Context: an optimization exercise on an open-source flow, tuned for small area, a short achievable clock period and few clock cycles. The choices shown serve that exercise and are no tape-out recipe. Where RTL was checked, it was by simulation tests only, not by an equivalence proof against the original. Not every run is shown, and edits may drop behaviour that the tests do not exercise. The RTL of run 11 was laid out without a check of its function.

==> design/flow/design.v <==
`timescale 1ns/1ps
module Fp32Decoder (
  input [31:0] data,
  output sign,
  output [7:0] exponent,
  output [22:0] mantissa,
  output is_zero,
  output is_denorm,
  output is_inf,
  output is_nan
);
  assign sign     = data[31];
  assign exponent = data[30:23];
  assign mantissa = data[22:0];
  wire exponent_all_clr = exponent ==   0 ? 1 : 0;
  wire exponent_all_set = exponent == 255 ? 1 : 0;
  wire mantissa_all_clr = mantissa ==   0 ? 1 : 0;
  assign is_zero   =  exponent_all_clr &  mantissa_all_clr;
  assign is_denorm =  exponent_all_clr & !mantissa_all_clr;
  assign is_inf    =  exponent_all_set &  mantissa_all_clr;
  assign is_nan    =  exponent_all_set & !mantissa_all_clr;
endmodule
`timescale 1ns/1ps
module Fp32ToQ15 (
  input [31:0] fp32_data,
  output [63:0] q15_data
);
  wire sign;
  wire [7:0] exponent;
  wire [22:0] mantissa;
  wire zero, denorm, inf, nan;
  Fp32Decoder decoder(
    .data(fp32_data),
    .sign(sign),
    .exponent(exponent),
    .mantissa(mantissa),
    .is_zero(zero),
    .is_denorm(denorm),
    .is_inf(inf),
    .is_nan(nan)
  );
  wire inf_override  = inf  | (exponent >= 142 ? 1 : 0);
  wire zero_override = zero | (exponent < 78 ? 1 : 0);
  wire [6:0] shamt = 8'd142 - exponent;
  wire signed [63:0] shifted = {2'b1, mantissa, 40'b0} >> shamt;
  wire [63:0] signed_shifted = sign ? -shifted : shifted;
  wire [63:0] mantissa_extended = {sign, 15'b0, mantissa, 25'b0};
  assign q15_data =
    nan           ? 64'h8000000000000000 :
    inf_override  ? (sign ? 64'h8000000000000001 : 64'h7fffffffffffffff) :
    zero_override ? 0 :
                    signed_shifted;
endmodule
`timescale 1ns/1ps
module Q15Decoder (
  input [63:0] data,
  output sign,
  output nan,
  output zero,
  output inf
);
  assign sign = data[63];
  assign inf = (data == 64'h8000000000000001 ? 1 : 0) | (data == 63'h7fffffffffffffff ? 1 : 0);
  assign zero = data[62:0] == 0 ? 1 : 0;
  assign nan = sign & zero;
endmodule
`timescale 1ns/1ps
module Q15ToFp32 (
  input signed [63:0] q15_data,
  output [31:0] fp32_data
);
  wire sign = q15_data[63];
  wire [63:0] unsigned_q15 = sign ? -q15_data : q15_data;
  wire [7:0] exponent;
  wire [22:0] mantissa;
  assign {exponent, mantissa} =
    unsigned_q15[62] == 1 ? {8'd141, unsigned_q15[61:39]} :
    unsigned_q15[61] == 1 ? {8'd140, unsigned_q15[60:38]} :
    unsigned_q15[60] == 1 ? {8'd139, unsigned_q15[59:37]} :
    unsigned_q15[59] == 1 ? {8'd138, unsigned_q15[58:36]} :
    unsigned_q15[58] == 1 ? {8'd137, unsigned_q15[57:35]} :
    unsigned_q15[57] == 1 ? {8'd136, unsigned_q15[56:34]} :
    unsigned_q15[56] == 1 ? {8'd135, unsigned_q15[55:33]} :
    unsigned_q15[55] == 1 ? {8'd134, unsigned_q15[54:32]} :
    unsigned_q15[54] == 1 ? {8'd133, unsigned_q15[53:31]} :
    unsigned_q15[53] == 1 ? {8'd132, unsigned_q15[52:30]} :
    unsigned_q15[52] == 1 ? {8'd131, unsigned_q15[51:29]} :
    unsigned_q15[51] == 1 ? {8'd130, unsigned_q15[50:28]} :
    unsigned_q15[50] == 1 ? {8'd129, unsigned_q15[49:27]} :
    unsigned_q15[49] == 1 ? {8'd128, unsigned_q15[48:26]} :
    unsigned_q15[48] == 1 ? {8'd127, unsigned_q15[47:25]} :
    unsigned_q15[47] == 1 ? {8'd126, unsigned_q15[46:24]} :
    unsigned_q15[46] == 1 ? {8'd125, unsigned_q15[45:23]} :
    unsigned_q15[45] == 1 ? {8'd124, unsigned_q15[44:22]} :
    unsigned_q15[44] == 1 ? {8'd123, unsigned_q15[43:21]} :
    unsigned_q15[43] == 1 ? {8'd122, unsigned_q15[42:20]} :
    unsigned_q15[42] == 1 ? {8'd121, unsigned_q15[41:19]} :
    unsigned_q15[41] == 1 ? {8'd120, unsigned_q15[40:18]} :
    unsigned_q15[40] == 1 ? {8'd119, unsigned_q15[39:17]} :
    unsigned_q15[39] == 1 ? {8'd118, unsigned_q15[38:16]} :
    unsigned_q15[38] == 1 ? {8'd117, unsigned_q15[37:15]} :
    unsigned_q15[37] == 1 ? {8'd116, unsigned_q15[36:14]} :
    unsigned_q15[36] == 1 ? {8'd115, unsigned_q15[35:13]} :
    unsigned_q15[35] == 1 ? {8'd114, unsigned_q15[34:12]} :
    unsigned_q15[34] == 1 ? {8'd113, unsigned_q15[33:11]} :
    unsigned_q15[33] == 1 ? {8'd112, unsigned_q15[32:10]} :
    unsigned_q15[32] == 1 ? {8'd111, unsigned_q15[31:09]} :
    unsigned_q15[31] == 1 ? {8'd110, unsigned_q15[30:08]} :
    unsigned_q15[30] == 1 ? {8'd109, unsigned_q15[29:07]} :
    unsigned_q15[29] == 1 ? {8'd108, unsigned_q15[28:06]} :
    unsigned_q15[28] == 1 ? {8'd107, unsigned_q15[27:05]} :
    unsigned_q15[27] == 1 ? {8'd106, unsigned_q15[26:04]} :
    unsigned_q15[26] == 1 ? {8'd105, unsigned_q15[25:03]} :
    unsigned_q15[25] == 1 ? {8'd104, unsigned_q15[24:02]} :
    unsigned_q15[24] == 1 ? {8'd103, unsigned_q15[23:01]} :
    unsigned_q15[23] == 1 ? {8'd102, unsigned_q15[22:00]} :
    unsigned_q15[22] == 1 ? {8'd101, unsigned_q15[21:00], 1'b0} :
    unsigned_q15[21] == 1 ? {8'd100, unsigned_q15[20:00], 2'b0} :
    unsigned_q15[20] == 1 ? {8'd099, unsigned_q15[19:00], 3'b0} :
    unsigned_q15[19] == 1 ? {8'd098, unsigned_q15[18:00], 4'b0} :
    unsigned_q15[18] == 1 ? {8'd097, unsigned_q15[17:00], 5'b0} :
    unsigned_q15[17] == 1 ? {8'd096, unsigned_q15[16:00], 6'b0} :
    unsigned_q15[16] == 1 ? {8'd095, unsigned_q15[15:00], 7'b0} :
    unsigned_q15[15] == 1 ? {8'd094, unsigned_q15[14:00], 8'b0} :
    unsigned_q15[14] == 1 ? {8'd093, unsigned_q15[13:00], 9'b0} :
    unsigned_q15[13] == 1 ? {8'd092, unsigned_q15[12:00], 10'b0} :
    unsigned_q15[12] == 1 ? {8'd091, unsigned_q15[11:00], 11'b0} :
    unsigned_q15[11] == 1 ? {8'd090, unsigned_q15[10:00], 12'b0} :
    unsigned_q15[10] == 1 ? {8'd089, unsigned_q15[09:00], 13'b0} :
    unsigned_q15[09] == 1 ? {8'd088, unsigned_q15[08:00], 14'b0} :
    unsigned_q15[08] == 1 ? {8'd087, unsigned_q15[07:00], 15'b0} :
    unsigned_q15[07] == 1 ? {8'd086, unsigned_q15[06:00], 16'b0} :
    unsigned_q15[06] == 1 ? {8'd085, unsigned_q15[05:00], 17'b0} :
    unsigned_q15[05] == 1 ? {8'd084, unsigned_q15[04:00], 18'b0} :
    unsigned_q15[04] == 1 ? {8'd083, unsigned_q15[03:00], 19'b0} :
    unsigned_q15[03] == 1 ? {8'd082, unsigned_q15[02:00], 20'b0} :
    unsigned_q15[02] == 1 ? {8'd081, unsigned_q15[01:00], 21'b0} :
    unsigned_q15[01] == 1 ? {8'd080, unsigned_q15[00:00], 22'b0} :
    unsigned_q15[00] == 1 ? {8'd079, 23'b0} :
    0;
  assign fp32_data = 
    q15_data == 64'h8000000000000000 ? 32'h7fc00000 :
    q15_data == 64'h7fffffffffffffff ? 32'h7f800000 :
    q15_data == 64'h8000000000000001 ? 32'hff800000 :
    {sign, exponent, mantissa};
endmodule
`timescale 1ns/1ps
module Q15ToX32 (
  input [63:0] q15_data,
  output [31:0] i32_data,
  output [31:0] u32_data
);
  wire sign, inf, zero, nan;
  Q15Decoder q15_decode(
    .data(q15_data),
    .sign(sign),
    .inf(inf),
    .zero(zero),
    .nan(nan)
  );
  assign u32_data =
    (nan | sign) ? 0 :
    inf ? 32'h7fffffff :
    {16'b0, q15_data[63:48]};
  assign i32_data =
    nan ? 0 :
    inf ? (sign ? 32'h80000000 : 32'h7fffffff) :
    {{16{sign}}, q15_data[63:48]};
endmodule
`timescale 1ns/1ps
module X32ToQ15 (
  input sign_mask,
  input [31:0] x32_data,
  output [63:0] q15_data
);
  wire sign = sign_mask & x32_data[31];
  wire signed [31:0] unsigned_x32 = sign ? -x32_data : x32_data;
  wire overflow = unsigned_x32[31:15] != 0 ? 1 : 0;
  assign q15_data =
    overflow ? (sign ? 64'h8000000000000001 : 64'h7fffffffffffffff) :
    (sign ? {-(unsigned_x32[15:0]), 48'b0} : {unsigned_x32[15:0], 48'b0});
endmodule
`timescale 1ns/1ps
module Q15Adder (
  input signed [63:0] a,
  input signed [63:0] b,
  output signed [63:0] res
);
  wire a_sign, a_nan, a_zero, a_inf;
  Q15Decoder decode_a(
    .data(a),
    .sign(a_sign),
    .nan (a_nan),
    .zero(a_zero),
    .inf (a_inf)
  );
  wire b_sign, b_nan, b_zero, b_inf;
  Q15Decoder decode_b(
    .data(b),
    .sign(b_sign),
    .nan (b_nan),
    .zero(b_zero),
    .inf (b_inf)
  );
  wire nan = a_nan | b_nan | (a_inf & b_inf);
  wire signed [64:0] a_extended = {a_sign, a};
  wire signed [64:0] b_extended = {b_sign, b};
  wire signed [64:0] sum_extended = a_extended + b_extended;
  wire signed [63:0] sum = sum_extended[63:0];
  wire sum_sign = sum[63];
  wire a_b_same_sign   = a_sign ==   b_sign ? 1 : 0;
  wire a_sum_diff_sign = a_sign != sum_sign ? 1 : 0;
  wire overflow = a_inf | b_inf | (a_b_same_sign & a_sum_diff_sign);
  assign res =
    nan      ? 64'h8000000000000000 :
    overflow ? (sum_sign ? 64'h7fffffffffffffff : 64'h8000000000000001) :
               sum;
endmodule
`timescale 1ns/1ps
module Q15Multiplier (
  input signed [63:0] a,
  input signed [63:0] b,
  output signed [63:0] res
);
  wire a_sign, a_nan, a_zero, a_inf;
  Q15Decoder decode_a(
    .data(a),
    .sign(a_sign),
    .nan (a_nan),
    .zero(a_zero),
    .inf (a_inf)
  );
  wire b_sign, b_nan, b_zero, b_inf;
  Q15Decoder decode_b(
    .data(b),
    .sign(b_sign),
    .nan (b_nan),
    .zero(b_zero),
    .inf (b_inf)
  );
  wire signed [126:0] a_extended = {{63{a_sign}}, a};
  wire signed [126:0] b_extended = {{63{b_sign}}, b};
  wire signed [126:0] product_extended = a_extended * b_extended;
  wire signed [63:0]  product = product_extended[111:48];
  wire product_sign  = product[63];
  wire expected_sign = (a_sign ^ b_sign) & !a_zero & !b_zero;
  wire overflow = a_inf | b_inf | (product_sign != expected_sign ? 1 : 0);
  wire nan = a_nan | b_nan | (a_inf & b_inf);
  assign res =
    nan      ? 64'h8000000000000000 :
    overflow ? (expected_sign ? 64'h7fffffffffffffff : 64'h8000000000000001) :
               product;
endmodule
`timescale 1ns / 1ps
module Divider #(parameter WIDTH=4) (
  input clk,
  input reset,
  input launch,
  input [WIDTH-1:0] dividend,
  input [WIDTH-1:0] divisor,
  output reg busy,
  output reg div_by_zero,
  output [WIDTH-1:0] quotient,
  output [WIDTH-1:0] remainder
);
  reg [WIDTH-1:0] divisor_;   
  reg [WIDTH-1:0] quotient_;  
  reg [WIDTH:0] remainder_;   
  reg [$clog2(WIDTH):0] it_count;
  wire div_digit = remainder_ >= divisor_ ? 1 : 0;
  assign quotient = quotient_;
  assign remainder = remainder_[WIDTH-1:0];
  wire [WIDTH:0] remainder_minus_divisor = remainder_ - divisor_;
  wire [WIDTH:0] remainder_updated = div_digit ?
    {remainder_minus_divisor[WIDTH-1:0], quotient[WIDTH-1]} :
    {remainder, quotient[WIDTH-1]};
  wire [$clog2(WIDTH):0] next_it_count  = it_count + 1;
  wire [WIDTH-1:0]       next_quotient  = launch ?
    {dividend[WIDTH-2:0], 1'b0} :
    {quotient[WIDTH-2:0], div_digit};
  wire [WIDTH:0]         next_remainder = launch ?
    {{(WIDTH-1){1'b0}}, dividend[WIDTH-1]} :
    remainder_updated;
  always @(posedge clk, posedge reset) begin
    if (reset) begin
      busy <= 0;
      div_by_zero <= 0;
      it_count <= 0;
      divisor_ <= 0;
      quotient_ <= 0;
      remainder_ <= 0;
    end else if (launch) begin
      if (divisor == 0) begin
        busy <= 0;
        div_by_zero <= 1;
        it_count <= 0;
        divisor_ <= 0;
        quotient_ <= 0;
        remainder_ <= 0;
      end else begin
        busy <= 1;
        div_by_zero <= 0;
        it_count <= 0;
        divisor_ <= divisor;
        quotient_ <= next_quotient;
        remainder_ <= next_remainder;
      end
    end else if (busy) begin
      if (next_it_count == WIDTH) begin
        busy <= 0;
        div_by_zero <= 0;
        it_count <= 0;
        divisor_ <= divisor_;
        quotient_ <= next_quotient;
        remainder_ <= next_remainder;
      end else begin
        busy <= 1;
        div_by_zero <= 0;
        it_count <= next_it_count;
        divisor_ <= divisor_;
        quotient_ <= next_quotient;
        remainder_ <= next_remainder;
      end
    end
  end
endmodule
`timescale 1ns/1ps
module Q15Divider (
  input clk,
  input reset,
  input launch,
  input signed [63:0] a,
  input signed [63:0] b,
  output busy,
  output done,
  output launching,
  output signed [63:0] res
);
  wire a_sign, a_nan, a_zero, a_inf;
  Q15Decoder decode_a(
    .data(a),
    .sign(a_sign),
    .nan (a_nan),
    .zero(a_zero),
    .inf (a_inf)
  );
  wire b_sign, b_nan, b_zero, b_inf;
  Q15Decoder decode_b(
    .data(b),
    .sign(b_sign),
    .nan (b_nan),
    .zero(b_zero),
    .inf (b_inf)
  );
  wire [63:0] a_unsigned = a_sign ? -a : a;
  wire [63:0] b_unsigned = b_sign ? -b : b;
  wire [111:0] a_extended = {a_unsigned, 48'b0};
  wire [111:0] b_extended = {48'b0, b_unsigned};
  wire launch_inner = launch & !a_zero & !b_zero & !a_inf & !a_inf;
  assign launching = launch_inner;
  reg busy_d;
  always @(posedge clk, posedge reset) begin
    if (reset)
      busy_d <= 0;
    else
      busy_d <= busy;
  end
  assign done = busy_d & !busy;
  wire div_by_zero;
  wire [111:0] quotient_extended;
  wire [63:0] quotient = quotient_extended[63:0];
  Divider #(.WIDTH(112)) inner(
    .clk(clk),
    .reset(reset),
    .launch(launch_inner),
    .dividend(a_extended),
    .divisor(b_extended),
    .busy(busy),
    .div_by_zero(div_by_zero),
    .quotient(quotient_extended)
  );
  wire nan = a_nan | b_nan | b_zero | (a_inf & b_inf) | div_by_zero;
  wire res_sign = (a_sign ^ b_sign) & !a_zero;
  assign res =
    busy   ? 0 :
    nan    ? 64'h8000000000000000 :
    a_inf  ? a :
    b_inf  ? 0 :
    a_zero ? 0 :
    (res_sign ? -quotient : quotient);
endmodule
`timescale 1ns/1ps
module Fpu (
  input clk,
  input reset,
  input [3:0] fpu_op,
  input signed [63:0] a_data,
  input signed [63:0] b_data,
  output busy,
  output signed [63:0] fpu_res
);
  wire signed [63:0] prod;
  Q15Multiplier mul(
    .a(a_data),
    .b(b_data),
    .res(prod)
  );
  wire signed [63:0] sum;
  Q15Adder add(
    .a(a_data),
    .b(b_data),
    .res(sum)
  );
  wire signed [63:0] diff;
  Q15Adder sub(
    .a(a_data),
    .b(-b_data),
    .res(diff)
  );
  wire div_busy;
  wire div_done;
  wire div_launching;
  wire launch_div = (fpu_op == 4'b0011 ? 1 : 0) & !div_busy & !div_done;
  wire signed [63:0] quot;
  Q15Divider div(
    .clk(clk),
    .reset(reset),
    .launch(launch_div),
    .a(a_data),
    .b(b_data),
    .busy(div_busy),
    .done(div_done),
    .launching(div_launching),
    .res(quot)
  );
  wire a_sign = a_data[63];
  wire b_sign = b_data[63];
  wire [63:0] unsigned_a_data = a_sign ? -a_data : a_data;
  wire nan = fpu_res == 64'h8000000000000000 ? 1 : 0;
  wire inf = fpu_res == 64'h7fffffffffffffff | fpu_res == 64'h8000000000000001 ? 1 : 0; 
  assign busy = div_busy | div_launching;
  assign fpu_res =
    fpu_op == 4'b0000 ? sum :
    fpu_op == 4'b0001 ? diff :
    fpu_op == 4'b0010 ? prod :
    fpu_op == 4'b0011 ? quot :
    fpu_op == 4'b0100 ? (b_sign          ? -unsigned_a_data : unsigned_a_data) :
    fpu_op == 4'b0101 ? (b_sign          ? -unsigned_a_data : unsigned_a_data) :
    fpu_op == 4'b0110 ? (b_sign ^ a_sign ? -unsigned_a_data : unsigned_a_data) :
    fpu_op == 4'b1000 ? (a_data <= b_data ? 64'h0001000000000000 : 0) :
    fpu_op == 4'b1001 ? (a_data <  b_data ? 64'h0001000000000000 : 0) :
    fpu_op == 4'b1010 ? (a_data == b_data ? 64'h0001000000000000 : 0) :
    fpu_op == 4'b1100 ? (a_data < b_data ? a_data : b_data) :
    fpu_op == 4'b1101 ? (a_data < b_data ? b_data : a_data) :
    64'b0;
endmodule
`timescale 1ns/1ps
module SignedArithShiftWorkaround(
  input signed [31:0] data,
  input [4:0] shamt,
  output [31:0] res
);
  assign res =
    shamt == 5'b00000 ? data[31:0] :
    shamt == 5'b00001 ? { { 1{data[31]}}, data[31: 1] } :
    shamt == 5'b00010 ? { { 2{data[31]}}, data[31: 2] } :
    shamt == 5'b00011 ? { { 3{data[31]}}, data[31: 3] } :
    shamt == 5'b00100 ? { { 4{data[31]}}, data[31: 4] } :
    shamt == 5'b00101 ? { { 5{data[31]}}, data[31: 5] } :
    shamt == 5'b00110 ? { { 6{data[31]}}, data[31: 6] } :
    shamt == 5'b00111 ? { { 7{data[31]}}, data[31: 7] } :
    shamt == 5'b01000 ? { { 8{data[31]}}, data[31: 8] } :
    shamt == 5'b01001 ? { { 9{data[31]}}, data[31: 9] } :
    shamt == 5'b01010 ? { {10{data[31]}}, data[31:10] } :
    shamt == 5'b01011 ? { {11{data[31]}}, data[31:11] } :
    shamt == 5'b01100 ? { {12{data[31]}}, data[31:12] } :
    shamt == 5'b01101 ? { {13{data[31]}}, data[31:13] } :
    shamt == 5'b01110 ? { {14{data[31]}}, data[31:14] } :
    shamt == 5'b01111 ? { {15{data[31]}}, data[31:15] } :
    shamt == 5'b10000 ? { {16{data[31]}}, data[31:16] } :
    shamt == 5'b10001 ? { {17{data[31]}}, data[31:17] } :
    shamt == 5'b10010 ? { {18{data[31]}}, data[31:18] } :
    shamt == 5'b10011 ? { {19{data[31]}}, data[31:19] } :
    shamt == 5'b10100 ? { {20{data[31]}}, data[31:20] } :
    shamt == 5'b10101 ? { {21{data[31]}}, data[31:21] } :
    shamt == 5'b10110 ? { {22{data[31]}}, data[31:22] } :
    shamt == 5'b10111 ? { {23{data[31]}}, data[31:23] } :
    shamt == 5'b11000 ? { {24{data[31]}}, data[31:24] } :
    shamt == 5'b11001 ? { {25{data[31]}}, data[31:25] } :
    shamt == 5'b11010 ? { {26{data[31]}}, data[31:26] } :
    shamt == 5'b11011 ? { {27{data[31]}}, data[31:27] } :
    shamt == 5'b11100 ? { {28{data[31]}}, data[31:28] } :
    shamt == 5'b11101 ? { {29{data[31]}}, data[31:29] } :
    shamt == 5'b11110 ? { {30{data[31]}}, data[31:30] } :
    shamt == 5'b11111 ? { {31{data[31]}}, data[31:31] } :
    32'b0;
endmodule
module Alu(
  input [3:0] alu_op,
  input [31:0] a_data,
  input [31:0] b_data,
  output [31:0] alu_res
);
  wire signed [31:0] signed_a_data = $signed(a_data);
  wire signed [31:0] signed_b_data = $signed(b_data);
  wire [4:0] shamt = b_data[4:0];
  wire [31:0] signed_shifted_data;
  SignedArithShiftWorkaround sasw(
    .data(a_data),
    .shamt(shamt),
    .res(signed_shifted_data)
  ); 
  assign alu_res =
    alu_op == 4'b0000 ? a_data + b_data :
    alu_op == 4'b0001 ? a_data - b_data :
    alu_op == 4'b0010 ? a_data * b_data :
    alu_op == 4'b0100 ? a_data << shamt :
    alu_op == 4'b0110 ? a_data >> shamt :
    alu_op == 4'b0111 ? signed_shifted_data :
    alu_op == 4'b1001 ? a_data & b_data :
    alu_op == 4'b1010 ? a_data | b_data :
    alu_op == 4'b1011 ? a_data ^ b_data :
    alu_op == 4'b1100 ? a_data < b_data ? 1 : 0 :
    alu_op == 4'b1101 ? signed_a_data < signed_b_data ? 1 : 0 :
    {32'b0};
endmodule
`timescale 1ns/1ps
module AluInputMux(
  input [2:0] src,
  input [31:0] instr_addr,
  input [31:0] instr,
  input [31:0] rs_data,
  input [63:0] xs_data,
  output [31:0] data
);
  wire sign = instr[31];
  wire [31:0] imm12   = { {20{ sign }}, instr[31:20]              };
  wire [31:0] imm20   = {               instr[31:12], 12'b0       };
  wire [31:0] imm12hl = { {20{ sign }}, instr[31:25], instr[11:7] };
  wire [31:0] xs_fp32;
  Q15ToFp32 xs_cvt(
    .q15_data(xs_data),
    .fp32_data(xs_fp32)
  );
  assign data = 
    src == 3'b000 ? 0 :
    src == 3'b001 ? instr_addr + 4 :
    src == 3'b010 ? instr_addr :
    src == 3'b011 ? rs_data :
    src == 3'b100 ? imm12 :
    src == 3'b101 ? imm20 :
    src == 3'b110 ? xs_fp32 :
    src == 3'b111 ? imm12hl :
    32'b0;
endmodule
`timescale 1ns/1ps
module FpuInputMux(
  input [2:0] src,
  input [31:0] rs_data,
  input signed [63:0] xs_data,
  output [63:0] data
);
  wire [63:0] rs_float_q15;
  Fp32ToQ15 rs_float_cvt(
    .fp32_data(rs_data),
    .q15_data(rs_float_q15)
  );
  wire [63:0] rs_int_q15;
  X32ToQ15 rs_int_cvt(
    .sign_mask(src[0]),
    .x32_data(rs_data),
    .q15_data(rs_int_q15)
  );
  assign data =
    src == 3'b000 ? 0 :
    src == 3'b001 ? 64'h0001000000000000 :
    src == 3'b010 ? xs_data :
    src == 3'b011 ? rs_float_q15 :
    src == 3'b100 ? rs_int_q15 :
    src == 3'b101 ? rs_int_q15 :
    32'b0;
endmodule
`timescale 1ns/1ps
module BranchInputMux(
  input [2:0] src,
  input [31:0] instr_addr,
  input [31:0] instr,
  input [31:0] rs_data,
  output [31:0] data
);
  wire sign = instr[31];
  wire [31:0] imm12 = { {20{ sign }}, instr[31:20]        };
  wire [31:0] branch_offset = { {20{ instr[31] }},     instr[7], instr[30:25],  instr[11:8], 1'b0 };
  wire [31:0] jump_offset   = { {12{ instr[31] }}, instr[19:12],    instr[20], instr[30:21], 1'b0 };
  assign data = 
    src == 3'b000 ? 0 :
    src == 3'b001 ? instr_addr + 4 :
    src == 3'b010 ? instr_addr :
    src == 3'b011 ? rs_data :
    src == 3'b100 ? imm12 :
    src == 3'b101 ? jump_offset :
    src == 3'b110 ? branch_offset :
    32'b0;
endmodule
`timescale 1ns/1ps
module BranchUnit(
  input [1:0] branch_op,
  input [31:0] branch_base_data,
  input [31:0] branch_offset_data,
  input [31:0] instr_addr,
  input alu_res_is_zero,
  output [31:0] next_pc
);
  wire take_branch = (branch_op[0] & ~alu_res_is_zero) | (branch_op[1] & alu_res_is_zero);
  assign next_pc = take_branch ? branch_base_data + branch_offset_data : instr_addr + 4;
endmodule
`timescale 1ns/1ps
module RegisterWriteMux(
  input [2:0] src,
  input [31:0] alu_res,
  input [31:0] mem_read_data,
  input [63:0] fpu_res,
  output [31:0] reg_write_data
);
  wire [31:0] fpu_res_fp32;
  Q15ToFp32 fpu_res_float_cvt(
    .q15_data(fpu_res),
    .fp32_data(fpu_res_fp32)
  );
  wire [31:0] fpu_res_i32;
  wire [31:0] fpu_res_u32;
  Q15ToX32 fpu_res_int_cvt(
    .q15_data(fpu_res),
    .i32_data(fpu_res_i32),
    .u32_data(fpu_res_u32)
  );
  assign reg_write_data =
    src == 3'b000 ? fpu_res_i32 :
    src == 3'b001 ? fpu_res_u32 :
    src == 3'b010 ? alu_res :
    src == 3'b100 ? mem_read_data :
    src == 3'b110 ? fpu_res_fp32 :
    32'b0;
endmodule
`timescale 1ns/1ps
module XmmRegisterWriteMux(
  input [2:0] src,
  input [31:0] alu_res,
  input [31:0] mem_read_data,
  input [63:0] fpu_res,
  output [63:0] xmm_write_data
);
  wire [63:0] alu_res_float_q15;
  Fp32ToQ15 alu_res_float_cvt(
    .fp32_data(alu_res),
    .q15_data(alu_res_float_q15)
  );
  wire [63:0] mem_read_data_q15;
  Fp32ToQ15 mem_read_data_cvt(
    .fp32_data(mem_read_data),
    .q15_data(mem_read_data_q15)
  );
  wire [63:0] alu_res_int_q15;
  X32ToQ15 alu_res_int_cvt(
    .sign_mask(src[0]),
    .x32_data(alu_res),
    .q15_data(alu_res_int_q15)
  );
  assign xmm_write_data =
    src[2:1] == 2'b00 ? alu_res_int_q15 :
    src[2:1] == 2'b01 ? alu_res_float_q15 :
    src[2:1] == 2'b10 ? mem_read_data_q15 :
    src[2:1] == 2'b11 ? fpu_res :
    64'b0;
endmodule
`timescale 1ns/1ps
module MemoryWriteMux(
  input [1:0] src,
  input [31:0] rs2_data,
  input [63:0] xs2_data,
  output [31:0] mem_write_data
);
  wire [31:0] xs2_fp32;
  Q15ToFp32 xs2_cvt(
    .q15_data(xs2_data),
    .fp32_data(xs2_fp32)
  );
  assign mem_write_data =
    src == 2'b01 ? rs2_data :
    src == 2'b10 ? xs2_fp32 :
    32'b0;
endmodule
`timescale 1ns/1ps
module InstructionControlExtractor(
  input [31:0] instr,
  output reg should_read_mem,
  output reg should_write_mem,
  output reg should_write_reg,
  output reg should_write_xmm,
  output [4:0] rs1_addr,
  output [4:0] rs2_addr,
  output [4:0] rd_addr,
  output reg [2:0] alu_a_src,
  output reg [2:0] alu_b_src,
  output reg [3:0] fpu_op,
  output reg [2:0] fpu_a_src,
  output reg [2:0] fpu_b_src,
  output reg [2:0] reg_write_src,
  output reg [2:0] xmm_write_src,
  output reg [1:0] mem_write_src
);
  assign rs1_addr = instr[19:15];
  assign rs2_addr = instr[24:20];
  assign rd_addr = instr[11:7];
  localparam ALU_SRC_ZERO      = 3'b000;
  localparam ALU_SRC_PC_PLUS4  = 3'b001;
  localparam ALU_SRC_PC        = 3'b010;
  localparam ALU_SRC_REG       = 3'b011;
  localparam ALU_SRC_IMM12     = 3'b100;
  localparam ALU_SRC_IMM20     = 3'b101;
  localparam ALU_SRC_XMM       = 3'b110;
  localparam ALU_SRC_IMM12HL   = 3'b111;
  localparam ALU_SRC_DONT_CARE = 3'b000;
  localparam FPU_SRC_ZERO      = 3'b000;
  localparam FPU_SRC_ONE       = 3'b001;
  localparam FPU_SRC_XMM       = 3'b010;
  localparam FPU_SRC_REG_FP32  = 3'b011;
  localparam FPU_SRC_REG_U32   = 3'b100;
  localparam FPU_SRC_REG_I32   = 3'b101;
  localparam FPU_SRC_DONT_CARE = 3'b000;
  localparam REG_WRITE_SRC_FPU_U32   = 3'b000;
  localparam REG_WRITE_SRC_FPU_I32   = 3'b001;
  localparam REG_WRITE_SRC_ALU       = 3'b010;
  localparam REG_WRITE_SRC_MEM       = 3'b100;
  localparam REG_WRITE_SRC_FPU_FP32  = 3'b110;
  localparam REG_WRITE_SRC_DONT_CARE = 3'b000;
  localparam XMM_WRITE_SRC_ALU_U32   = 3'b000;
  localparam XMM_WRITE_SRC_ALU_I32   = 3'b001;
  localparam XMM_WRITE_SRC_ALU_FP32  = 3'b010;
  localparam XMM_WRITE_SRC_MEM       = 3'b100;
  localparam XMM_WRITE_SRC_FPU       = 3'b110;
  localparam XMM_WRITE_SRC_DONT_CARE = 3'b000;
  localparam MEM_WRITE_SRC_REG = 2'b01;
  localparam MEM_WRITE_SRC_XMM = 2'b10;
  localparam MEM_WRITE_SRC_DONT_CARE = 2'b00;
  always @(*) begin
    case (instr[6:2])
      5'h00: begin
        should_read_mem        <= 1;
        should_write_mem       <= 0;
        should_write_reg       <= 1;
        should_write_xmm       <= 0;
        alu_a_src              <= ALU_SRC_REG;
        alu_b_src              <= ALU_SRC_IMM12;
        fpu_op                 <= 4'b0000;
        fpu_a_src              <= FPU_SRC_DONT_CARE;
        fpu_b_src              <= FPU_SRC_DONT_CARE;
        reg_write_src          <= REG_WRITE_SRC_MEM;
        xmm_write_src          <= XMM_WRITE_SRC_DONT_CARE;
        mem_write_src          <= MEM_WRITE_SRC_DONT_CARE;
      end
      5'h01: begin
        should_read_mem        <= 1;
        should_write_mem       <= 0;
        should_write_reg       <= 0;
        should_write_xmm       <= 1;
        alu_a_src              <= ALU_SRC_REG;
        alu_b_src              <= ALU_SRC_IMM12;
        fpu_op                 <= 4'b0000;
        fpu_a_src              <= FPU_SRC_DONT_CARE;
        fpu_b_src              <= FPU_SRC_DONT_CARE;
        reg_write_src          <= REG_WRITE_SRC_DONT_CARE;
        xmm_write_src          <= XMM_WRITE_SRC_MEM;
        mem_write_src          <= MEM_WRITE_SRC_DONT_CARE;
      end
      5'h03: begin
        should_read_mem        <= 0;
        should_write_mem       <= 0;
        should_write_reg       <= 0;
        should_write_xmm       <= 0;
        alu_a_src              <= ALU_SRC_DONT_CARE;
        alu_b_src              <= ALU_SRC_DONT_CARE;
        fpu_op                 <= 4'b0000;
        fpu_a_src              <= FPU_SRC_DONT_CARE;
        fpu_b_src              <= FPU_SRC_DONT_CARE;
        reg_write_src          <= REG_WRITE_SRC_DONT_CARE;
        xmm_write_src          <= XMM_WRITE_SRC_DONT_CARE;
        mem_write_src          <= MEM_WRITE_SRC_DONT_CARE;
      end
      5'h04: begin
        should_read_mem        <= 0;
        should_write_mem       <= 0;
        should_write_reg       <= 1;
        should_write_xmm       <= 0;
        alu_a_src              <= ALU_SRC_REG;
        alu_b_src              <= ALU_SRC_IMM12;
        fpu_op                 <= 4'b0000;
        fpu_a_src              <= FPU_SRC_DONT_CARE;
        fpu_b_src              <= FPU_SRC_DONT_CARE;
        reg_write_src          <= REG_WRITE_SRC_ALU;
        xmm_write_src          <= XMM_WRITE_SRC_DONT_CARE;
        mem_write_src          <= MEM_WRITE_SRC_DONT_CARE;
      end
      5'h05: begin
        should_read_mem        <= 0;
        should_write_mem       <= 0;
        should_write_reg       <= 1;
        should_write_xmm       <= 0;
        alu_a_src              <= ALU_SRC_PC;
        alu_b_src              <= ALU_SRC_IMM20;
        fpu_op                 <= 4'b0000;
        fpu_a_src              <= FPU_SRC_DONT_CARE;
        fpu_b_src              <= FPU_SRC_DONT_CARE;
        reg_write_src          <= REG_WRITE_SRC_ALU;
        xmm_write_src          <= XMM_WRITE_SRC_DONT_CARE;
        mem_write_src          <= MEM_WRITE_SRC_DONT_CARE;
      end
      5'h08: begin
        should_read_mem        <= 0;
        should_write_mem       <= 1;
        should_write_reg       <= 0;
        should_write_xmm       <= 0;
        alu_a_src              <= ALU_SRC_REG;
        alu_b_src              <= ALU_SRC_IMM12HL;
        fpu_op                 <= 4'b0000;
        fpu_a_src              <= FPU_SRC_DONT_CARE;
        fpu_b_src              <= FPU_SRC_DONT_CARE;
        reg_write_src          <= REG_WRITE_SRC_DONT_CARE;
        xmm_write_src          <= XMM_WRITE_SRC_DONT_CARE;
        mem_write_src          <= MEM_WRITE_SRC_REG;
      end
      5'h09: begin
        should_read_mem        <= 0;
        should_write_mem       <= 1;
        should_write_reg       <= 0;
        should_write_xmm       <= 0;
        alu_a_src              <= ALU_SRC_REG;
        alu_b_src              <= ALU_SRC_IMM12HL;
        fpu_op                 <= 4'b0000;
        fpu_a_src              <= FPU_SRC_DONT_CARE;
        fpu_b_src              <= FPU_SRC_DONT_CARE;
        reg_write_src          <= REG_WRITE_SRC_DONT_CARE;
        xmm_write_src          <= XMM_WRITE_SRC_DONT_CARE;
        mem_write_src          <= MEM_WRITE_SRC_XMM;
      end
      5'h0c: begin
        should_read_mem        <= 0;
        should_write_mem       <= 0;
        should_write_reg       <= 1;
        should_write_xmm       <= 0;
        alu_a_src              <= ALU_SRC_REG;
        alu_b_src              <= ALU_SRC_REG;
        fpu_op                 <= 4'b0000;
        fpu_a_src              <= FPU_SRC_DONT_CARE;
        fpu_b_src              <= FPU_SRC_DONT_CARE;
        reg_write_src          <= REG_WRITE_SRC_ALU;
        xmm_write_src          <= XMM_WRITE_SRC_DONT_CARE;
        mem_write_src          <= MEM_WRITE_SRC_DONT_CARE;
      end
      5'h0d: begin
        should_read_mem        <= 0;
        should_write_mem       <= 0;
        should_write_reg       <= 1;
        should_write_xmm       <= 0;
        alu_a_src              <= ALU_SRC_ZERO;
        alu_b_src              <= ALU_SRC_IMM20;
        fpu_op                 <= 4'b0000;
        fpu_a_src              <= FPU_SRC_DONT_CARE;
        fpu_b_src              <= FPU_SRC_DONT_CARE;
        reg_write_src          <= REG_WRITE_SRC_ALU;
        xmm_write_src          <= XMM_WRITE_SRC_DONT_CARE;
        mem_write_src          <= MEM_WRITE_SRC_DONT_CARE;
      end
      5'h14: begin
        case (instr[31:27])
          5'h00: begin  
            should_read_mem        <= 0;
            should_write_mem       <= 0;
            should_write_reg       <= 0;
            should_write_xmm       <= 1;
            alu_a_src              <= ALU_SRC_DONT_CARE;
            alu_b_src              <= ALU_SRC_DONT_CARE;
            fpu_op                 <= 4'b0000;
            fpu_a_src              <= FPU_SRC_XMM;
            fpu_b_src              <= FPU_SRC_XMM;
            reg_write_src          <= REG_WRITE_SRC_DONT_CARE;
            xmm_write_src          <= XMM_WRITE_SRC_FPU;
            mem_write_src          <= MEM_WRITE_SRC_DONT_CARE;
          end
          5'h01: begin  
            should_read_mem        <= 0;
            should_write_mem       <= 0;
            should_write_reg       <= 0;
            should_write_xmm       <= 1;
            alu_a_src              <= ALU_SRC_DONT_CARE;
            alu_b_src              <= ALU_SRC_DONT_CARE;
            fpu_op                 <= 4'b0001;
            fpu_a_src              <= FPU_SRC_XMM;
            fpu_b_src              <= FPU_SRC_XMM;
            reg_write_src          <= REG_WRITE_SRC_DONT_CARE;
            xmm_write_src          <= XMM_WRITE_SRC_FPU;
            mem_write_src          <= MEM_WRITE_SRC_DONT_CARE;
          end
          5'h02: begin  
            should_read_mem        <= 0;
            should_write_mem       <= 0;
            should_write_reg       <= 0;
            should_write_xmm       <= 1;
            alu_a_src              <= ALU_SRC_DONT_CARE;
            alu_b_src              <= ALU_SRC_DONT_CARE;
            fpu_op                 <= 4'b0010;
            fpu_a_src              <= FPU_SRC_XMM;
            fpu_b_src              <= FPU_SRC_XMM;
            reg_write_src          <= REG_WRITE_SRC_DONT_CARE;
            xmm_write_src          <= XMM_WRITE_SRC_FPU;
            mem_write_src          <= MEM_WRITE_SRC_DONT_CARE;
          end
          5'h03: begin  
            should_read_mem        <= 0;
            should_write_mem       <= 0;
            should_write_reg       <= 0;
            should_write_xmm       <= 1;
            alu_a_src              <= ALU_SRC_DONT_CARE;
            alu_b_src              <= ALU_SRC_DONT_CARE;
            fpu_op                 <= 4'b0011;
            fpu_a_src              <= FPU_SRC_XMM;
            fpu_b_src              <= FPU_SRC_XMM;
            reg_write_src          <= REG_WRITE_SRC_DONT_CARE;
            xmm_write_src          <= XMM_WRITE_SRC_FPU;
            mem_write_src          <= MEM_WRITE_SRC_DONT_CARE;
          end
          5'h04: begin  
            should_read_mem        <= 0;
            should_write_mem       <= 0;
            should_write_reg       <= 0;
            should_write_xmm       <= 1;
            alu_a_src              <= ALU_SRC_DONT_CARE;
            alu_b_src              <= ALU_SRC_DONT_CARE;
            fpu_op                 <= {2'b01, instr[13:12]};
            fpu_a_src              <= FPU_SRC_XMM;
            fpu_b_src              <= FPU_SRC_XMM;
            reg_write_src          <= REG_WRITE_SRC_DONT_CARE;
            xmm_write_src          <= XMM_WRITE_SRC_FPU;
            mem_write_src          <= MEM_WRITE_SRC_DONT_CARE;
          end
          5'h05: begin  
            should_read_mem        <= 0;
            should_write_mem       <= 0;
            should_write_reg       <= 0;
            should_write_xmm       <= 1;
            alu_a_src              <= ALU_SRC_DONT_CARE;
            alu_b_src              <= ALU_SRC_DONT_CARE;
            fpu_op                 <= {3'b110, instr[12]};
            fpu_a_src              <= FPU_SRC_XMM;
            fpu_b_src              <= FPU_SRC_XMM;
            reg_write_src          <= REG_WRITE_SRC_DONT_CARE;
            xmm_write_src          <= XMM_WRITE_SRC_FPU;
            mem_write_src          <= MEM_WRITE_SRC_DONT_CARE;
          end
          5'h14: begin  
            should_read_mem        <= 0;
            should_write_mem       <= 0;
            should_write_reg       <= 1;
            should_write_xmm       <= 0;
            alu_a_src              <= ALU_SRC_DONT_CARE;
            alu_b_src              <= ALU_SRC_DONT_CARE;
            fpu_op                 <= {2'b10, instr[13:12]};
            fpu_a_src              <= FPU_SRC_XMM;
            fpu_b_src              <= FPU_SRC_XMM;
            reg_write_src          <= REG_WRITE_SRC_FPU_U32;
            xmm_write_src          <= XMM_WRITE_SRC_DONT_CARE;
            mem_write_src          <= MEM_WRITE_SRC_DONT_CARE;
          end
          5'h18: begin  
            should_read_mem        <= 0;
            should_write_mem       <= 0;
            should_write_reg       <= 1;
            should_write_xmm       <= 0;
            alu_a_src              <= ALU_SRC_DONT_CARE;
            alu_b_src              <= ALU_SRC_DONT_CARE;
            fpu_op                 <= 4'b0000;
            fpu_a_src              <= FPU_SRC_XMM;
            fpu_b_src              <= FPU_SRC_ZERO;
            reg_write_src          <= instr[20] ? REG_WRITE_SRC_FPU_U32 : REG_WRITE_SRC_FPU_I32;
            xmm_write_src          <= XMM_WRITE_SRC_DONT_CARE;
            mem_write_src          <= MEM_WRITE_SRC_DONT_CARE;
          end
          5'h1A: begin  
            should_read_mem        <= 0;
            should_write_mem       <= 0;
            should_write_reg       <= 0;
            should_write_xmm       <= 1;
            alu_a_src              <= ALU_SRC_REG;
            alu_b_src              <= ALU_SRC_ZERO;
            fpu_op                 <= 4'b0000;
            fpu_a_src              <= FPU_SRC_DONT_CARE;
            fpu_b_src              <= FPU_SRC_DONT_CARE;
            reg_write_src          <= REG_WRITE_SRC_DONT_CARE;
            xmm_write_src          <= instr[20] ? XMM_WRITE_SRC_ALU_U32 : XMM_WRITE_SRC_ALU_I32;
            mem_write_src          <= MEM_WRITE_SRC_DONT_CARE;
          end
          5'h1C: begin  
            should_read_mem        <= 0;
            should_write_mem       <= 0;
            should_write_reg       <= 1;
            should_write_xmm       <= 0;
            alu_a_src              <= ALU_SRC_DONT_CARE;
            alu_b_src              <= ALU_SRC_DONT_CARE;
            fpu_op                 <= 4'b0000;
            fpu_a_src              <= FPU_SRC_XMM;
            fpu_b_src              <= FPU_SRC_ZERO;
            reg_write_src          <= REG_WRITE_SRC_FPU_FP32;
            xmm_write_src          <= XMM_WRITE_SRC_DONT_CARE;
            mem_write_src          <= MEM_WRITE_SRC_DONT_CARE;
          end
          5'h1E: begin  
            should_read_mem        <= 0;
            should_write_mem       <= 0;
            should_write_reg       <= 0;
            should_write_xmm       <= 1;
            alu_a_src              <= ALU_SRC_REG;
            alu_b_src              <= ALU_SRC_ZERO;
            fpu_op                 <= 4'b0000;
            fpu_a_src              <= FPU_SRC_DONT_CARE;
            fpu_b_src              <= FPU_SRC_DONT_CARE;
            reg_write_src          <= REG_WRITE_SRC_DONT_CARE;
            xmm_write_src          <= XMM_WRITE_SRC_ALU_FP32;
            mem_write_src          <= MEM_WRITE_SRC_DONT_CARE;
          end
          default: begin
            should_read_mem        <= 0;
            should_write_mem       <= 0;
            should_write_reg       <= 0;
            should_write_xmm       <= 0;
            alu_a_src              <= ALU_SRC_DONT_CARE;
            alu_b_src              <= ALU_SRC_DONT_CARE;
            fpu_op                 <= 4'b0000;
            fpu_a_src              <= FPU_SRC_DONT_CARE;
            fpu_b_src              <= FPU_SRC_DONT_CARE;
            reg_write_src          <= REG_WRITE_SRC_DONT_CARE;
            xmm_write_src          <= XMM_WRITE_SRC_DONT_CARE;
            mem_write_src          <= MEM_WRITE_SRC_DONT_CARE;
          end
        endcase
      end
      5'h18: begin
        should_read_mem        <= 0;
        should_write_mem       <= 0;
        should_write_reg       <= 0;
        should_write_xmm       <= 0;
        alu_a_src              <= ALU_SRC_REG;
        alu_b_src              <= ALU_SRC_REG;
        fpu_op                 <= 4'b0000;
        fpu_a_src              <= FPU_SRC_DONT_CARE;
        fpu_b_src              <= FPU_SRC_DONT_CARE;
        reg_write_src          <= REG_WRITE_SRC_DONT_CARE;
        xmm_write_src          <= XMM_WRITE_SRC_DONT_CARE;
        mem_write_src          <= MEM_WRITE_SRC_DONT_CARE;
      end
      5'h19: begin
        should_read_mem        <= 0;
        should_write_mem       <= 0;
        should_write_reg       <= 1;
        should_write_xmm       <= 0;
        alu_a_src              <= ALU_SRC_PC_PLUS4;
        alu_b_src              <= ALU_SRC_ZERO;
        fpu_op                 <= 4'b0000;
        fpu_a_src              <= FPU_SRC_DONT_CARE;
        fpu_b_src              <= FPU_SRC_DONT_CARE;
        reg_write_src          <= REG_WRITE_SRC_ALU;
        xmm_write_src          <= XMM_WRITE_SRC_DONT_CARE;
        mem_write_src          <= MEM_WRITE_SRC_DONT_CARE;
      end
      5'h1b: begin
        should_read_mem        <= 0;
        should_write_mem       <= 0;
        should_write_reg       <= 1;
        should_write_xmm       <= 0;
        alu_a_src              <= ALU_SRC_PC_PLUS4;
        alu_b_src              <= ALU_SRC_ZERO;
        fpu_op                 <= 4'b0000;
        fpu_a_src              <= FPU_SRC_DONT_CARE;
        fpu_b_src              <= FPU_SRC_DONT_CARE;
        reg_write_src          <= REG_WRITE_SRC_ALU;
        xmm_write_src          <= XMM_WRITE_SRC_DONT_CARE;
        mem_write_src          <= MEM_WRITE_SRC_DONT_CARE;
      end
      default: begin
        should_read_mem        <= 0;
        should_write_mem       <= 0;
        should_write_reg       <= 0;
        should_write_xmm       <= 0;
        alu_a_src              <= ALU_SRC_DONT_CARE;
        alu_b_src              <= ALU_SRC_DONT_CARE;
        fpu_op                 <= 4'b0000;
        fpu_a_src              <= FPU_SRC_DONT_CARE;
        fpu_b_src              <= FPU_SRC_DONT_CARE;
        reg_write_src          <= REG_WRITE_SRC_DONT_CARE;
        xmm_write_src          <= XMM_WRITE_SRC_DONT_CARE;
        mem_write_src          <= MEM_WRITE_SRC_DONT_CARE;
      end
    endcase
  end
endmodule
`timescale 1ns/1ps
module InstructionAluOpTranslator(
  input [31:0] instr,
  output reg [3:0] alu_op
);
  wire [2:0] funct3 = instr[14:12];
  wire [7:0] funct7 = instr[31:25];
  always @(*) begin
    case (instr[6:2])
      5'h04:  
        case (funct3)
          3'b000: alu_op = 4'b0000;
          3'b001: alu_op = 4'b0100;
          3'b010: alu_op = 4'b1101;
          3'b011: alu_op = 4'b1100;
          3'b100: alu_op = 4'b1011;
          3'b101: alu_op = funct7[5] ? 4'b0111 : 4'b0110;
          3'b110: alu_op = 4'b1010;
          3'b111: alu_op = 4'b1001;
        endcase
      5'h0c:  
        case (funct3)
          3'b000: alu_op =
            funct7[0] ? 4'b0010 :
            funct7[5] ? 4'b0001 :
            4'b0000;
          3'b001: alu_op = 4'b0100;
          3'b010: alu_op = 4'b1101;
          3'b011: alu_op = 4'b1100;
          3'b100: alu_op = 4'b1011;
          3'b101: alu_op = funct7[5] ? 4'b0111 : 4'b0110;
          3'b110: alu_op = 4'b1010;
          3'b111: alu_op = 4'b1001;
        endcase
      5'h18: begin
        case (funct3)
          3'b000: alu_op = 4'b0001;  
          3'b001: alu_op = 4'b0001;  
          3'b100: alu_op = 4'b1101;  
          3'b101: alu_op = 4'b1101;  
          3'b110: alu_op = 4'b1100;  
          3'b111: alu_op = 4'b1100;  
          default: alu_op = 4'b0000;
        endcase
      end
      default: alu_op = 4'b0000;  
    endcase
  end
endmodule
`timescale 1ns/1ps
module InstructionBranchSelTranslator(
  input [31:0] instr,
  output reg [1:0] branch_op,
  output reg [2:0] branch_base_src,
  output reg [2:0] branch_offset_src
);
  localparam BRANCH_NEVER        = 2'b00;
  localparam BRANCH_ALU_NON_ZERO = 2'b01;
  localparam BRANCH_ALU_ZERO     = 2'b10;
  localparam BRANCH_ALWAYS       = 2'b11;
  localparam BRANCH_DONT_CARE    = 2'b00;
  localparam BRANCH_SRC_ZERO      = 3'b000;
  localparam BRANCH_SRC_PC_PLUS4  = 3'b001;
  localparam BRANCH_SRC_PC        = 3'b010;
  localparam BRANCH_SRC_REG       = 3'b011;
  localparam BRANCH_SRC_IMM12     = 3'b100;
  localparam BRANCH_SRC_JUMP      = 3'b101;
  localparam BRANCH_SRC_BRANCH    = 3'b110;
  localparam BRANCH_SRC_DONT_CARE = 3'b000;
  wire [2:0] funct3 = instr[14:12];
  always @(*) begin
    case (instr[6:2])
      5'h18: begin
        case (funct3)
        3'b000:  branch_op <= BRANCH_ALU_ZERO;
        3'b001:  branch_op <= BRANCH_ALU_NON_ZERO;
        3'b100:  branch_op <= BRANCH_ALU_NON_ZERO;
        3'b101:  branch_op <= BRANCH_ALU_ZERO;
        3'b110:  branch_op <= BRANCH_ALU_NON_ZERO;
        3'b111:  branch_op <= BRANCH_ALU_ZERO;
        default: branch_op <= BRANCH_DONT_CARE;
        endcase
        branch_base_src   <= BRANCH_SRC_PC;
        branch_offset_src <= BRANCH_SRC_BRANCH;
      end
      5'h19: begin
        branch_op         <= BRANCH_ALWAYS;
        branch_base_src   <= BRANCH_SRC_REG;
        branch_offset_src <= BRANCH_SRC_IMM12;
      end
      5'h1b: begin
        branch_op         <= BRANCH_ALWAYS;
        branch_base_src   <= BRANCH_SRC_PC;
        branch_offset_src <= BRANCH_SRC_JUMP;
      end
      default: begin
        branch_op         <= BRANCH_NEVER;
        branch_base_src   <= BRANCH_SRC_ZERO;
        branch_offset_src <= BRANCH_SRC_ZERO;
      end
    endcase
  end
endmodule
`timescale 1ns/1ps
module RegisterFile(
  input clk,
  input reset,
  input [4:0] read_addr1,
  input [4:0] read_addr2,
  input should_write,
  input [4:0] write_addr,
  input [31:0] write_data,
  output [31:0] read_data1,
  output [31:0] read_data2
);
  wire [32*32-1:0] flat;
  assign flat[31:0] = 32'b0;
  genvar g;
  generate
    for (g = 1; g < 32; g = g + 1) begin : entry
      reg [31:0] q;
      always @(posedge clk, posedge reset) begin
        if (reset)
          q <= 0;
        else if (should_write && write_addr == g)
          q <= write_data;
      end
      assign flat[g*32 +: 32] = q;
    end
  endgenerate
  assign read_data1 = flat[read_addr1*32 +: 32];
  assign read_data2 = flat[read_addr2*32 +: 32];
endmodule
`timescale 1ns/1ps
module XmmRegisterFile(
  input clk,
  input reset,
  input [4:0] read_addr1,
  input [4:0] read_addr2,
  input should_write,
  input [4:0] write_addr,
  input [63:0] write_data,
  output [63:0] read_data1,
  output [63:0] read_data2
);
  wire [32*64-1:0] flat;
  genvar g;
  generate
    for (g = 0; g < 32; g = g + 1) begin : entry
      reg [63:0] q;
      always @(posedge clk, posedge reset) begin
        if (reset)
          q <= 0;
        else if (should_write && write_addr == g)
          q <= write_data;
      end
      assign flat[g*64 +: 64] = q;
    end
  endgenerate
  assign read_data1 = flat[read_addr1*64 +: 64];
  assign read_data2 = flat[read_addr2*64 +: 64];
endmodule
`timescale 1ns/1ps
module ProgramCounter(
  input clk,
  input reset,
  input no_update,
  input [31:0] next_pc,
  output [31:0] instr_addr
);
  reg [31:0] pc;
  assign instr_addr = pc;
  always @(posedge clk, posedge reset) begin
    if (reset)
      pc <= 0;
    else if (no_update)
      pc <= pc;
    else
      pc <= next_pc;
  end
endmodule
`timescale 1ns/1ps
module Riscv(
  input clk,
  input reset,
  input [31:0] instr,
  input [31:0] mem_read_data,
  output [31:0] instr_addr,
  output [31:0] data_addr,
  output should_read_mem,
  output should_write_mem,
  output [31:0] mem_write_data
);
wire [31:0] next_pc;
wire [2:0] alu_a_src, alu_b_src;
wire [2:0] fpu_a_src, fpu_b_src;
wire [2:0] branch_base_src, branch_offset_src;
wire [2:0] reg_write_src;
wire [2:0] xmm_write_src;
wire [1:0] mem_write_src;
wire [3:0] alu_op;
wire [3:0] fpu_op;
wire [1:0] branch_op;
wire [4:0] rs1_addr, rs2_addr, rd_addr;
wire [31:0] rs1_data, rs2_data;
wire [63:0] xs1_data, xs2_data;
wire [31:0] a_data, b_data;
wire [63:0] fa_data, fb_data;
wire [31:0] branch_base_data, branch_offset_data;
wire fpu_busy;
wire [31:0] alu_res;
wire [63:0] fpu_res;
wire should_write_reg;
wire should_write_xmm;
wire [31:0] reg_write_data;
wire [63:0] xmm_write_data;
wire no_update = fpu_busy;
assign data_addr = alu_res;
wire alu_res_is_zero = alu_res == 0 ? 1 : 0;
ProgramCounter pc(.clk(clk), .reset(reset),
  .no_update(no_update),
  .next_pc(next_pc),
  .instr_addr(instr_addr)
);
wire should_write_mem_;
InstructionControlExtractor instr_ctrl_extract(
  .instr(instr),
  .should_read_mem(should_read_mem),
  .should_write_mem(should_write_mem_),
  .should_write_reg(should_write_reg),
  .should_write_xmm(should_write_xmm),
  .rs1_addr(rs1_addr),
  .rs2_addr(rs2_addr),
  .rd_addr(rd_addr),
  .alu_a_src(alu_a_src),
  .alu_b_src(alu_b_src),
  .fpu_op(fpu_op),
  .fpu_a_src(fpu_a_src),
  .fpu_b_src(fpu_b_src),
  .reg_write_src(reg_write_src),
  .xmm_write_src(xmm_write_src),
  .mem_write_src(mem_write_src)
);
assign should_write_mem = should_write_mem_ & ~no_update;
InstructionAluOpTranslator instr_alu_op_trans(
  .instr(instr),
  .alu_op(alu_op)
);
InstructionBranchSelTranslator instr_branch_sel_trans(
  .instr(instr),
  .branch_op(branch_op),
  .branch_base_src(branch_base_src),
  .branch_offset_src(branch_offset_src)
);
RegisterFile reg_file(.clk(clk), .reset(reset),
  .read_addr1(rs1_addr),
  .read_addr2(rs2_addr),
  .write_addr(rd_addr),
  .should_write(should_write_reg & ~no_update),
  .write_data(reg_write_data),
  .read_data1(rs1_data),
  .read_data2(rs2_data)
);
XmmRegisterFile xmm_reg_file(.clk(clk), .reset(reset),
  .read_addr1(rs1_addr),
  .read_addr2(rs2_addr),
  .write_addr(rd_addr),
  .should_write(should_write_xmm & ~no_update),
  .write_data(xmm_write_data),
  .read_data1(xs1_data),
  .read_data2(xs2_data)
);
AluInputMux alu_a_mux(
  .src(alu_a_src),
  .instr_addr(instr_addr),
  .instr(instr),
  .rs_data(rs1_data),
  .xs_data(xs1_data),
  .data(a_data)
);
AluInputMux alu_b_mux(
  .src(alu_b_src),
  .instr_addr(instr_addr),
  .instr(instr),
  .rs_data(rs2_data),
  .xs_data(xs2_data),
  .data(b_data)
);
FpuInputMux fpu_a_mux(
  .src(fpu_a_src),
  .rs_data(rs1_data),
  .xs_data(xs1_data),
  .data(fa_data)
);
FpuInputMux fpu_b_mux(
  .src(fpu_b_src),
  .rs_data(rs2_data),
  .xs_data(xs2_data),
  .data(fb_data)
);
BranchInputMux branch_base_mux(
  .src(branch_base_src),
  .instr_addr(instr_addr),
  .instr(instr),
  .rs_data(rs1_data),
  .data(branch_base_data)
);
BranchInputMux branch_offset_mux(
  .src(branch_offset_src),
  .instr_addr(instr_addr),
  .instr(instr),
  .rs_data(rs2_data),
  .data(branch_offset_data)
);
Alu alu(
  .alu_op(alu_op),
  .a_data(a_data),
  .b_data(b_data),
  .alu_res(alu_res)
);
Fpu fpu(.clk(clk), .reset(reset),
  .fpu_op(fpu_op),
  .a_data(fa_data),
  .b_data(fb_data),
  .busy(fpu_busy),
  .fpu_res(fpu_res)
);
BranchUnit branch_unit(
  .branch_op(branch_op),
  .branch_base_data(branch_base_data),
  .branch_offset_data(branch_offset_data),
  .instr_addr(instr_addr),
  .alu_res_is_zero(alu_res_is_zero),
  .next_pc(next_pc)
);
RegisterWriteMux reg_write_mux(
  .src(reg_write_src),
  .alu_res(alu_res),
  .mem_read_data(mem_read_data),
  .fpu_res(fpu_res),
  .reg_write_data(reg_write_data)
);
XmmRegisterWriteMux xmm_write_mux(
  .src(xmm_write_src),
  .alu_res(alu_res),
  .mem_read_data(mem_read_data),
  .fpu_res(fpu_res),
  .xmm_write_data(xmm_write_data)
);
MemoryWriteMux mem_write_mux(
  .src(mem_write_src),
  .rs2_data(rs2_data),
  .xs2_data(xs2_data),
  .mem_write_data(mem_write_data)
);
endmodule
==> design/flow/run.sh <==
#!/bin/bash
# synth_recipe.tcl (not shown) runs the flow's synth.tcl, then flattens the netlist and writes it again
# the make line also repeats each setting of config.mk as NAME=value (left out here)
make -C /OpenROAD-flow-scripts/flow DESIGN_CONFIG=/design/flow/config.mk WORK_HOME=/design/flow/orfs CLKGATE_MAP_FILE= SYNTH_SCRIPT=/design/flow/synth_recipe.tcl finish
==> design/flow/config.mk <==
export PLATFORM = sky130hd
export DESIGN_NAME = Riscv
export DESIGN_NICKNAME = Riscv
export VERILOG_FILES = /design/flow/design.v
export SDC_FILE = /design/flow/constraint.sdc
export NUM_CORES = 8
export LEC_CHECK = 0
export CAP_MARGIN = 20
export CORE_MARGIN = 2
export CORE_UTILIZATION = 30
export PLACE_DENSITY = 0.45
export SLEW_MARGIN = 20
==> design/flow/constraint.sdc <==
create_clock -name core_clock -period 60.0 [get_ports {clk}]
set_input_delay 12.0000 -clock core_clock [delete_from_list [all_inputs] [get_ports {clk}]]
set_output_delay 12.0000 -clock core_clock [all_outputs]
set_load 0.01 [all_outputs]
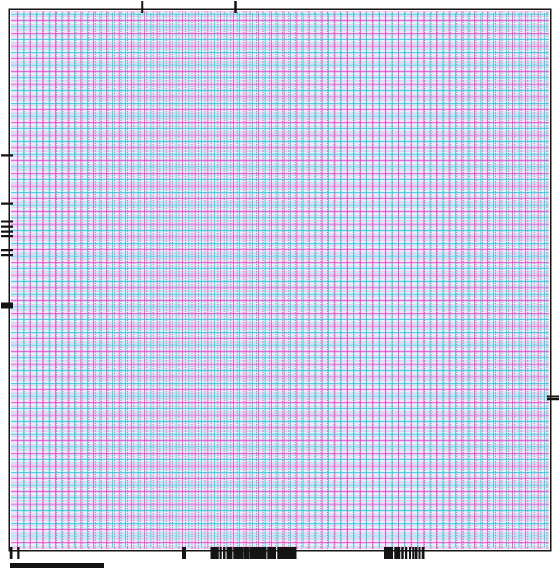
**Above:** run 1 (supply network).
The bar under the picture is 200 um long. Pins as bars on the die edge. Tap cells in grey.
- VDD: cyan
- VSS: magenta
- signal pins: 164
- met4 straps: 84
- rows: 422
Die W: 1.15 mm
CORE AREA: 1320000 um^2
height of the die: 1.15 mm

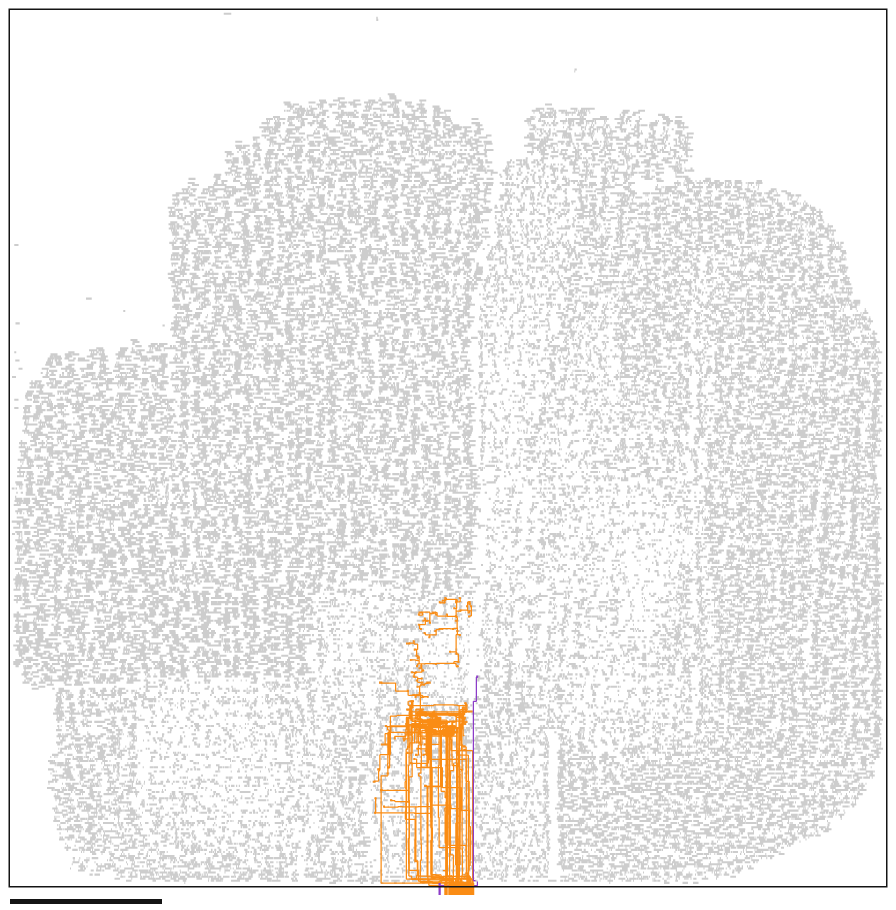
**Above:** run 1 (I/O nets highlighted).
The bar under the picture is 200 um long.
- `should_write_mem`: purple (bits 1; direction output; edge south; end cells 1; buffers 1; wire 332 um)
- `mem_read_data`: orange (bits 32; direction input; edge south; end cells 179; buffers 39; wire 12200 um)

==> impl_metrics.csv, run 1 <==
group,metric,value,unit
drt,drtIter0Drc,45200,
yosys,synthSimpleGateAreaFrac,0.146,
cells_and_area,reg_top3,"xmm_reg_file.entry.q: 2048 flops, reg_file.entry.q: 992 flops, fpu.div.inner.remainder_: 113 flops",
yosys,synth-xor-area-share,0.0231,
clocking,root_buffer,"clkbuf_16",
cells_and_area,clkbuf_count,596,
cells_and_area,area_growth,10.7,%
yosys,async_reset_ff_frac,1.00,
critical_path,critPathRequiredTime,48.00,ns
cells_and_area,seq_share,0.192,
critical_path,cp-endpoint,"data_addr[30]",
status,status,"timing/DRC/antenna clean",
global_route,gr-total-overflow,0,
critical_path,r2r_cells,64,
clocking,h-tree-depth,5,
cells_and_area,utilization,0.333,
critical_path,crit_path_end_kind,"output port",
drt,met3_length,233,mm
cells_and_area,seqCellArea,84400,um^2
global_route,grt_max_degree,188,
drt,wl_met2,1010,mm
worst_hold_path,min_to,"fpu.div.inner.quotient_[90]",
drt,wl_met1,861,mm
die,rows,422,
cells_and_area,fillCellCount,137000,
placement,dpl.hpwl,1710,mm
sta,tightest_slew,1.35,ns
cells_and_area,drive_gt1_frac,0.124,
drt,first_pass_iters,10,
Testbench counts for the RTL of run 1, summed over its fixed seeds: cycles 107,889.
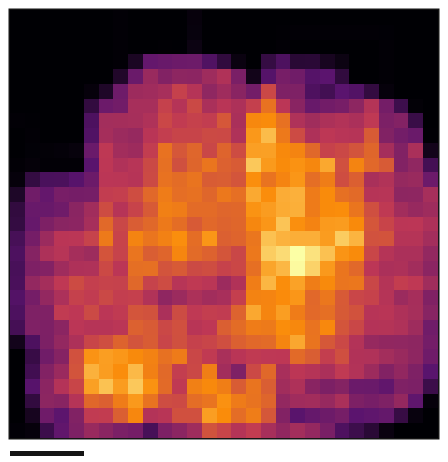
**Above:** run 1 (signal metal coverage by tile).
The bar under the picture is 200 um long. 29 x 29 tiles, from black (low) to pale yellow (high), scaled to the fullest tile. Values are wire area over tile area, all layers added.
- fullest tile: 0.74
- nearly empty tiles: 20%
- emptiest ninth of the die: north-west
- densest ninth of the die: centre
- mean over tiles: 0.30
DR vias: 371000
Avg WL per Cell: 37.2 um
WL final: 2310 mm
gr usage total: 0.336

## Run 2: large edit since run 1, in outline
design/flow/design.v: 1460 -> 2370 lines; modules unchanged: 0
  BoothMul64x18: new, 1770 lines
  MulFA: new, 4 lines
  MulHA: new, 4 lines
  RegisterFile: edited, 29 -> 19 lines
  RdBit32: new, 15 lines
  RfAoi222: new, 3 lines
  RfAoi22: new, 3 lines
  RfNand4: new, 3 lines
  RfNand3: new, 3 lines
  RfOr3: new, 3 lines
  XmmRegisterFile: edited, 28 -> 19 lines
  Riscv: edited, 174 -> 521 lines
  removed: Fp32Decoder, Fp32ToQ15, Q15Decoder, Q15ToFp32, Q15ToX32, X32ToQ15, Q15Adder, Q15Multiplier, Divider, Q15Divider, Fpu, SignedArithShiftWorkaround, Alu, AluInputMux, FpuInputMux, BranchInputMux, BranchUnit, RegisterWriteMux, XmmRegisterWriteMux, MemoryWriteMux, InstructionControlExtractor, InstructionAluOpTranslator, InstructionBranchSelTranslator, ProgramCounter
==> module MulFA as of run 2 <==
module MulFA(input a, input b, input c, output s, output co);
  assign s = a ^ b ^ c;
  assign co = (a & b) | (a & c) | (b & c);
endmodule
==> module MulHA as of run 2 <==
module MulHA(input a, input b, output s, output co);
  assign s = a ^ b;
  assign co = a & b;
endmodule
==> module RdBit32 as of run 2 <==
module RdBit32(input [31:0] s, input [31:0] d, output y);
  wire [10:0] t;
  genvar k;
  generate
    for (k = 0; k < 10; k = k + 1) begin : g
      RfAoi222 u(.a0(s[3*k]), .b0(d[3*k]), .a1(s[3*k+1]), .b1(d[3*k+1]), .a2(s[3*k+2]), .b2(d[3*k+2]), .y(t[k]));
    end
  endgenerate
  RfAoi22 u10(.a0(s[30]), .b0(d[30]), .a1(s[31]), .b1(d[31]), .y(t[10]));
  wire n0, n1, n2;
  RfNand4 x0(.a(t[0]), .b(t[1]), .c(t[2]), .d(t[3]), .y(n0));
  RfNand4 x1(.a(t[4]), .b(t[5]), .c(t[6]), .d(t[7]), .y(n1));
  RfNand3 x2(.a(t[8]), .b(t[9]), .c(t[10]), .y(n2));
  RfOr3 o(.a(n0), .b(n1), .c(n2), .y(y));
endmodule
==> module RfNand4 as of run 2 <==
module RfNand4(input a, input b, input c, input d, output y);
  assign y = ~(a & b & c & d);
endmodule
==> module RfNand3 as of run 2 <==
module RfNand3(input a, input b, input c, output y);
  assign y = ~(a & b & c);
endmodule
==> module RfAoi222 as of run 2 <==
module RfAoi222(input a0, input b0, input a1, input b1, input a2, input b2, output y);
  assign y = ~((a0 & b0) | (a1 & b1) | (a2 & b2));
endmodule
==> module XmmRegisterFile as of run 2 <==
module XmmRegisterFile(
  input [32*64-1:0] q,
  input [31:0] s1,
  input [31:0] s2,
  output [63:0] rd1,
  output [63:0] rd2
);
  genvar g, j;
  generate
    for (j = 0; j < 64; j = j + 1) begin : bt
      wire [31:0] col;
      for (g = 0; g < 32; g = g + 1) begin : c
        assign col[g] = q[g*64 + j];
      end
      RdBit32 r1(.s(s1), .d(col), .y(rd1[j]));
      RdBit32 r2(.s(s2), .d(col), .y(rd2[j]));
    end
  endgenerate
endmodule
==> module RfAoi22 as of run 2 <==
module RfAoi22(input a0, input b0, input a1, input b1, output y);
  assign y = ~((a0 & b0) | (a1 & b1));
endmodule
==> module RegisterFile as of run 2 <==
module RegisterFile(
  input [32*32-1:0] q,
  input [31:0] s1,
  input [31:0] s2,
  output [31:0] rd1,
  output [31:0] rd2
);
  genvar g, j;
  generate
    for (j = 0; j < 32; j = j + 1) begin : bt
      wire [31:0] col;
      for (g = 0; g < 32; g = g + 1) begin : c
        assign col[g] = q[g*32 + j];
      end
      RdBit32 r1(.s(s1), .d(col), .y(rd1[j]));
      RdBit32 r2(.s(s2), .d(col), .y(rd2[j]));
    end
  endgenerate
endmodule
==> module RfOr3 as of run 2 <==
module RfOr3(input a, input b, input c, output y);
  assign y = a | b | c;
endmodule
==> design/flow/flow/run.sh (new file) <==
#!/bin/bash
set -euo pipefail
export SETUP_SLACK_MARGIN=46.3
bash standard.sh > standard.log 2>&1
==> design/flow/standard.sh (new file) <==
#!/bin/bash
# synth_recipe.tcl (not shown) runs the flow's synth.tcl, then flattens the netlist and writes it again
# the make line also repeats each setting of config.mk as NAME=value (left out here)
make -C /OpenROAD-flow-scripts/flow DESIGN_CONFIG=/design/flow/config.mk WORK_HOME=/design/flow/orfs CLKGATE_MAP_FILE= SYNTH_SCRIPT=/design/flow/synth_recipe.tcl "${@:-finish}"
--- a/design/flow/config.mk
+++ b/design/flow/config.mk
@@ -9,4 +9,8 @@
 export CORE_MARGIN = 2
 export CORE_UTILIZATION = 30
+export CTS_CLUSTER_DIAMETER = 100
+export CTS_CLUSTER_SIZE = 20
 export PLACE_DENSITY = 0.45
 export SLEW_MARGIN = 20
+export SYNTH_HIERARCHICAL = 1
+export SYNTH_MINIMUM_KEEP_SIZE = 0
removed: design/flow/run.sh
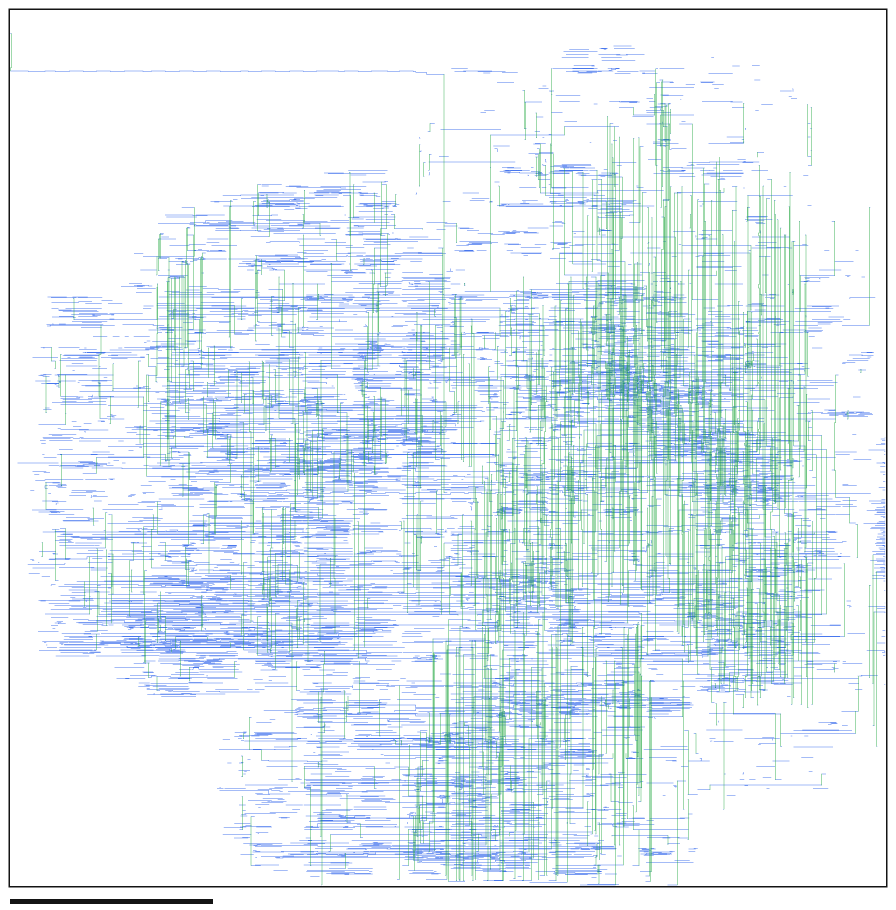
**Above:** run 2 (wiring by layer).
The bar under the picture is 200 um long. Only two layers are drawn.
- M3: blue (wire length 145 mm)
- M4: green (wire length 87.8 mm)
Avg WL per Cell: 41.5 um
DR vias: 195000
gr usage total: 0.311
WL final: 1220 mm

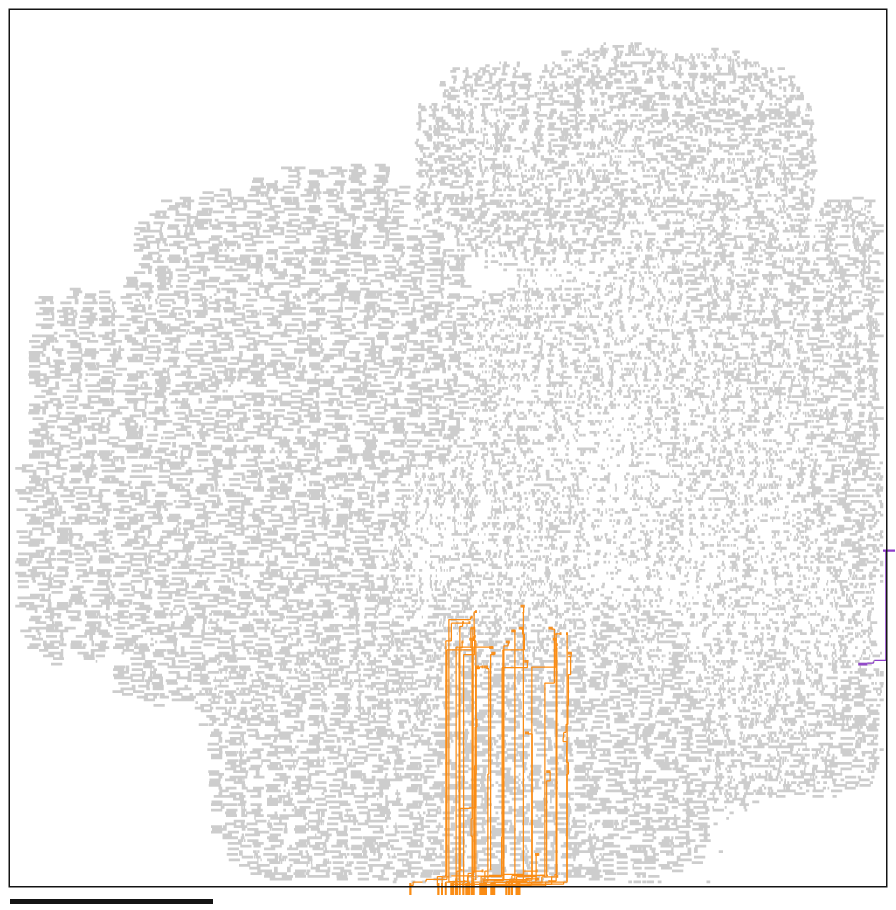
**Above:** run 2 (I/O nets highlighted).
The bar under the picture is 200 um long.
- `should_write_mem`: purple (bits 1; direction output; edge east; end cells 1; buffers 1; wire 129 um)
- `mem_read_data`: orange (bits 32; direction input; edge south; end cells 32; buffers 32; wire 7490 um)
# port buffers: 161
num ports: 164

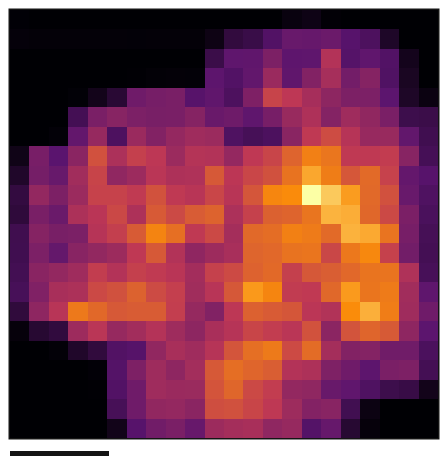
**Above:** run 2 (signal metal coverage by tile).
The bar under the picture is 200 um long. 22 x 22 tiles, from black (low) to pale yellow (high), scaled to the fullest tile. Values are wire area over tile area, all layers added.
- fullest tile: 0.84
- nearly empty tiles: 20%
- tiles over half the peak: 28%
- mean over tiles: 0.29
- emptiest ninth of the die: north-west

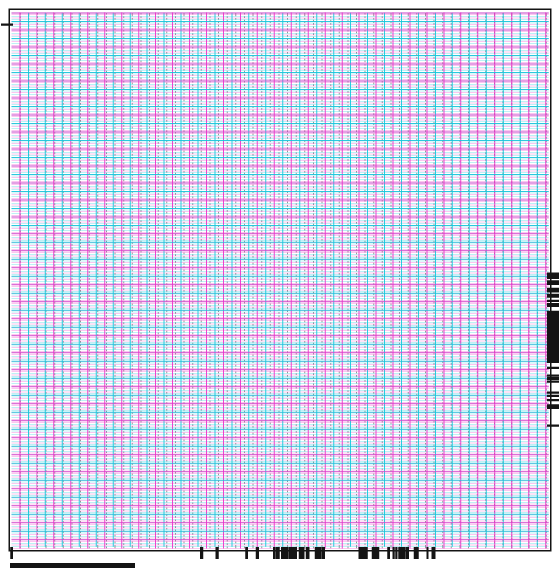
**Above:** run 2 (supply network).
The bar under the picture is 200 um long. Pins as bars on the die edge. Tap cells in grey.
- VDD: cyan
- VSS: magenta
- signal pins: 164
- met4 straps: 63
- met5 straps: 63
- tap cells: 9827
- rows: 315

==> run 2 against run 1 <==
Net effect:
- still clean on timing, DRC and antenna
- highest routed layer unchanged
- register-to-register slack better by 12 ns
- worst setup slack improved by 25 ns
- final area down 43%
- worst hold slack worse by 0.092 ns
- largest cell class is now sequential cells
- first-iteration DRC count fell by 11%
- via count fell by 47%
- global-route usage is 2.6 points lower
- area after synthesis fell by 44%
- synthesized cell count fell by 58%
- core utilization grew 0.70 points
==> impl_metrics.csv, run 2 <==
group,metric,value,unit
yosys,synth_edf_count,3430,
clocking,root_buffer,"clkbuf_16",
global_route,gr-total-overflow,0,
die,rows,315,
critical_path,r2r_cells,48,
sta,fin_worst_skew,0.163,ns
yosys,synth_top_family_by_area,"compound AO/OA/AOI/OAI gates",
critical_path,cp.depth,48,
yosys,netlist.area_leader.share,0.464,
worst_hold_path,min_to,"w_cvt",
global_route,grt_max_degree,113,
cells_and_area,final_cell_mix,"3430 x edfxtp_1, 1938 x a222oi_1, 1244 x nand2_1",
yosys,yosysMostFrequentCell,"edfxtp_1",
drt,drtIter0Drc,40300,
yosys,yosysTopAreaCell,"edfxtp_1",
yosys,synth_fa_ha_area_frac,0.0838,
cells_and_area,drive_gt1_frac,0.126,
die,die_w,864,um
cells_and_area,seq_share,0.445,
drt,met3_length,145,mm
drt,first_pass_iters,14,
drt,wl_met2,516,mm
cells_and_area,clkbuf_count,313,
status,status,"timing/DRC/antenna clean",
die,core_area,737000,um^2
critical_path,crit_path_end_kind,"flip-flop",
sta,tightest_slew,1.39,ns
drt,vias_per_cell,6.62,
yosys,synthSimpleGateAreaFrac,0.102,
cells_and_area,largest_register_ffs,2048,
clocking,h-tree-depth,4,
cells_and_area,seqCellArea,111000,um^2
cells_and_area,area_growth,12.8,%
cells_and_area,utilization,0.340,
cells_and_area,fillCellCount,73700,
yosys,async_reset_ff_frac,0.0317,
critical_path,crit_family,"compound AO/OA/AOI/OAI gates",
run,maxCapViolations,0,
drt,wl_met1,474,mm
yosys,synth-xor-area-share,0.0418,
die,die-area,747000,um^2
global_route,antenna_found_initial,180,
critical_path,reg2reg_to,"m_res[3]",
critical_path,cp-endpoint,"m_res[3]",
cells_and_area,reg_top3,"fq: 2048 flops, xq: 992 flops, mul_pl: 65 flops",
yosys,synth_cells,19000,
placement,dpl.hpwl,844,mm
Testbench counts for the RTL of run 2, summed over its fixed seeds: cycles 105,531.
--- run 3 (diff from run 2) ---
--- a/design/flow/design.v
+++ b/design/flow/design.v
@@ -1885,6 +1885,8 @@
   reg        m_rd_mem, m_wr_mem;
   reg        m_fmt;               
   reg        m_mes;               
+  reg        m_afmt;              
+  reg        m_ainf, m_asame, m_asign;
   reg        w_wi, w_wx, w_cvt;
   reg [4:0]  w_rd;
   reg [63:0] w_data;
@@ -1976,7 +1978,10 @@
   wire [63:0] rf_f1, rf_f2;
   RegisterFile xrf(.q(xq), .s1(sel1 & xvalid), .s2(sel2 & xvalid), .rd1(rf_x1), .rd2(rf_x2));
   XmmRegisterFile frf(.q(fq), .s1(sel1 & fvalid), .s2(sel2 & fvalid), .rd1(rf_f1), .rd2(rf_f2));
-  wire [63:0] m_val = (m_fmt & (m_res[63] != m_mes)) ? (m_mes ? PINF : NINF) : m_res;
+  wire        m_aovf = m_ainf | (m_asame & (m_asign != m_res[63]));
+  wire        m_sat  = (m_afmt & m_aovf) | (m_fmt & (m_res[63] != m_mes));
+  wire        m_satp = m_afmt ? m_res[63] : m_mes;
+  wire [63:0] m_val  = m_sat ? (m_satp ? PINF : NINF) : m_res;
   wire [31:0] x1 = (m_wi & m1) ? m_val[31:0] : (w_wi & w1) ? w_data[31:0] : rf_x1;
   wire [31:0] x2 = (m_wi & m2) ? m_val[31:0] : (w_wi & w2) ? w_data[31:0] : rf_x2;
   wire [63:0] a  = (m_wx & m1) ? m_val : (w_wx & w1) ? w_data : rf_f1;
@@ -2048,8 +2053,7 @@
   wire [63:0] add_sum = add_sx[63:0];
   wire add_bs  = f_sub ? (b_zero ? b_sign : !b_sign) : b_sign;
   wire add_nan = a_nan | b_nan | (a_inf & b_inf);
-  wire add_ovf = a_inf | b_inf | ((a_sign == add_bs) & (a_sign != add_sum[63]));
-  wire [63:0] add_res = add_nan ? NAN : add_ovf ? (add_sum[63] ? PINF : NINF) : add_sum;
+  wire [63:0] add_res = add_nan ? NAN : add_sum;       
   wire [63:0] mul_a = is_mul ? {16'b0, x1, 16'b0} : a;
   reg  [17:0] mul_b;
   always @* begin
@@ -2240,7 +2244,7 @@
   always @(posedge clk or posedge reset) begin
     if (reset) begin
       m_wi <= 1'b0; m_wx <= 1'b0; m_late <= 1'b0; m_ld <= 1'b0; m_cvt <= 1'b0;
-      m_rd_mem <= 1'b0; m_wr_mem <= 1'b0; m_fmt <= 1'b0;
+      m_rd_mem <= 1'b0; m_wr_mem <= 1'b0; m_fmt <= 1'b0; m_afmt <= 1'b0;
     end else begin
       m_wi     <= commit & wr_x;
       m_wx     <= commit & wr_f;
@@ -2250,6 +2254,7 @@
       m_rd_mem <= commit & (i_load | i_flw);
       m_wr_mem <= commit & (i_store | i_fsw);
       m_fmt    <= commit & f_mul & !mul_special;
+      m_afmt   <= commit & (f_add | f_sub) & !add_nan;
     end
   end
   always @(posedge clk) begin
@@ -2258,6 +2263,9 @@
     m_addr  <= alu_sum;
     m_wdata <= i_fsw ? fp32 : x2;
     m_mes   <= mul_es;
+    m_ainf  <= a_inf | b_inf;
+    m_asame <= a_sign == add_bs;
+    m_asign <= a_sign;
   end
   always @(posedge clk or posedge reset) begin
     if (reset) begin
==> design/flow/flow/run.sh (replaced) <==
#!/bin/bash
set -euo pipefail
export SETUP_SLACK_MARGIN=46.8
bash standard.sh > standard.log 2>&1
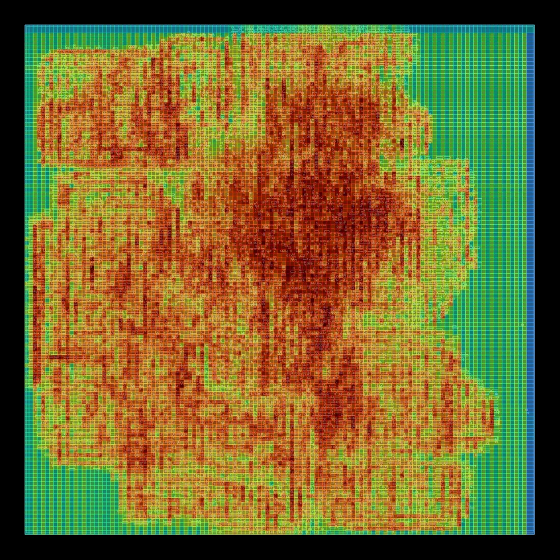
**Above:** run 3 (routing congestion map).
gr usage total: 0.332
met3 Track Usage GR: 0.0887
gr busiest metal: met2
grt met1 use: 0.441

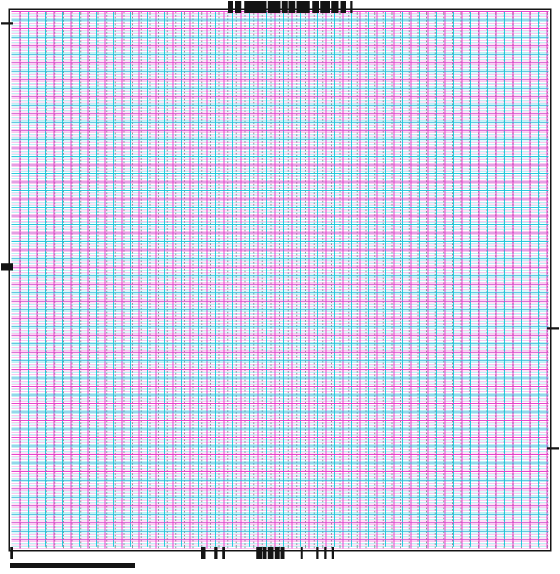
**Above:** run 3 (supply network).
The bar under the picture is 200 um long. Pins as bars on the die edge. Tap cells in grey.
- VSS: magenta
- VDD: cyan
- met4 straps: 63
- met1 rails: 316
CORE AREA: 735000 um^2
height of the die: 862 um

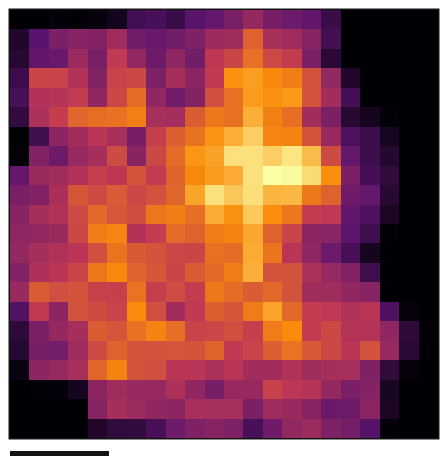
**Above:** run 3 (signal metal coverage by tile).
The bar under the picture is 200 um long. 22 x 22 tiles, from black (low) to pale yellow (high), scaled to the fullest tile. Values are wire area over tile area, all layers added.
- fullest tile: 0.75
- nearly empty tiles: 16%
- densest ninth of the die: centre
- mean over tiles: 0.31
- tiles over half the peak: 39%

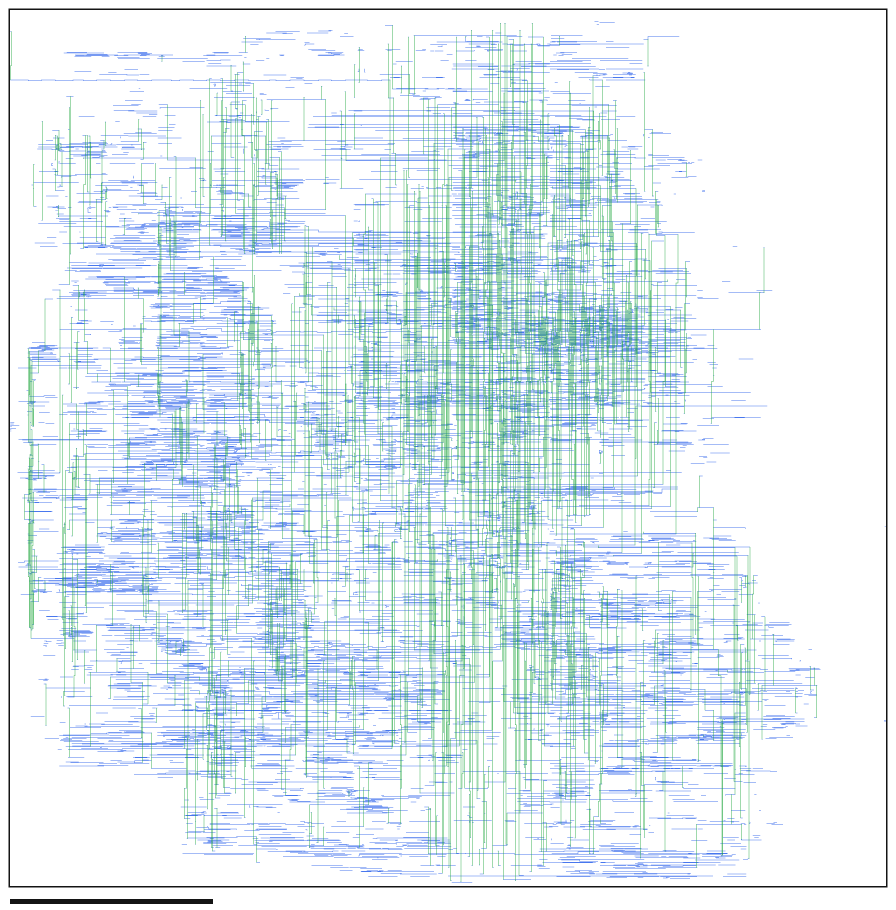
**Above:** run 3 (wiring by layer).
The bar under the picture is 200 um long. Only two layers are drawn.
- M4: green (wire length 95.7 mm)
- M3: blue (wire length 150 mm)
Avg WL per Cell: 43.9 um
DR vias: 195000
WL final: 1290 mm

==> run 3 against run 2 <==
Net effect:
- critical endpoint is now instr_addr[3]
- critical path type is now reg -> out
- worst setup slack gained 0.21 ns
- via count about the same
- register-to-register slack better by 0.35 ns
- final area rose by 0.37%
- still clean
- critical path depth decreased by 47
==> impl_metrics.csv, run 3 <==
group,metric,value,unit
status,status,"timing/DRC/antenna clean",
drt,met3_length,150,mm
clocking,h-tree-depth,4,
cells_and_area,seq_share,0.444,
cells_and_area,fillCellCount,73500,
cells_and_area,drive_gt1_frac,0.142,
yosys,synth_fa_ha_area_frac,0.0843,
cells_and_area,utilization,0.342,
sta,fin_worst_skew,0.177,ns
worst_hold_path,min_to,"w_cvt",
cells_and_area,clkbuf_count,326,
cells_and_area,final_cell_mix,"3430 x edfxtp_1, 1934 x a222oi_1, 1200 x nor2_1",
die,rows,315,
global_route,gr-total-overflow,0,
drt,first_pass_iters,17,
cells_and_area,largest_register_ffs,2048,
critical_path,critPathRequiredTime,48.00,ns
critical_path,reg2reg_to,"m_res[28]",
yosys,synth_cells,18700,
critical_path,cp-endpoint,"instr_addr[3]",
cells_and_area,reg_top3,"fq: 2048 flops, xq: 992 flops, mul_pl: 65 flops",
global_route,grt_max_degree,119,
drt,wl_met2,541,mm
global_route,antenna_found_initial,211,
critical_path,cp.depth,1,
sta,tightest_slew,1.37,ns
yosys,netlist.area_leader.share,0.466,
critical_path,crit_path_end_kind,"output port",
Testbench counts for the RTL of run 3, summed over its fixed seeds: cycles 105,531.
--- run 4 (diff from run 3) ---
--- a/design/flow/design.v
+++ b/design/flow/design.v
@@ -2010,10 +2010,12 @@
   wire [63:0] sh_x = {{32{sh_fill}}, sh_in} >> bop[4:0];
   assign sh_out = sh_x[31:0];
   wire [63:0] mul_p;
+  wire [80:0] mul_t;
   reg [31:0] alu_res;
   always @* begin
     case (f3)
-      3'b000: alu_res = is_mul ? mul_p[31:0] : alu_sum;      
+      3'b000: alu_res = !is_mul ? alu_sum :                   
+                        (mul_ph == 2'd0) ? mul_t[47:16] : mul_t[31:0];
       3'b001: alu_res = sh_rev;
       3'b010: alu_res = {31'b0, alu_lt};
       3'b011: alu_res = {31'b0, alu_ltu};
@@ -2064,7 +2066,6 @@
       default: mul_b = {b[63], b[63], b[63:48]};
     endcase
   end
-  wire [80:0] mul_t;
   BoothMul64x18 mul(.a(mul_a), .bm(mul_b), .acc(mul_ph == 2'd0 ? 65'b0 : mul_pl), .t(mul_t));
   assign mul_p = mul_t[63:0];
   wire mul_es  = (a_sign ^ b_sign) & !a_zero & !b_zero;
@@ -2131,7 +2132,7 @@
                          f_cvtws ? (ir[20] ? cvt_i32 : cvt_u32) :
                                    fp32;
   wire div_wait = f_div & !div_special & !d_done;
-  wire mul_wait = (f_mul & !mul_special & (mul_ph != 2'd3)) | (is_mul & (mul_ph != 2'd1));
+  wire mul_wait = (f_mul & !mul_special & (mul_ph != 2'd3)) | (is_mul & (mul_ph != 2'd1) & (x2[31:16] != 16'b0));
   wire stall    = xv & (haz | div_wait | mul_wait);
   wire commit   = xv & !stall;
   wire d_idle   = !d_pa & !d_pc & !d_busy & !d_done;
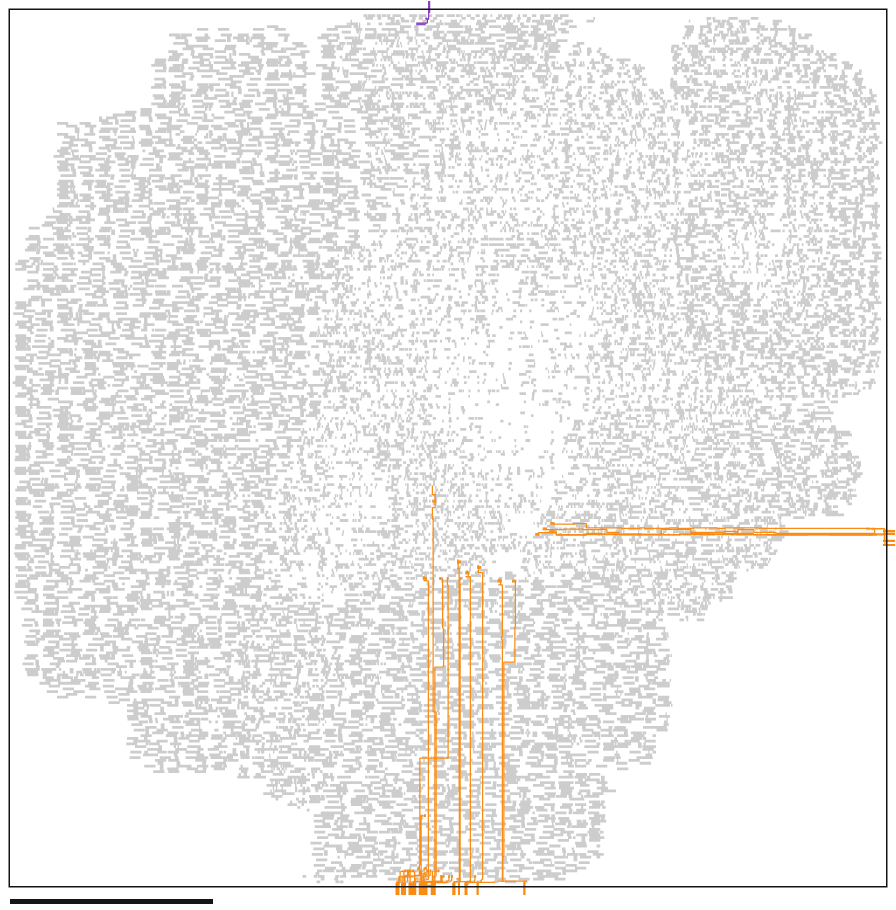
**Above:** run 4 (I/O nets highlighted).
The bar under the picture is 200 um long.
- `should_write_mem`: purple (bits 1; direction output; edge north; end cells 1; buffers 1; wire 20.1 um)
- `mem_read_data`: orange (bits 32; direction input; edge 28 south, 4 east; end cells 32; buffers 32; wire 5220 um)

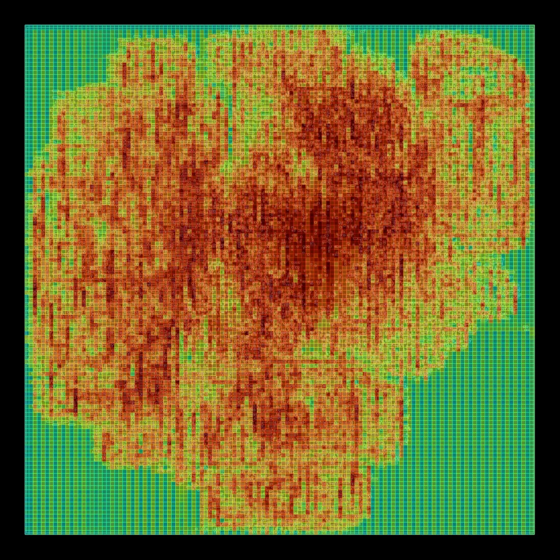
**Above:** run 4 (routing congestion map).
grt met1 use: 0.417
Avg WL per Cell: 43.5 um
gr usage total: 0.329
Util after Layout: 0.343
met3 Track Usage GR: 0.0858

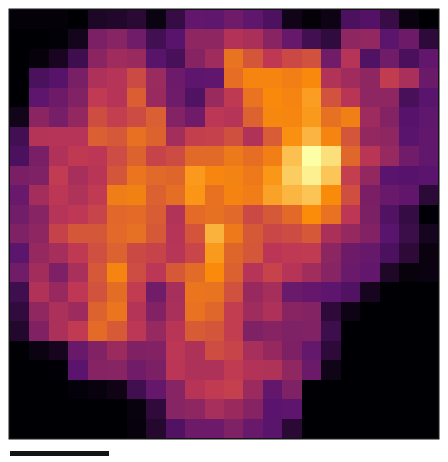
**Above:** run 4 (signal metal coverage by tile).
The bar under the picture is 200 um long. 22 x 22 tiles, from black (low) to pale yellow (high), scaled to the fullest tile. Values are wire area over tile area, all layers added.
- mean over tiles: 0.31
- emptiest ninth of the die: south-east
- tiles over half the peak: 31%

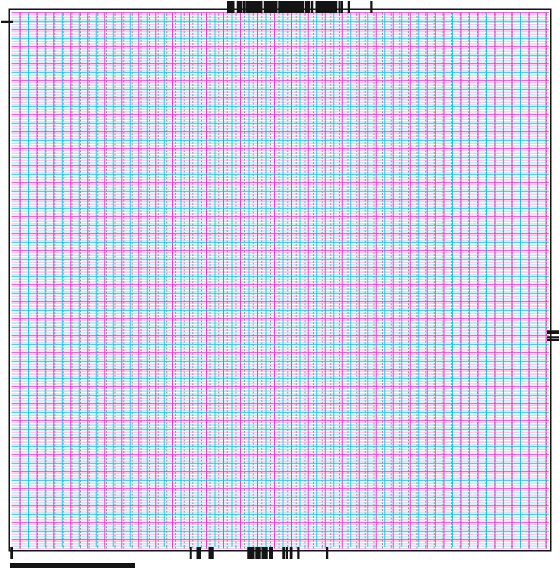
**Above:** run 4 (supply network).
The bar under the picture is 200 um long. Pins as bars on the die edge. Tap cells in grey.
- VSS: magenta
- VDD: cyan
- signal pins: 164
- met4 straps: 63
- met1 rails: 316
- rows: 315
- met5 straps: 63

==> run 4 against run 3 <==
Net effect:
- clock skew is 0.044 ns lower
- critical path depth stayed put
- register-to-register slack better by 0.25 ns
- first-iteration DRC count is 1.4% higher
- sequential cell count stayed put
- synthesized cell count is 1.3% higher
- final area is 0.40% higher
- worst setup slack worse by 0.063 ns
- critical path type unchanged
- largest cell class unchanged
==> impl_metrics.csv, run 4 <==
group,metric,value,unit
yosys,synth_edf_count,3430,
critical_path,critPathRequiredTime,48.00,ns
critical_path,cp.depth,1,
yosys,synthSimpleGateAreaFrac,0.103,
clocking,h-tree-depth,4,
global_route,busiest_layer,"met2",
global_route,antenna_found_initial,169,
cells_and_area,seqCellArea,112000,um^2
drt,wl_met1,486,mm
cells_and_area,drive_gt1_frac,0.141,
critical_path,cp-endpoint,"instr_addr[9]",
sta,fin_worst_skew,0.133,ns
clocking,root_buffer,"clkbuf_16",
critical_path,r2r_cells,43,
drt,wl_met2,551,mm
yosys,yosysTopAreaCell,"edfxtp_1",
cells_and_area,fillCellCount,73900,
die,die_w,864,um
yosys,netlist.area_leader.share,0.464,
yosys,yosysMostFrequentCell,"edfxtp_1",
status,status,"timing/DRC/antenna clean",
drt,wl,1290,mm
placement,dpl.hpwl,882,mm
drt,vias,197000,
die,die_y,864,um
yosys,synth-xor-area-share,0.0421,
critical_path,crit_family,"flip-flops",
cells_and_area,area_growth,13.8,%
global_route,grt_max_degree,108,
yosys,async_reset_ff_frac,0.0319,
drt,met3_length,145,mm
drt,vias_per_cell,6.63,
die,core_area,736000,um^2
worst_hold_path,min_to,"w_cvt",
critical_path,reg2reg_to,"m_res[27]",
die,ios,164,
drt,drtIter0Drc,39000,
drt,first_pass_iters,14,
Testbench counts for the RTL of run 4, summed over its fixed seeds: cycles 104,016.
--- run 5 (diff from run 4) ---
--- a/design/flow/design.v
+++ b/design/flow/design.v
@@ -1936,6 +1936,27 @@
       add64 = {cy[64], p ^ cy[63:0]};
     end
   endfunction
+  function [6:0] lzc64;
+    input [63:0] v;
+    reg [63:0] zr, zn;
+    reg [6*64-1:0] cr, cn;
+    integer l, g;
+    begin
+      zr = ~v;
+      cr = 0;
+      for (l = 0; l < 6; l = l + 1) begin
+        zn = 0;
+        cn = 0;
+        for (g = 0; g < (32 >> l); g = g + 1) begin
+          zn[g] = zr[2*g+1] & zr[2*g];
+          cn[6*g +: 6] = zr[2*g+1] ? (cr[6*(2*g) +: 6] | (6'd1 << l)) : cr[6*(2*g+1) +: 6];
+        end
+        zr = zn;
+        cr = cn;
+      end
+      lzc64 = {zr[0], cr[5:0]};
+    end
+  endfunction
   wire [4:0] n_op = instr[6:2];
   wire [4:0] n_f5 = instr[31:27];
   wire [4:0] n_rd = instr[11:7];
@@ -2105,19 +2126,15 @@
   wire        fp_ninf = fp_in == NINF;
   wire [63:0] fp_u = fp_sign ? -fp_in : fp_in;
   wire [62:0] fn0 = fp_u[62:0];
-  wire fz5 = fn0[62:31] == 0;
-  wire [62:0] fn1 = fz5 ? {fn0[30:0], 32'b0} : fn0;
-  wire fz4 = fn1[62:47] == 0;
-  wire [62:0] fn2 = fz4 ? {fn1[46:0], 16'b0} : fn1;
-  wire fz3 = fn2[62:55] == 0;
-  wire [62:0] fn3 = fz3 ? {fn2[54:0], 8'b0} : fn2;
-  wire fz2 = fn3[62:59] == 0;
-  wire [62:0] fn4 = fz2 ? {fn3[58:0], 4'b0} : fn3;
-  wire fz1 = fn4[62:61] == 0;
-  wire [62:0] fn5 = fz1 ? {fn4[60:0], 2'b0} : fn4;
-  wire fz0 = !fn5[62];
-  wire [62:0] fn6 = fz0 ? {fn5[61:0], 1'b0} : fn5;
-  wire [7:0] fp_exp = fn6[62] ? 8'd141 - {2'b0, fz5, fz4, fz3, fz2, fz1, fz0} : 8'd0;
+  wire [6:0]  fp_lzc = lzc64({fn0, 1'b1});
+  wire [5:0]  fz = fp_lzc[5:0];
+  wire [62:0] fn1 = fz[5] ? {fn0[30:0], 32'b0} : fn0;
+  wire [62:0] fn2 = fz[4] ? {fn1[46:0], 16'b0} : fn1;
+  wire [62:0] fn3 = fz[3] ? {fn2[54:0], 8'b0} : fn2;
+  wire [62:0] fn4 = fz[2] ? {fn3[58:0], 4'b0} : fn3;
+  wire [62:0] fn5 = fz[1] ? {fn4[60:0], 2'b0} : fn4;
+  wire [62:0] fn6 = fz[0] ? {fn5[61:0], 1'b0} : fn5;
+  wire [7:0] fp_exp = (fn0 != 63'b0) ? 8'd141 - {2'b0, fz} : 8'd0;
   wire [31:0] fp32 = (fp_in == NAN)                    ? 32'h7fc00000 :
                      (i_fsw ? fp_pinf : fp_ninf)       ? 32'h7f800000 :
                      (i_fsw ? fp_ninf : fp_pinf)       ? 32'hff800000 :
@@ -2154,14 +2171,17 @@
                                         fpu_ires;
   wire [63:0] xres = wr_f & !f_mvwx ? fpu_res : {32'b0, ires};
   always @(posedge clk or posedge reset) begin
-    if (reset) begin
-      pc <= 32'b0;
+    if (reset)
       xv <= 1'b0;
-    end else if (!stall) begin
+    else if (!stall)
+      xv <= !redirect;
+  end
+  always @(posedge clk) begin
+    if (reset)
+      pc <= 32'b0;
+    else if (!stall)
       pc <= redirect ? next_pc : f_hit0 ? {pc[31:14], bt_tgt0, 2'b00} :
             f_hit1 ? {pc[31:14], bt_tgt1, 2'b00} : pc + 32'd4;
-      xv <= !redirect;
-    end
   end
   always @(posedge clk) begin
     if (!stall) begin
@@ -2245,20 +2265,20 @@
   always @(posedge clk or posedge reset) begin
     if (reset) begin
       m_wi <= 1'b0; m_wx <= 1'b0; m_late <= 1'b0; m_ld <= 1'b0; m_cvt <= 1'b0;
-      m_rd_mem <= 1'b0; m_wr_mem <= 1'b0; m_fmt <= 1'b0; m_afmt <= 1'b0;
+      m_fmt <= 1'b0; m_afmt <= 1'b0;
     end else begin
       m_wi     <= commit & wr_x;
       m_wx     <= commit & wr_f;
       m_late   <= commit & (i_load | i_flw | f_mvwx);
       m_ld     <= commit & (i_load | i_flw);
       m_cvt    <= commit & (i_flw | f_mvwx);
-      m_rd_mem <= commit & (i_load | i_flw);
-      m_wr_mem <= commit & (i_store | i_fsw);
       m_fmt    <= commit & f_mul & !mul_special;
       m_afmt   <= commit & (f_add | f_sub) & !add_nan;
     end
   end
   always @(posedge clk) begin
+    m_rd_mem <= commit & (i_load | i_flw);
+    m_wr_mem <= commit & (i_store | i_fsw);
     m_rd    <= rd;
     m_res   <= xres;
     m_addr  <= alu_sum;
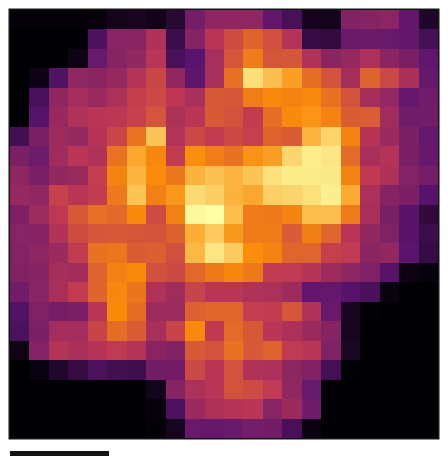
**Above:** run 5 (signal metal coverage by tile).
The bar under the picture is 200 um long. 22 x 22 tiles, from black (low) to pale yellow (high), scaled to the fullest tile. Values are wire area over tile area, all layers added.
- mean over tiles: 0.30
- fullest tile: 0.73
- emptiest ninth of the die: south-east
- nearly empty tiles: 16%
WL final: 1290 mm
DR vias: 198000

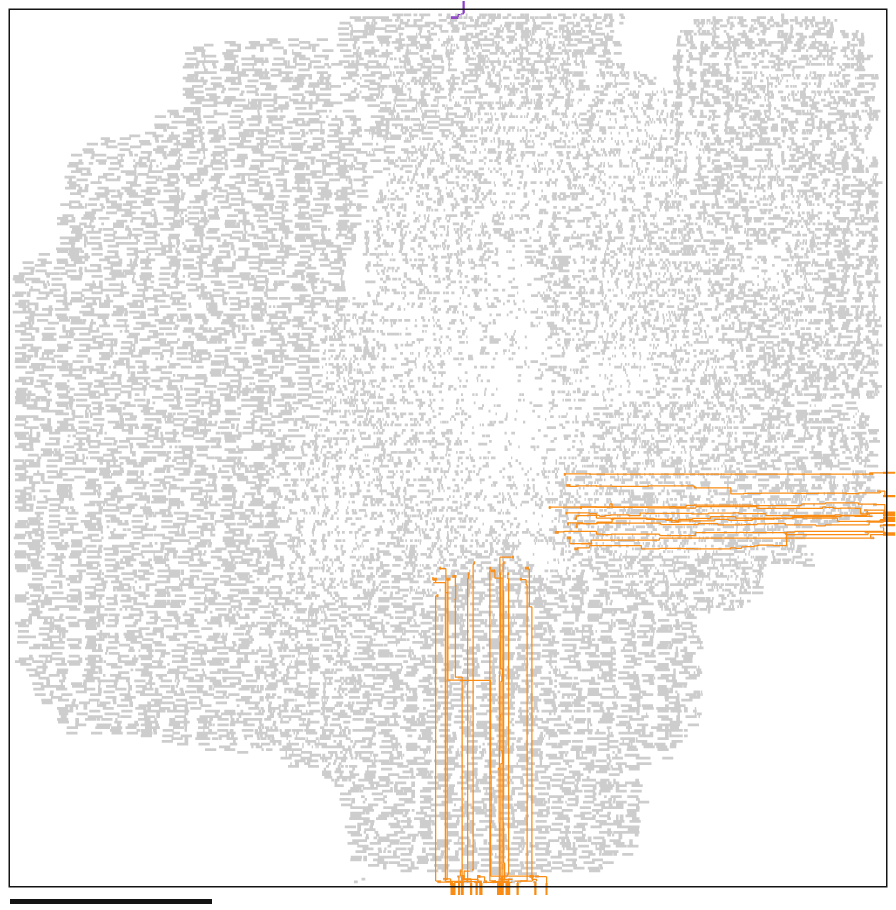
**Above:** run 5 (I/O nets highlighted).
The bar under the picture is 200 um long.
- `mem_read_data`: orange (bits 32; direction input; edge 21 south, 11 east; end cells 32; buffers 32; wire 8800 um)
- `should_write_mem`: purple (bits 1; direction output; edge north; end cells 1; buffers 1; wire 10.6 um)

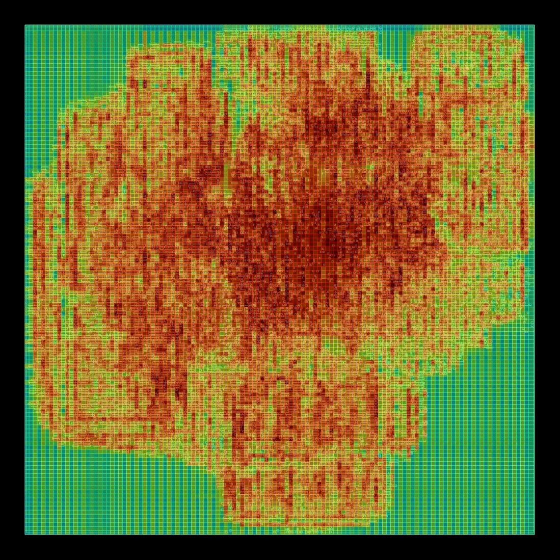
**Above:** run 5 (routing congestion map).
Util after Layout: 0.341
Avg WL per Cell: 43.4 um

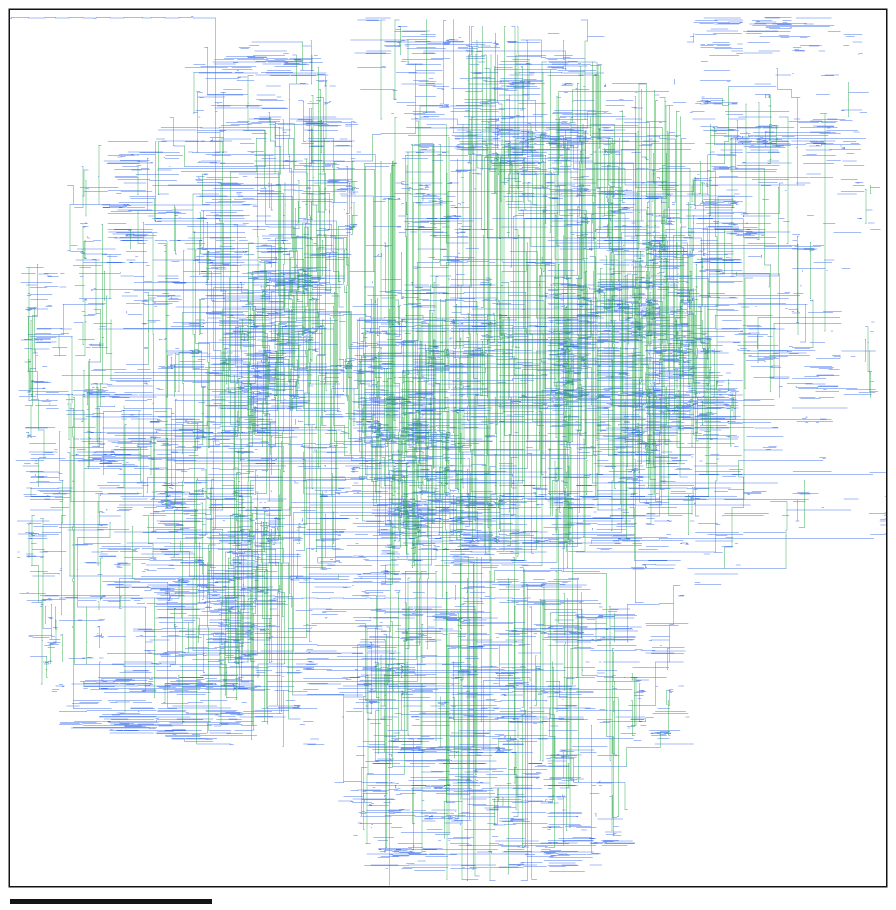
**Above:** run 5 (wiring by layer).
The bar under the picture is 200 um long. Only two layers are drawn.
- M4: green (wire length 109 mm)
- M3: blue (wire length 142 mm)
gr usage total: 0.329

==> run 5 against run 4 <==
Net effect:
- still clean
- maximum frequency up 0.62%
- clock-buffer cell count up 12
- via count up 0.74%
- register-to-register slack better by 0.04 ns
- clock skew up 0.013 ns
- first-iteration DRC count down 3.7%
- worst hold slack better by 0.0073 ns
- core utilization down 0.15 points
- critical endpoint is now instr_addr[5]
==> impl_metrics.csv, run 5 <==
group,metric,value,unit
die,core_area,740000,um^2
status,status,"timing/DRC/antenna clean",
cells_and_area,fillCellCount,74200,
global_route,use_met1,0.415,
die,die_y,866,um
critical_path,critPathRequiredTime,48.00,ns
critical_path,reg2reg_to,"m_res[62]",
clocking,h-tree-depth,4,
critical_path,r2r_cells,38,
yosys,synthSimpleGateAreaFrac,0.102,
cells_and_area,drive_gt1_frac,0.136,
drt,first_pass_iters,13,
yosys,netlist.area_leader.share,0.462,
die,rows,316,
cells_and_area,seq_share,0.442,
yosys,synth_fa_ha_area_frac,0.0837,
run,maxCapViolations,0,
yosys,async_reset_ff_frac,0.0233,
drt,met3_length,142,mm
placement,dpl.hpwl,895,mm
global_route,gr-total-overflow,0,
die,ios,164,
yosys,synth-xor-area-share,0.0420,
critical_path,cp-endpoint,"instr_addr[5]",
cells_and_area,seqCellArea,112000,um^2
yosys,synth_edf_count,3430,
cells_and_area,area_growth,13.4,%
drt,vias_per_cell,6.65,
drt,wl_met2,555,mm
global_route,antenna_found_initial,178,
yosys,synth_cells,19000,
sta,fin_worst_skew,0.146,ns
Testbench counts for the RTL of run 5, summed over its fixed seeds: cycles 104,016.
--- run 6 (diff from run 5) ---
--- a/design/flow/design.v
+++ b/design/flow/design.v
@@ -1862,6 +1862,7 @@
   localparam [63:0] PINF = 64'h7fffffffffffffff;
   localparam [63:0] NINF = 64'h8000000000000001;
   reg [31:0] pc;                  
+  reg [31:0] pc_n;                
   reg [31:0] ir;                  
   reg [31:0] xpc;                 
   reg        xv;                  
@@ -1903,7 +1904,7 @@
   reg [62:0] d_b;                 
   reg [63:0] d_nq;                
   reg        d_neg;
-  assign instr_addr       = pc;
+  assign instr_addr       = ~pc_n;
   assign data_addr        = m_addr;
   assign mem_write_data   = m_wdata;
   assign should_read_mem  = m_rd_mem;
@@ -2176,12 +2177,16 @@
     else if (!stall)
       xv <= !redirect;
   end
+  wire [31:0] pc_next = redirect ? next_pc : f_hit0 ? {pc[31:14], bt_tgt0, 2'b00} :
+                        f_hit1 ? {pc[31:14], bt_tgt1, 2'b00} : pc + 32'd4;
   always @(posedge clk) begin
-    if (reset)
-      pc <= 32'b0;
-    else if (!stall)
-      pc <= redirect ? next_pc : f_hit0 ? {pc[31:14], bt_tgt0, 2'b00} :
-            f_hit1 ? {pc[31:14], bt_tgt1, 2'b00} : pc + 32'd4;
+    if (reset) begin
+      pc   <= 32'b0;
+      pc_n <= 32'hffffffff;
+    end else if (!stall) begin
+      pc   <= pc_next;
+      pc_n <= ~pc_next;
+    end
   end
   always @(posedge clk) begin
     if (!stall) begin
==> design/flow/flow/run.sh (replaced) <==
#!/bin/bash
set -euo pipefail
export SETUP_SLACK_MARGIN=47.0
bash standard.sh > standard.log 2>&1
==> design/flow/config.mk (replaced) <==
export PLATFORM = sky130hd
export DESIGN_NAME = Riscv
export DESIGN_NICKNAME = Riscv
export VERILOG_FILES = /design/flow/design.v
export SDC_FILE = /design/flow/constraint.sdc
export NUM_CORES = 8
export LEC_CHECK = 0
export CAP_MARGIN = 40
export CORE_MARGIN = 2
export CORE_UTILIZATION = 30
export CTS_CLUSTER_DIAMETER = 100
export CTS_CLUSTER_SIZE = 20
export PLACE_DENSITY = 0.45
export SLEW_MARGIN = 40
export SYNTH_HIERARCHICAL = 1
export SYNTH_MINIMUM_KEEP_SIZE = 0
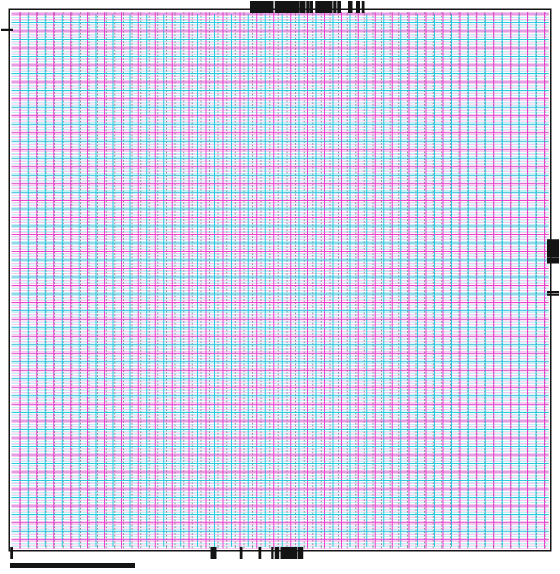
**Above:** run 6 (supply network).
The bar under the picture is 200 um long. Pins as bars on the die edge. Tap cells in grey.
- VSS: magenta
- VDD: cyan
- signal pins: 164
- tap cells: 9858
Die W: 866 um
CORE AREA: 741000 um^2
height of the die: 866 um

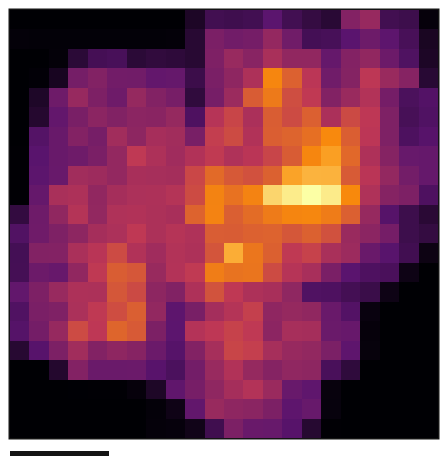
**Above:** run 6 (signal metal coverage by tile).
The bar under the picture is 200 um long. 22 x 22 tiles, from black (low) to pale yellow (high), scaled to the fullest tile. Values are wire area over tile area, all layers added.
- densest ninth of the die: centre
- mean over tiles: 0.30
- emptiest ninth of the die: south-east
- fullest tile: 0.93
gr usage total: 0.322
WL final: 1260 mm

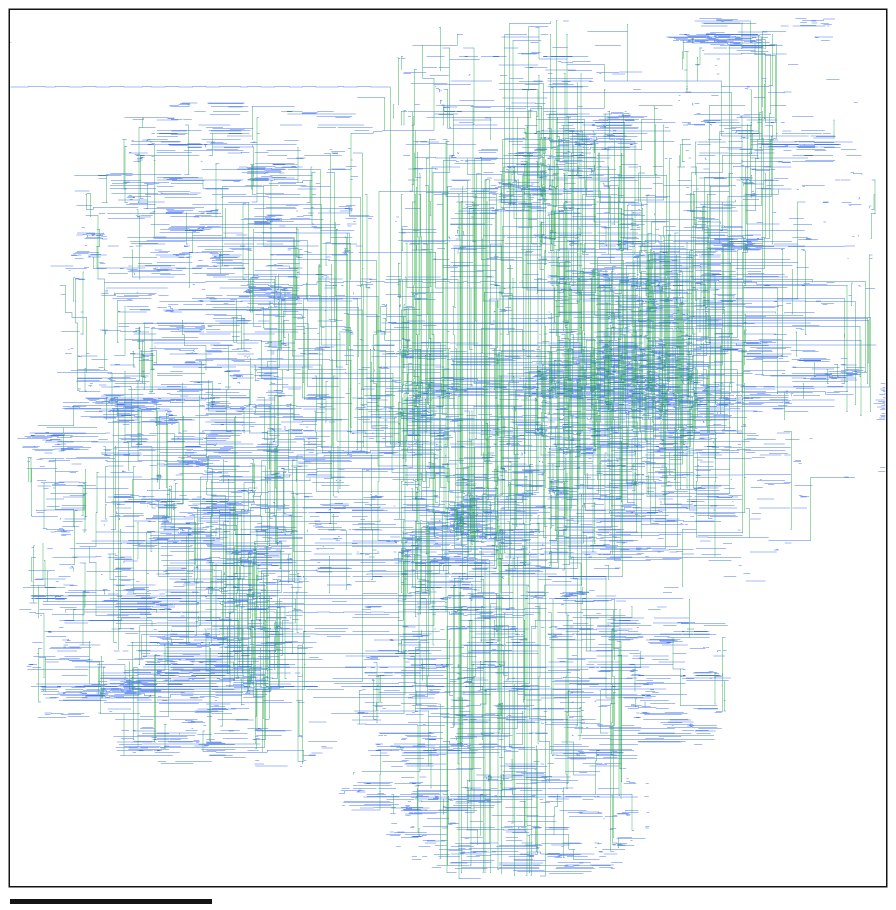
**Above:** run 6 (wiring by layer).
The bar under the picture is 200 um long. Only two layers are drawn.
- M3: blue (wire length 150 mm)
- M4: green (wire length 96.2 mm)
DR vias: 197000
Avg WL per Cell: 42.5 um

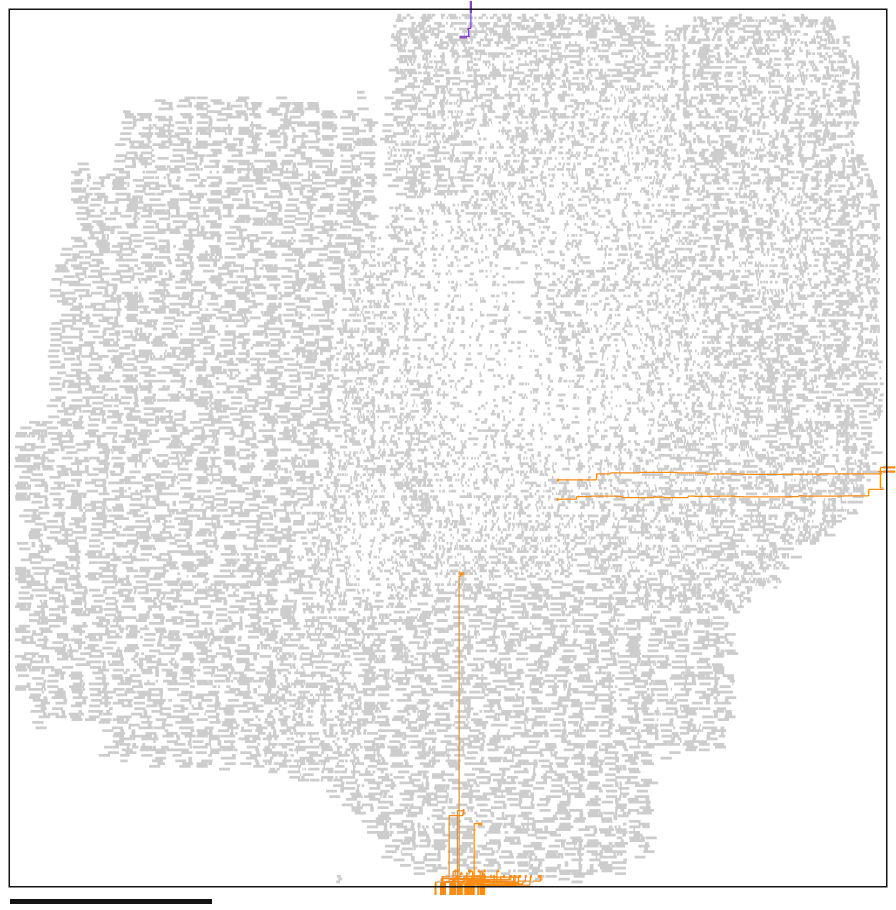
**Above:** run 6 (I/O nets highlighted).
The bar under the picture is 200 um long.
- `mem_read_data`: orange (bits 32; direction input; edge 30 south, 2 east; end cells 32; buffers 32; wire 2300 um)
- `should_write_mem`: purple (bits 1; direction output; edge north; end cells 1; buffers 1; wire 32.0 um)

==> run 6 against run 5 <==
Net effect:
- first-iteration DRC count increased by 0.15%
- worst hold slack worse by 0.0049 ns
- sequential share of layout area fell by 0.19 points
- worst setup slack better by 0.095 ns
- global-route usage decreased by 0.71 points
- via count shrank 0.63%
==> impl_metrics.csv, run 6 <==
group,metric,value,unit
status,status,"timing/DRC/antenna clean",
cells_and_area,final_cell_mix,"3430 x edfxtp_1, 1943 x a222oi_1, 1097 x nand2_1",
clocking,h-tree-depth,4,
global_route,grt_max_degree,121,
cells_and_area,utilization,0.344,
critical_path,cp-endpoint,"instr_addr[4]",
sta,tightest_slew,1.11,ns
critical_path,cp.depth,2,
yosys,yosysTopAreaCell,"edfxtp_1",
global_route,busiest_layer,"met2",
drt,wl_met1,477,mm
global_route,gr-total-overflow,0,
global_route,use_met1,0.407,
worst_hold_path,min_to,"w_cvt",
yosys,synth_top_family_by_area,"compound AO/OA/AOI/OAI gates",
yosys,synth-xor-area-share,0.0428,
die,die-area,750000,um^2
critical_path,r2r_cells,41,
yosys,synth_cells,18900,
yosys,async_reset_ff_frac,0.0231,
run,maxCapViolations,0,
critical_path,crit_path_end_kind,"output port",
yosys,netlist.area_leader.share,0.462,
die,ios,164,
drt,wl_met2,540,mm
cells_and_area,largest_register_ffs,2048,
drt,first_pass_iters,13,
global_route,antenna_found_initial,206,
critical_path,critPathRequiredTime,48.00,ns
placement,numPortBuffers,161,
yosys,synth_fa_ha_area_frac,0.0835,
cells_and_area,clkbuf_count,328,
worst_hold_path,hold_path_class,"reg -> reg",
cells_and_area,area_growth,14.4,%
clocking,root_buffer,"clkbuf_16",
global_route,grt_util_met3,0.0987,
yosys,yosysMostFrequentCell,"edfxtp_1",
sta,fin_worst_skew,0.105,ns
critical_path,crit_family,"flip-flops",
cells_and_area,reg_top3,"fq: 2048 flops, xq: 992 flops, mul_pl: 65 flops",
drt,drtIter0Drc,37600,
drt,met3_length,150,mm
cells_and_area,drive_gt1_frac,0.150,
yosys,synth_edf_count,3430,
Testbench counts for the RTL of run 6, summed over its fixed seeds: cycles 104,016.
--- run 7 (diff from run 6) ---
--- a/design/flow/config.mk
+++ b/design/flow/config.mk
@@ -10,7 +10,7 @@
 export CORE_UTILIZATION = 30
 export CTS_CLUSTER_DIAMETER = 100
 export CTS_CLUSTER_SIZE = 20
-export PLACE_DENSITY = 0.45
+export PLACE_DENSITY = 0.6
 export SLEW_MARGIN = 40
 export SYNTH_HIERARCHICAL = 1
 export SYNTH_MINIMUM_KEEP_SIZE = 0
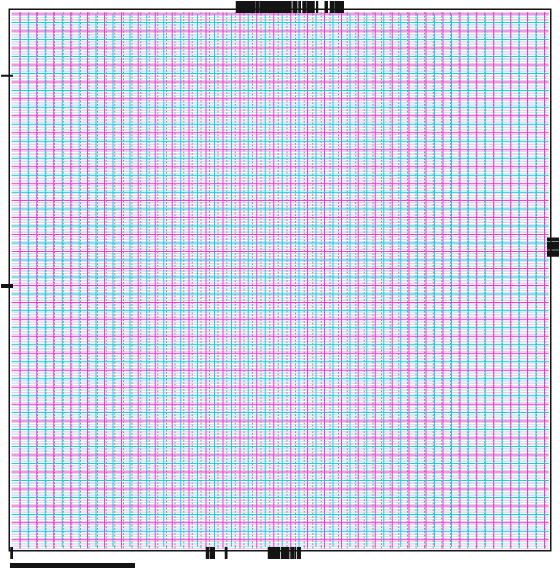
**Above:** run 7 (supply network).
The bar under the picture is 200 um long. Pins as bars on the die edge. Tap cells in grey.
- VSS: magenta
- VDD: cyan
- rows: 316
- signal pins: 164
- met4 straps: 63

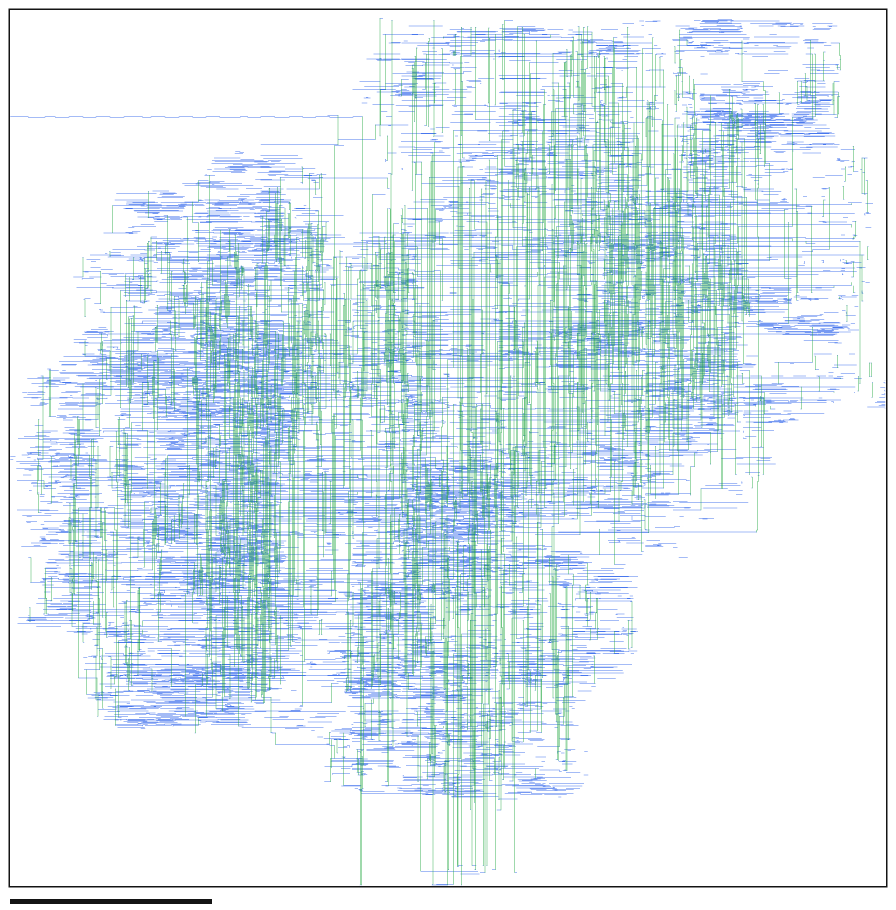
**Above:** run 7 (wiring by layer).
The bar under the picture is 200 um long. Only two layers are drawn.
- M4: green (wire length 113 mm)
- M3: blue (wire length 171 mm)

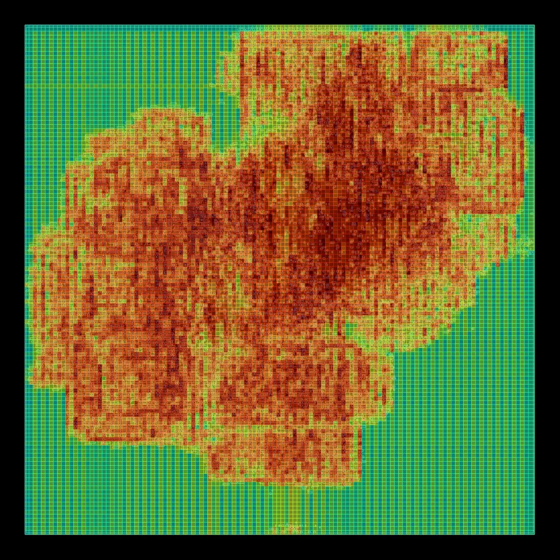
**Above:** run 7 (routing congestion map).
Avg WL per Cell: 40.8 um
Util after Layout: 0.343
met2 GRT Util: 0.445
grt met1 use: 0.377

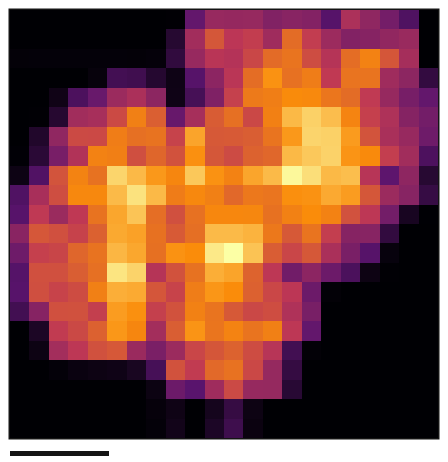
**Above:** run 7 (signal metal coverage by tile).
The bar under the picture is 200 um long. 22 x 22 tiles, from black (low) to pale yellow (high), scaled to the fullest tile. Values are wire area over tile area, all layers added.
- densest ninth of the die: centre
- tiles over half the peak: 43%
- fullest tile: 0.78
- emptiest ninth of the die: south-east

==> run 7 against run 6 <==
Net effect:
- still clean on timing, DRC and antenna
- global-route usage fell by 1.5 points
- sequential cell count stayed put
- critical path type unchanged
- largest cell class unchanged
==> impl_metrics.csv, run 7 <==
group,metric,value,unit
yosys,synth-xor-area-share,0.0428,
drt,wl_met2,501,mm
cells_and_area,seqCellArea,112000,um^2
run,maxCapViolations,0,
cells_and_area,area_growth,14.1,%
clocking,root_buffer,"clkbuf_16",
critical_path,reg2reg_to,"m_res[20]",
global_route,busiest_layer,"met2",
cells_and_area,fillCellCount,73200,
status,status,"timing/DRC/antenna clean",
cells_and_area,drive_gt1_frac,0.146,
drt,met3_length,171,mm
drt,vias_per_cell,6.73,
worst_hold_path,min_to,"w_cvt",
global_route,gr-total-overflow,0,
placement,numPortBuffers,161,
worst_hold_path,hold_path_class,"reg -> reg",
clocking,h-tree-depth,4,
critical_path,critPathRequiredTime,48.00,ns
yosys,netlist.area_leader.share,0.462,
cells_and_area,reg_top3,"fq: 2048 flops, xq: 992 flops, mul_pl: 65 flops",
critical_path,cp.depth,2,
drt,wl,1210,mm
yosys,async_reset_ff_frac,0.0231,
cells_and_area,final_cell_mix,"3430 x edfxtp_1, 1943 x a222oi_1, 1095 x nand2_1",
yosys,synth_cells,18900,
die,die_w,866,um
critical_path,crit_path_end_kind,"output port",
drt,first_pass_iters,14,
drt,wl_met1,426,mm
yosys,synth_fa_ha_area_frac,0.0835,
drt,vias,200000,
global_route,track_usage,0.306,
sta,fin_worst_skew,0.157,ns
die,die-area,750000,um^2
placement,dpl.hpwl,836,mm
--- run 8 (diff from run 7) ---
--- a/design/flow/config.mk
+++ b/design/flow/config.mk
@@ -10,7 +10,7 @@
 export CORE_UTILIZATION = 30
 export CTS_CLUSTER_DIAMETER = 100
 export CTS_CLUSTER_SIZE = 20
-export PLACE_DENSITY = 0.6
+export PLACE_DENSITY = 0.7
 export SLEW_MARGIN = 40
 export SYNTH_HIERARCHICAL = 1
 export SYNTH_MINIMUM_KEEP_SIZE = 0
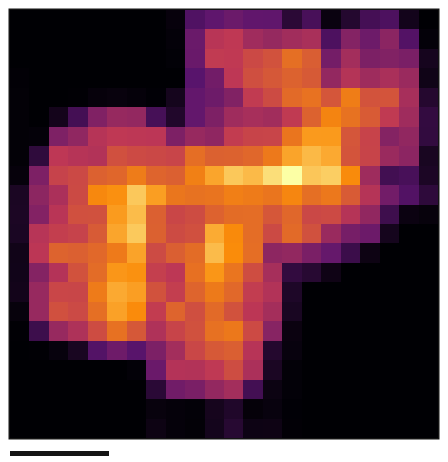
**Above:** run 8 (signal metal coverage by tile).
The bar under the picture is 200 um long. 22 x 22 tiles, from black (low) to pale yellow (high), scaled to the fullest tile. Values are wire area over tile area, all layers added.
- emptiest ninth of the die: south-east
- fullest tile: 0.99
- nearly empty tiles: 33%
- densest ninth of the die: centre

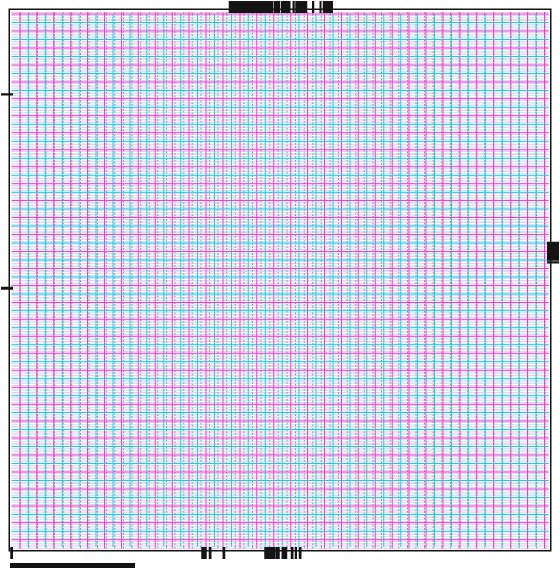
**Above:** run 8 (supply network).
The bar under the picture is 200 um long. Pins as bars on the die edge. Tap cells in grey.
- VDD: cyan
- VSS: magenta
- met1 rails: 317
- met5 straps: 63
- rows: 316
- met4 straps: 63

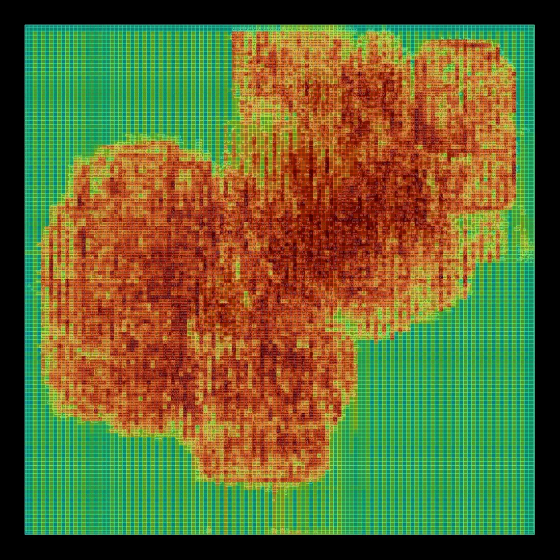
**Above:** run 8 (routing congestion map).
grt met1 use: 0.359
gr usage total: 0.302

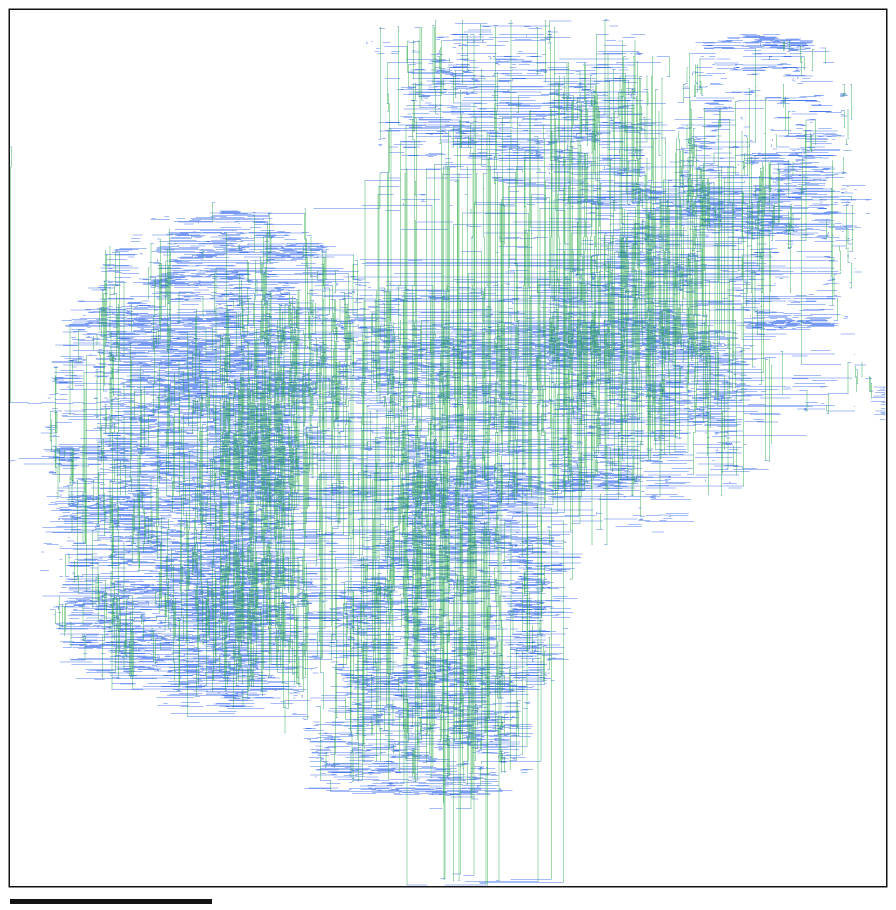
**Above:** run 8 (wiring by layer).
The bar under the picture is 200 um long. Only two layers are drawn.
- M3: blue (wire length 201 mm)
- M4: green (wire length 125 mm)
WL final: 1200 mm
DR vias: 204000
Avg WL per Cell: 40.3 um

==> run 8 against run 7 <==
Net effect:
- still clean on timing, DRC and antenna
- non-clock buffer count grew 42
- worst hold slack worse by 0.0079 ns
- final area is 0.19% higher
- global-route usage down 0.46 points
- sequential share of layout area down 0.076 points
- via count is 2.3% higher
- maximum frequency down 0.25%
- worst setup slack got worse by 0.033 ns
- synthesized cell count stayed put
- largest cell class unchanged
==> impl_metrics.csv, run 8 <==
group,metric,value,unit
status,status,"timing/DRC/antenna clean",
global_route,gr-total-overflow,0,
worst_hold_path,min_to,"w_cvt",
clocking,max-clock-path-buffers,4,
die,die_y,866,um
drt,met3_length,201,mm
critical_path,cp_num_buf_inv,2,
worst_hold_path,hold_path_class,"reg -> reg",
clocking,h-tree-depth,4,
yosys,async_reset_ff_frac,0.0231,
critical_path,reg2reg_to,"m_res[62]",
global_route,busiest_layer,"met2",
cells_and_area,final_cell_mix,"3430 x edfxtp_1, 1943 x a222oi_1, 1095 x nand2_1",
yosys,synthSimpleGateAreaFrac,0.100,
yosys,synth_edf_count,3430,
drt,vias_per_cell,6.87,
die,die-area,750000,um^2
yosys,yosysMostFrequentCell,"edfxtp_1",
critical_path,r2r_cells,36,
yosys,synth_fa_ha_area_frac,0.0835,
die,ios,164,
clocking,root_buffer,"clkbuf_16",
die,rows,316,
critical_path,slowest_delay,0.33,ns
clocking,cts_sinks,3856,
run,maxCapViolations,0,
cells_and_area,seq_share,0.440,
cells_and_area,drive_gt1_frac,0.148,
critical_path,cp.depth,2,
drt,wl_met2,475,mm
placement,numPortBuffers,161,
critical_path,critPathRequiredTime,48.00,ns
yosys,yosysTopAreaCell,"edfxtp_1",
yosys,syn_avg_cell_area,11.8,um^2
placement,dpl.hpwl,820,mm
global_route,antenna_found_initial,203,
die,die_w,866,um
die,core_area,741000,um^2
cells_and_area,seqCellArea,112000,um^2
cells_and_area,reg_top3,"fq: 2048 flops, xq: 992 flops, mul_pl: 65 flops",
cells_and_area,utilization,0.344,
cells_and_area,largest_register_ffs,2048,
yosys,netlist.area_leader.share,0.462,
drt,drtIter0Drc,49500,
cells_and_area,clkbuf_count,331,
critical_path,cp-endpoint,"instr_addr[15]",
drt,wl_met1,397,mm
drt,first_pass_iters,17,
yosys,synth_top_family_by_area,"compound AO/OA/AOI/OAI gates",
cells_and_area,seq_cells,3856,
cells_and_area,area_growth,14.3,%
yosys,synth_cells,18900,
yosys,synth-xor-area-share,0.0428,
--- run 9 (diff from run 8) ---
==> design/flow/config.mk (replaced) <==
export PLATFORM = sky130hd
export DESIGN_NAME = Riscv
export DESIGN_NICKNAME = Riscv
export VERILOG_FILES = /design/flow/design.v
export SDC_FILE = /design/flow/constraint.sdc
export NUM_CORES = 8
export LEC_CHECK = 0
export CAP_MARGIN = 30
export CORE_MARGIN = 2
export CORE_UTILIZATION = 30
export CTS_CLUSTER_DIAMETER = 100
export CTS_CLUSTER_SIZE = 20
export PLACE_DENSITY = 0.6
export SLEW_MARGIN = 30
export SYNTH_HIERARCHICAL = 1
export SYNTH_MINIMUM_KEEP_SIZE = 0
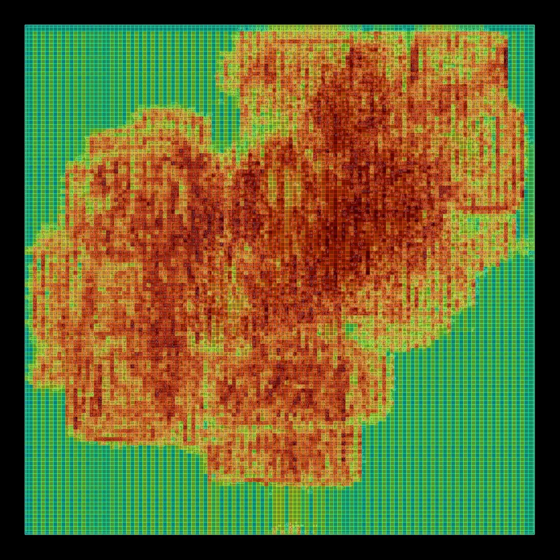
**Above:** run 9 (routing congestion map).
Avg WL per Cell: 40.8 um
gr usage total: 0.307
Util after Layout: 0.343
grt met1 use: 0.379
met2 GRT Util: 0.445

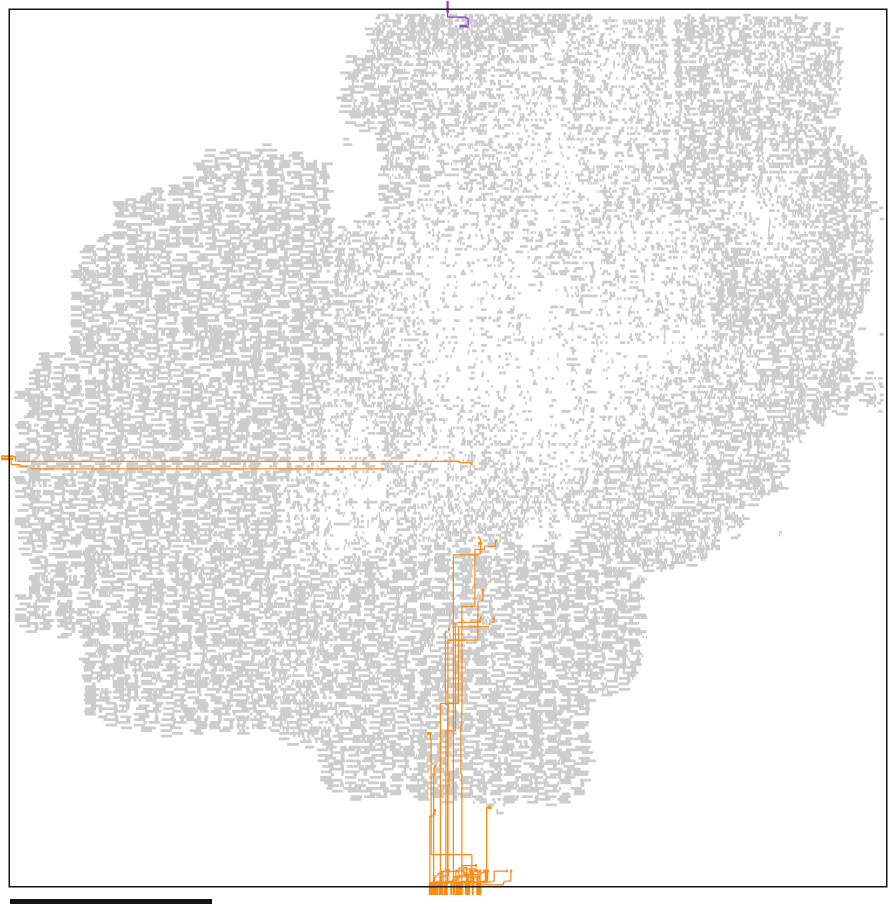
**Above:** run 9 (I/O nets highlighted).
The bar under the picture is 200 um long.
- `mem_read_data`: orange (bits 32; direction input; edge 30 south, 2 west; end cells 32; buffers 32; wire 3900 um)
- `should_write_mem`: purple (bits 1; direction output; edge north; end cells 1; buffers 1; wire 38.2 um)

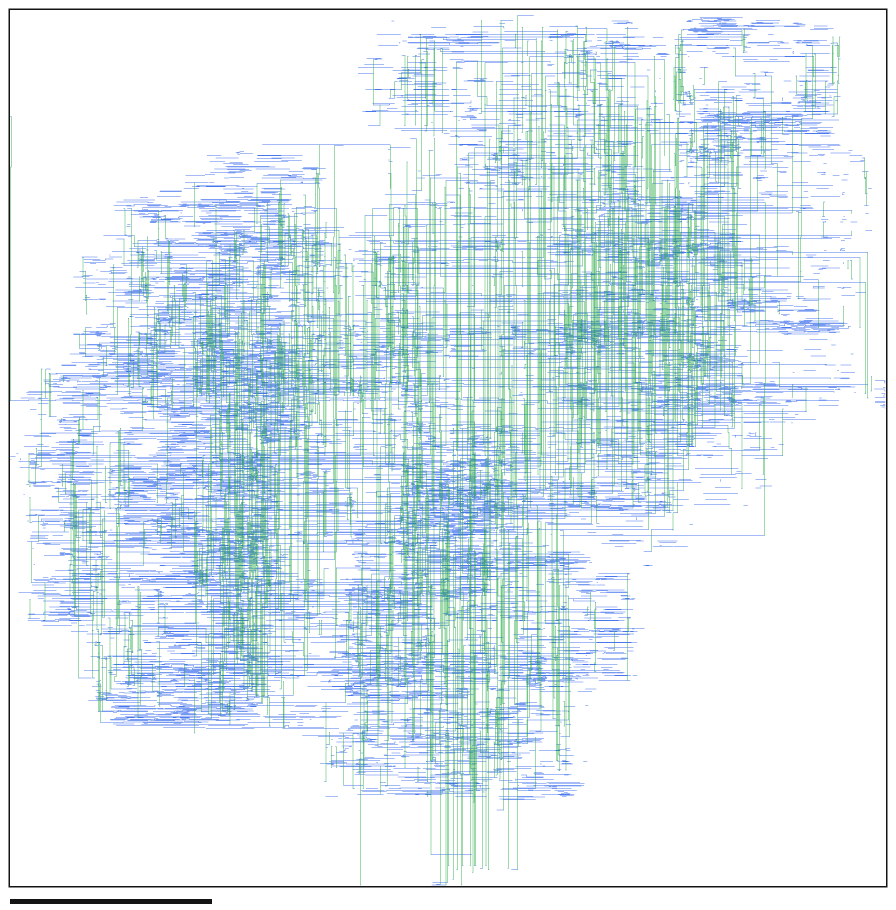
**Above:** run 9 (wiring by layer).
The bar under the picture is 200 um long. Only two layers are drawn.
- M3: blue (wire length 171 mm)
- M4: green (wire length 112 mm)
WL final: 1210 mm
DR vias: 200000

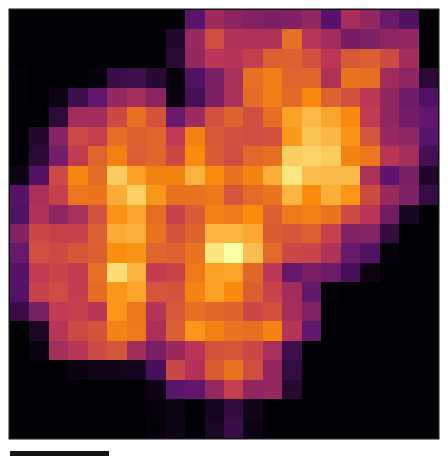
**Above:** run 9 (signal metal coverage by tile).
The bar under the picture is 200 um long. 22 x 22 tiles, from black (low) to pale yellow (high), scaled to the fullest tile. Values are wire area over tile area, all layers added.
- densest ninth of the die: centre
- mean over tiles: 0.30
- fullest tile: 0.81

==> run 9 against run 8 <==
Net effect:
- area after synthesis is the same
- critical path depth is the same
- clock skew grew 0.0016 ns
- synthesized cell count is the same
- critical endpoint is now instr_addr[28]
- largest cell class unchanged
==> impl_metrics.csv, run 9 <==
group,metric,value,unit
cells_and_area,largest_register_ffs,2048,
yosys,netlist.area_leader.share,0.462,
die,rows,316,
sta,fin_worst_skew,0.149,ns
cells_and_area,fillCellCount,73300,
cells_and_area,seqCellArea,112000,um^2
cells_and_area,seq_share,0.442,
global_route,antenna_found_initial,181,
critical_path,critPathRequiredTime,48.00,ns
critical_path,cp_num_buf_inv,2,
cells_and_area,final_cell_mix,"3430 x edfxtp_1, 1943 x a222oi_1, 1097 x nand2_1",
critical_path,crit_family,"flip-flops",
die,die_w,866,um
yosys,synth-xor-area-share,0.0428,
worst_hold_path,hold_path_class,"reg -> reg",
clocking,root_buffer,"clkbuf_16",
yosys,syn_avg_cell_area,11.8,um^2
yosys,synthSimpleGateAreaFrac,0.100,
drt,drtIter0Drc,42400,
cells_and_area,seq_cells,3856,
status,status,"timing/DRC/antenna clean",
die,ios,164,
cells_and_area,reg_top3,"fq: 2048 flops, xq: 992 flops, mul_pl: 65 flops",
critical_path,cp.depth,2,
cells_and_area,area_growth,13.8,%
--- run 10 (diff from run 9) ---
--- a/design/flow/design.v
+++ b/design/flow/design.v
@@ -1862,7 +1862,6 @@
   localparam [63:0] PINF = 64'h7fffffffffffffff;
   localparam [63:0] NINF = 64'h8000000000000001;
   reg [31:0] pc;                  
-  reg [31:0] pc_n;                
   reg [31:0] ir;                  
   reg [31:0] xpc;                 
   reg        xv;                  
@@ -1895,7 +1894,8 @@
   reg [31:0]      xvalid;
   reg [32*64-1:0] fq;
   reg [31:0]      fvalid;
-  reg [1:0]  mul_ph;
+  reg        mul_st;              
+  reg [1:0]  mul_ph;              
   reg [64:0] mul_pl;
   reg        d_pa, d_pc;          
   reg        d_busy, d_done;
@@ -1904,7 +1904,7 @@
   reg [62:0] d_b;                 
   reg [63:0] d_nq;                
   reg        d_neg;
-  assign instr_addr       = ~pc_n;
+  assign instr_addr       = pc;
   assign data_addr        = m_addr;
   assign mem_write_data   = m_wdata;
   assign should_read_mem  = m_rd_mem;
@@ -2033,11 +2033,12 @@
   assign sh_out = sh_x[31:0];
   wire [63:0] mul_p;
   wire [80:0] mul_t;
+  wire [1:0]  mul_phx;             
   reg [31:0] alu_res;
   always @* begin
     case (f3)
       3'b000: alu_res = !is_mul ? alu_sum :                   
-                        (mul_ph == 2'd0) ? mul_t[47:16] : mul_t[31:0];
+                        (mul_phx == 2'd0) ? mul_t[47:16] : mul_t[31:0];
       3'b001: alu_res = sh_rev;
       3'b010: alu_res = {31'b0, alu_lt};
       3'b011: alu_res = {31'b0, alu_ltu};
@@ -2078,17 +2079,22 @@
   wire add_bs  = f_sub ? (b_zero ? b_sign : !b_sign) : b_sign;
   wire add_nan = a_nan | b_nan | (a_inf & b_inf);
   wire [63:0] add_res = add_nan ? NAN : add_sum;       
+  wire [15:0] mb0 = is_mul ? x2[15:0] : b[15:0];
+  wire [15:0] mb1 = is_mul ? x2[31:16] : b[31:16];
+  wire [1:0]  mul_f0 = (mb0 != 16'b0) ? 2'd0 : (is_mul | (mb1 != 16'b0)) ? 2'd1 :
+                       (b[47:32] != 16'b0) ? 2'd2 : 2'd3;
+  assign mul_phx = mul_st ? mul_ph : mul_f0;
   wire [63:0] mul_a = is_mul ? {16'b0, x1, 16'b0} : a;
   reg  [17:0] mul_b;
   always @* begin
-    case (mul_ph)
-      2'd0:    mul_b = {2'b00, is_mul ? x2[15:0] : b[15:0]};
-      2'd1:    mul_b = {2'b00, is_mul ? x2[31:16] : b[31:16]};
+    case (mul_phx)
+      2'd0:    mul_b = {2'b00, mb0};
+      2'd1:    mul_b = {2'b00, mb1};
       2'd2:    mul_b = {2'b00, b[47:32]};
       default: mul_b = {b[63], b[63], b[63:48]};
     endcase
   end
-  BoothMul64x18 mul(.a(mul_a), .bm(mul_b), .acc(mul_ph == 2'd0 ? 65'b0 : mul_pl), .t(mul_t));
+  BoothMul64x18 mul(.a(mul_a), .bm(mul_b), .acc(mul_st ? mul_pl : 65'b0), .t(mul_t));
   assign mul_p = mul_t[63:0];
   wire mul_es  = (a_sign ^ b_sign) & !a_zero & !b_zero;
   wire mul_special = a_zero | b_zero | a_inf | b_inf;
@@ -2150,7 +2156,8 @@
                          f_cvtws ? (ir[20] ? cvt_i32 : cvt_u32) :
                                    fp32;
   wire div_wait = f_div & !div_special & !d_done;
-  wire mul_wait = (f_mul & !mul_special & (mul_ph != 2'd3)) | (is_mul & (mul_ph != 2'd1) & (x2[31:16] != 16'b0));
+  wire mul_last = f_mul ? (mul_phx == 2'd3) : (mul_phx == 2'd1) | (x2[31:16] == 16'b0);
+  wire mul_wait = ((f_mul & !mul_special) | is_mul) & !mul_last;
   wire stall    = xv & (haz | div_wait | mul_wait);
   wire commit   = xv & !stall;
   wire d_idle   = !d_pa & !d_pc & !d_busy & !d_done;
@@ -2177,16 +2184,12 @@
     else if (!stall)
       xv <= !redirect;
   end
-  wire [31:0] pc_next = redirect ? next_pc : f_hit0 ? {pc[31:14], bt_tgt0, 2'b00} :
-                        f_hit1 ? {pc[31:14], bt_tgt1, 2'b00} : pc + 32'd4;
   always @(posedge clk) begin
-    if (reset) begin
-      pc   <= 32'b0;
-      pc_n <= 32'hffffffff;
-    end else if (!stall) begin
-      pc   <= pc_next;
-      pc_n <= ~pc_next;
-    end
+    if (reset)
+      pc <= 32'b0;
+    else if (!stall)
+      pc <= redirect ? next_pc : f_hit0 ? {pc[31:14], bt_tgt0, 2'b00} :
+            f_hit1 ? {pc[31:14], bt_tgt1, 2'b00} : pc + 32'd4;
   end
   always @(posedge clk) begin
     if (!stall) begin
@@ -2338,12 +2341,14 @@
     end
   end
   always @(posedge clk or posedge reset) begin
-    if (reset)
-      mul_ph <= 2'd0;
-    else if (xv & !haz & mul_wait)
-      mul_ph <= mul_ph + 2'd1;
-    else if (commit)
+    if (reset) begin
+      mul_st <= 1'b0;
       mul_ph <= 2'd0;
+    end else if (xv & !haz & mul_wait) begin
+      mul_st <= 1'b1;
+      mul_ph <= mul_phx + 2'd1;
+    end else if (commit)
+      mul_st <= 1'b0;
   end
   always @(posedge clk)
     mul_pl <= mul_t[80:16];
==> design/flow/flow/run.sh (replaced) <==
#!/bin/bash
set -euo pipefail
export SETUP_SLACK_MARGIN=46.8
bash standard.sh > standard.log 2>&1
==> design/flow/config.mk (replaced) <==
export PLATFORM = sky130hd
export DESIGN_NAME = Riscv
export DESIGN_NICKNAME = Riscv
export VERILOG_FILES = /design/flow/design.v
export SDC_FILE = /design/flow/constraint.sdc
export NUM_CORES = 8
export LEC_CHECK = 0
export CAP_MARGIN = 20
export CORE_MARGIN = 2
export CORE_UTILIZATION = 30
export CTS_CLUSTER_DIAMETER = 100
export CTS_CLUSTER_SIZE = 20
export PLACE_DENSITY = 0.45
export SLEW_MARGIN = 20
export SYNTH_HIERARCHICAL = 1
export SYNTH_MINIMUM_KEEP_SIZE = 0
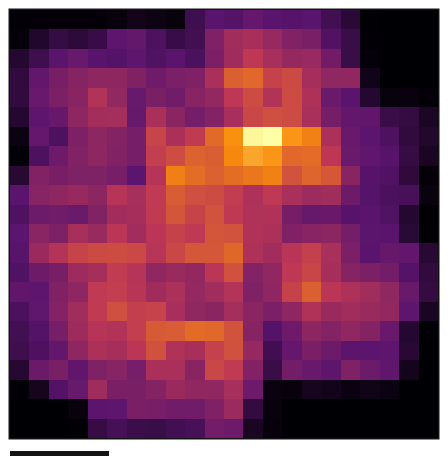
**Above:** run 10 (signal metal coverage by tile).
The bar under the picture is 200 um long. 22 x 22 tiles, from black (low) to pale yellow (high), scaled to the fullest tile. Values are wire area over tile area, all layers added.
- densest ninth of the die: centre
- tiles over half the peak: 17%
- fullest tile: 1.0
- emptiest ninth of the die: south-east
- nearly empty tiles: 13%
WL final: 1380 mm
Avg WL per Cell: 45.7 um

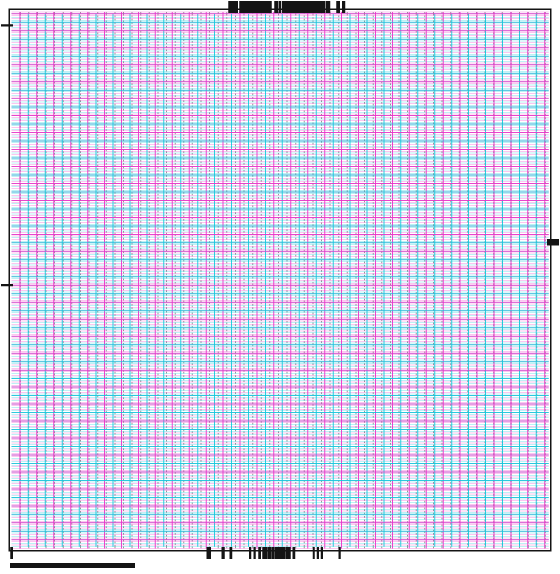
**Above:** run 10 (supply network).
The bar under the picture is 200 um long. Pins as bars on the die edge. Tap cells in grey.
- VSS: magenta
- VDD: cyan
- rows: 316
- met4 straps: 63
- met5 straps: 63
- tap cells: 9858

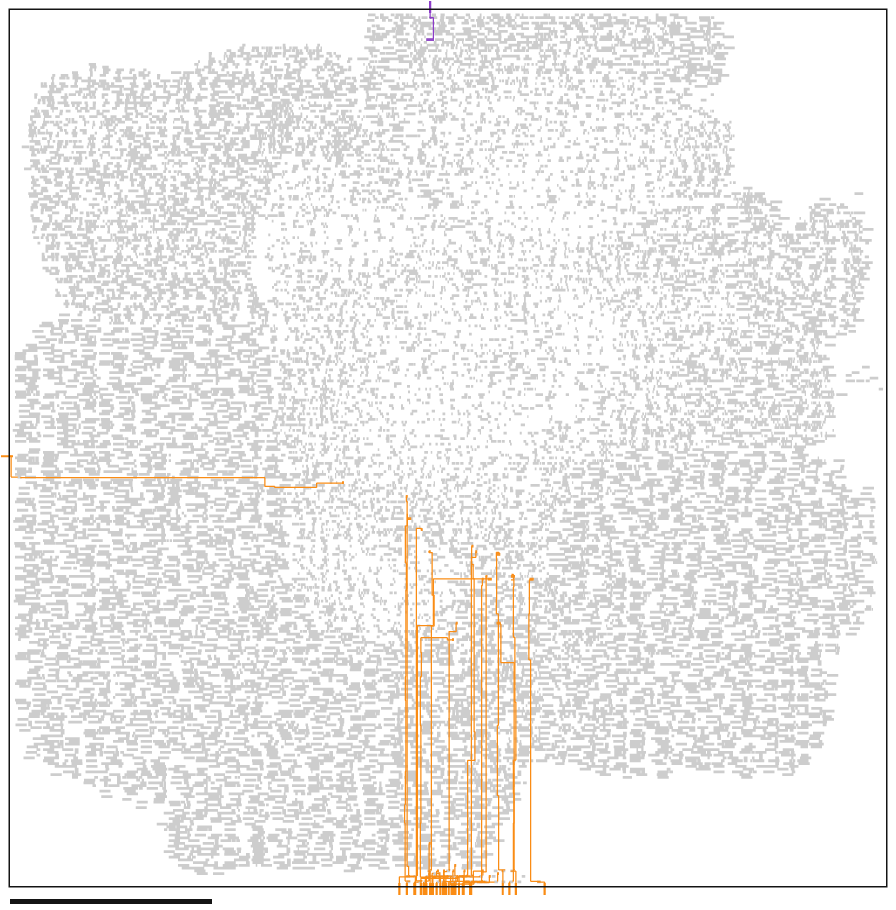
**Above:** run 10 (I/O nets highlighted).
The bar under the picture is 200 um long.
- `mem_read_data`: orange (bits 32; direction input; edge 31 south, 1 west; end cells 32; buffers 32; wire 5820 um)
- `should_write_mem`: purple (bits 1; direction output; edge north; end cells 1; buffers 1; wire 33.8 um)

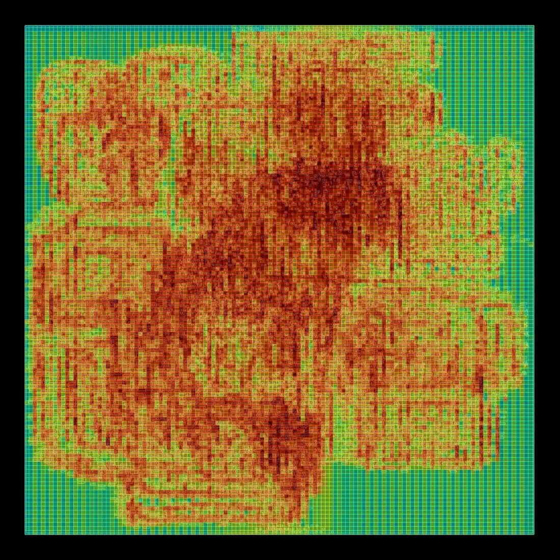
**Above:** run 10 (routing congestion map).
gr usage total: 0.349
grt met1 use: 0.478
met3 Track Usage GR: 0.111
Util after Layout: 0.350

==> run 10 against run 9 <==
Net effect:
- final area increased by 2.0%
- non-clock buffer count grew 228
- still clean
- die area down 0.11%
- highest routed layer unchanged
- sequential cell count decreased by 31
- core utilization rose by 0.71 points
- clock-buffer cell count down 22
- worst hold slack worse by 0.022 ns
- via count grew 1.9%
- maximum frequency is 0.92% lower
==> impl_metrics.csv, run 10 <==
group,metric,value,unit
status,status,"timing/DRC/antenna clean",
die,die_w,866,um
drt,first_pass_iters,12,
yosys,async_reset_ff_frac,0.0235,
worst_hold_path,hold_path_class,"reg -> reg",
yosys,yosysMostFrequentCell,"edfxtp_1",
critical_path,reg2reg_to,"m_res[26]",
yosys,synth_edf_count,3430,
global_route,grt_max_degree,128,
critical_path,crit_family,"flip-flops",
cells_and_area,seqCellArea,112000,um^2
critical_path,cp_num_buf_inv,2,
die,die_y,866,um
cells_and_area,reg_top3,"fq: 2048 flops, xq: 992 flops, mul_pl: 65 flops",
die,rows,316,
global_route,gr-total-overflow,0,
clocking,cts_sinks,3825,
run,maxCapViolations,0,
cells_and_area,seq_share,0.431,
drt,wl_met2,551,mm
drt,wl_met1,549,mm
yosys,synth_fa_ha_area_frac,0.0837,
placement,dpl.hpwl,940,mm
drt,vias_per_cell,6.76,
die,die-area,749000,um^2
sta,fin_worst_skew,0.157,ns
drt,vias,203000,
cells_and_area,fillCellCount,73500,
critical_path,slowest_delay,0.35,ns
cells_and_area,seq_cells,3825,
global_route,antenna_found_initial,216,
yosys,synth_cells,19100,
global_route,busiest_layer,"met2",
worst_hold_path,min_to,"w_cvt",
yosys,yosysTopAreaCell,"edfxtp_1",
sta,tightest_slew,1.35,ns
yosys,syn_avg_cell_area,11.7,um^2
clocking,max-clock-path-buffers,4,
critical_path,r2r_cells,53,
cells_and_area,area_growth,16.2,%
yosys,synthSimpleGateAreaFrac,0.103,
cells_and_area,drive_gt1_frac,0.165,
critical_path,crit_path_end_kind,"output port",
cells_and_area,clkbuf_count,303,
drt,met3_length,182,mm
clocking,root_buffer,"clkbuf_16",
drt,drtIter0Drc,42200,
yosys,synth_top_family_by_area,"compound AO/OA/AOI/OAI gates",
cells_and_area,final_cell_mix,"3430 x edfxtp_1, 1929 x a222oi_1, 1270 x nor2_1",
cells_and_area,largest_register_ffs,2048,
sta,relSlewSlack,0.100,
die,core_area,740000,um^2
yosys,synth-xor-area-share,0.0422,
yosys,netlist.area_leader.share,0.463,
critical_path,cp.depth,2,
critical_path,cp-endpoint,"instr_addr[12]",
Testbench counts for the RTL of run 10, summed over its fixed seeds: cycles 103,144.
## Run 11: large edit since run 10, in outline
design/flow/design.v: 2409 -> 4334 lines; modules unchanged: 8
  Fp32ToQ15: new, 21 lines
  Q15ToFp32: new, 29 lines
  Q15ToX32: new, 18 lines
  X32ToQ15: new, 13 lines
  BoothMul64x34: new, 3749 lines
  Fpu: new, 88 lines
  Alu: new, 47 lines
  RegisterFile: edited, 19 -> 30 lines
  XmmRegisterFile: edited, 19 -> 25 lines
  Riscv: edited, 560 -> 267 lines
  removed: BoothMul64x18
==> module Riscv as of run 11 <==
module Riscv(
  input clk,
  input reset,
  input [31:0] instr,
  input [31:0] mem_read_data,
  output [31:0] instr_addr,
  output [31:0] data_addr,
  output should_read_mem,
  output should_write_mem,
  output [31:0] mem_write_data
);
  reg [31:0] pc;                  
  reg [31:0] ir;                  
  reg [31:0] xpc;                 
  reg        xv;                  
  reg        m_wi, m_wx;          
  reg        m_late;              
  reg        m_ld;                
  reg        m_cvt;               
  reg [4:0]  m_rd;
  reg [63:0] m_res;
  reg [31:0] m_addr;
  reg [31:0] m_wdata;
  reg        m_rd_mem, m_wr_mem;
  reg        w_wi, w_wx, w_cvt;
  reg [4:0]  w_rd;
  reg [63:0] w_data;
  reg [32*32-1:0] xq;
  reg [31:0]      xvalid;
  reg [32*64-1:0] fq;
  reg [31:0]      fvalid;
  reg        mul_ph;
  reg [63:0] mul_pl;
  reg        d_busy, d_done;
  reg [5:0]  d_cnt;
  reg [62:0] d_r;                 
  reg [62:0] d_b;                 
  reg [63:0] d_n;                 
  reg [63:0] d_q;                 
  reg        d_neg;
  assign instr_addr       = pc;
  assign data_addr        = m_addr;
  assign mem_write_data   = m_wdata;
  assign should_read_mem  = m_rd_mem;
  assign should_write_mem = m_wr_mem;
  wire [4:0] op  = ir[6:2];
  wire [2:0] f3  = ir[14:12];
  wire [4:0] f5  = ir[31:27];
  wire [4:0] rd  = ir[11:7];
  wire [4:0] rs1 = ir[19:15];
  wire [4:0] rs2 = ir[24:20];
  wire i_load  = op == 5'h00;
  wire i_flw   = op == 5'h01;
  wire i_opimm = op == 5'h04;
  wire i_auipc = op == 5'h05;
  wire i_store = op == 5'h08;
  wire i_fsw   = op == 5'h09;
  wire i_op    = op == 5'h0c;
  wire i_lui   = op == 5'h0d;
  wire i_fp    = op == 5'h14;
  wire i_br    = op == 5'h18;
  wire i_jalr  = op == 5'h19;
  wire i_jal   = op == 5'h1b;
  wire f_add   = i_fp & (f5 == 5'h00);
  wire f_sub   = i_fp & (f5 == 5'h01);
  wire f_mul   = i_fp & (f5 == 5'h02);
  wire f_div   = i_fp & (f5 == 5'h03);
  wire f_sgn   = i_fp & (f5 == 5'h04);
  wire f_mm    = i_fp & (f5 == 5'h05);
  wire f_cmp   = i_fp & (f5 == 5'h14);
  wire f_cvtws = i_fp & (f5 == 5'h18);
  wire f_cvtsw = i_fp & (f5 == 5'h1a);
  wire f_mvxw  = i_fp & (f5 == 5'h1c);
  wire f_mvwx  = i_fp & (f5 == 5'h1e);
  wire f_bin   = f_add | f_sub | f_mul | f_div | f_sgn | f_mm | f_cmp;
  wire use_x1 = i_load | i_flw | i_store | i_fsw | i_opimm | i_op | i_br | i_jalr | f_cvtsw | f_mvwx;
  wire use_x2 = i_store | i_op | i_br;
  wire use_f1 = f_bin | f_cvtws | f_mvxw;
  wire use_f2 = f_bin | i_fsw;
  wire wr_x = (i_load | i_opimm | i_auipc | i_op | i_lui | i_jal | i_jalr | f_cmp | f_cvtws | f_mvxw) & (rd != 5'd0);
  wire wr_f = i_flw | f_add | f_sub | f_mul | f_div | f_sgn | f_mm | f_cvtsw | f_mvwx;
  wire m1 = m_rd == rs1;
  wire m2 = m_rd == rs2;
  wire w1 = w_rd == rs1;
  wire w2 = w_rd == rs2;
  wire haz = (m_late & m_wi & ((use_x1 & m1) | (use_x2 & m2)))
           | (m_late & m_wx & ((use_f1 & m1) | (use_f2 & m2)))
           | (w_cvt & ((use_f1 & w1) | (use_f2 & w2)));
  wire [31:0] rf_x1, rf_x2;
  wire [63:0] rf_f1, rf_f2;
  RegisterFile xrf(.q(xq), .valid(xvalid), .ra1(rs1), .ra2(rs2), .rd1(rf_x1), .rd2(rf_x2));
  XmmRegisterFile frf(.q(fq), .valid(fvalid), .ra1(rs1), .ra2(rs2), .rd1(rf_f1), .rd2(rf_f2));
  wire [31:0] x1 = (m_wi & m1) ? m_res[31:0] : (w_wi & w1) ? w_data[31:0] : rf_x1;
  wire [31:0] x2 = (m_wi & m2) ? m_res[31:0] : (w_wi & w2) ? w_data[31:0] : rf_x2;
  wire [63:0] a  = (m_wx & m1) ? m_res : (w_wx & w1) ? w_data : rf_f1;
  wire [63:0] b  = (m_wx & m2) ? m_res : (w_wx & w2) ? w_data : rf_f2;
  wire [31:0] imm_i = {{20{ir[31]}}, ir[31:20]};
  wire [31:0] imm_s = {{20{ir[31]}}, ir[31:25], ir[11:7]};
  wire [31:0] imm_b = {{20{ir[31]}}, ir[7], ir[30:25], ir[11:8], 1'b0};
  wire [31:0] imm_j = {{12{ir[31]}}, ir[19:12], ir[20], ir[30:21], 1'b0};
  wire [31:0] imm_u = {ir[31:12], 12'b0};
  wire [31:0] bop = (i_op | i_br) ? x2 : (i_store | i_fsw) ? imm_s : imm_i;
  wire [63:0] mul_p;
  wire [31:0] alu_res;
  wire        alu_eq, alu_lt, alu_ltu;
  wire [31:0] alu_sum;
  Alu alu(.f3(f3), .is_op(i_op), .ir30(ir[30]), .ir25(ir[25]), .a(x1), .b(bop), .mul_lo(mul_p[31:0]),
          .res(alu_res), .sum(alu_sum), .eq(alu_eq), .lt(alu_lt), .ltu(alu_ltu));
  wire [31:0] tgt_sum = xpc + (i_br ? imm_b : i_jal ? imm_j : imm_u);
  reg br_taken;
  always @* begin
    case (f3)
      3'b000: br_taken = alu_eq;
      3'b001: br_taken = !alu_eq;
      3'b100: br_taken = alu_lt;
      3'b101: br_taken = !alu_lt;
      3'b110: br_taken = alu_ltu;
      3'b111: br_taken = !alu_ltu;
      default: br_taken = 1'b0;
    endcase
  end
  wire [63:0] fpu_res;
  wire [31:0] fpu_ires;
  wire        div_special;
  wire [62:0] div_au, div_bu;
  wire        div_big, div_neg;
  Fpu fpu(.f_add(f_add), .f_sub(f_sub), .f_mul(f_mul), .f_div(f_div), .f_sgn(f_sgn), .f_mm(f_mm),
          .f_cmp(f_cmp), .f_cvtws(f_cvtws), .f_mvxw(f_mvxw), .f_cvtsw(f_cvtsw), .i_fsw(i_fsw),
          .f3(f3), .r20(ir[20]),
          .a(a), .b(b), .x1(x1), .x2(x2), .mul_int(i_op), .mul_ph(mul_ph), .mul_pl(mul_pl),
          .d_q(d_q), .d_neg(d_neg),
          .res(fpu_res), .ires(fpu_ires), .mul_p(mul_p),
          .div_special(div_special), .div_au(div_au), .div_bu(div_bu), .div_big(div_big), .div_neg(div_neg));
  wire div_wait = f_div & !div_special & !d_done;
  wire mul_wait = f_mul & !mul_ph;
  wire stall    = xv & (haz | div_wait | mul_wait);
  wire commit   = xv & !stall;
  wire launch   = xv & f_div & !div_special & !haz & !d_busy & !d_done;
  wire redirect = commit & (i_jal | i_jalr | (i_br & br_taken));
  wire [31:0] target = i_jalr ? alu_sum : tgt_sum;
  wire [31:0] ires = (i_opimm | i_op) ? alu_res :
                     i_auipc          ? tgt_sum :
                     i_lui            ? imm_u :
                     (i_jal | i_jalr) ? pc :
                     f_mvwx           ? x1 :
                                        fpu_ires;
  wire [63:0] xres = wr_f & !f_mvwx ? fpu_res : {32'b0, ires};
  always @(posedge clk or posedge reset) begin
    if (reset) begin
      pc <= 32'b0;
      xv <= 1'b0;
    end else if (!stall) begin
      pc <= redirect ? target : pc + 32'd4;
      xv <= !redirect;
    end
  end
  always @(posedge clk) begin
    if (!stall) begin
      ir  <= instr;
      xpc <= pc;
    end
  end
  always @(posedge clk or posedge reset) begin
    if (reset) begin
      m_wi <= 1'b0; m_wx <= 1'b0; m_late <= 1'b0; m_ld <= 1'b0; m_cvt <= 1'b0;
      m_rd_mem <= 1'b0; m_wr_mem <= 1'b0;
    end else begin
      m_wi     <= commit & wr_x;
      m_wx     <= commit & wr_f;
      m_late   <= commit & (i_load | i_flw | f_mvwx);
      m_ld     <= commit & (i_load | i_flw);
      m_cvt    <= commit & (i_flw | f_mvwx);
      m_rd_mem <= commit & (i_load | i_flw);
      m_wr_mem <= commit & (i_store | i_fsw);
    end
  end
  always @(posedge clk) begin
    m_rd    <= rd;
    m_res   <= xres;
    m_addr  <= alu_sum;
    m_wdata <= i_fsw ? fpu_ires : x2;
  end
  always @(posedge clk or posedge reset) begin
    if (reset) begin
      w_wi <= 1'b0; w_wx <= 1'b0; w_cvt <= 1'b0;
    end else begin
      w_wi  <= m_wi;
      w_wx  <= m_wx;
      w_cvt <= m_cvt;
    end
  end
  always @(posedge clk) begin
    w_rd   <= m_rd;
    w_data <= m_ld ? {32'b0, mem_read_data} : m_res;
  end
  wire [63:0] w_conv;
  Fp32ToQ15 wcvt(.fp32_data(w_data[31:0]), .q15_data(w_conv));
  wire [63:0] w_fdata = w_cvt ? w_conv : w_data;
  integer k;
  always @(posedge clk) begin
    for (k = 1; k < 32; k = k + 1)
      if (w_wi && w_rd == k) xq[k*32 +: 32] <= w_data[31:0];
    for (k = 0; k < 32; k = k + 1)
      if (w_wx && w_rd == k) fq[k*64 +: 64] <= w_fdata;
  end
  always @(posedge clk or posedge reset) begin
    if (reset) begin
      xvalid <= 32'b0;
      fvalid <= 32'b0;
    end else begin
      for (k = 1; k < 32; k = k + 1)
        if (w_wi && w_rd == k) xvalid[k] <= 1'b1;
      for (k = 0; k < 32; k = k + 1)
        if (w_wx && w_rd == k) fvalid[k] <= 1'b1;
    end
  end
  always @(posedge clk or posedge reset) begin
    if (reset)
      mul_ph <= 1'b0;
    else if (xv & f_mul & !haz & !mul_ph)
      mul_ph <= 1'b1;
    else if (commit)
      mul_ph <= 1'b0;
  end
  always @(posedge clk)
    mul_pl <= mul_p;
  wire [63:0] d_t1  = {d_r, d_n[63]};
  wire [64:0] d_s1  = {1'b0, d_t1} - {2'b0, d_b};
  wire        d_g1  = !d_s1[64];
  wire [62:0] d_r1  = d_g1 ? d_s1[62:0] : d_t1[62:0];
  wire [63:0] d_t2  = {d_r1, d_n[62]};
  wire [64:0] d_s2  = {1'b0, d_t2} - {2'b0, d_b};
  wire        d_g2  = !d_s2[64];
  wire [62:0] d_r2  = d_g2 ? d_s2[62:0] : d_t2[62:0];
  always @(posedge clk or posedge reset) begin
    if (reset) begin
      d_busy <= 1'b0;
      d_done <= 1'b0;
      d_cnt  <= 6'd0;
    end else if (launch) begin
      d_busy <= 1'b1;
      d_done <= 1'b0;
      d_cnt  <= div_big ? 6'd55 : 6'd31;
    end else if (d_busy) begin
      d_cnt <= d_cnt - 6'd1;
      if (d_cnt == 6'd0) begin
        d_busy <= 1'b0;
        d_done <= 1'b1;
      end
    end else if (commit) begin
      d_done <= 1'b0;
    end
  end
  always @(posedge clk) begin
    if (launch) begin
      d_b   <= div_bu;
      d_neg <= div_neg;
      d_r   <= div_big ? 63'b0 : {16'b0, div_au[62:16]};
      d_n   <= div_big ? {1'b0, div_au} : {div_au[15:0], 48'b0};
      d_q   <= 64'b0;
    end else if (d_busy) begin
      d_r <= d_r2;
      d_n <= {d_n[61:0], 2'b00};
      d_q <= {d_q[61:0], d_g1, d_g2};
    end
  end
endmodule
==> module Fp32ToQ15 as of run 11 <==
module Fp32ToQ15 (
  input [31:0] fp32_data,
  output [63:0] q15_data
);
  wire sign = fp32_data[31];
  wire [7:0] exponent = fp32_data[30:23];
  wire [22:0] mantissa = fp32_data[22:0];
  wire exp_ones = exponent == 8'd255;
  wire man_zero = mantissa == 23'b0;
  wire nan  = exp_ones & !man_zero;
  wire inf  = exponent >= 8'd142;
  wire zero = exponent < 8'd79;       
  wire [7:0] sh8 = 8'd142 - exponent;
  wire [63:0] shifted = {1'b1, mantissa, 40'b0} >> sh8[5:0];
  wire [63:0] signed_shifted = sign ? -shifted : shifted;
  assign q15_data =
    nan  ? 64'h8000000000000000 :
    inf  ? (sign ? 64'h8000000000000001 : 64'h7fffffffffffffff) :
    zero ? 64'b0 :
           signed_shifted;
endmodule
==> module RegisterFile as of run 11 <==
module RegisterFile(
  input [32*32-1:0] q,
  input [31:0] valid,
  input [4:0] ra1,
  input [4:0] ra2,
  output [31:0] rd1,
  output [31:0] rd2
);
  wire [31:0] s1, s2;
  genvar g, j;
  generate
    for (g = 0; g < 32; g = g + 1) begin : sel
      if (g == 0) begin : z
        assign s1[g] = 1'b0;
        assign s2[g] = 1'b0;
      end else begin : nz
        assign s1[g] = (ra1 == g) & valid[g];
        assign s2[g] = (ra2 == g) & valid[g];
      end
    end
    for (j = 0; j < 32; j = j + 1) begin : bt
      wire [31:0] col;
      for (g = 0; g < 32; g = g + 1) begin : c
        assign col[g] = q[g*32 + j];
      end
      RdBit32 r1(.s(s1), .d(col), .y(rd1[j]));
      RdBit32 r2(.s(s2), .d(col), .y(rd2[j]));
    end
  endgenerate
endmodule
==> module Fpu as of run 11 <==
module Fpu (
  input f_add, input f_sub, input f_mul, input f_div, input f_sgn, input f_mm,
  input f_cmp, input f_cvtws, input f_mvxw, input f_cvtsw, input i_fsw,
  input [2:0] f3,
  input r20,
  input [63:0] a,
  input [63:0] b,
  input [31:0] x1,
  input [31:0] x2,
  input mul_int,
  input mul_ph,
  input [63:0] mul_pl,
  input [63:0] d_q,
  input d_neg,
  output [63:0] res,
  output [31:0] ires,
  output [63:0] mul_p,
  output div_special,
  output [62:0] div_au,
  output [62:0] div_bu,
  output div_big,
  output div_neg
);
  localparam [63:0] NAN  = 64'h8000000000000000;
  localparam [63:0] PINF = 64'h7fffffffffffffff;
  localparam [63:0] NINF = 64'h8000000000000001;
  wire a_sign = a[63];
  wire b_sign = b[63];
  wire a_zero = a[62:0] == 63'b0;
  wire b_zero = b[62:0] == 63'b0;
  wire a_nan  = a_sign & a_zero;
  wire b_nan  = b_sign & b_zero;
  wire a_inf  = (a == PINF) | (a == NINF);
  wire b_inf  = (b == PINF) | (b == NINF);
  wire [63:0] bx = b ^ {64{f_sub}};
  wire [63:0] sum = a + bx + {63'b0, f_sub};
  wire bs_sign = f_sub ? (b_zero ? b_sign : !b_sign) : b_sign;
  wire add_nan = a_nan | b_nan | (a_inf & b_inf);
  wire add_ovf = a_inf | b_inf | ((a_sign == bs_sign) & (a_sign != sum[63]));
  wire [63:0] add_res = add_nan ? NAN : add_ovf ? (sum[63] ? PINF : NINF) : sum;
  wire [63:0] ma = mul_int ? {x1, 32'b0} : a;
  wire [33:0] mb = mul_int ? {2'b00, x2} : mul_ph ? {b[63], b[63], b[63:32]} : {2'b00, b[31:0]};
  BoothMul64x34 mul(.a(ma), .bm(mb), .acc(mul_ph ? mul_pl : 64'b0), .hi(mul_ph), .p(mul_p));
  wire exp_sign = (a_sign ^ b_sign) & !a_zero & !b_zero;
  wire mul_nan = a_nan | b_nan | (a_inf & b_inf);
  wire mul_ovf = a_inf | b_inf | (mul_p[63] != exp_sign);
  wire [63:0] mul_res = mul_nan ? NAN : mul_ovf ? (exp_sign ? PINF : NINF) : mul_p;
  wire [63:0] neg_a = -a;
  wire flip = f3[1] ? b_sign : (a_sign ^ b_sign);
  wire [63:0] sgn_res = (f3[1:0] == 2'b11) ? 64'b0 : (flip ? neg_a : a);
  wire lt = $signed(a) < $signed(b);
  wire eq = a == b;
  reg cmp;
  always @* begin
    case (f3[1:0])
      2'b00: cmp = lt | eq;
      2'b01: cmp = lt;
      2'b10: cmp = eq;
      default: cmp = 1'b0;
    endcase
  end
  wire [63:0] mm_res = (lt ^ f3[0]) ? a : b;
  wire [63:0] neg_b = -b;
  assign div_au  = a_sign ? neg_a[62:0] : a[62:0];
  assign div_bu  = b_sign ? neg_b[62:0] : b[62:0];
  assign div_neg = a_sign ^ b_sign;
  assign div_big = {16'b0, div_au[62:16]} >= div_bu;
  assign div_special = a_nan | b_nan | a_zero | b_zero | a_inf | b_inf;
  wire [63:0] div_spec_res = (a_nan | b_nan | b_zero | (a_inf & b_inf)) ? NAN : a_inf ? a : 64'b0;
  wire [63:0] quot = d_neg ? -d_q : d_q;
  wire [63:0] div_res = div_special ? div_spec_res : quot;
  wire [63:0] a0 = a_inf ? {~a[63:1], a[0]} : a;
  wire [31:0] fp32;
  Q15ToFp32 to_fp32(.q15_data(i_fsw ? b : a0), .fp32_data(fp32));
  wire [31:0] i32, u32;
  Q15ToX32 to_x32(.q15_data(a0), .i32_data(i32), .u32_data(u32));
  wire [63:0] from_x32;
  X32ToQ15 from_x(.sign_mask(!r20), .x32_data(x1), .q15_data(from_x32));
  assign res = (f_add | f_sub) ? add_res :
               f_mul           ? mul_res :
               f_div           ? div_res :
               f_sgn           ? sgn_res :
               f_mm            ? mm_res :
                                 from_x32;
  assign ires = f_cmp   ? {31'b0, cmp} :
                f_cvtws ? (r20 ? i32 : u32) :
                          fp32;
endmodule
==> module Q15ToFp32 as of run 11 <==
module Q15ToFp32 (
  input [63:0] q15_data,
  output [31:0] fp32_data
);
  wire sign = q15_data[63];
  wire [63:0] u = sign ? -q15_data : q15_data;
  wire [62:0] n0 = u[62:0];
  wire z5 = n0[62:31] == 0;
  wire [62:0] n1 = z5 ? {n0[30:0], 32'b0} : n0;
  wire z4 = n1[62:47] == 0;
  wire [62:0] n2 = z4 ? {n1[46:0], 16'b0} : n1;
  wire z3 = n2[62:55] == 0;
  wire [62:0] n3 = z3 ? {n2[54:0], 8'b0} : n2;
  wire z2 = n3[62:59] == 0;
  wire [62:0] n4 = z2 ? {n3[58:0], 4'b0} : n3;
  wire z1 = n4[62:61] == 0;
  wire [62:0] n5 = z1 ? {n4[60:0], 2'b0} : n4;
  wire z0 = !n5[62];
  wire [62:0] n6 = z0 ? {n5[61:0], 1'b0} : n5;
  wire nz = n6[62];
  wire [5:0] lz = {z5, z4, z3, z2, z1, z0};
  wire [7:0] exponent = nz ? 8'd141 - {2'b0, lz} : 8'd0;
  wire [22:0] mantissa = n6[61:39];
  assign fp32_data =
    q15_data == 64'h8000000000000000 ? 32'h7fc00000 :
    q15_data == 64'h7fffffffffffffff ? 32'h7f800000 :
    q15_data == 64'h8000000000000001 ? 32'hff800000 :
    {sign, exponent, mantissa};
endmodule
==> design/flow/run.sh (new file) <==
#!/bin/bash
# synth_recipe.tcl (not shown) runs the flow's synth.tcl, then flattens the netlist and writes it again
# the make line also repeats each setting of config.mk as NAME=value (left out here)
make -C /OpenROAD-flow-scripts/flow DESIGN_CONFIG=/design/flow/config.mk WORK_HOME=/design/flow/orfs CLKGATE_MAP_FILE= SYNTH_SCRIPT=/design/flow/synth_recipe.tcl finish
--- a/design/flow/config.mk
+++ b/design/flow/config.mk
@@ -9,6 +9,4 @@
 export CORE_MARGIN = 2
 export CORE_UTILIZATION = 30
-export CTS_CLUSTER_DIAMETER = 100
-export CTS_CLUSTER_SIZE = 20
 export PLACE_DENSITY = 0.45
 export SLEW_MARGIN = 20
removed: design/flow/flow/run.sh
removed: design/flow/standard.sh
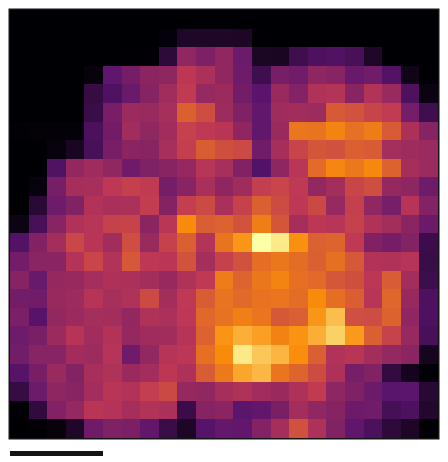
**Above:** run 11 (signal metal coverage by tile).
The bar under the picture is 200 um long. 23 x 23 tiles, from black (low) to pale yellow (high), scaled to the fullest tile. Values are wire area over tile area, all layers added.
- tiles over half the peak: 27%
- fullest tile: 0.83
- mean over tiles: 0.31
- emptiest ninth of the die: north-west
WL final: 1490 mm
DR vias: 226000

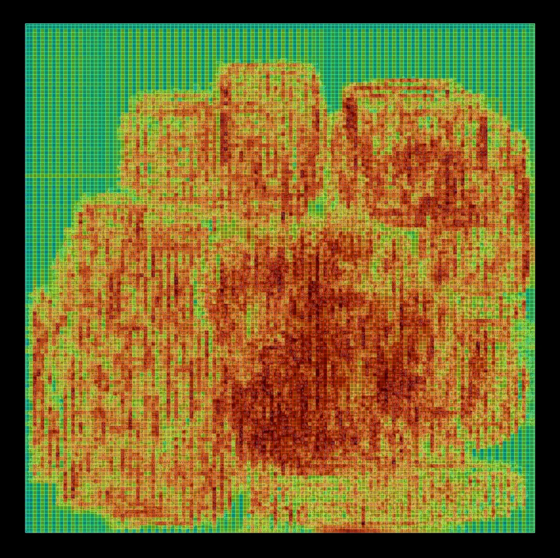
**Above:** run 11 (routing congestion map).
grt met1 use: 0.428
met3 Track Usage GR: 0.107
gr usage total: 0.334
met2 GRT Util: 0.488

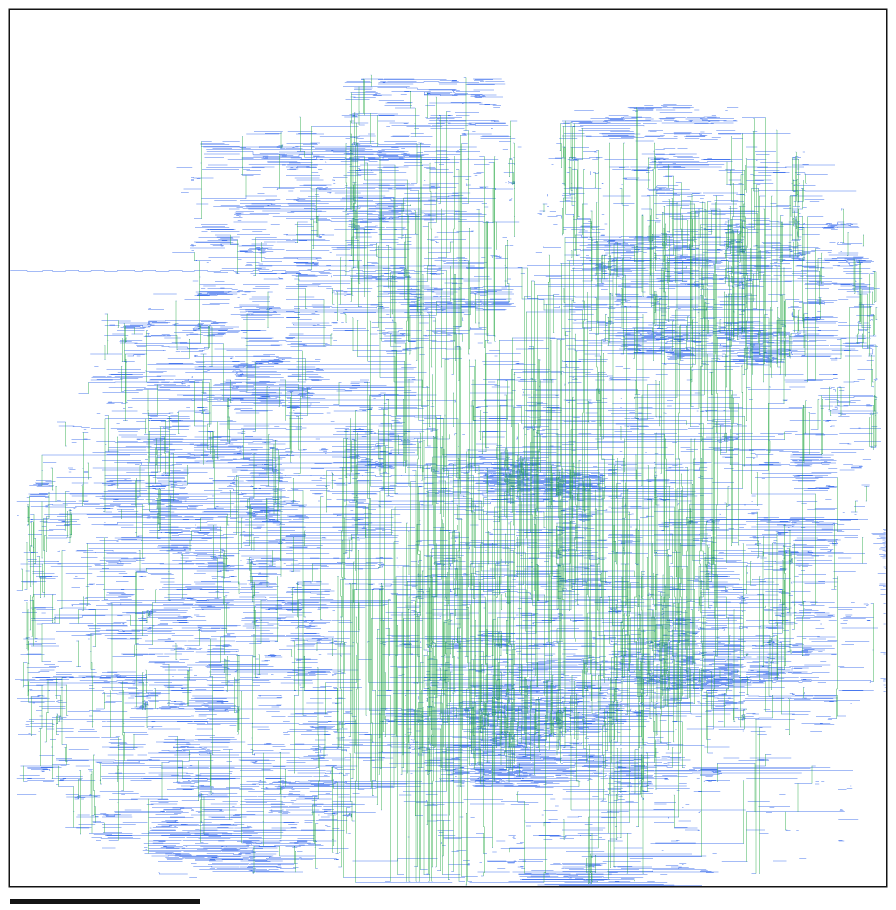
**Above:** run 11 (wiring by layer).
The bar under the picture is 200 um long. Only two layers are drawn.
- M4: green (wire length 110 mm)
- M3: blue (wire length 177 mm)

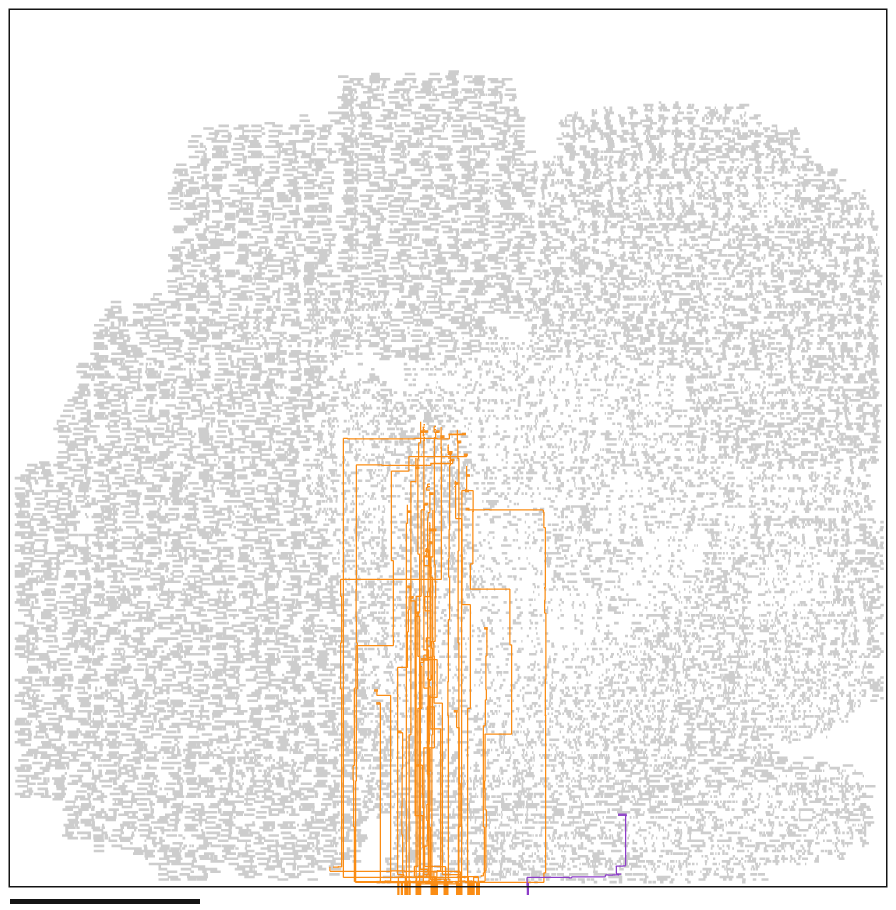
**Above:** run 11 (I/O nets highlighted).
The bar under the picture is 200 um long.
- `should_write_mem`: purple (bits 1; direction output; edge south; end cells 1; buffers 1; wire 188 um)
- `mem_read_data`: orange (bits 32; direction input; edge south; end cells 32; buffers 33; wire 13700 um)

==> run 11 against run 10 <==
Net effect:
- still clean on timing, DRC and antenna
- die area up 13%
- sequential cell count shrank 88
- core utilization fell by 0.81 points
- critical path depth is 41 higher
- non-clock buffer count is 426 lower
- area after synthesis rose by 13%
- worst hold slack gained 0.0062 ns
- synthesized cell count up 17%
- cell count increased by 14%
- clock skew down 0.015 ns
- critical path type is now reg -> reg
- critical endpoint is now m_res[47]
==> impl_metrics.csv, run 11 <==
group,metric,value,unit
critical_path,critPathRequiredTime,61.00,ns
die,die_y,920,um
drt,vias_per_cell,6.63,
die,core_area,837000,um^2
sta,relSlewSlack,0.0830,
cells_and_area,clkbuf_count,550,
global_route,antenna_found_initial,252,
cells_and_area,largest_register_ffs,2048,
cells_and_area,final_cell_mix,"3293 x edfxtp_1, 1925 x a222oi_1, 1486 x xnor2_1",
clocking,max-clock-path-buffers,4,
cells_and_area,seq_share,0.379,
drt,wl_per_cell,43.5,um
die,die-area,846000,um^2
run,maxCapViolations,0,
status,status,"timing/DRC/antenna clean",
critical_path,cp-endpoint,"m_res[47]",
cells_and_area,fillCellCount,84000,
critical_path,cp_num_buf_inv,7,
drt,first_pass_iters,14,
cells_and_area,drive_gt1_frac,0.131,
cells_and_area,reg_top3,"fq: 2048 flops, xq: 992 flops",
placement,numPortBuffers,161,
die,die_w,920,um
critical_path,crit_family,"compound AO/OA/AOI/OAI gates",
global_route,grt_max_degree,130,
cells_and_area,seqCellArea,108000,um^2
drt,drtIter0Drc,41500,
placement,dpl.hpwl,1020,mm
critical_path,slowest_delay,0.91,ns
yosys,syn_avg_cell_area,11.3,um^2
critical_path,r2r_cells,43,
yosys,synth_cells,22200,
cells_and_area,utilization,0.342,
global_route,gr-total-overflow,0,
die,ios,164,
## Run 12: large edit since run 11, in outline
design/flow/design.v: 4334 -> 4281 lines; modules unchanged: 9
  RegisterFile: edited, 30 -> 19 lines
  XmmRegisterFile: edited, 25 -> 19 lines
  Riscv: edited, 267 -> 453 lines
  removed: Fp32ToQ15, Q15ToFp32, Q15ToX32, X32ToQ15, Fpu, Alu
==> module XmmRegisterFile as of run 12 <==
module XmmRegisterFile(
  input [32*64-1:0] q,
  input [31:0] s1,
  input [31:0] s2,
  output [63:0] rd1,
  output [63:0] rd2
);
  genvar g, j;
  generate
    for (j = 0; j < 64; j = j + 1) begin : bt
      wire [31:0] col;
      for (g = 0; g < 32; g = g + 1) begin : c
        assign col[g] = q[g*64 + j];
      end
      RdBit32 r1(.s(s1), .d(col), .y(rd1[j]));
      RdBit32 r2(.s(s2), .d(col), .y(rd2[j]));
    end
  endgenerate
endmodule
==> module RegisterFile as of run 12 <==
module RegisterFile(
  input [32*32-1:0] q,
  input [31:0] s1,
  input [31:0] s2,
  output [31:0] rd1,
  output [31:0] rd2
);
  genvar g, j;
  generate
    for (j = 0; j < 32; j = j + 1) begin : bt
      wire [31:0] col;
      for (g = 0; g < 32; g = g + 1) begin : c
        assign col[g] = q[g*32 + j];
      end
      RdBit32 r1(.s(s1), .d(col), .y(rd1[j]));
      RdBit32 r2(.s(s2), .d(col), .y(rd2[j]));
    end
  endgenerate
endmodule
==> design/flow/flow/run.sh (new file) <==
#!/bin/bash
set -euo pipefail
export SETUP_SLACK_MARGIN=46
bash standard.sh > standard.log 2>&1
==> design/flow/standard.sh (new file) <==
#!/bin/bash
# synth_recipe.tcl (not shown) runs the flow's synth.tcl, then flattens the netlist and writes it again
# the make line also repeats each setting of config.mk as NAME=value (left out here)
make -C /OpenROAD-flow-scripts/flow DESIGN_CONFIG=/design/flow/config.mk WORK_HOME=/design/flow/orfs CLKGATE_MAP_FILE= SYNTH_SCRIPT=/design/flow/synth_recipe.tcl "${@:-finish}"
--- a/design/flow/config.mk
+++ b/design/flow/config.mk
@@ -9,4 +9,6 @@
 export CORE_MARGIN = 2
 export CORE_UTILIZATION = 30
+export CTS_CLUSTER_DIAMETER = 100
+export CTS_CLUSTER_SIZE = 20
 export PLACE_DENSITY = 0.45
 export SLEW_MARGIN = 20
removed: design/flow/run.sh
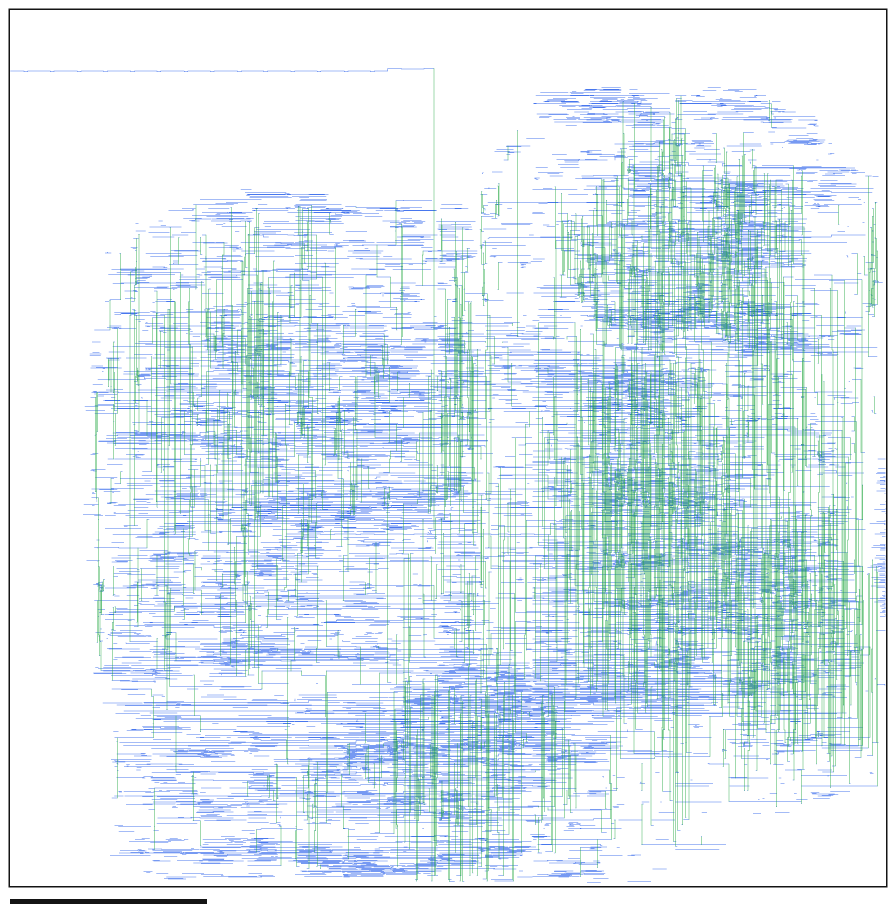
**Above:** run 12 (wiring by layer).
The bar under the picture is 200 um long. Only two layers are drawn.
- M4: green (wire length 117 mm)
- M3: blue (wire length 184 mm)

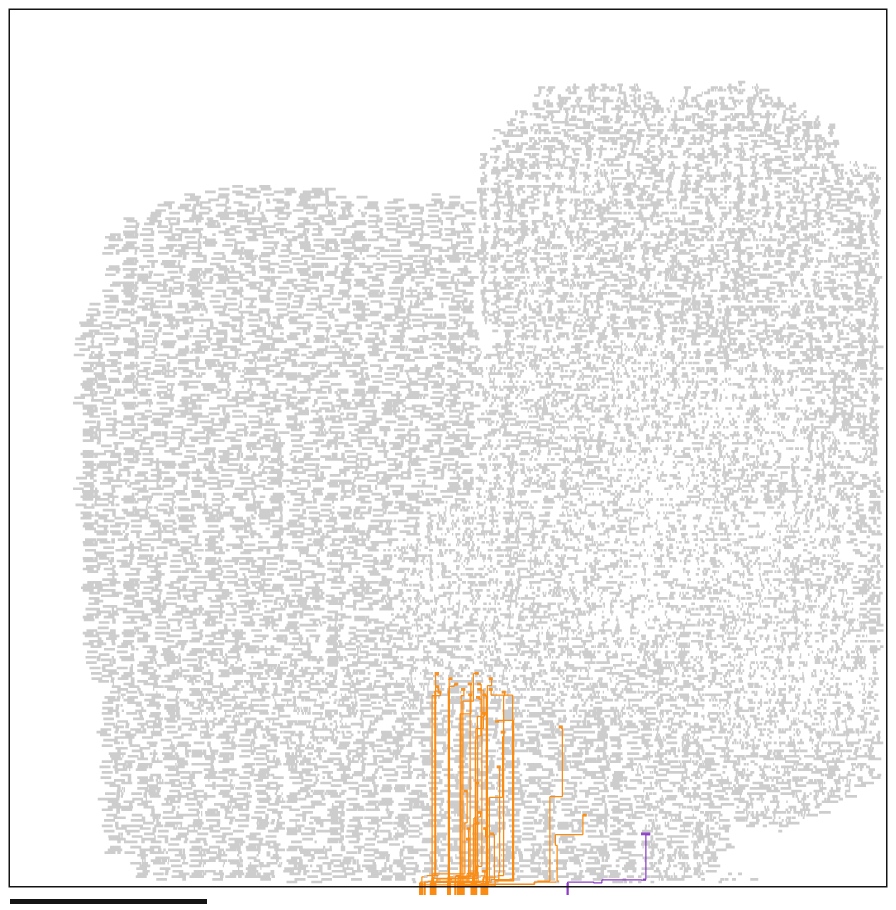
**Above:** run 12 (I/O nets highlighted).
The bar under the picture is 200 um long.
- `mem_read_data`: orange (bits 32; direction input; edge south; end cells 32; buffers 32; wire 5560 um)
- `should_write_mem`: purple (bits 1; direction output; edge south; end cells 1; buffers 1; wire 140 um)

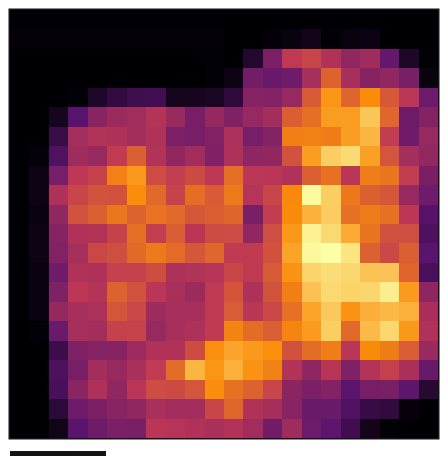
**Above:** run 12 (signal metal coverage by tile).
The bar under the picture is 200 um long. 22 x 22 tiles, from black (low) to pale yellow (high), scaled to the fullest tile. Values are wire area over tile area, all layers added.
- tiles over half the peak: 38%
- nearly empty tiles: 21%
- emptiest ninth of the die: north-west
WL final: 1360 mm
DR vias: 208000
Avg WL per Cell: 43.8 um

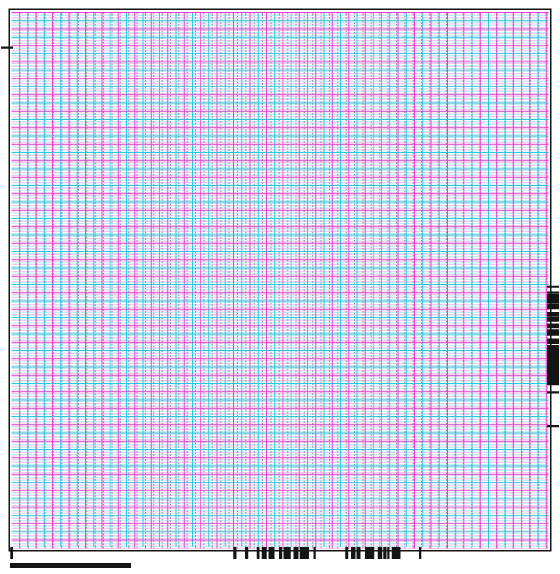
**Above:** run 12 (supply network).
The bar under the picture is 200 um long. Pins as bars on the die edge. Tap cells in grey.
- VSS: magenta
- VDD: cyan
- met1 rails: 326
- rows: 325
- tap cells: 10464
CORE AREA: 783000 um^2
height of the die: 891 um
Die W: 891 um

==> run 12 against run 11 <==
Net effect:
- cell count shrank 9.3%
- critical path depth grew 4
- die area shrank 6.3%
- final area shrank 6.0%
- clock skew grew 0.022 ns
- via count shrank 8.2%
- maximum frequency grew 31%
- clock-buffer cell count shrank 245
==> impl_metrics.csv, run 12 <==
group,metric,value,unit
cells_and_area,reg_top3,"fq: 2048 flops, xq: 992 flops",
placement,dpl.hpwl,899,mm
drt,wl_met1,503,mm
cells_and_area,clkbuf_count,305,
cells_and_area,drive_gt1_frac,0.141,
yosys,yosysTopAreaCell,"edfxtp_1",
die,rows,325,
global_route,use_met2,0.459,
yosys,async_reset_ff_frac,0.0308,
yosys,synth_edf_count,3380,
global_route,track_usage,0.323,
yosys,yosysMostFrequentCell,"edfxtp_1",
cells_and_area,seq_cells,3762,
global_route,grt_max_degree,124,
status,status,"timing/DRC/antenna clean",
cells_and_area,fillCellCount,78000,
yosys,synthSimpleGateAreaFrac,0.0907,
drt,wl_met2,555,mm
yosys,synth-xor-area-share,0.0552,
yosys,synth_top_family_by_area,"compound AO/OA/AOI/OAI gates",
cells_and_area,seqCellArea,110000,um^2
worst_hold_path,min_to,"w_cvt",
clocking,h-tree-depth,4,
cells_and_area,final_cell_mix,"3380 x edfxtp_1, 1921 x a222oi_1, 1240 x xnor2_1",
critical_path,r2r_cells,47,
die,ios,164,
critical_path,cp_num_buf_inv,11,
yosys,synth_fa_ha_area_frac,0.127,
critical_path,cp-endpoint,"m_res[37]",
drt,first_pass_iters,13,
placement,numPortBuffers,161,
clocking,max-clock-path-buffers,4,
sta,fin_worst_skew,0.164,ns
critical_path,slowest_delay,0.62,ns
yosys,syn_avg_cell_area,11.9,um^2
yosys,netlist.area_leader.share,0.430,
global_route,grt_util_met3,0.113,
yosys,synth_cells,19800,
global_route,antenna_found_initial,171,
critical_path,crit_family,"compound AO/OA/AOI/OAI gates",
critical_path,reg2reg_to,"m_res[37]",
Testbench counts for the RTL of run 12, summed over its fixed seeds: cycles 107,835.
## Run 13: large edit since run 12, in outline
design/flow/design.v: 4281 -> 3874 lines; modules unchanged: 10
  BoothMul64x34: edited, 3749 -> 3337 lines
  Riscv: edited, 453 -> 458 lines
==> design/flow/flow/run.sh (replaced) <==
#!/bin/bash
set -euo pipefail
export SETUP_SLACK_MARGIN=46.3
bash standard.sh > standard.log 2>&1
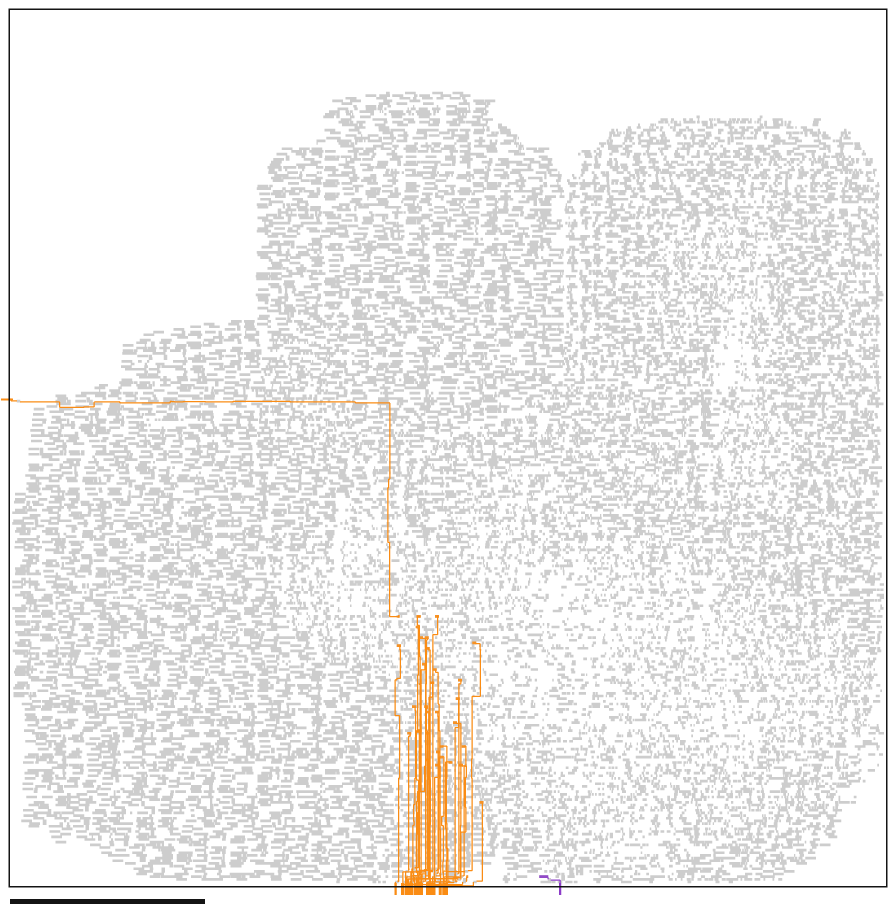
**Above:** run 13 (I/O nets highlighted).
The bar under the picture is 200 um long.
- `mem_read_data`: orange (bits 32; direction input; edge 31 south, 1 west; end cells 32; buffers 32; wire 6790 um)
- `should_write_mem`: purple (bits 1; direction output; edge south; end cells 1; buffers 1; wire 17.0 um)

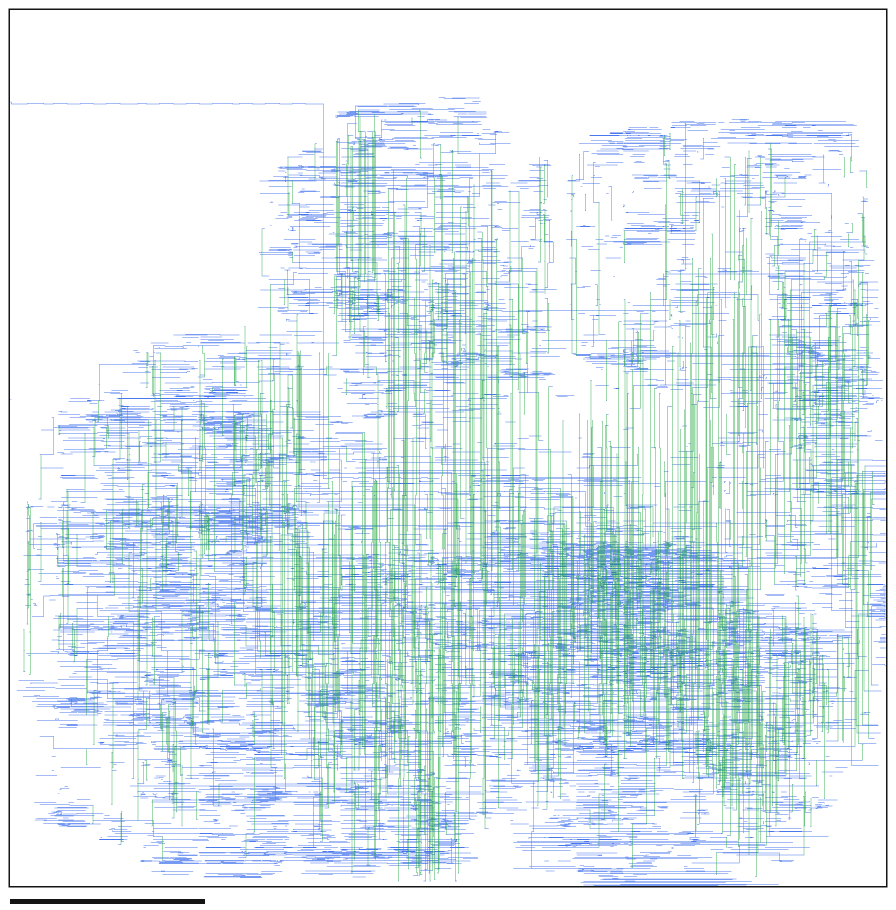
**Above:** run 13 (wiring by layer).
The bar under the picture is 200 um long. Only two layers are drawn.
- M4: green (wire length 122 mm)
- M3: blue (wire length 169 mm)

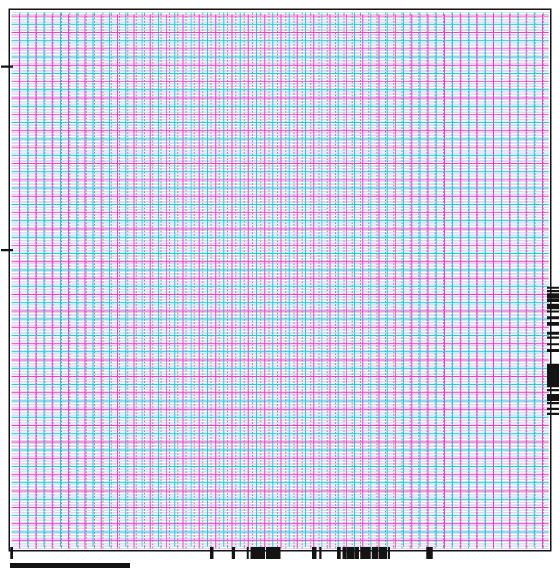
**Above:** run 13 (supply network).
The bar under the picture is 200 um long. Pins as bars on the die edge. Tap cells in grey.
- VDD: cyan
- VSS: magenta
- signal pins: 164
- met5 straps: 65
- met4 straps: 65
- rows: 327
- met1 rails: 328

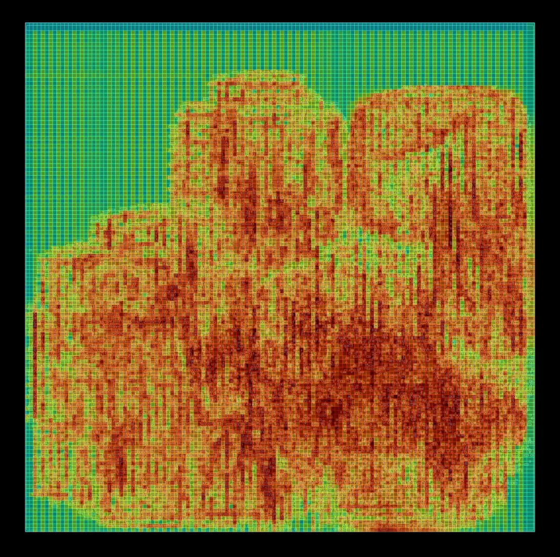
**Above:** run 13 (routing congestion map).
met2 GRT Util: 0.491
Avg WL per Cell: 44.4 um
met3 Track Usage GR: 0.0969
Util after Layout: 0.341
grt met1 use: 0.413

==> run 13 against run 12 <==
Net effect:
- first-iteration DRC count down 1.1%
- clock skew up 0.048 ns
- worst hold slack worse by 0.0070 ns
- register-to-register slack better by 0.19 ns
- maximum frequency up 1.3%
- critical endpoint is now m_res[17]
==> impl_metrics.csv, run 13 <==
group,metric,value,unit
clocking,root_buffer,"clkbuf_16",
critical_path,reg2reg_to,"m_res[17]",
critical_path,cp-endpoint,"m_res[17]",
yosys,synth_fa_ha_area_frac,0.125,
yosys,yosysTopAreaCell,"edfxtp_1",
global_route,gr-total-overflow,0,
critical_path,critPathRequiredTime,60.86,ns
placement,numPortBuffers,161,
global_route,grt_max_degree,133,
yosys,netlist.area_leader.share,0.424,
drt,drtIter0Drc,40400,
sta,fin_worst_skew,0.212,ns
cells_and_area,clkbuf_count,317,
sta,tightest_slew,1.35,ns
cells_and_area,largest_register_ffs,2048,
drt,first_pass_iters,15,
cells_and_area,seq_share,0.406,
yosys,async_reset_ff_frac,0.0311,
yosys,syn_avg_cell_area,11.7,um^2
yosys,yosysMostFrequentCell,"edfxtp_1",
yosys,synth_top_family_by_area,"compound AO/OA/AOI/OAI gates",
yosys,synth-xor-area-share,0.0541,
die,core_area,794000,um^2
critical_path,cp.depth,35,
die,die_w,897,um
cells_and_area,seqCellArea,110000,um^2
yosys,synth_edf_count,3380,
clocking,cts_sinks,3764,
yosys,synth_cells,20400,
cells_and_area,reg_top3,"fq: 2048 flops, xq: 992 flops",
run,maxCapViolations,0,
placement,dpl.hpwl,955,mm
drt,vias_per_cell,6.68,
die,die_y,897,um
status,status,"timing/DRC/antenna clean",
critical_path,crit_path_end_kind,"flip-flop",
worst_hold_path,hold_path_class,"reg -> reg",
sta,relSlewSlack,0.0909,
cells_and_area,drive_gt1_frac,0.137,
drt,wl_met2,593,mm
critical_path,slowest_delay,0.70,ns
Testbench counts for the RTL of run 13, summed over its fixed seeds: cycles 104,155.

==> screenshots <==
Wiring by layer.
The bar under the picture is 200 um long. Only two layers are drawn.
image #1
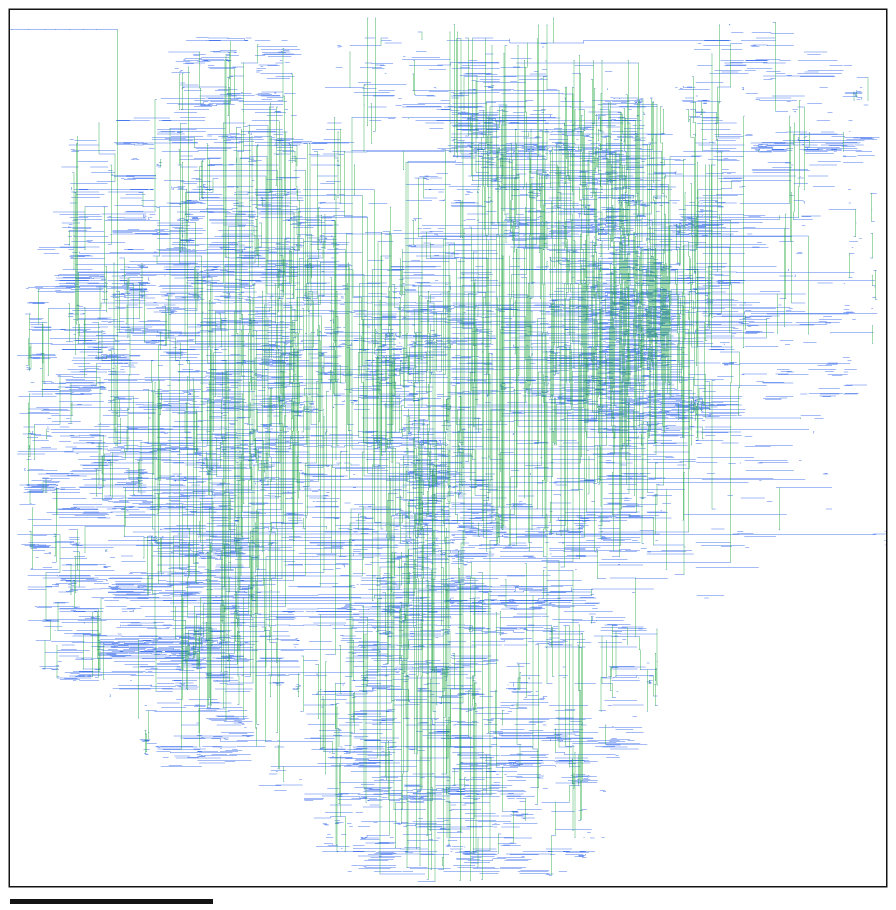
image #2
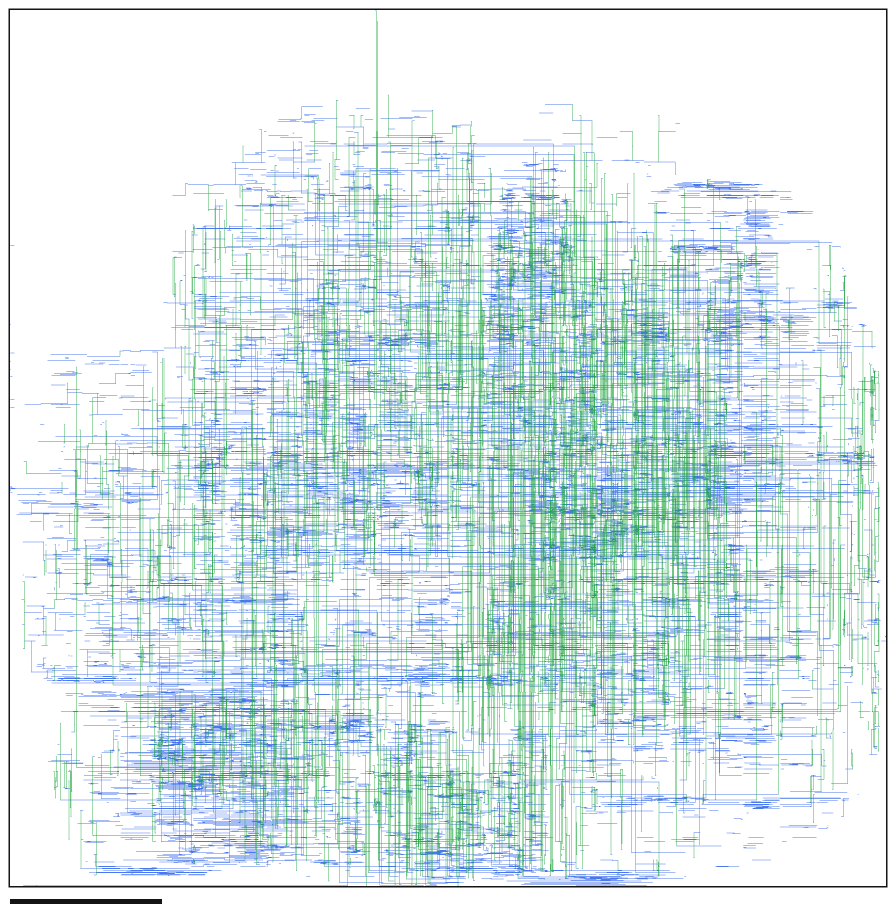
image #3
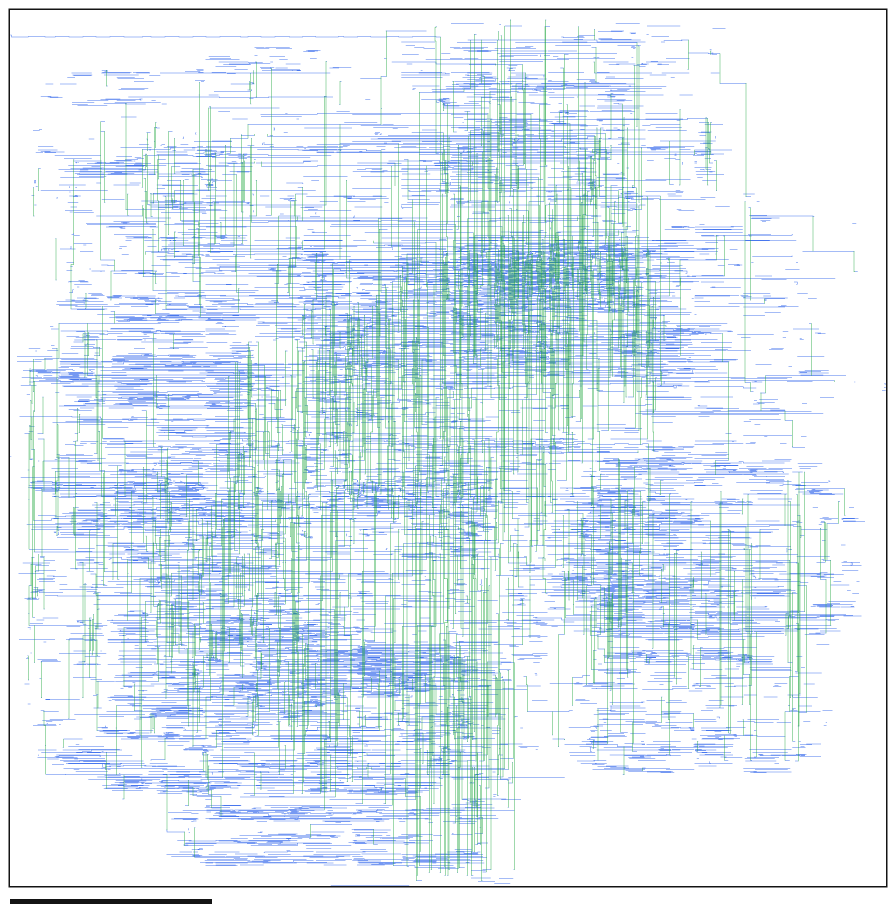
- image #1 = run 4
- image #2 = run 1
- image #3 = run 10

Key to image #3:
- M4: green (wire length 92.8 mm)
- M3: blue (wire length 182 mm)


==> screenshots <==
I/O nets highlighted.
The bar under the picture is 200 um long.
picture 1
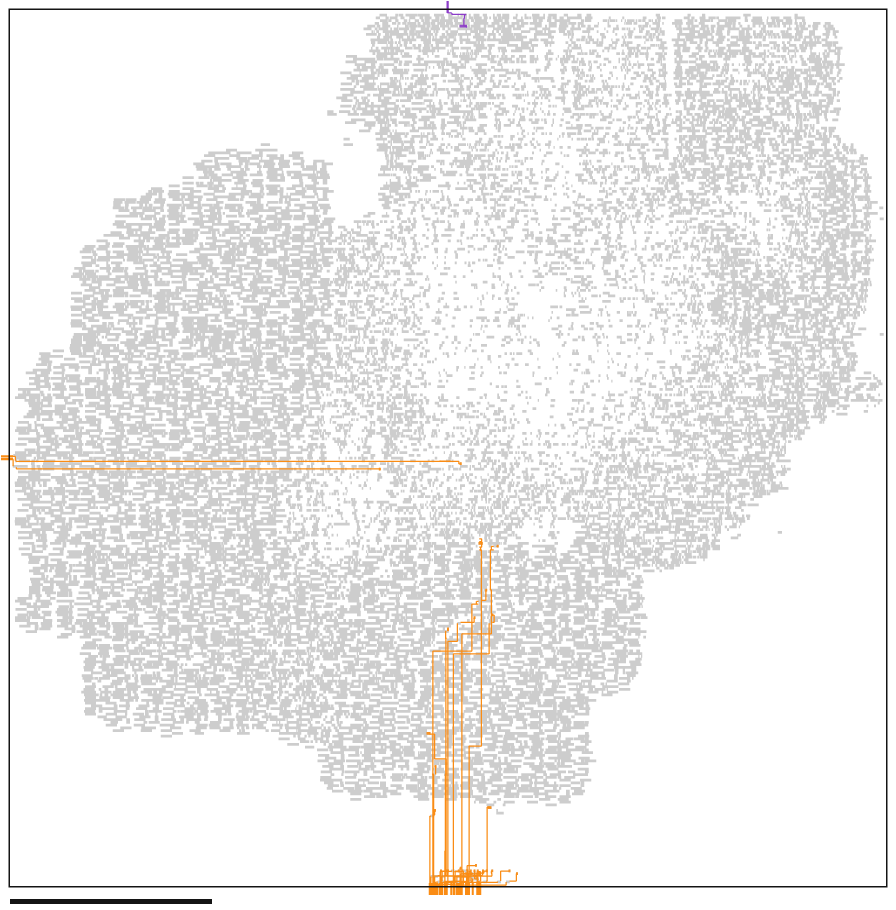
picture 2
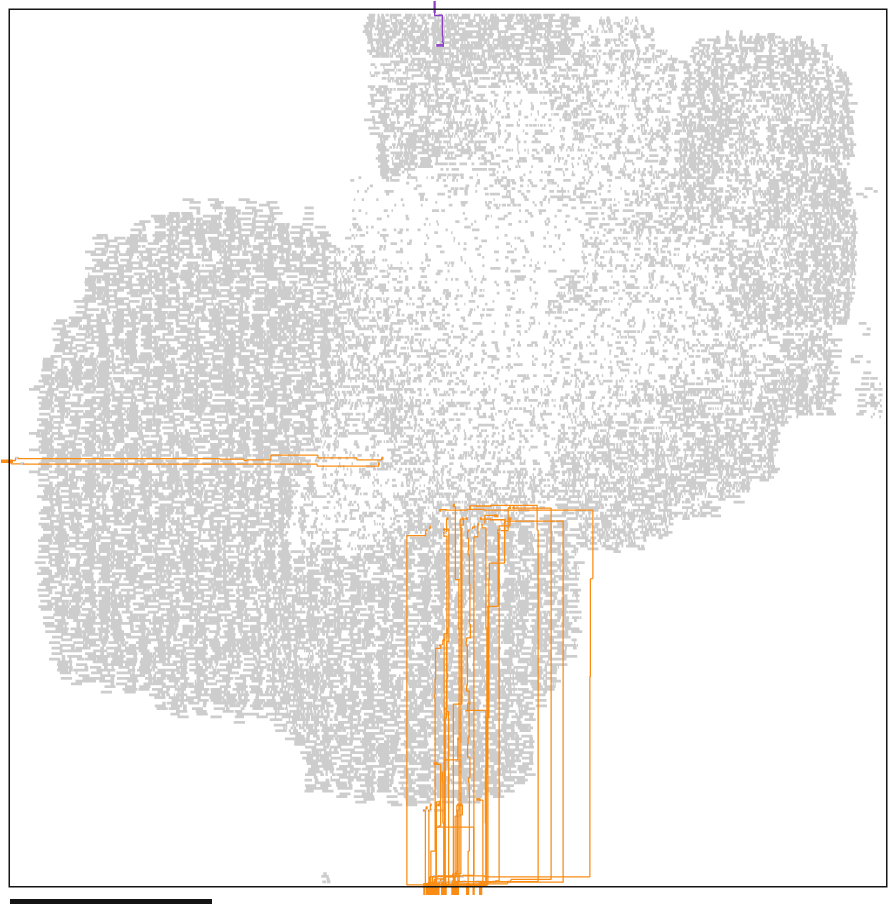
picture 3
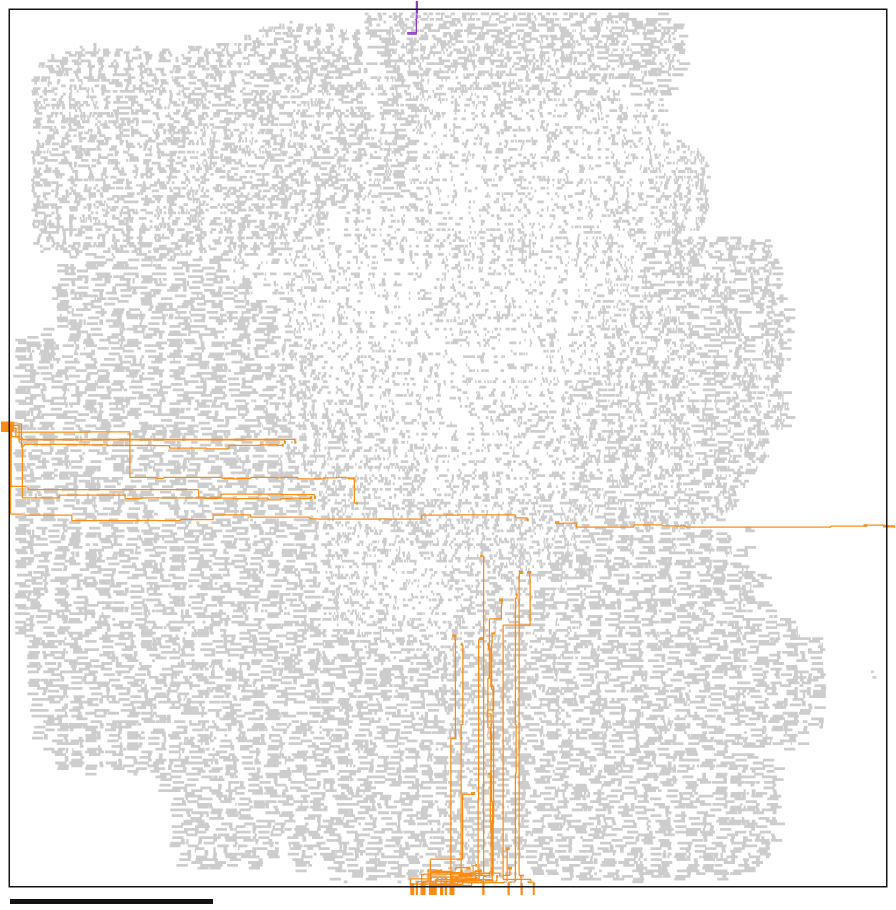
picture 3: run 3
picture 2: run 8
picture 1: run 7

Key to picture 2:
- `should_write_mem`: purple (bits 1; direction output; edge north; end cells 1; buffers 1; wire 47.7 um)
- `mem_read_data`: orange (bits 32; direction input; edge 30 south, 2 west; end cells 32; buffers 32; wire 9670 um)

-- static timing again, ports no longer ideal --
Ports are ideal in the flow. The routed layouts listed here were re-timed in OpenROAD.
Step 1 sets driving cells, clkbuf_16 on the clock port and buf_2 on the other inputs (assumed; they add their load-dependent delay and slew).
Step 2 moves the port delays by t, midway between the first and last clock arrival at a register: inputs arrive t later, outputs are due t later. That takes back most of the time a late clock gives input paths.
Three values: no drivers, after step 1, after step 2; two values: the first two.
run | t (ns) | slack for setup (ns) | worst setup path after step 2 | clock arrival spread, ns | pins driven straight from the clock port
run 1 | 1.210 | 20.634 / 20.586 / 20.018 | input to register | 0.128 / 0.129 | 1
run 2 | 1.209 | 46.101 / 46.052 / 45.243 | input to register | 0.163 / 0.163 | 1
run 3 | 1.234 | 46.308 / 46.146 / 45.917 | input, reset recovery | 0.177 / 0.177 | 1
run 4 | 1.232 | 46.245 / 46.085 / 45.781 | input to register | 0.148 / 0.149 | 1
run 5 | 1.203 | 46.330 / 46.174 / 45.878 | input to register | 0.172 / 0.173 | 1
run 6 | 1.202 | 46.425 / 46.290 / 45.978 | input to register | 0.113 / 0.113 | 1
run 7 | 1.176 | 46.455 / 46.328 / 45.958 | input to register | 0.158 / 0.157 | 1
run 8 | 1.183 | 46.422 / 46.285 / 46.003 | input to register | 0.147 / 0.147 | 1
run 9 | 1.188 | 46.447 / 46.316 / 45.892 | input to register | 0.149 / 0.149 | 1
run 10 | 1.215 | 46.321 / 46.174 / 45.987 | input to register | 0.157 / 0.156 | 1
run 11 | 1.218 | 41.528 / 41.528 / 41.528 | register to register | 0.154 / 0.154 | 1
run 12 | 1.155 | 45.893 / 45.893 / 45.353 | input, reset recovery | 0.164 / 0.165 | 1
run 13 | 1.193 | 46.080 / 46.067 / 45.342 | input to register | 0.212 / 0.212 | 1
After both steps setup and hold are still met in every run listed. The setup slack of run 2, which loses most, moves by -0.049 ns with the drivers and by -0.858 ns with both steps. Setup slack includes reset recovery checks.
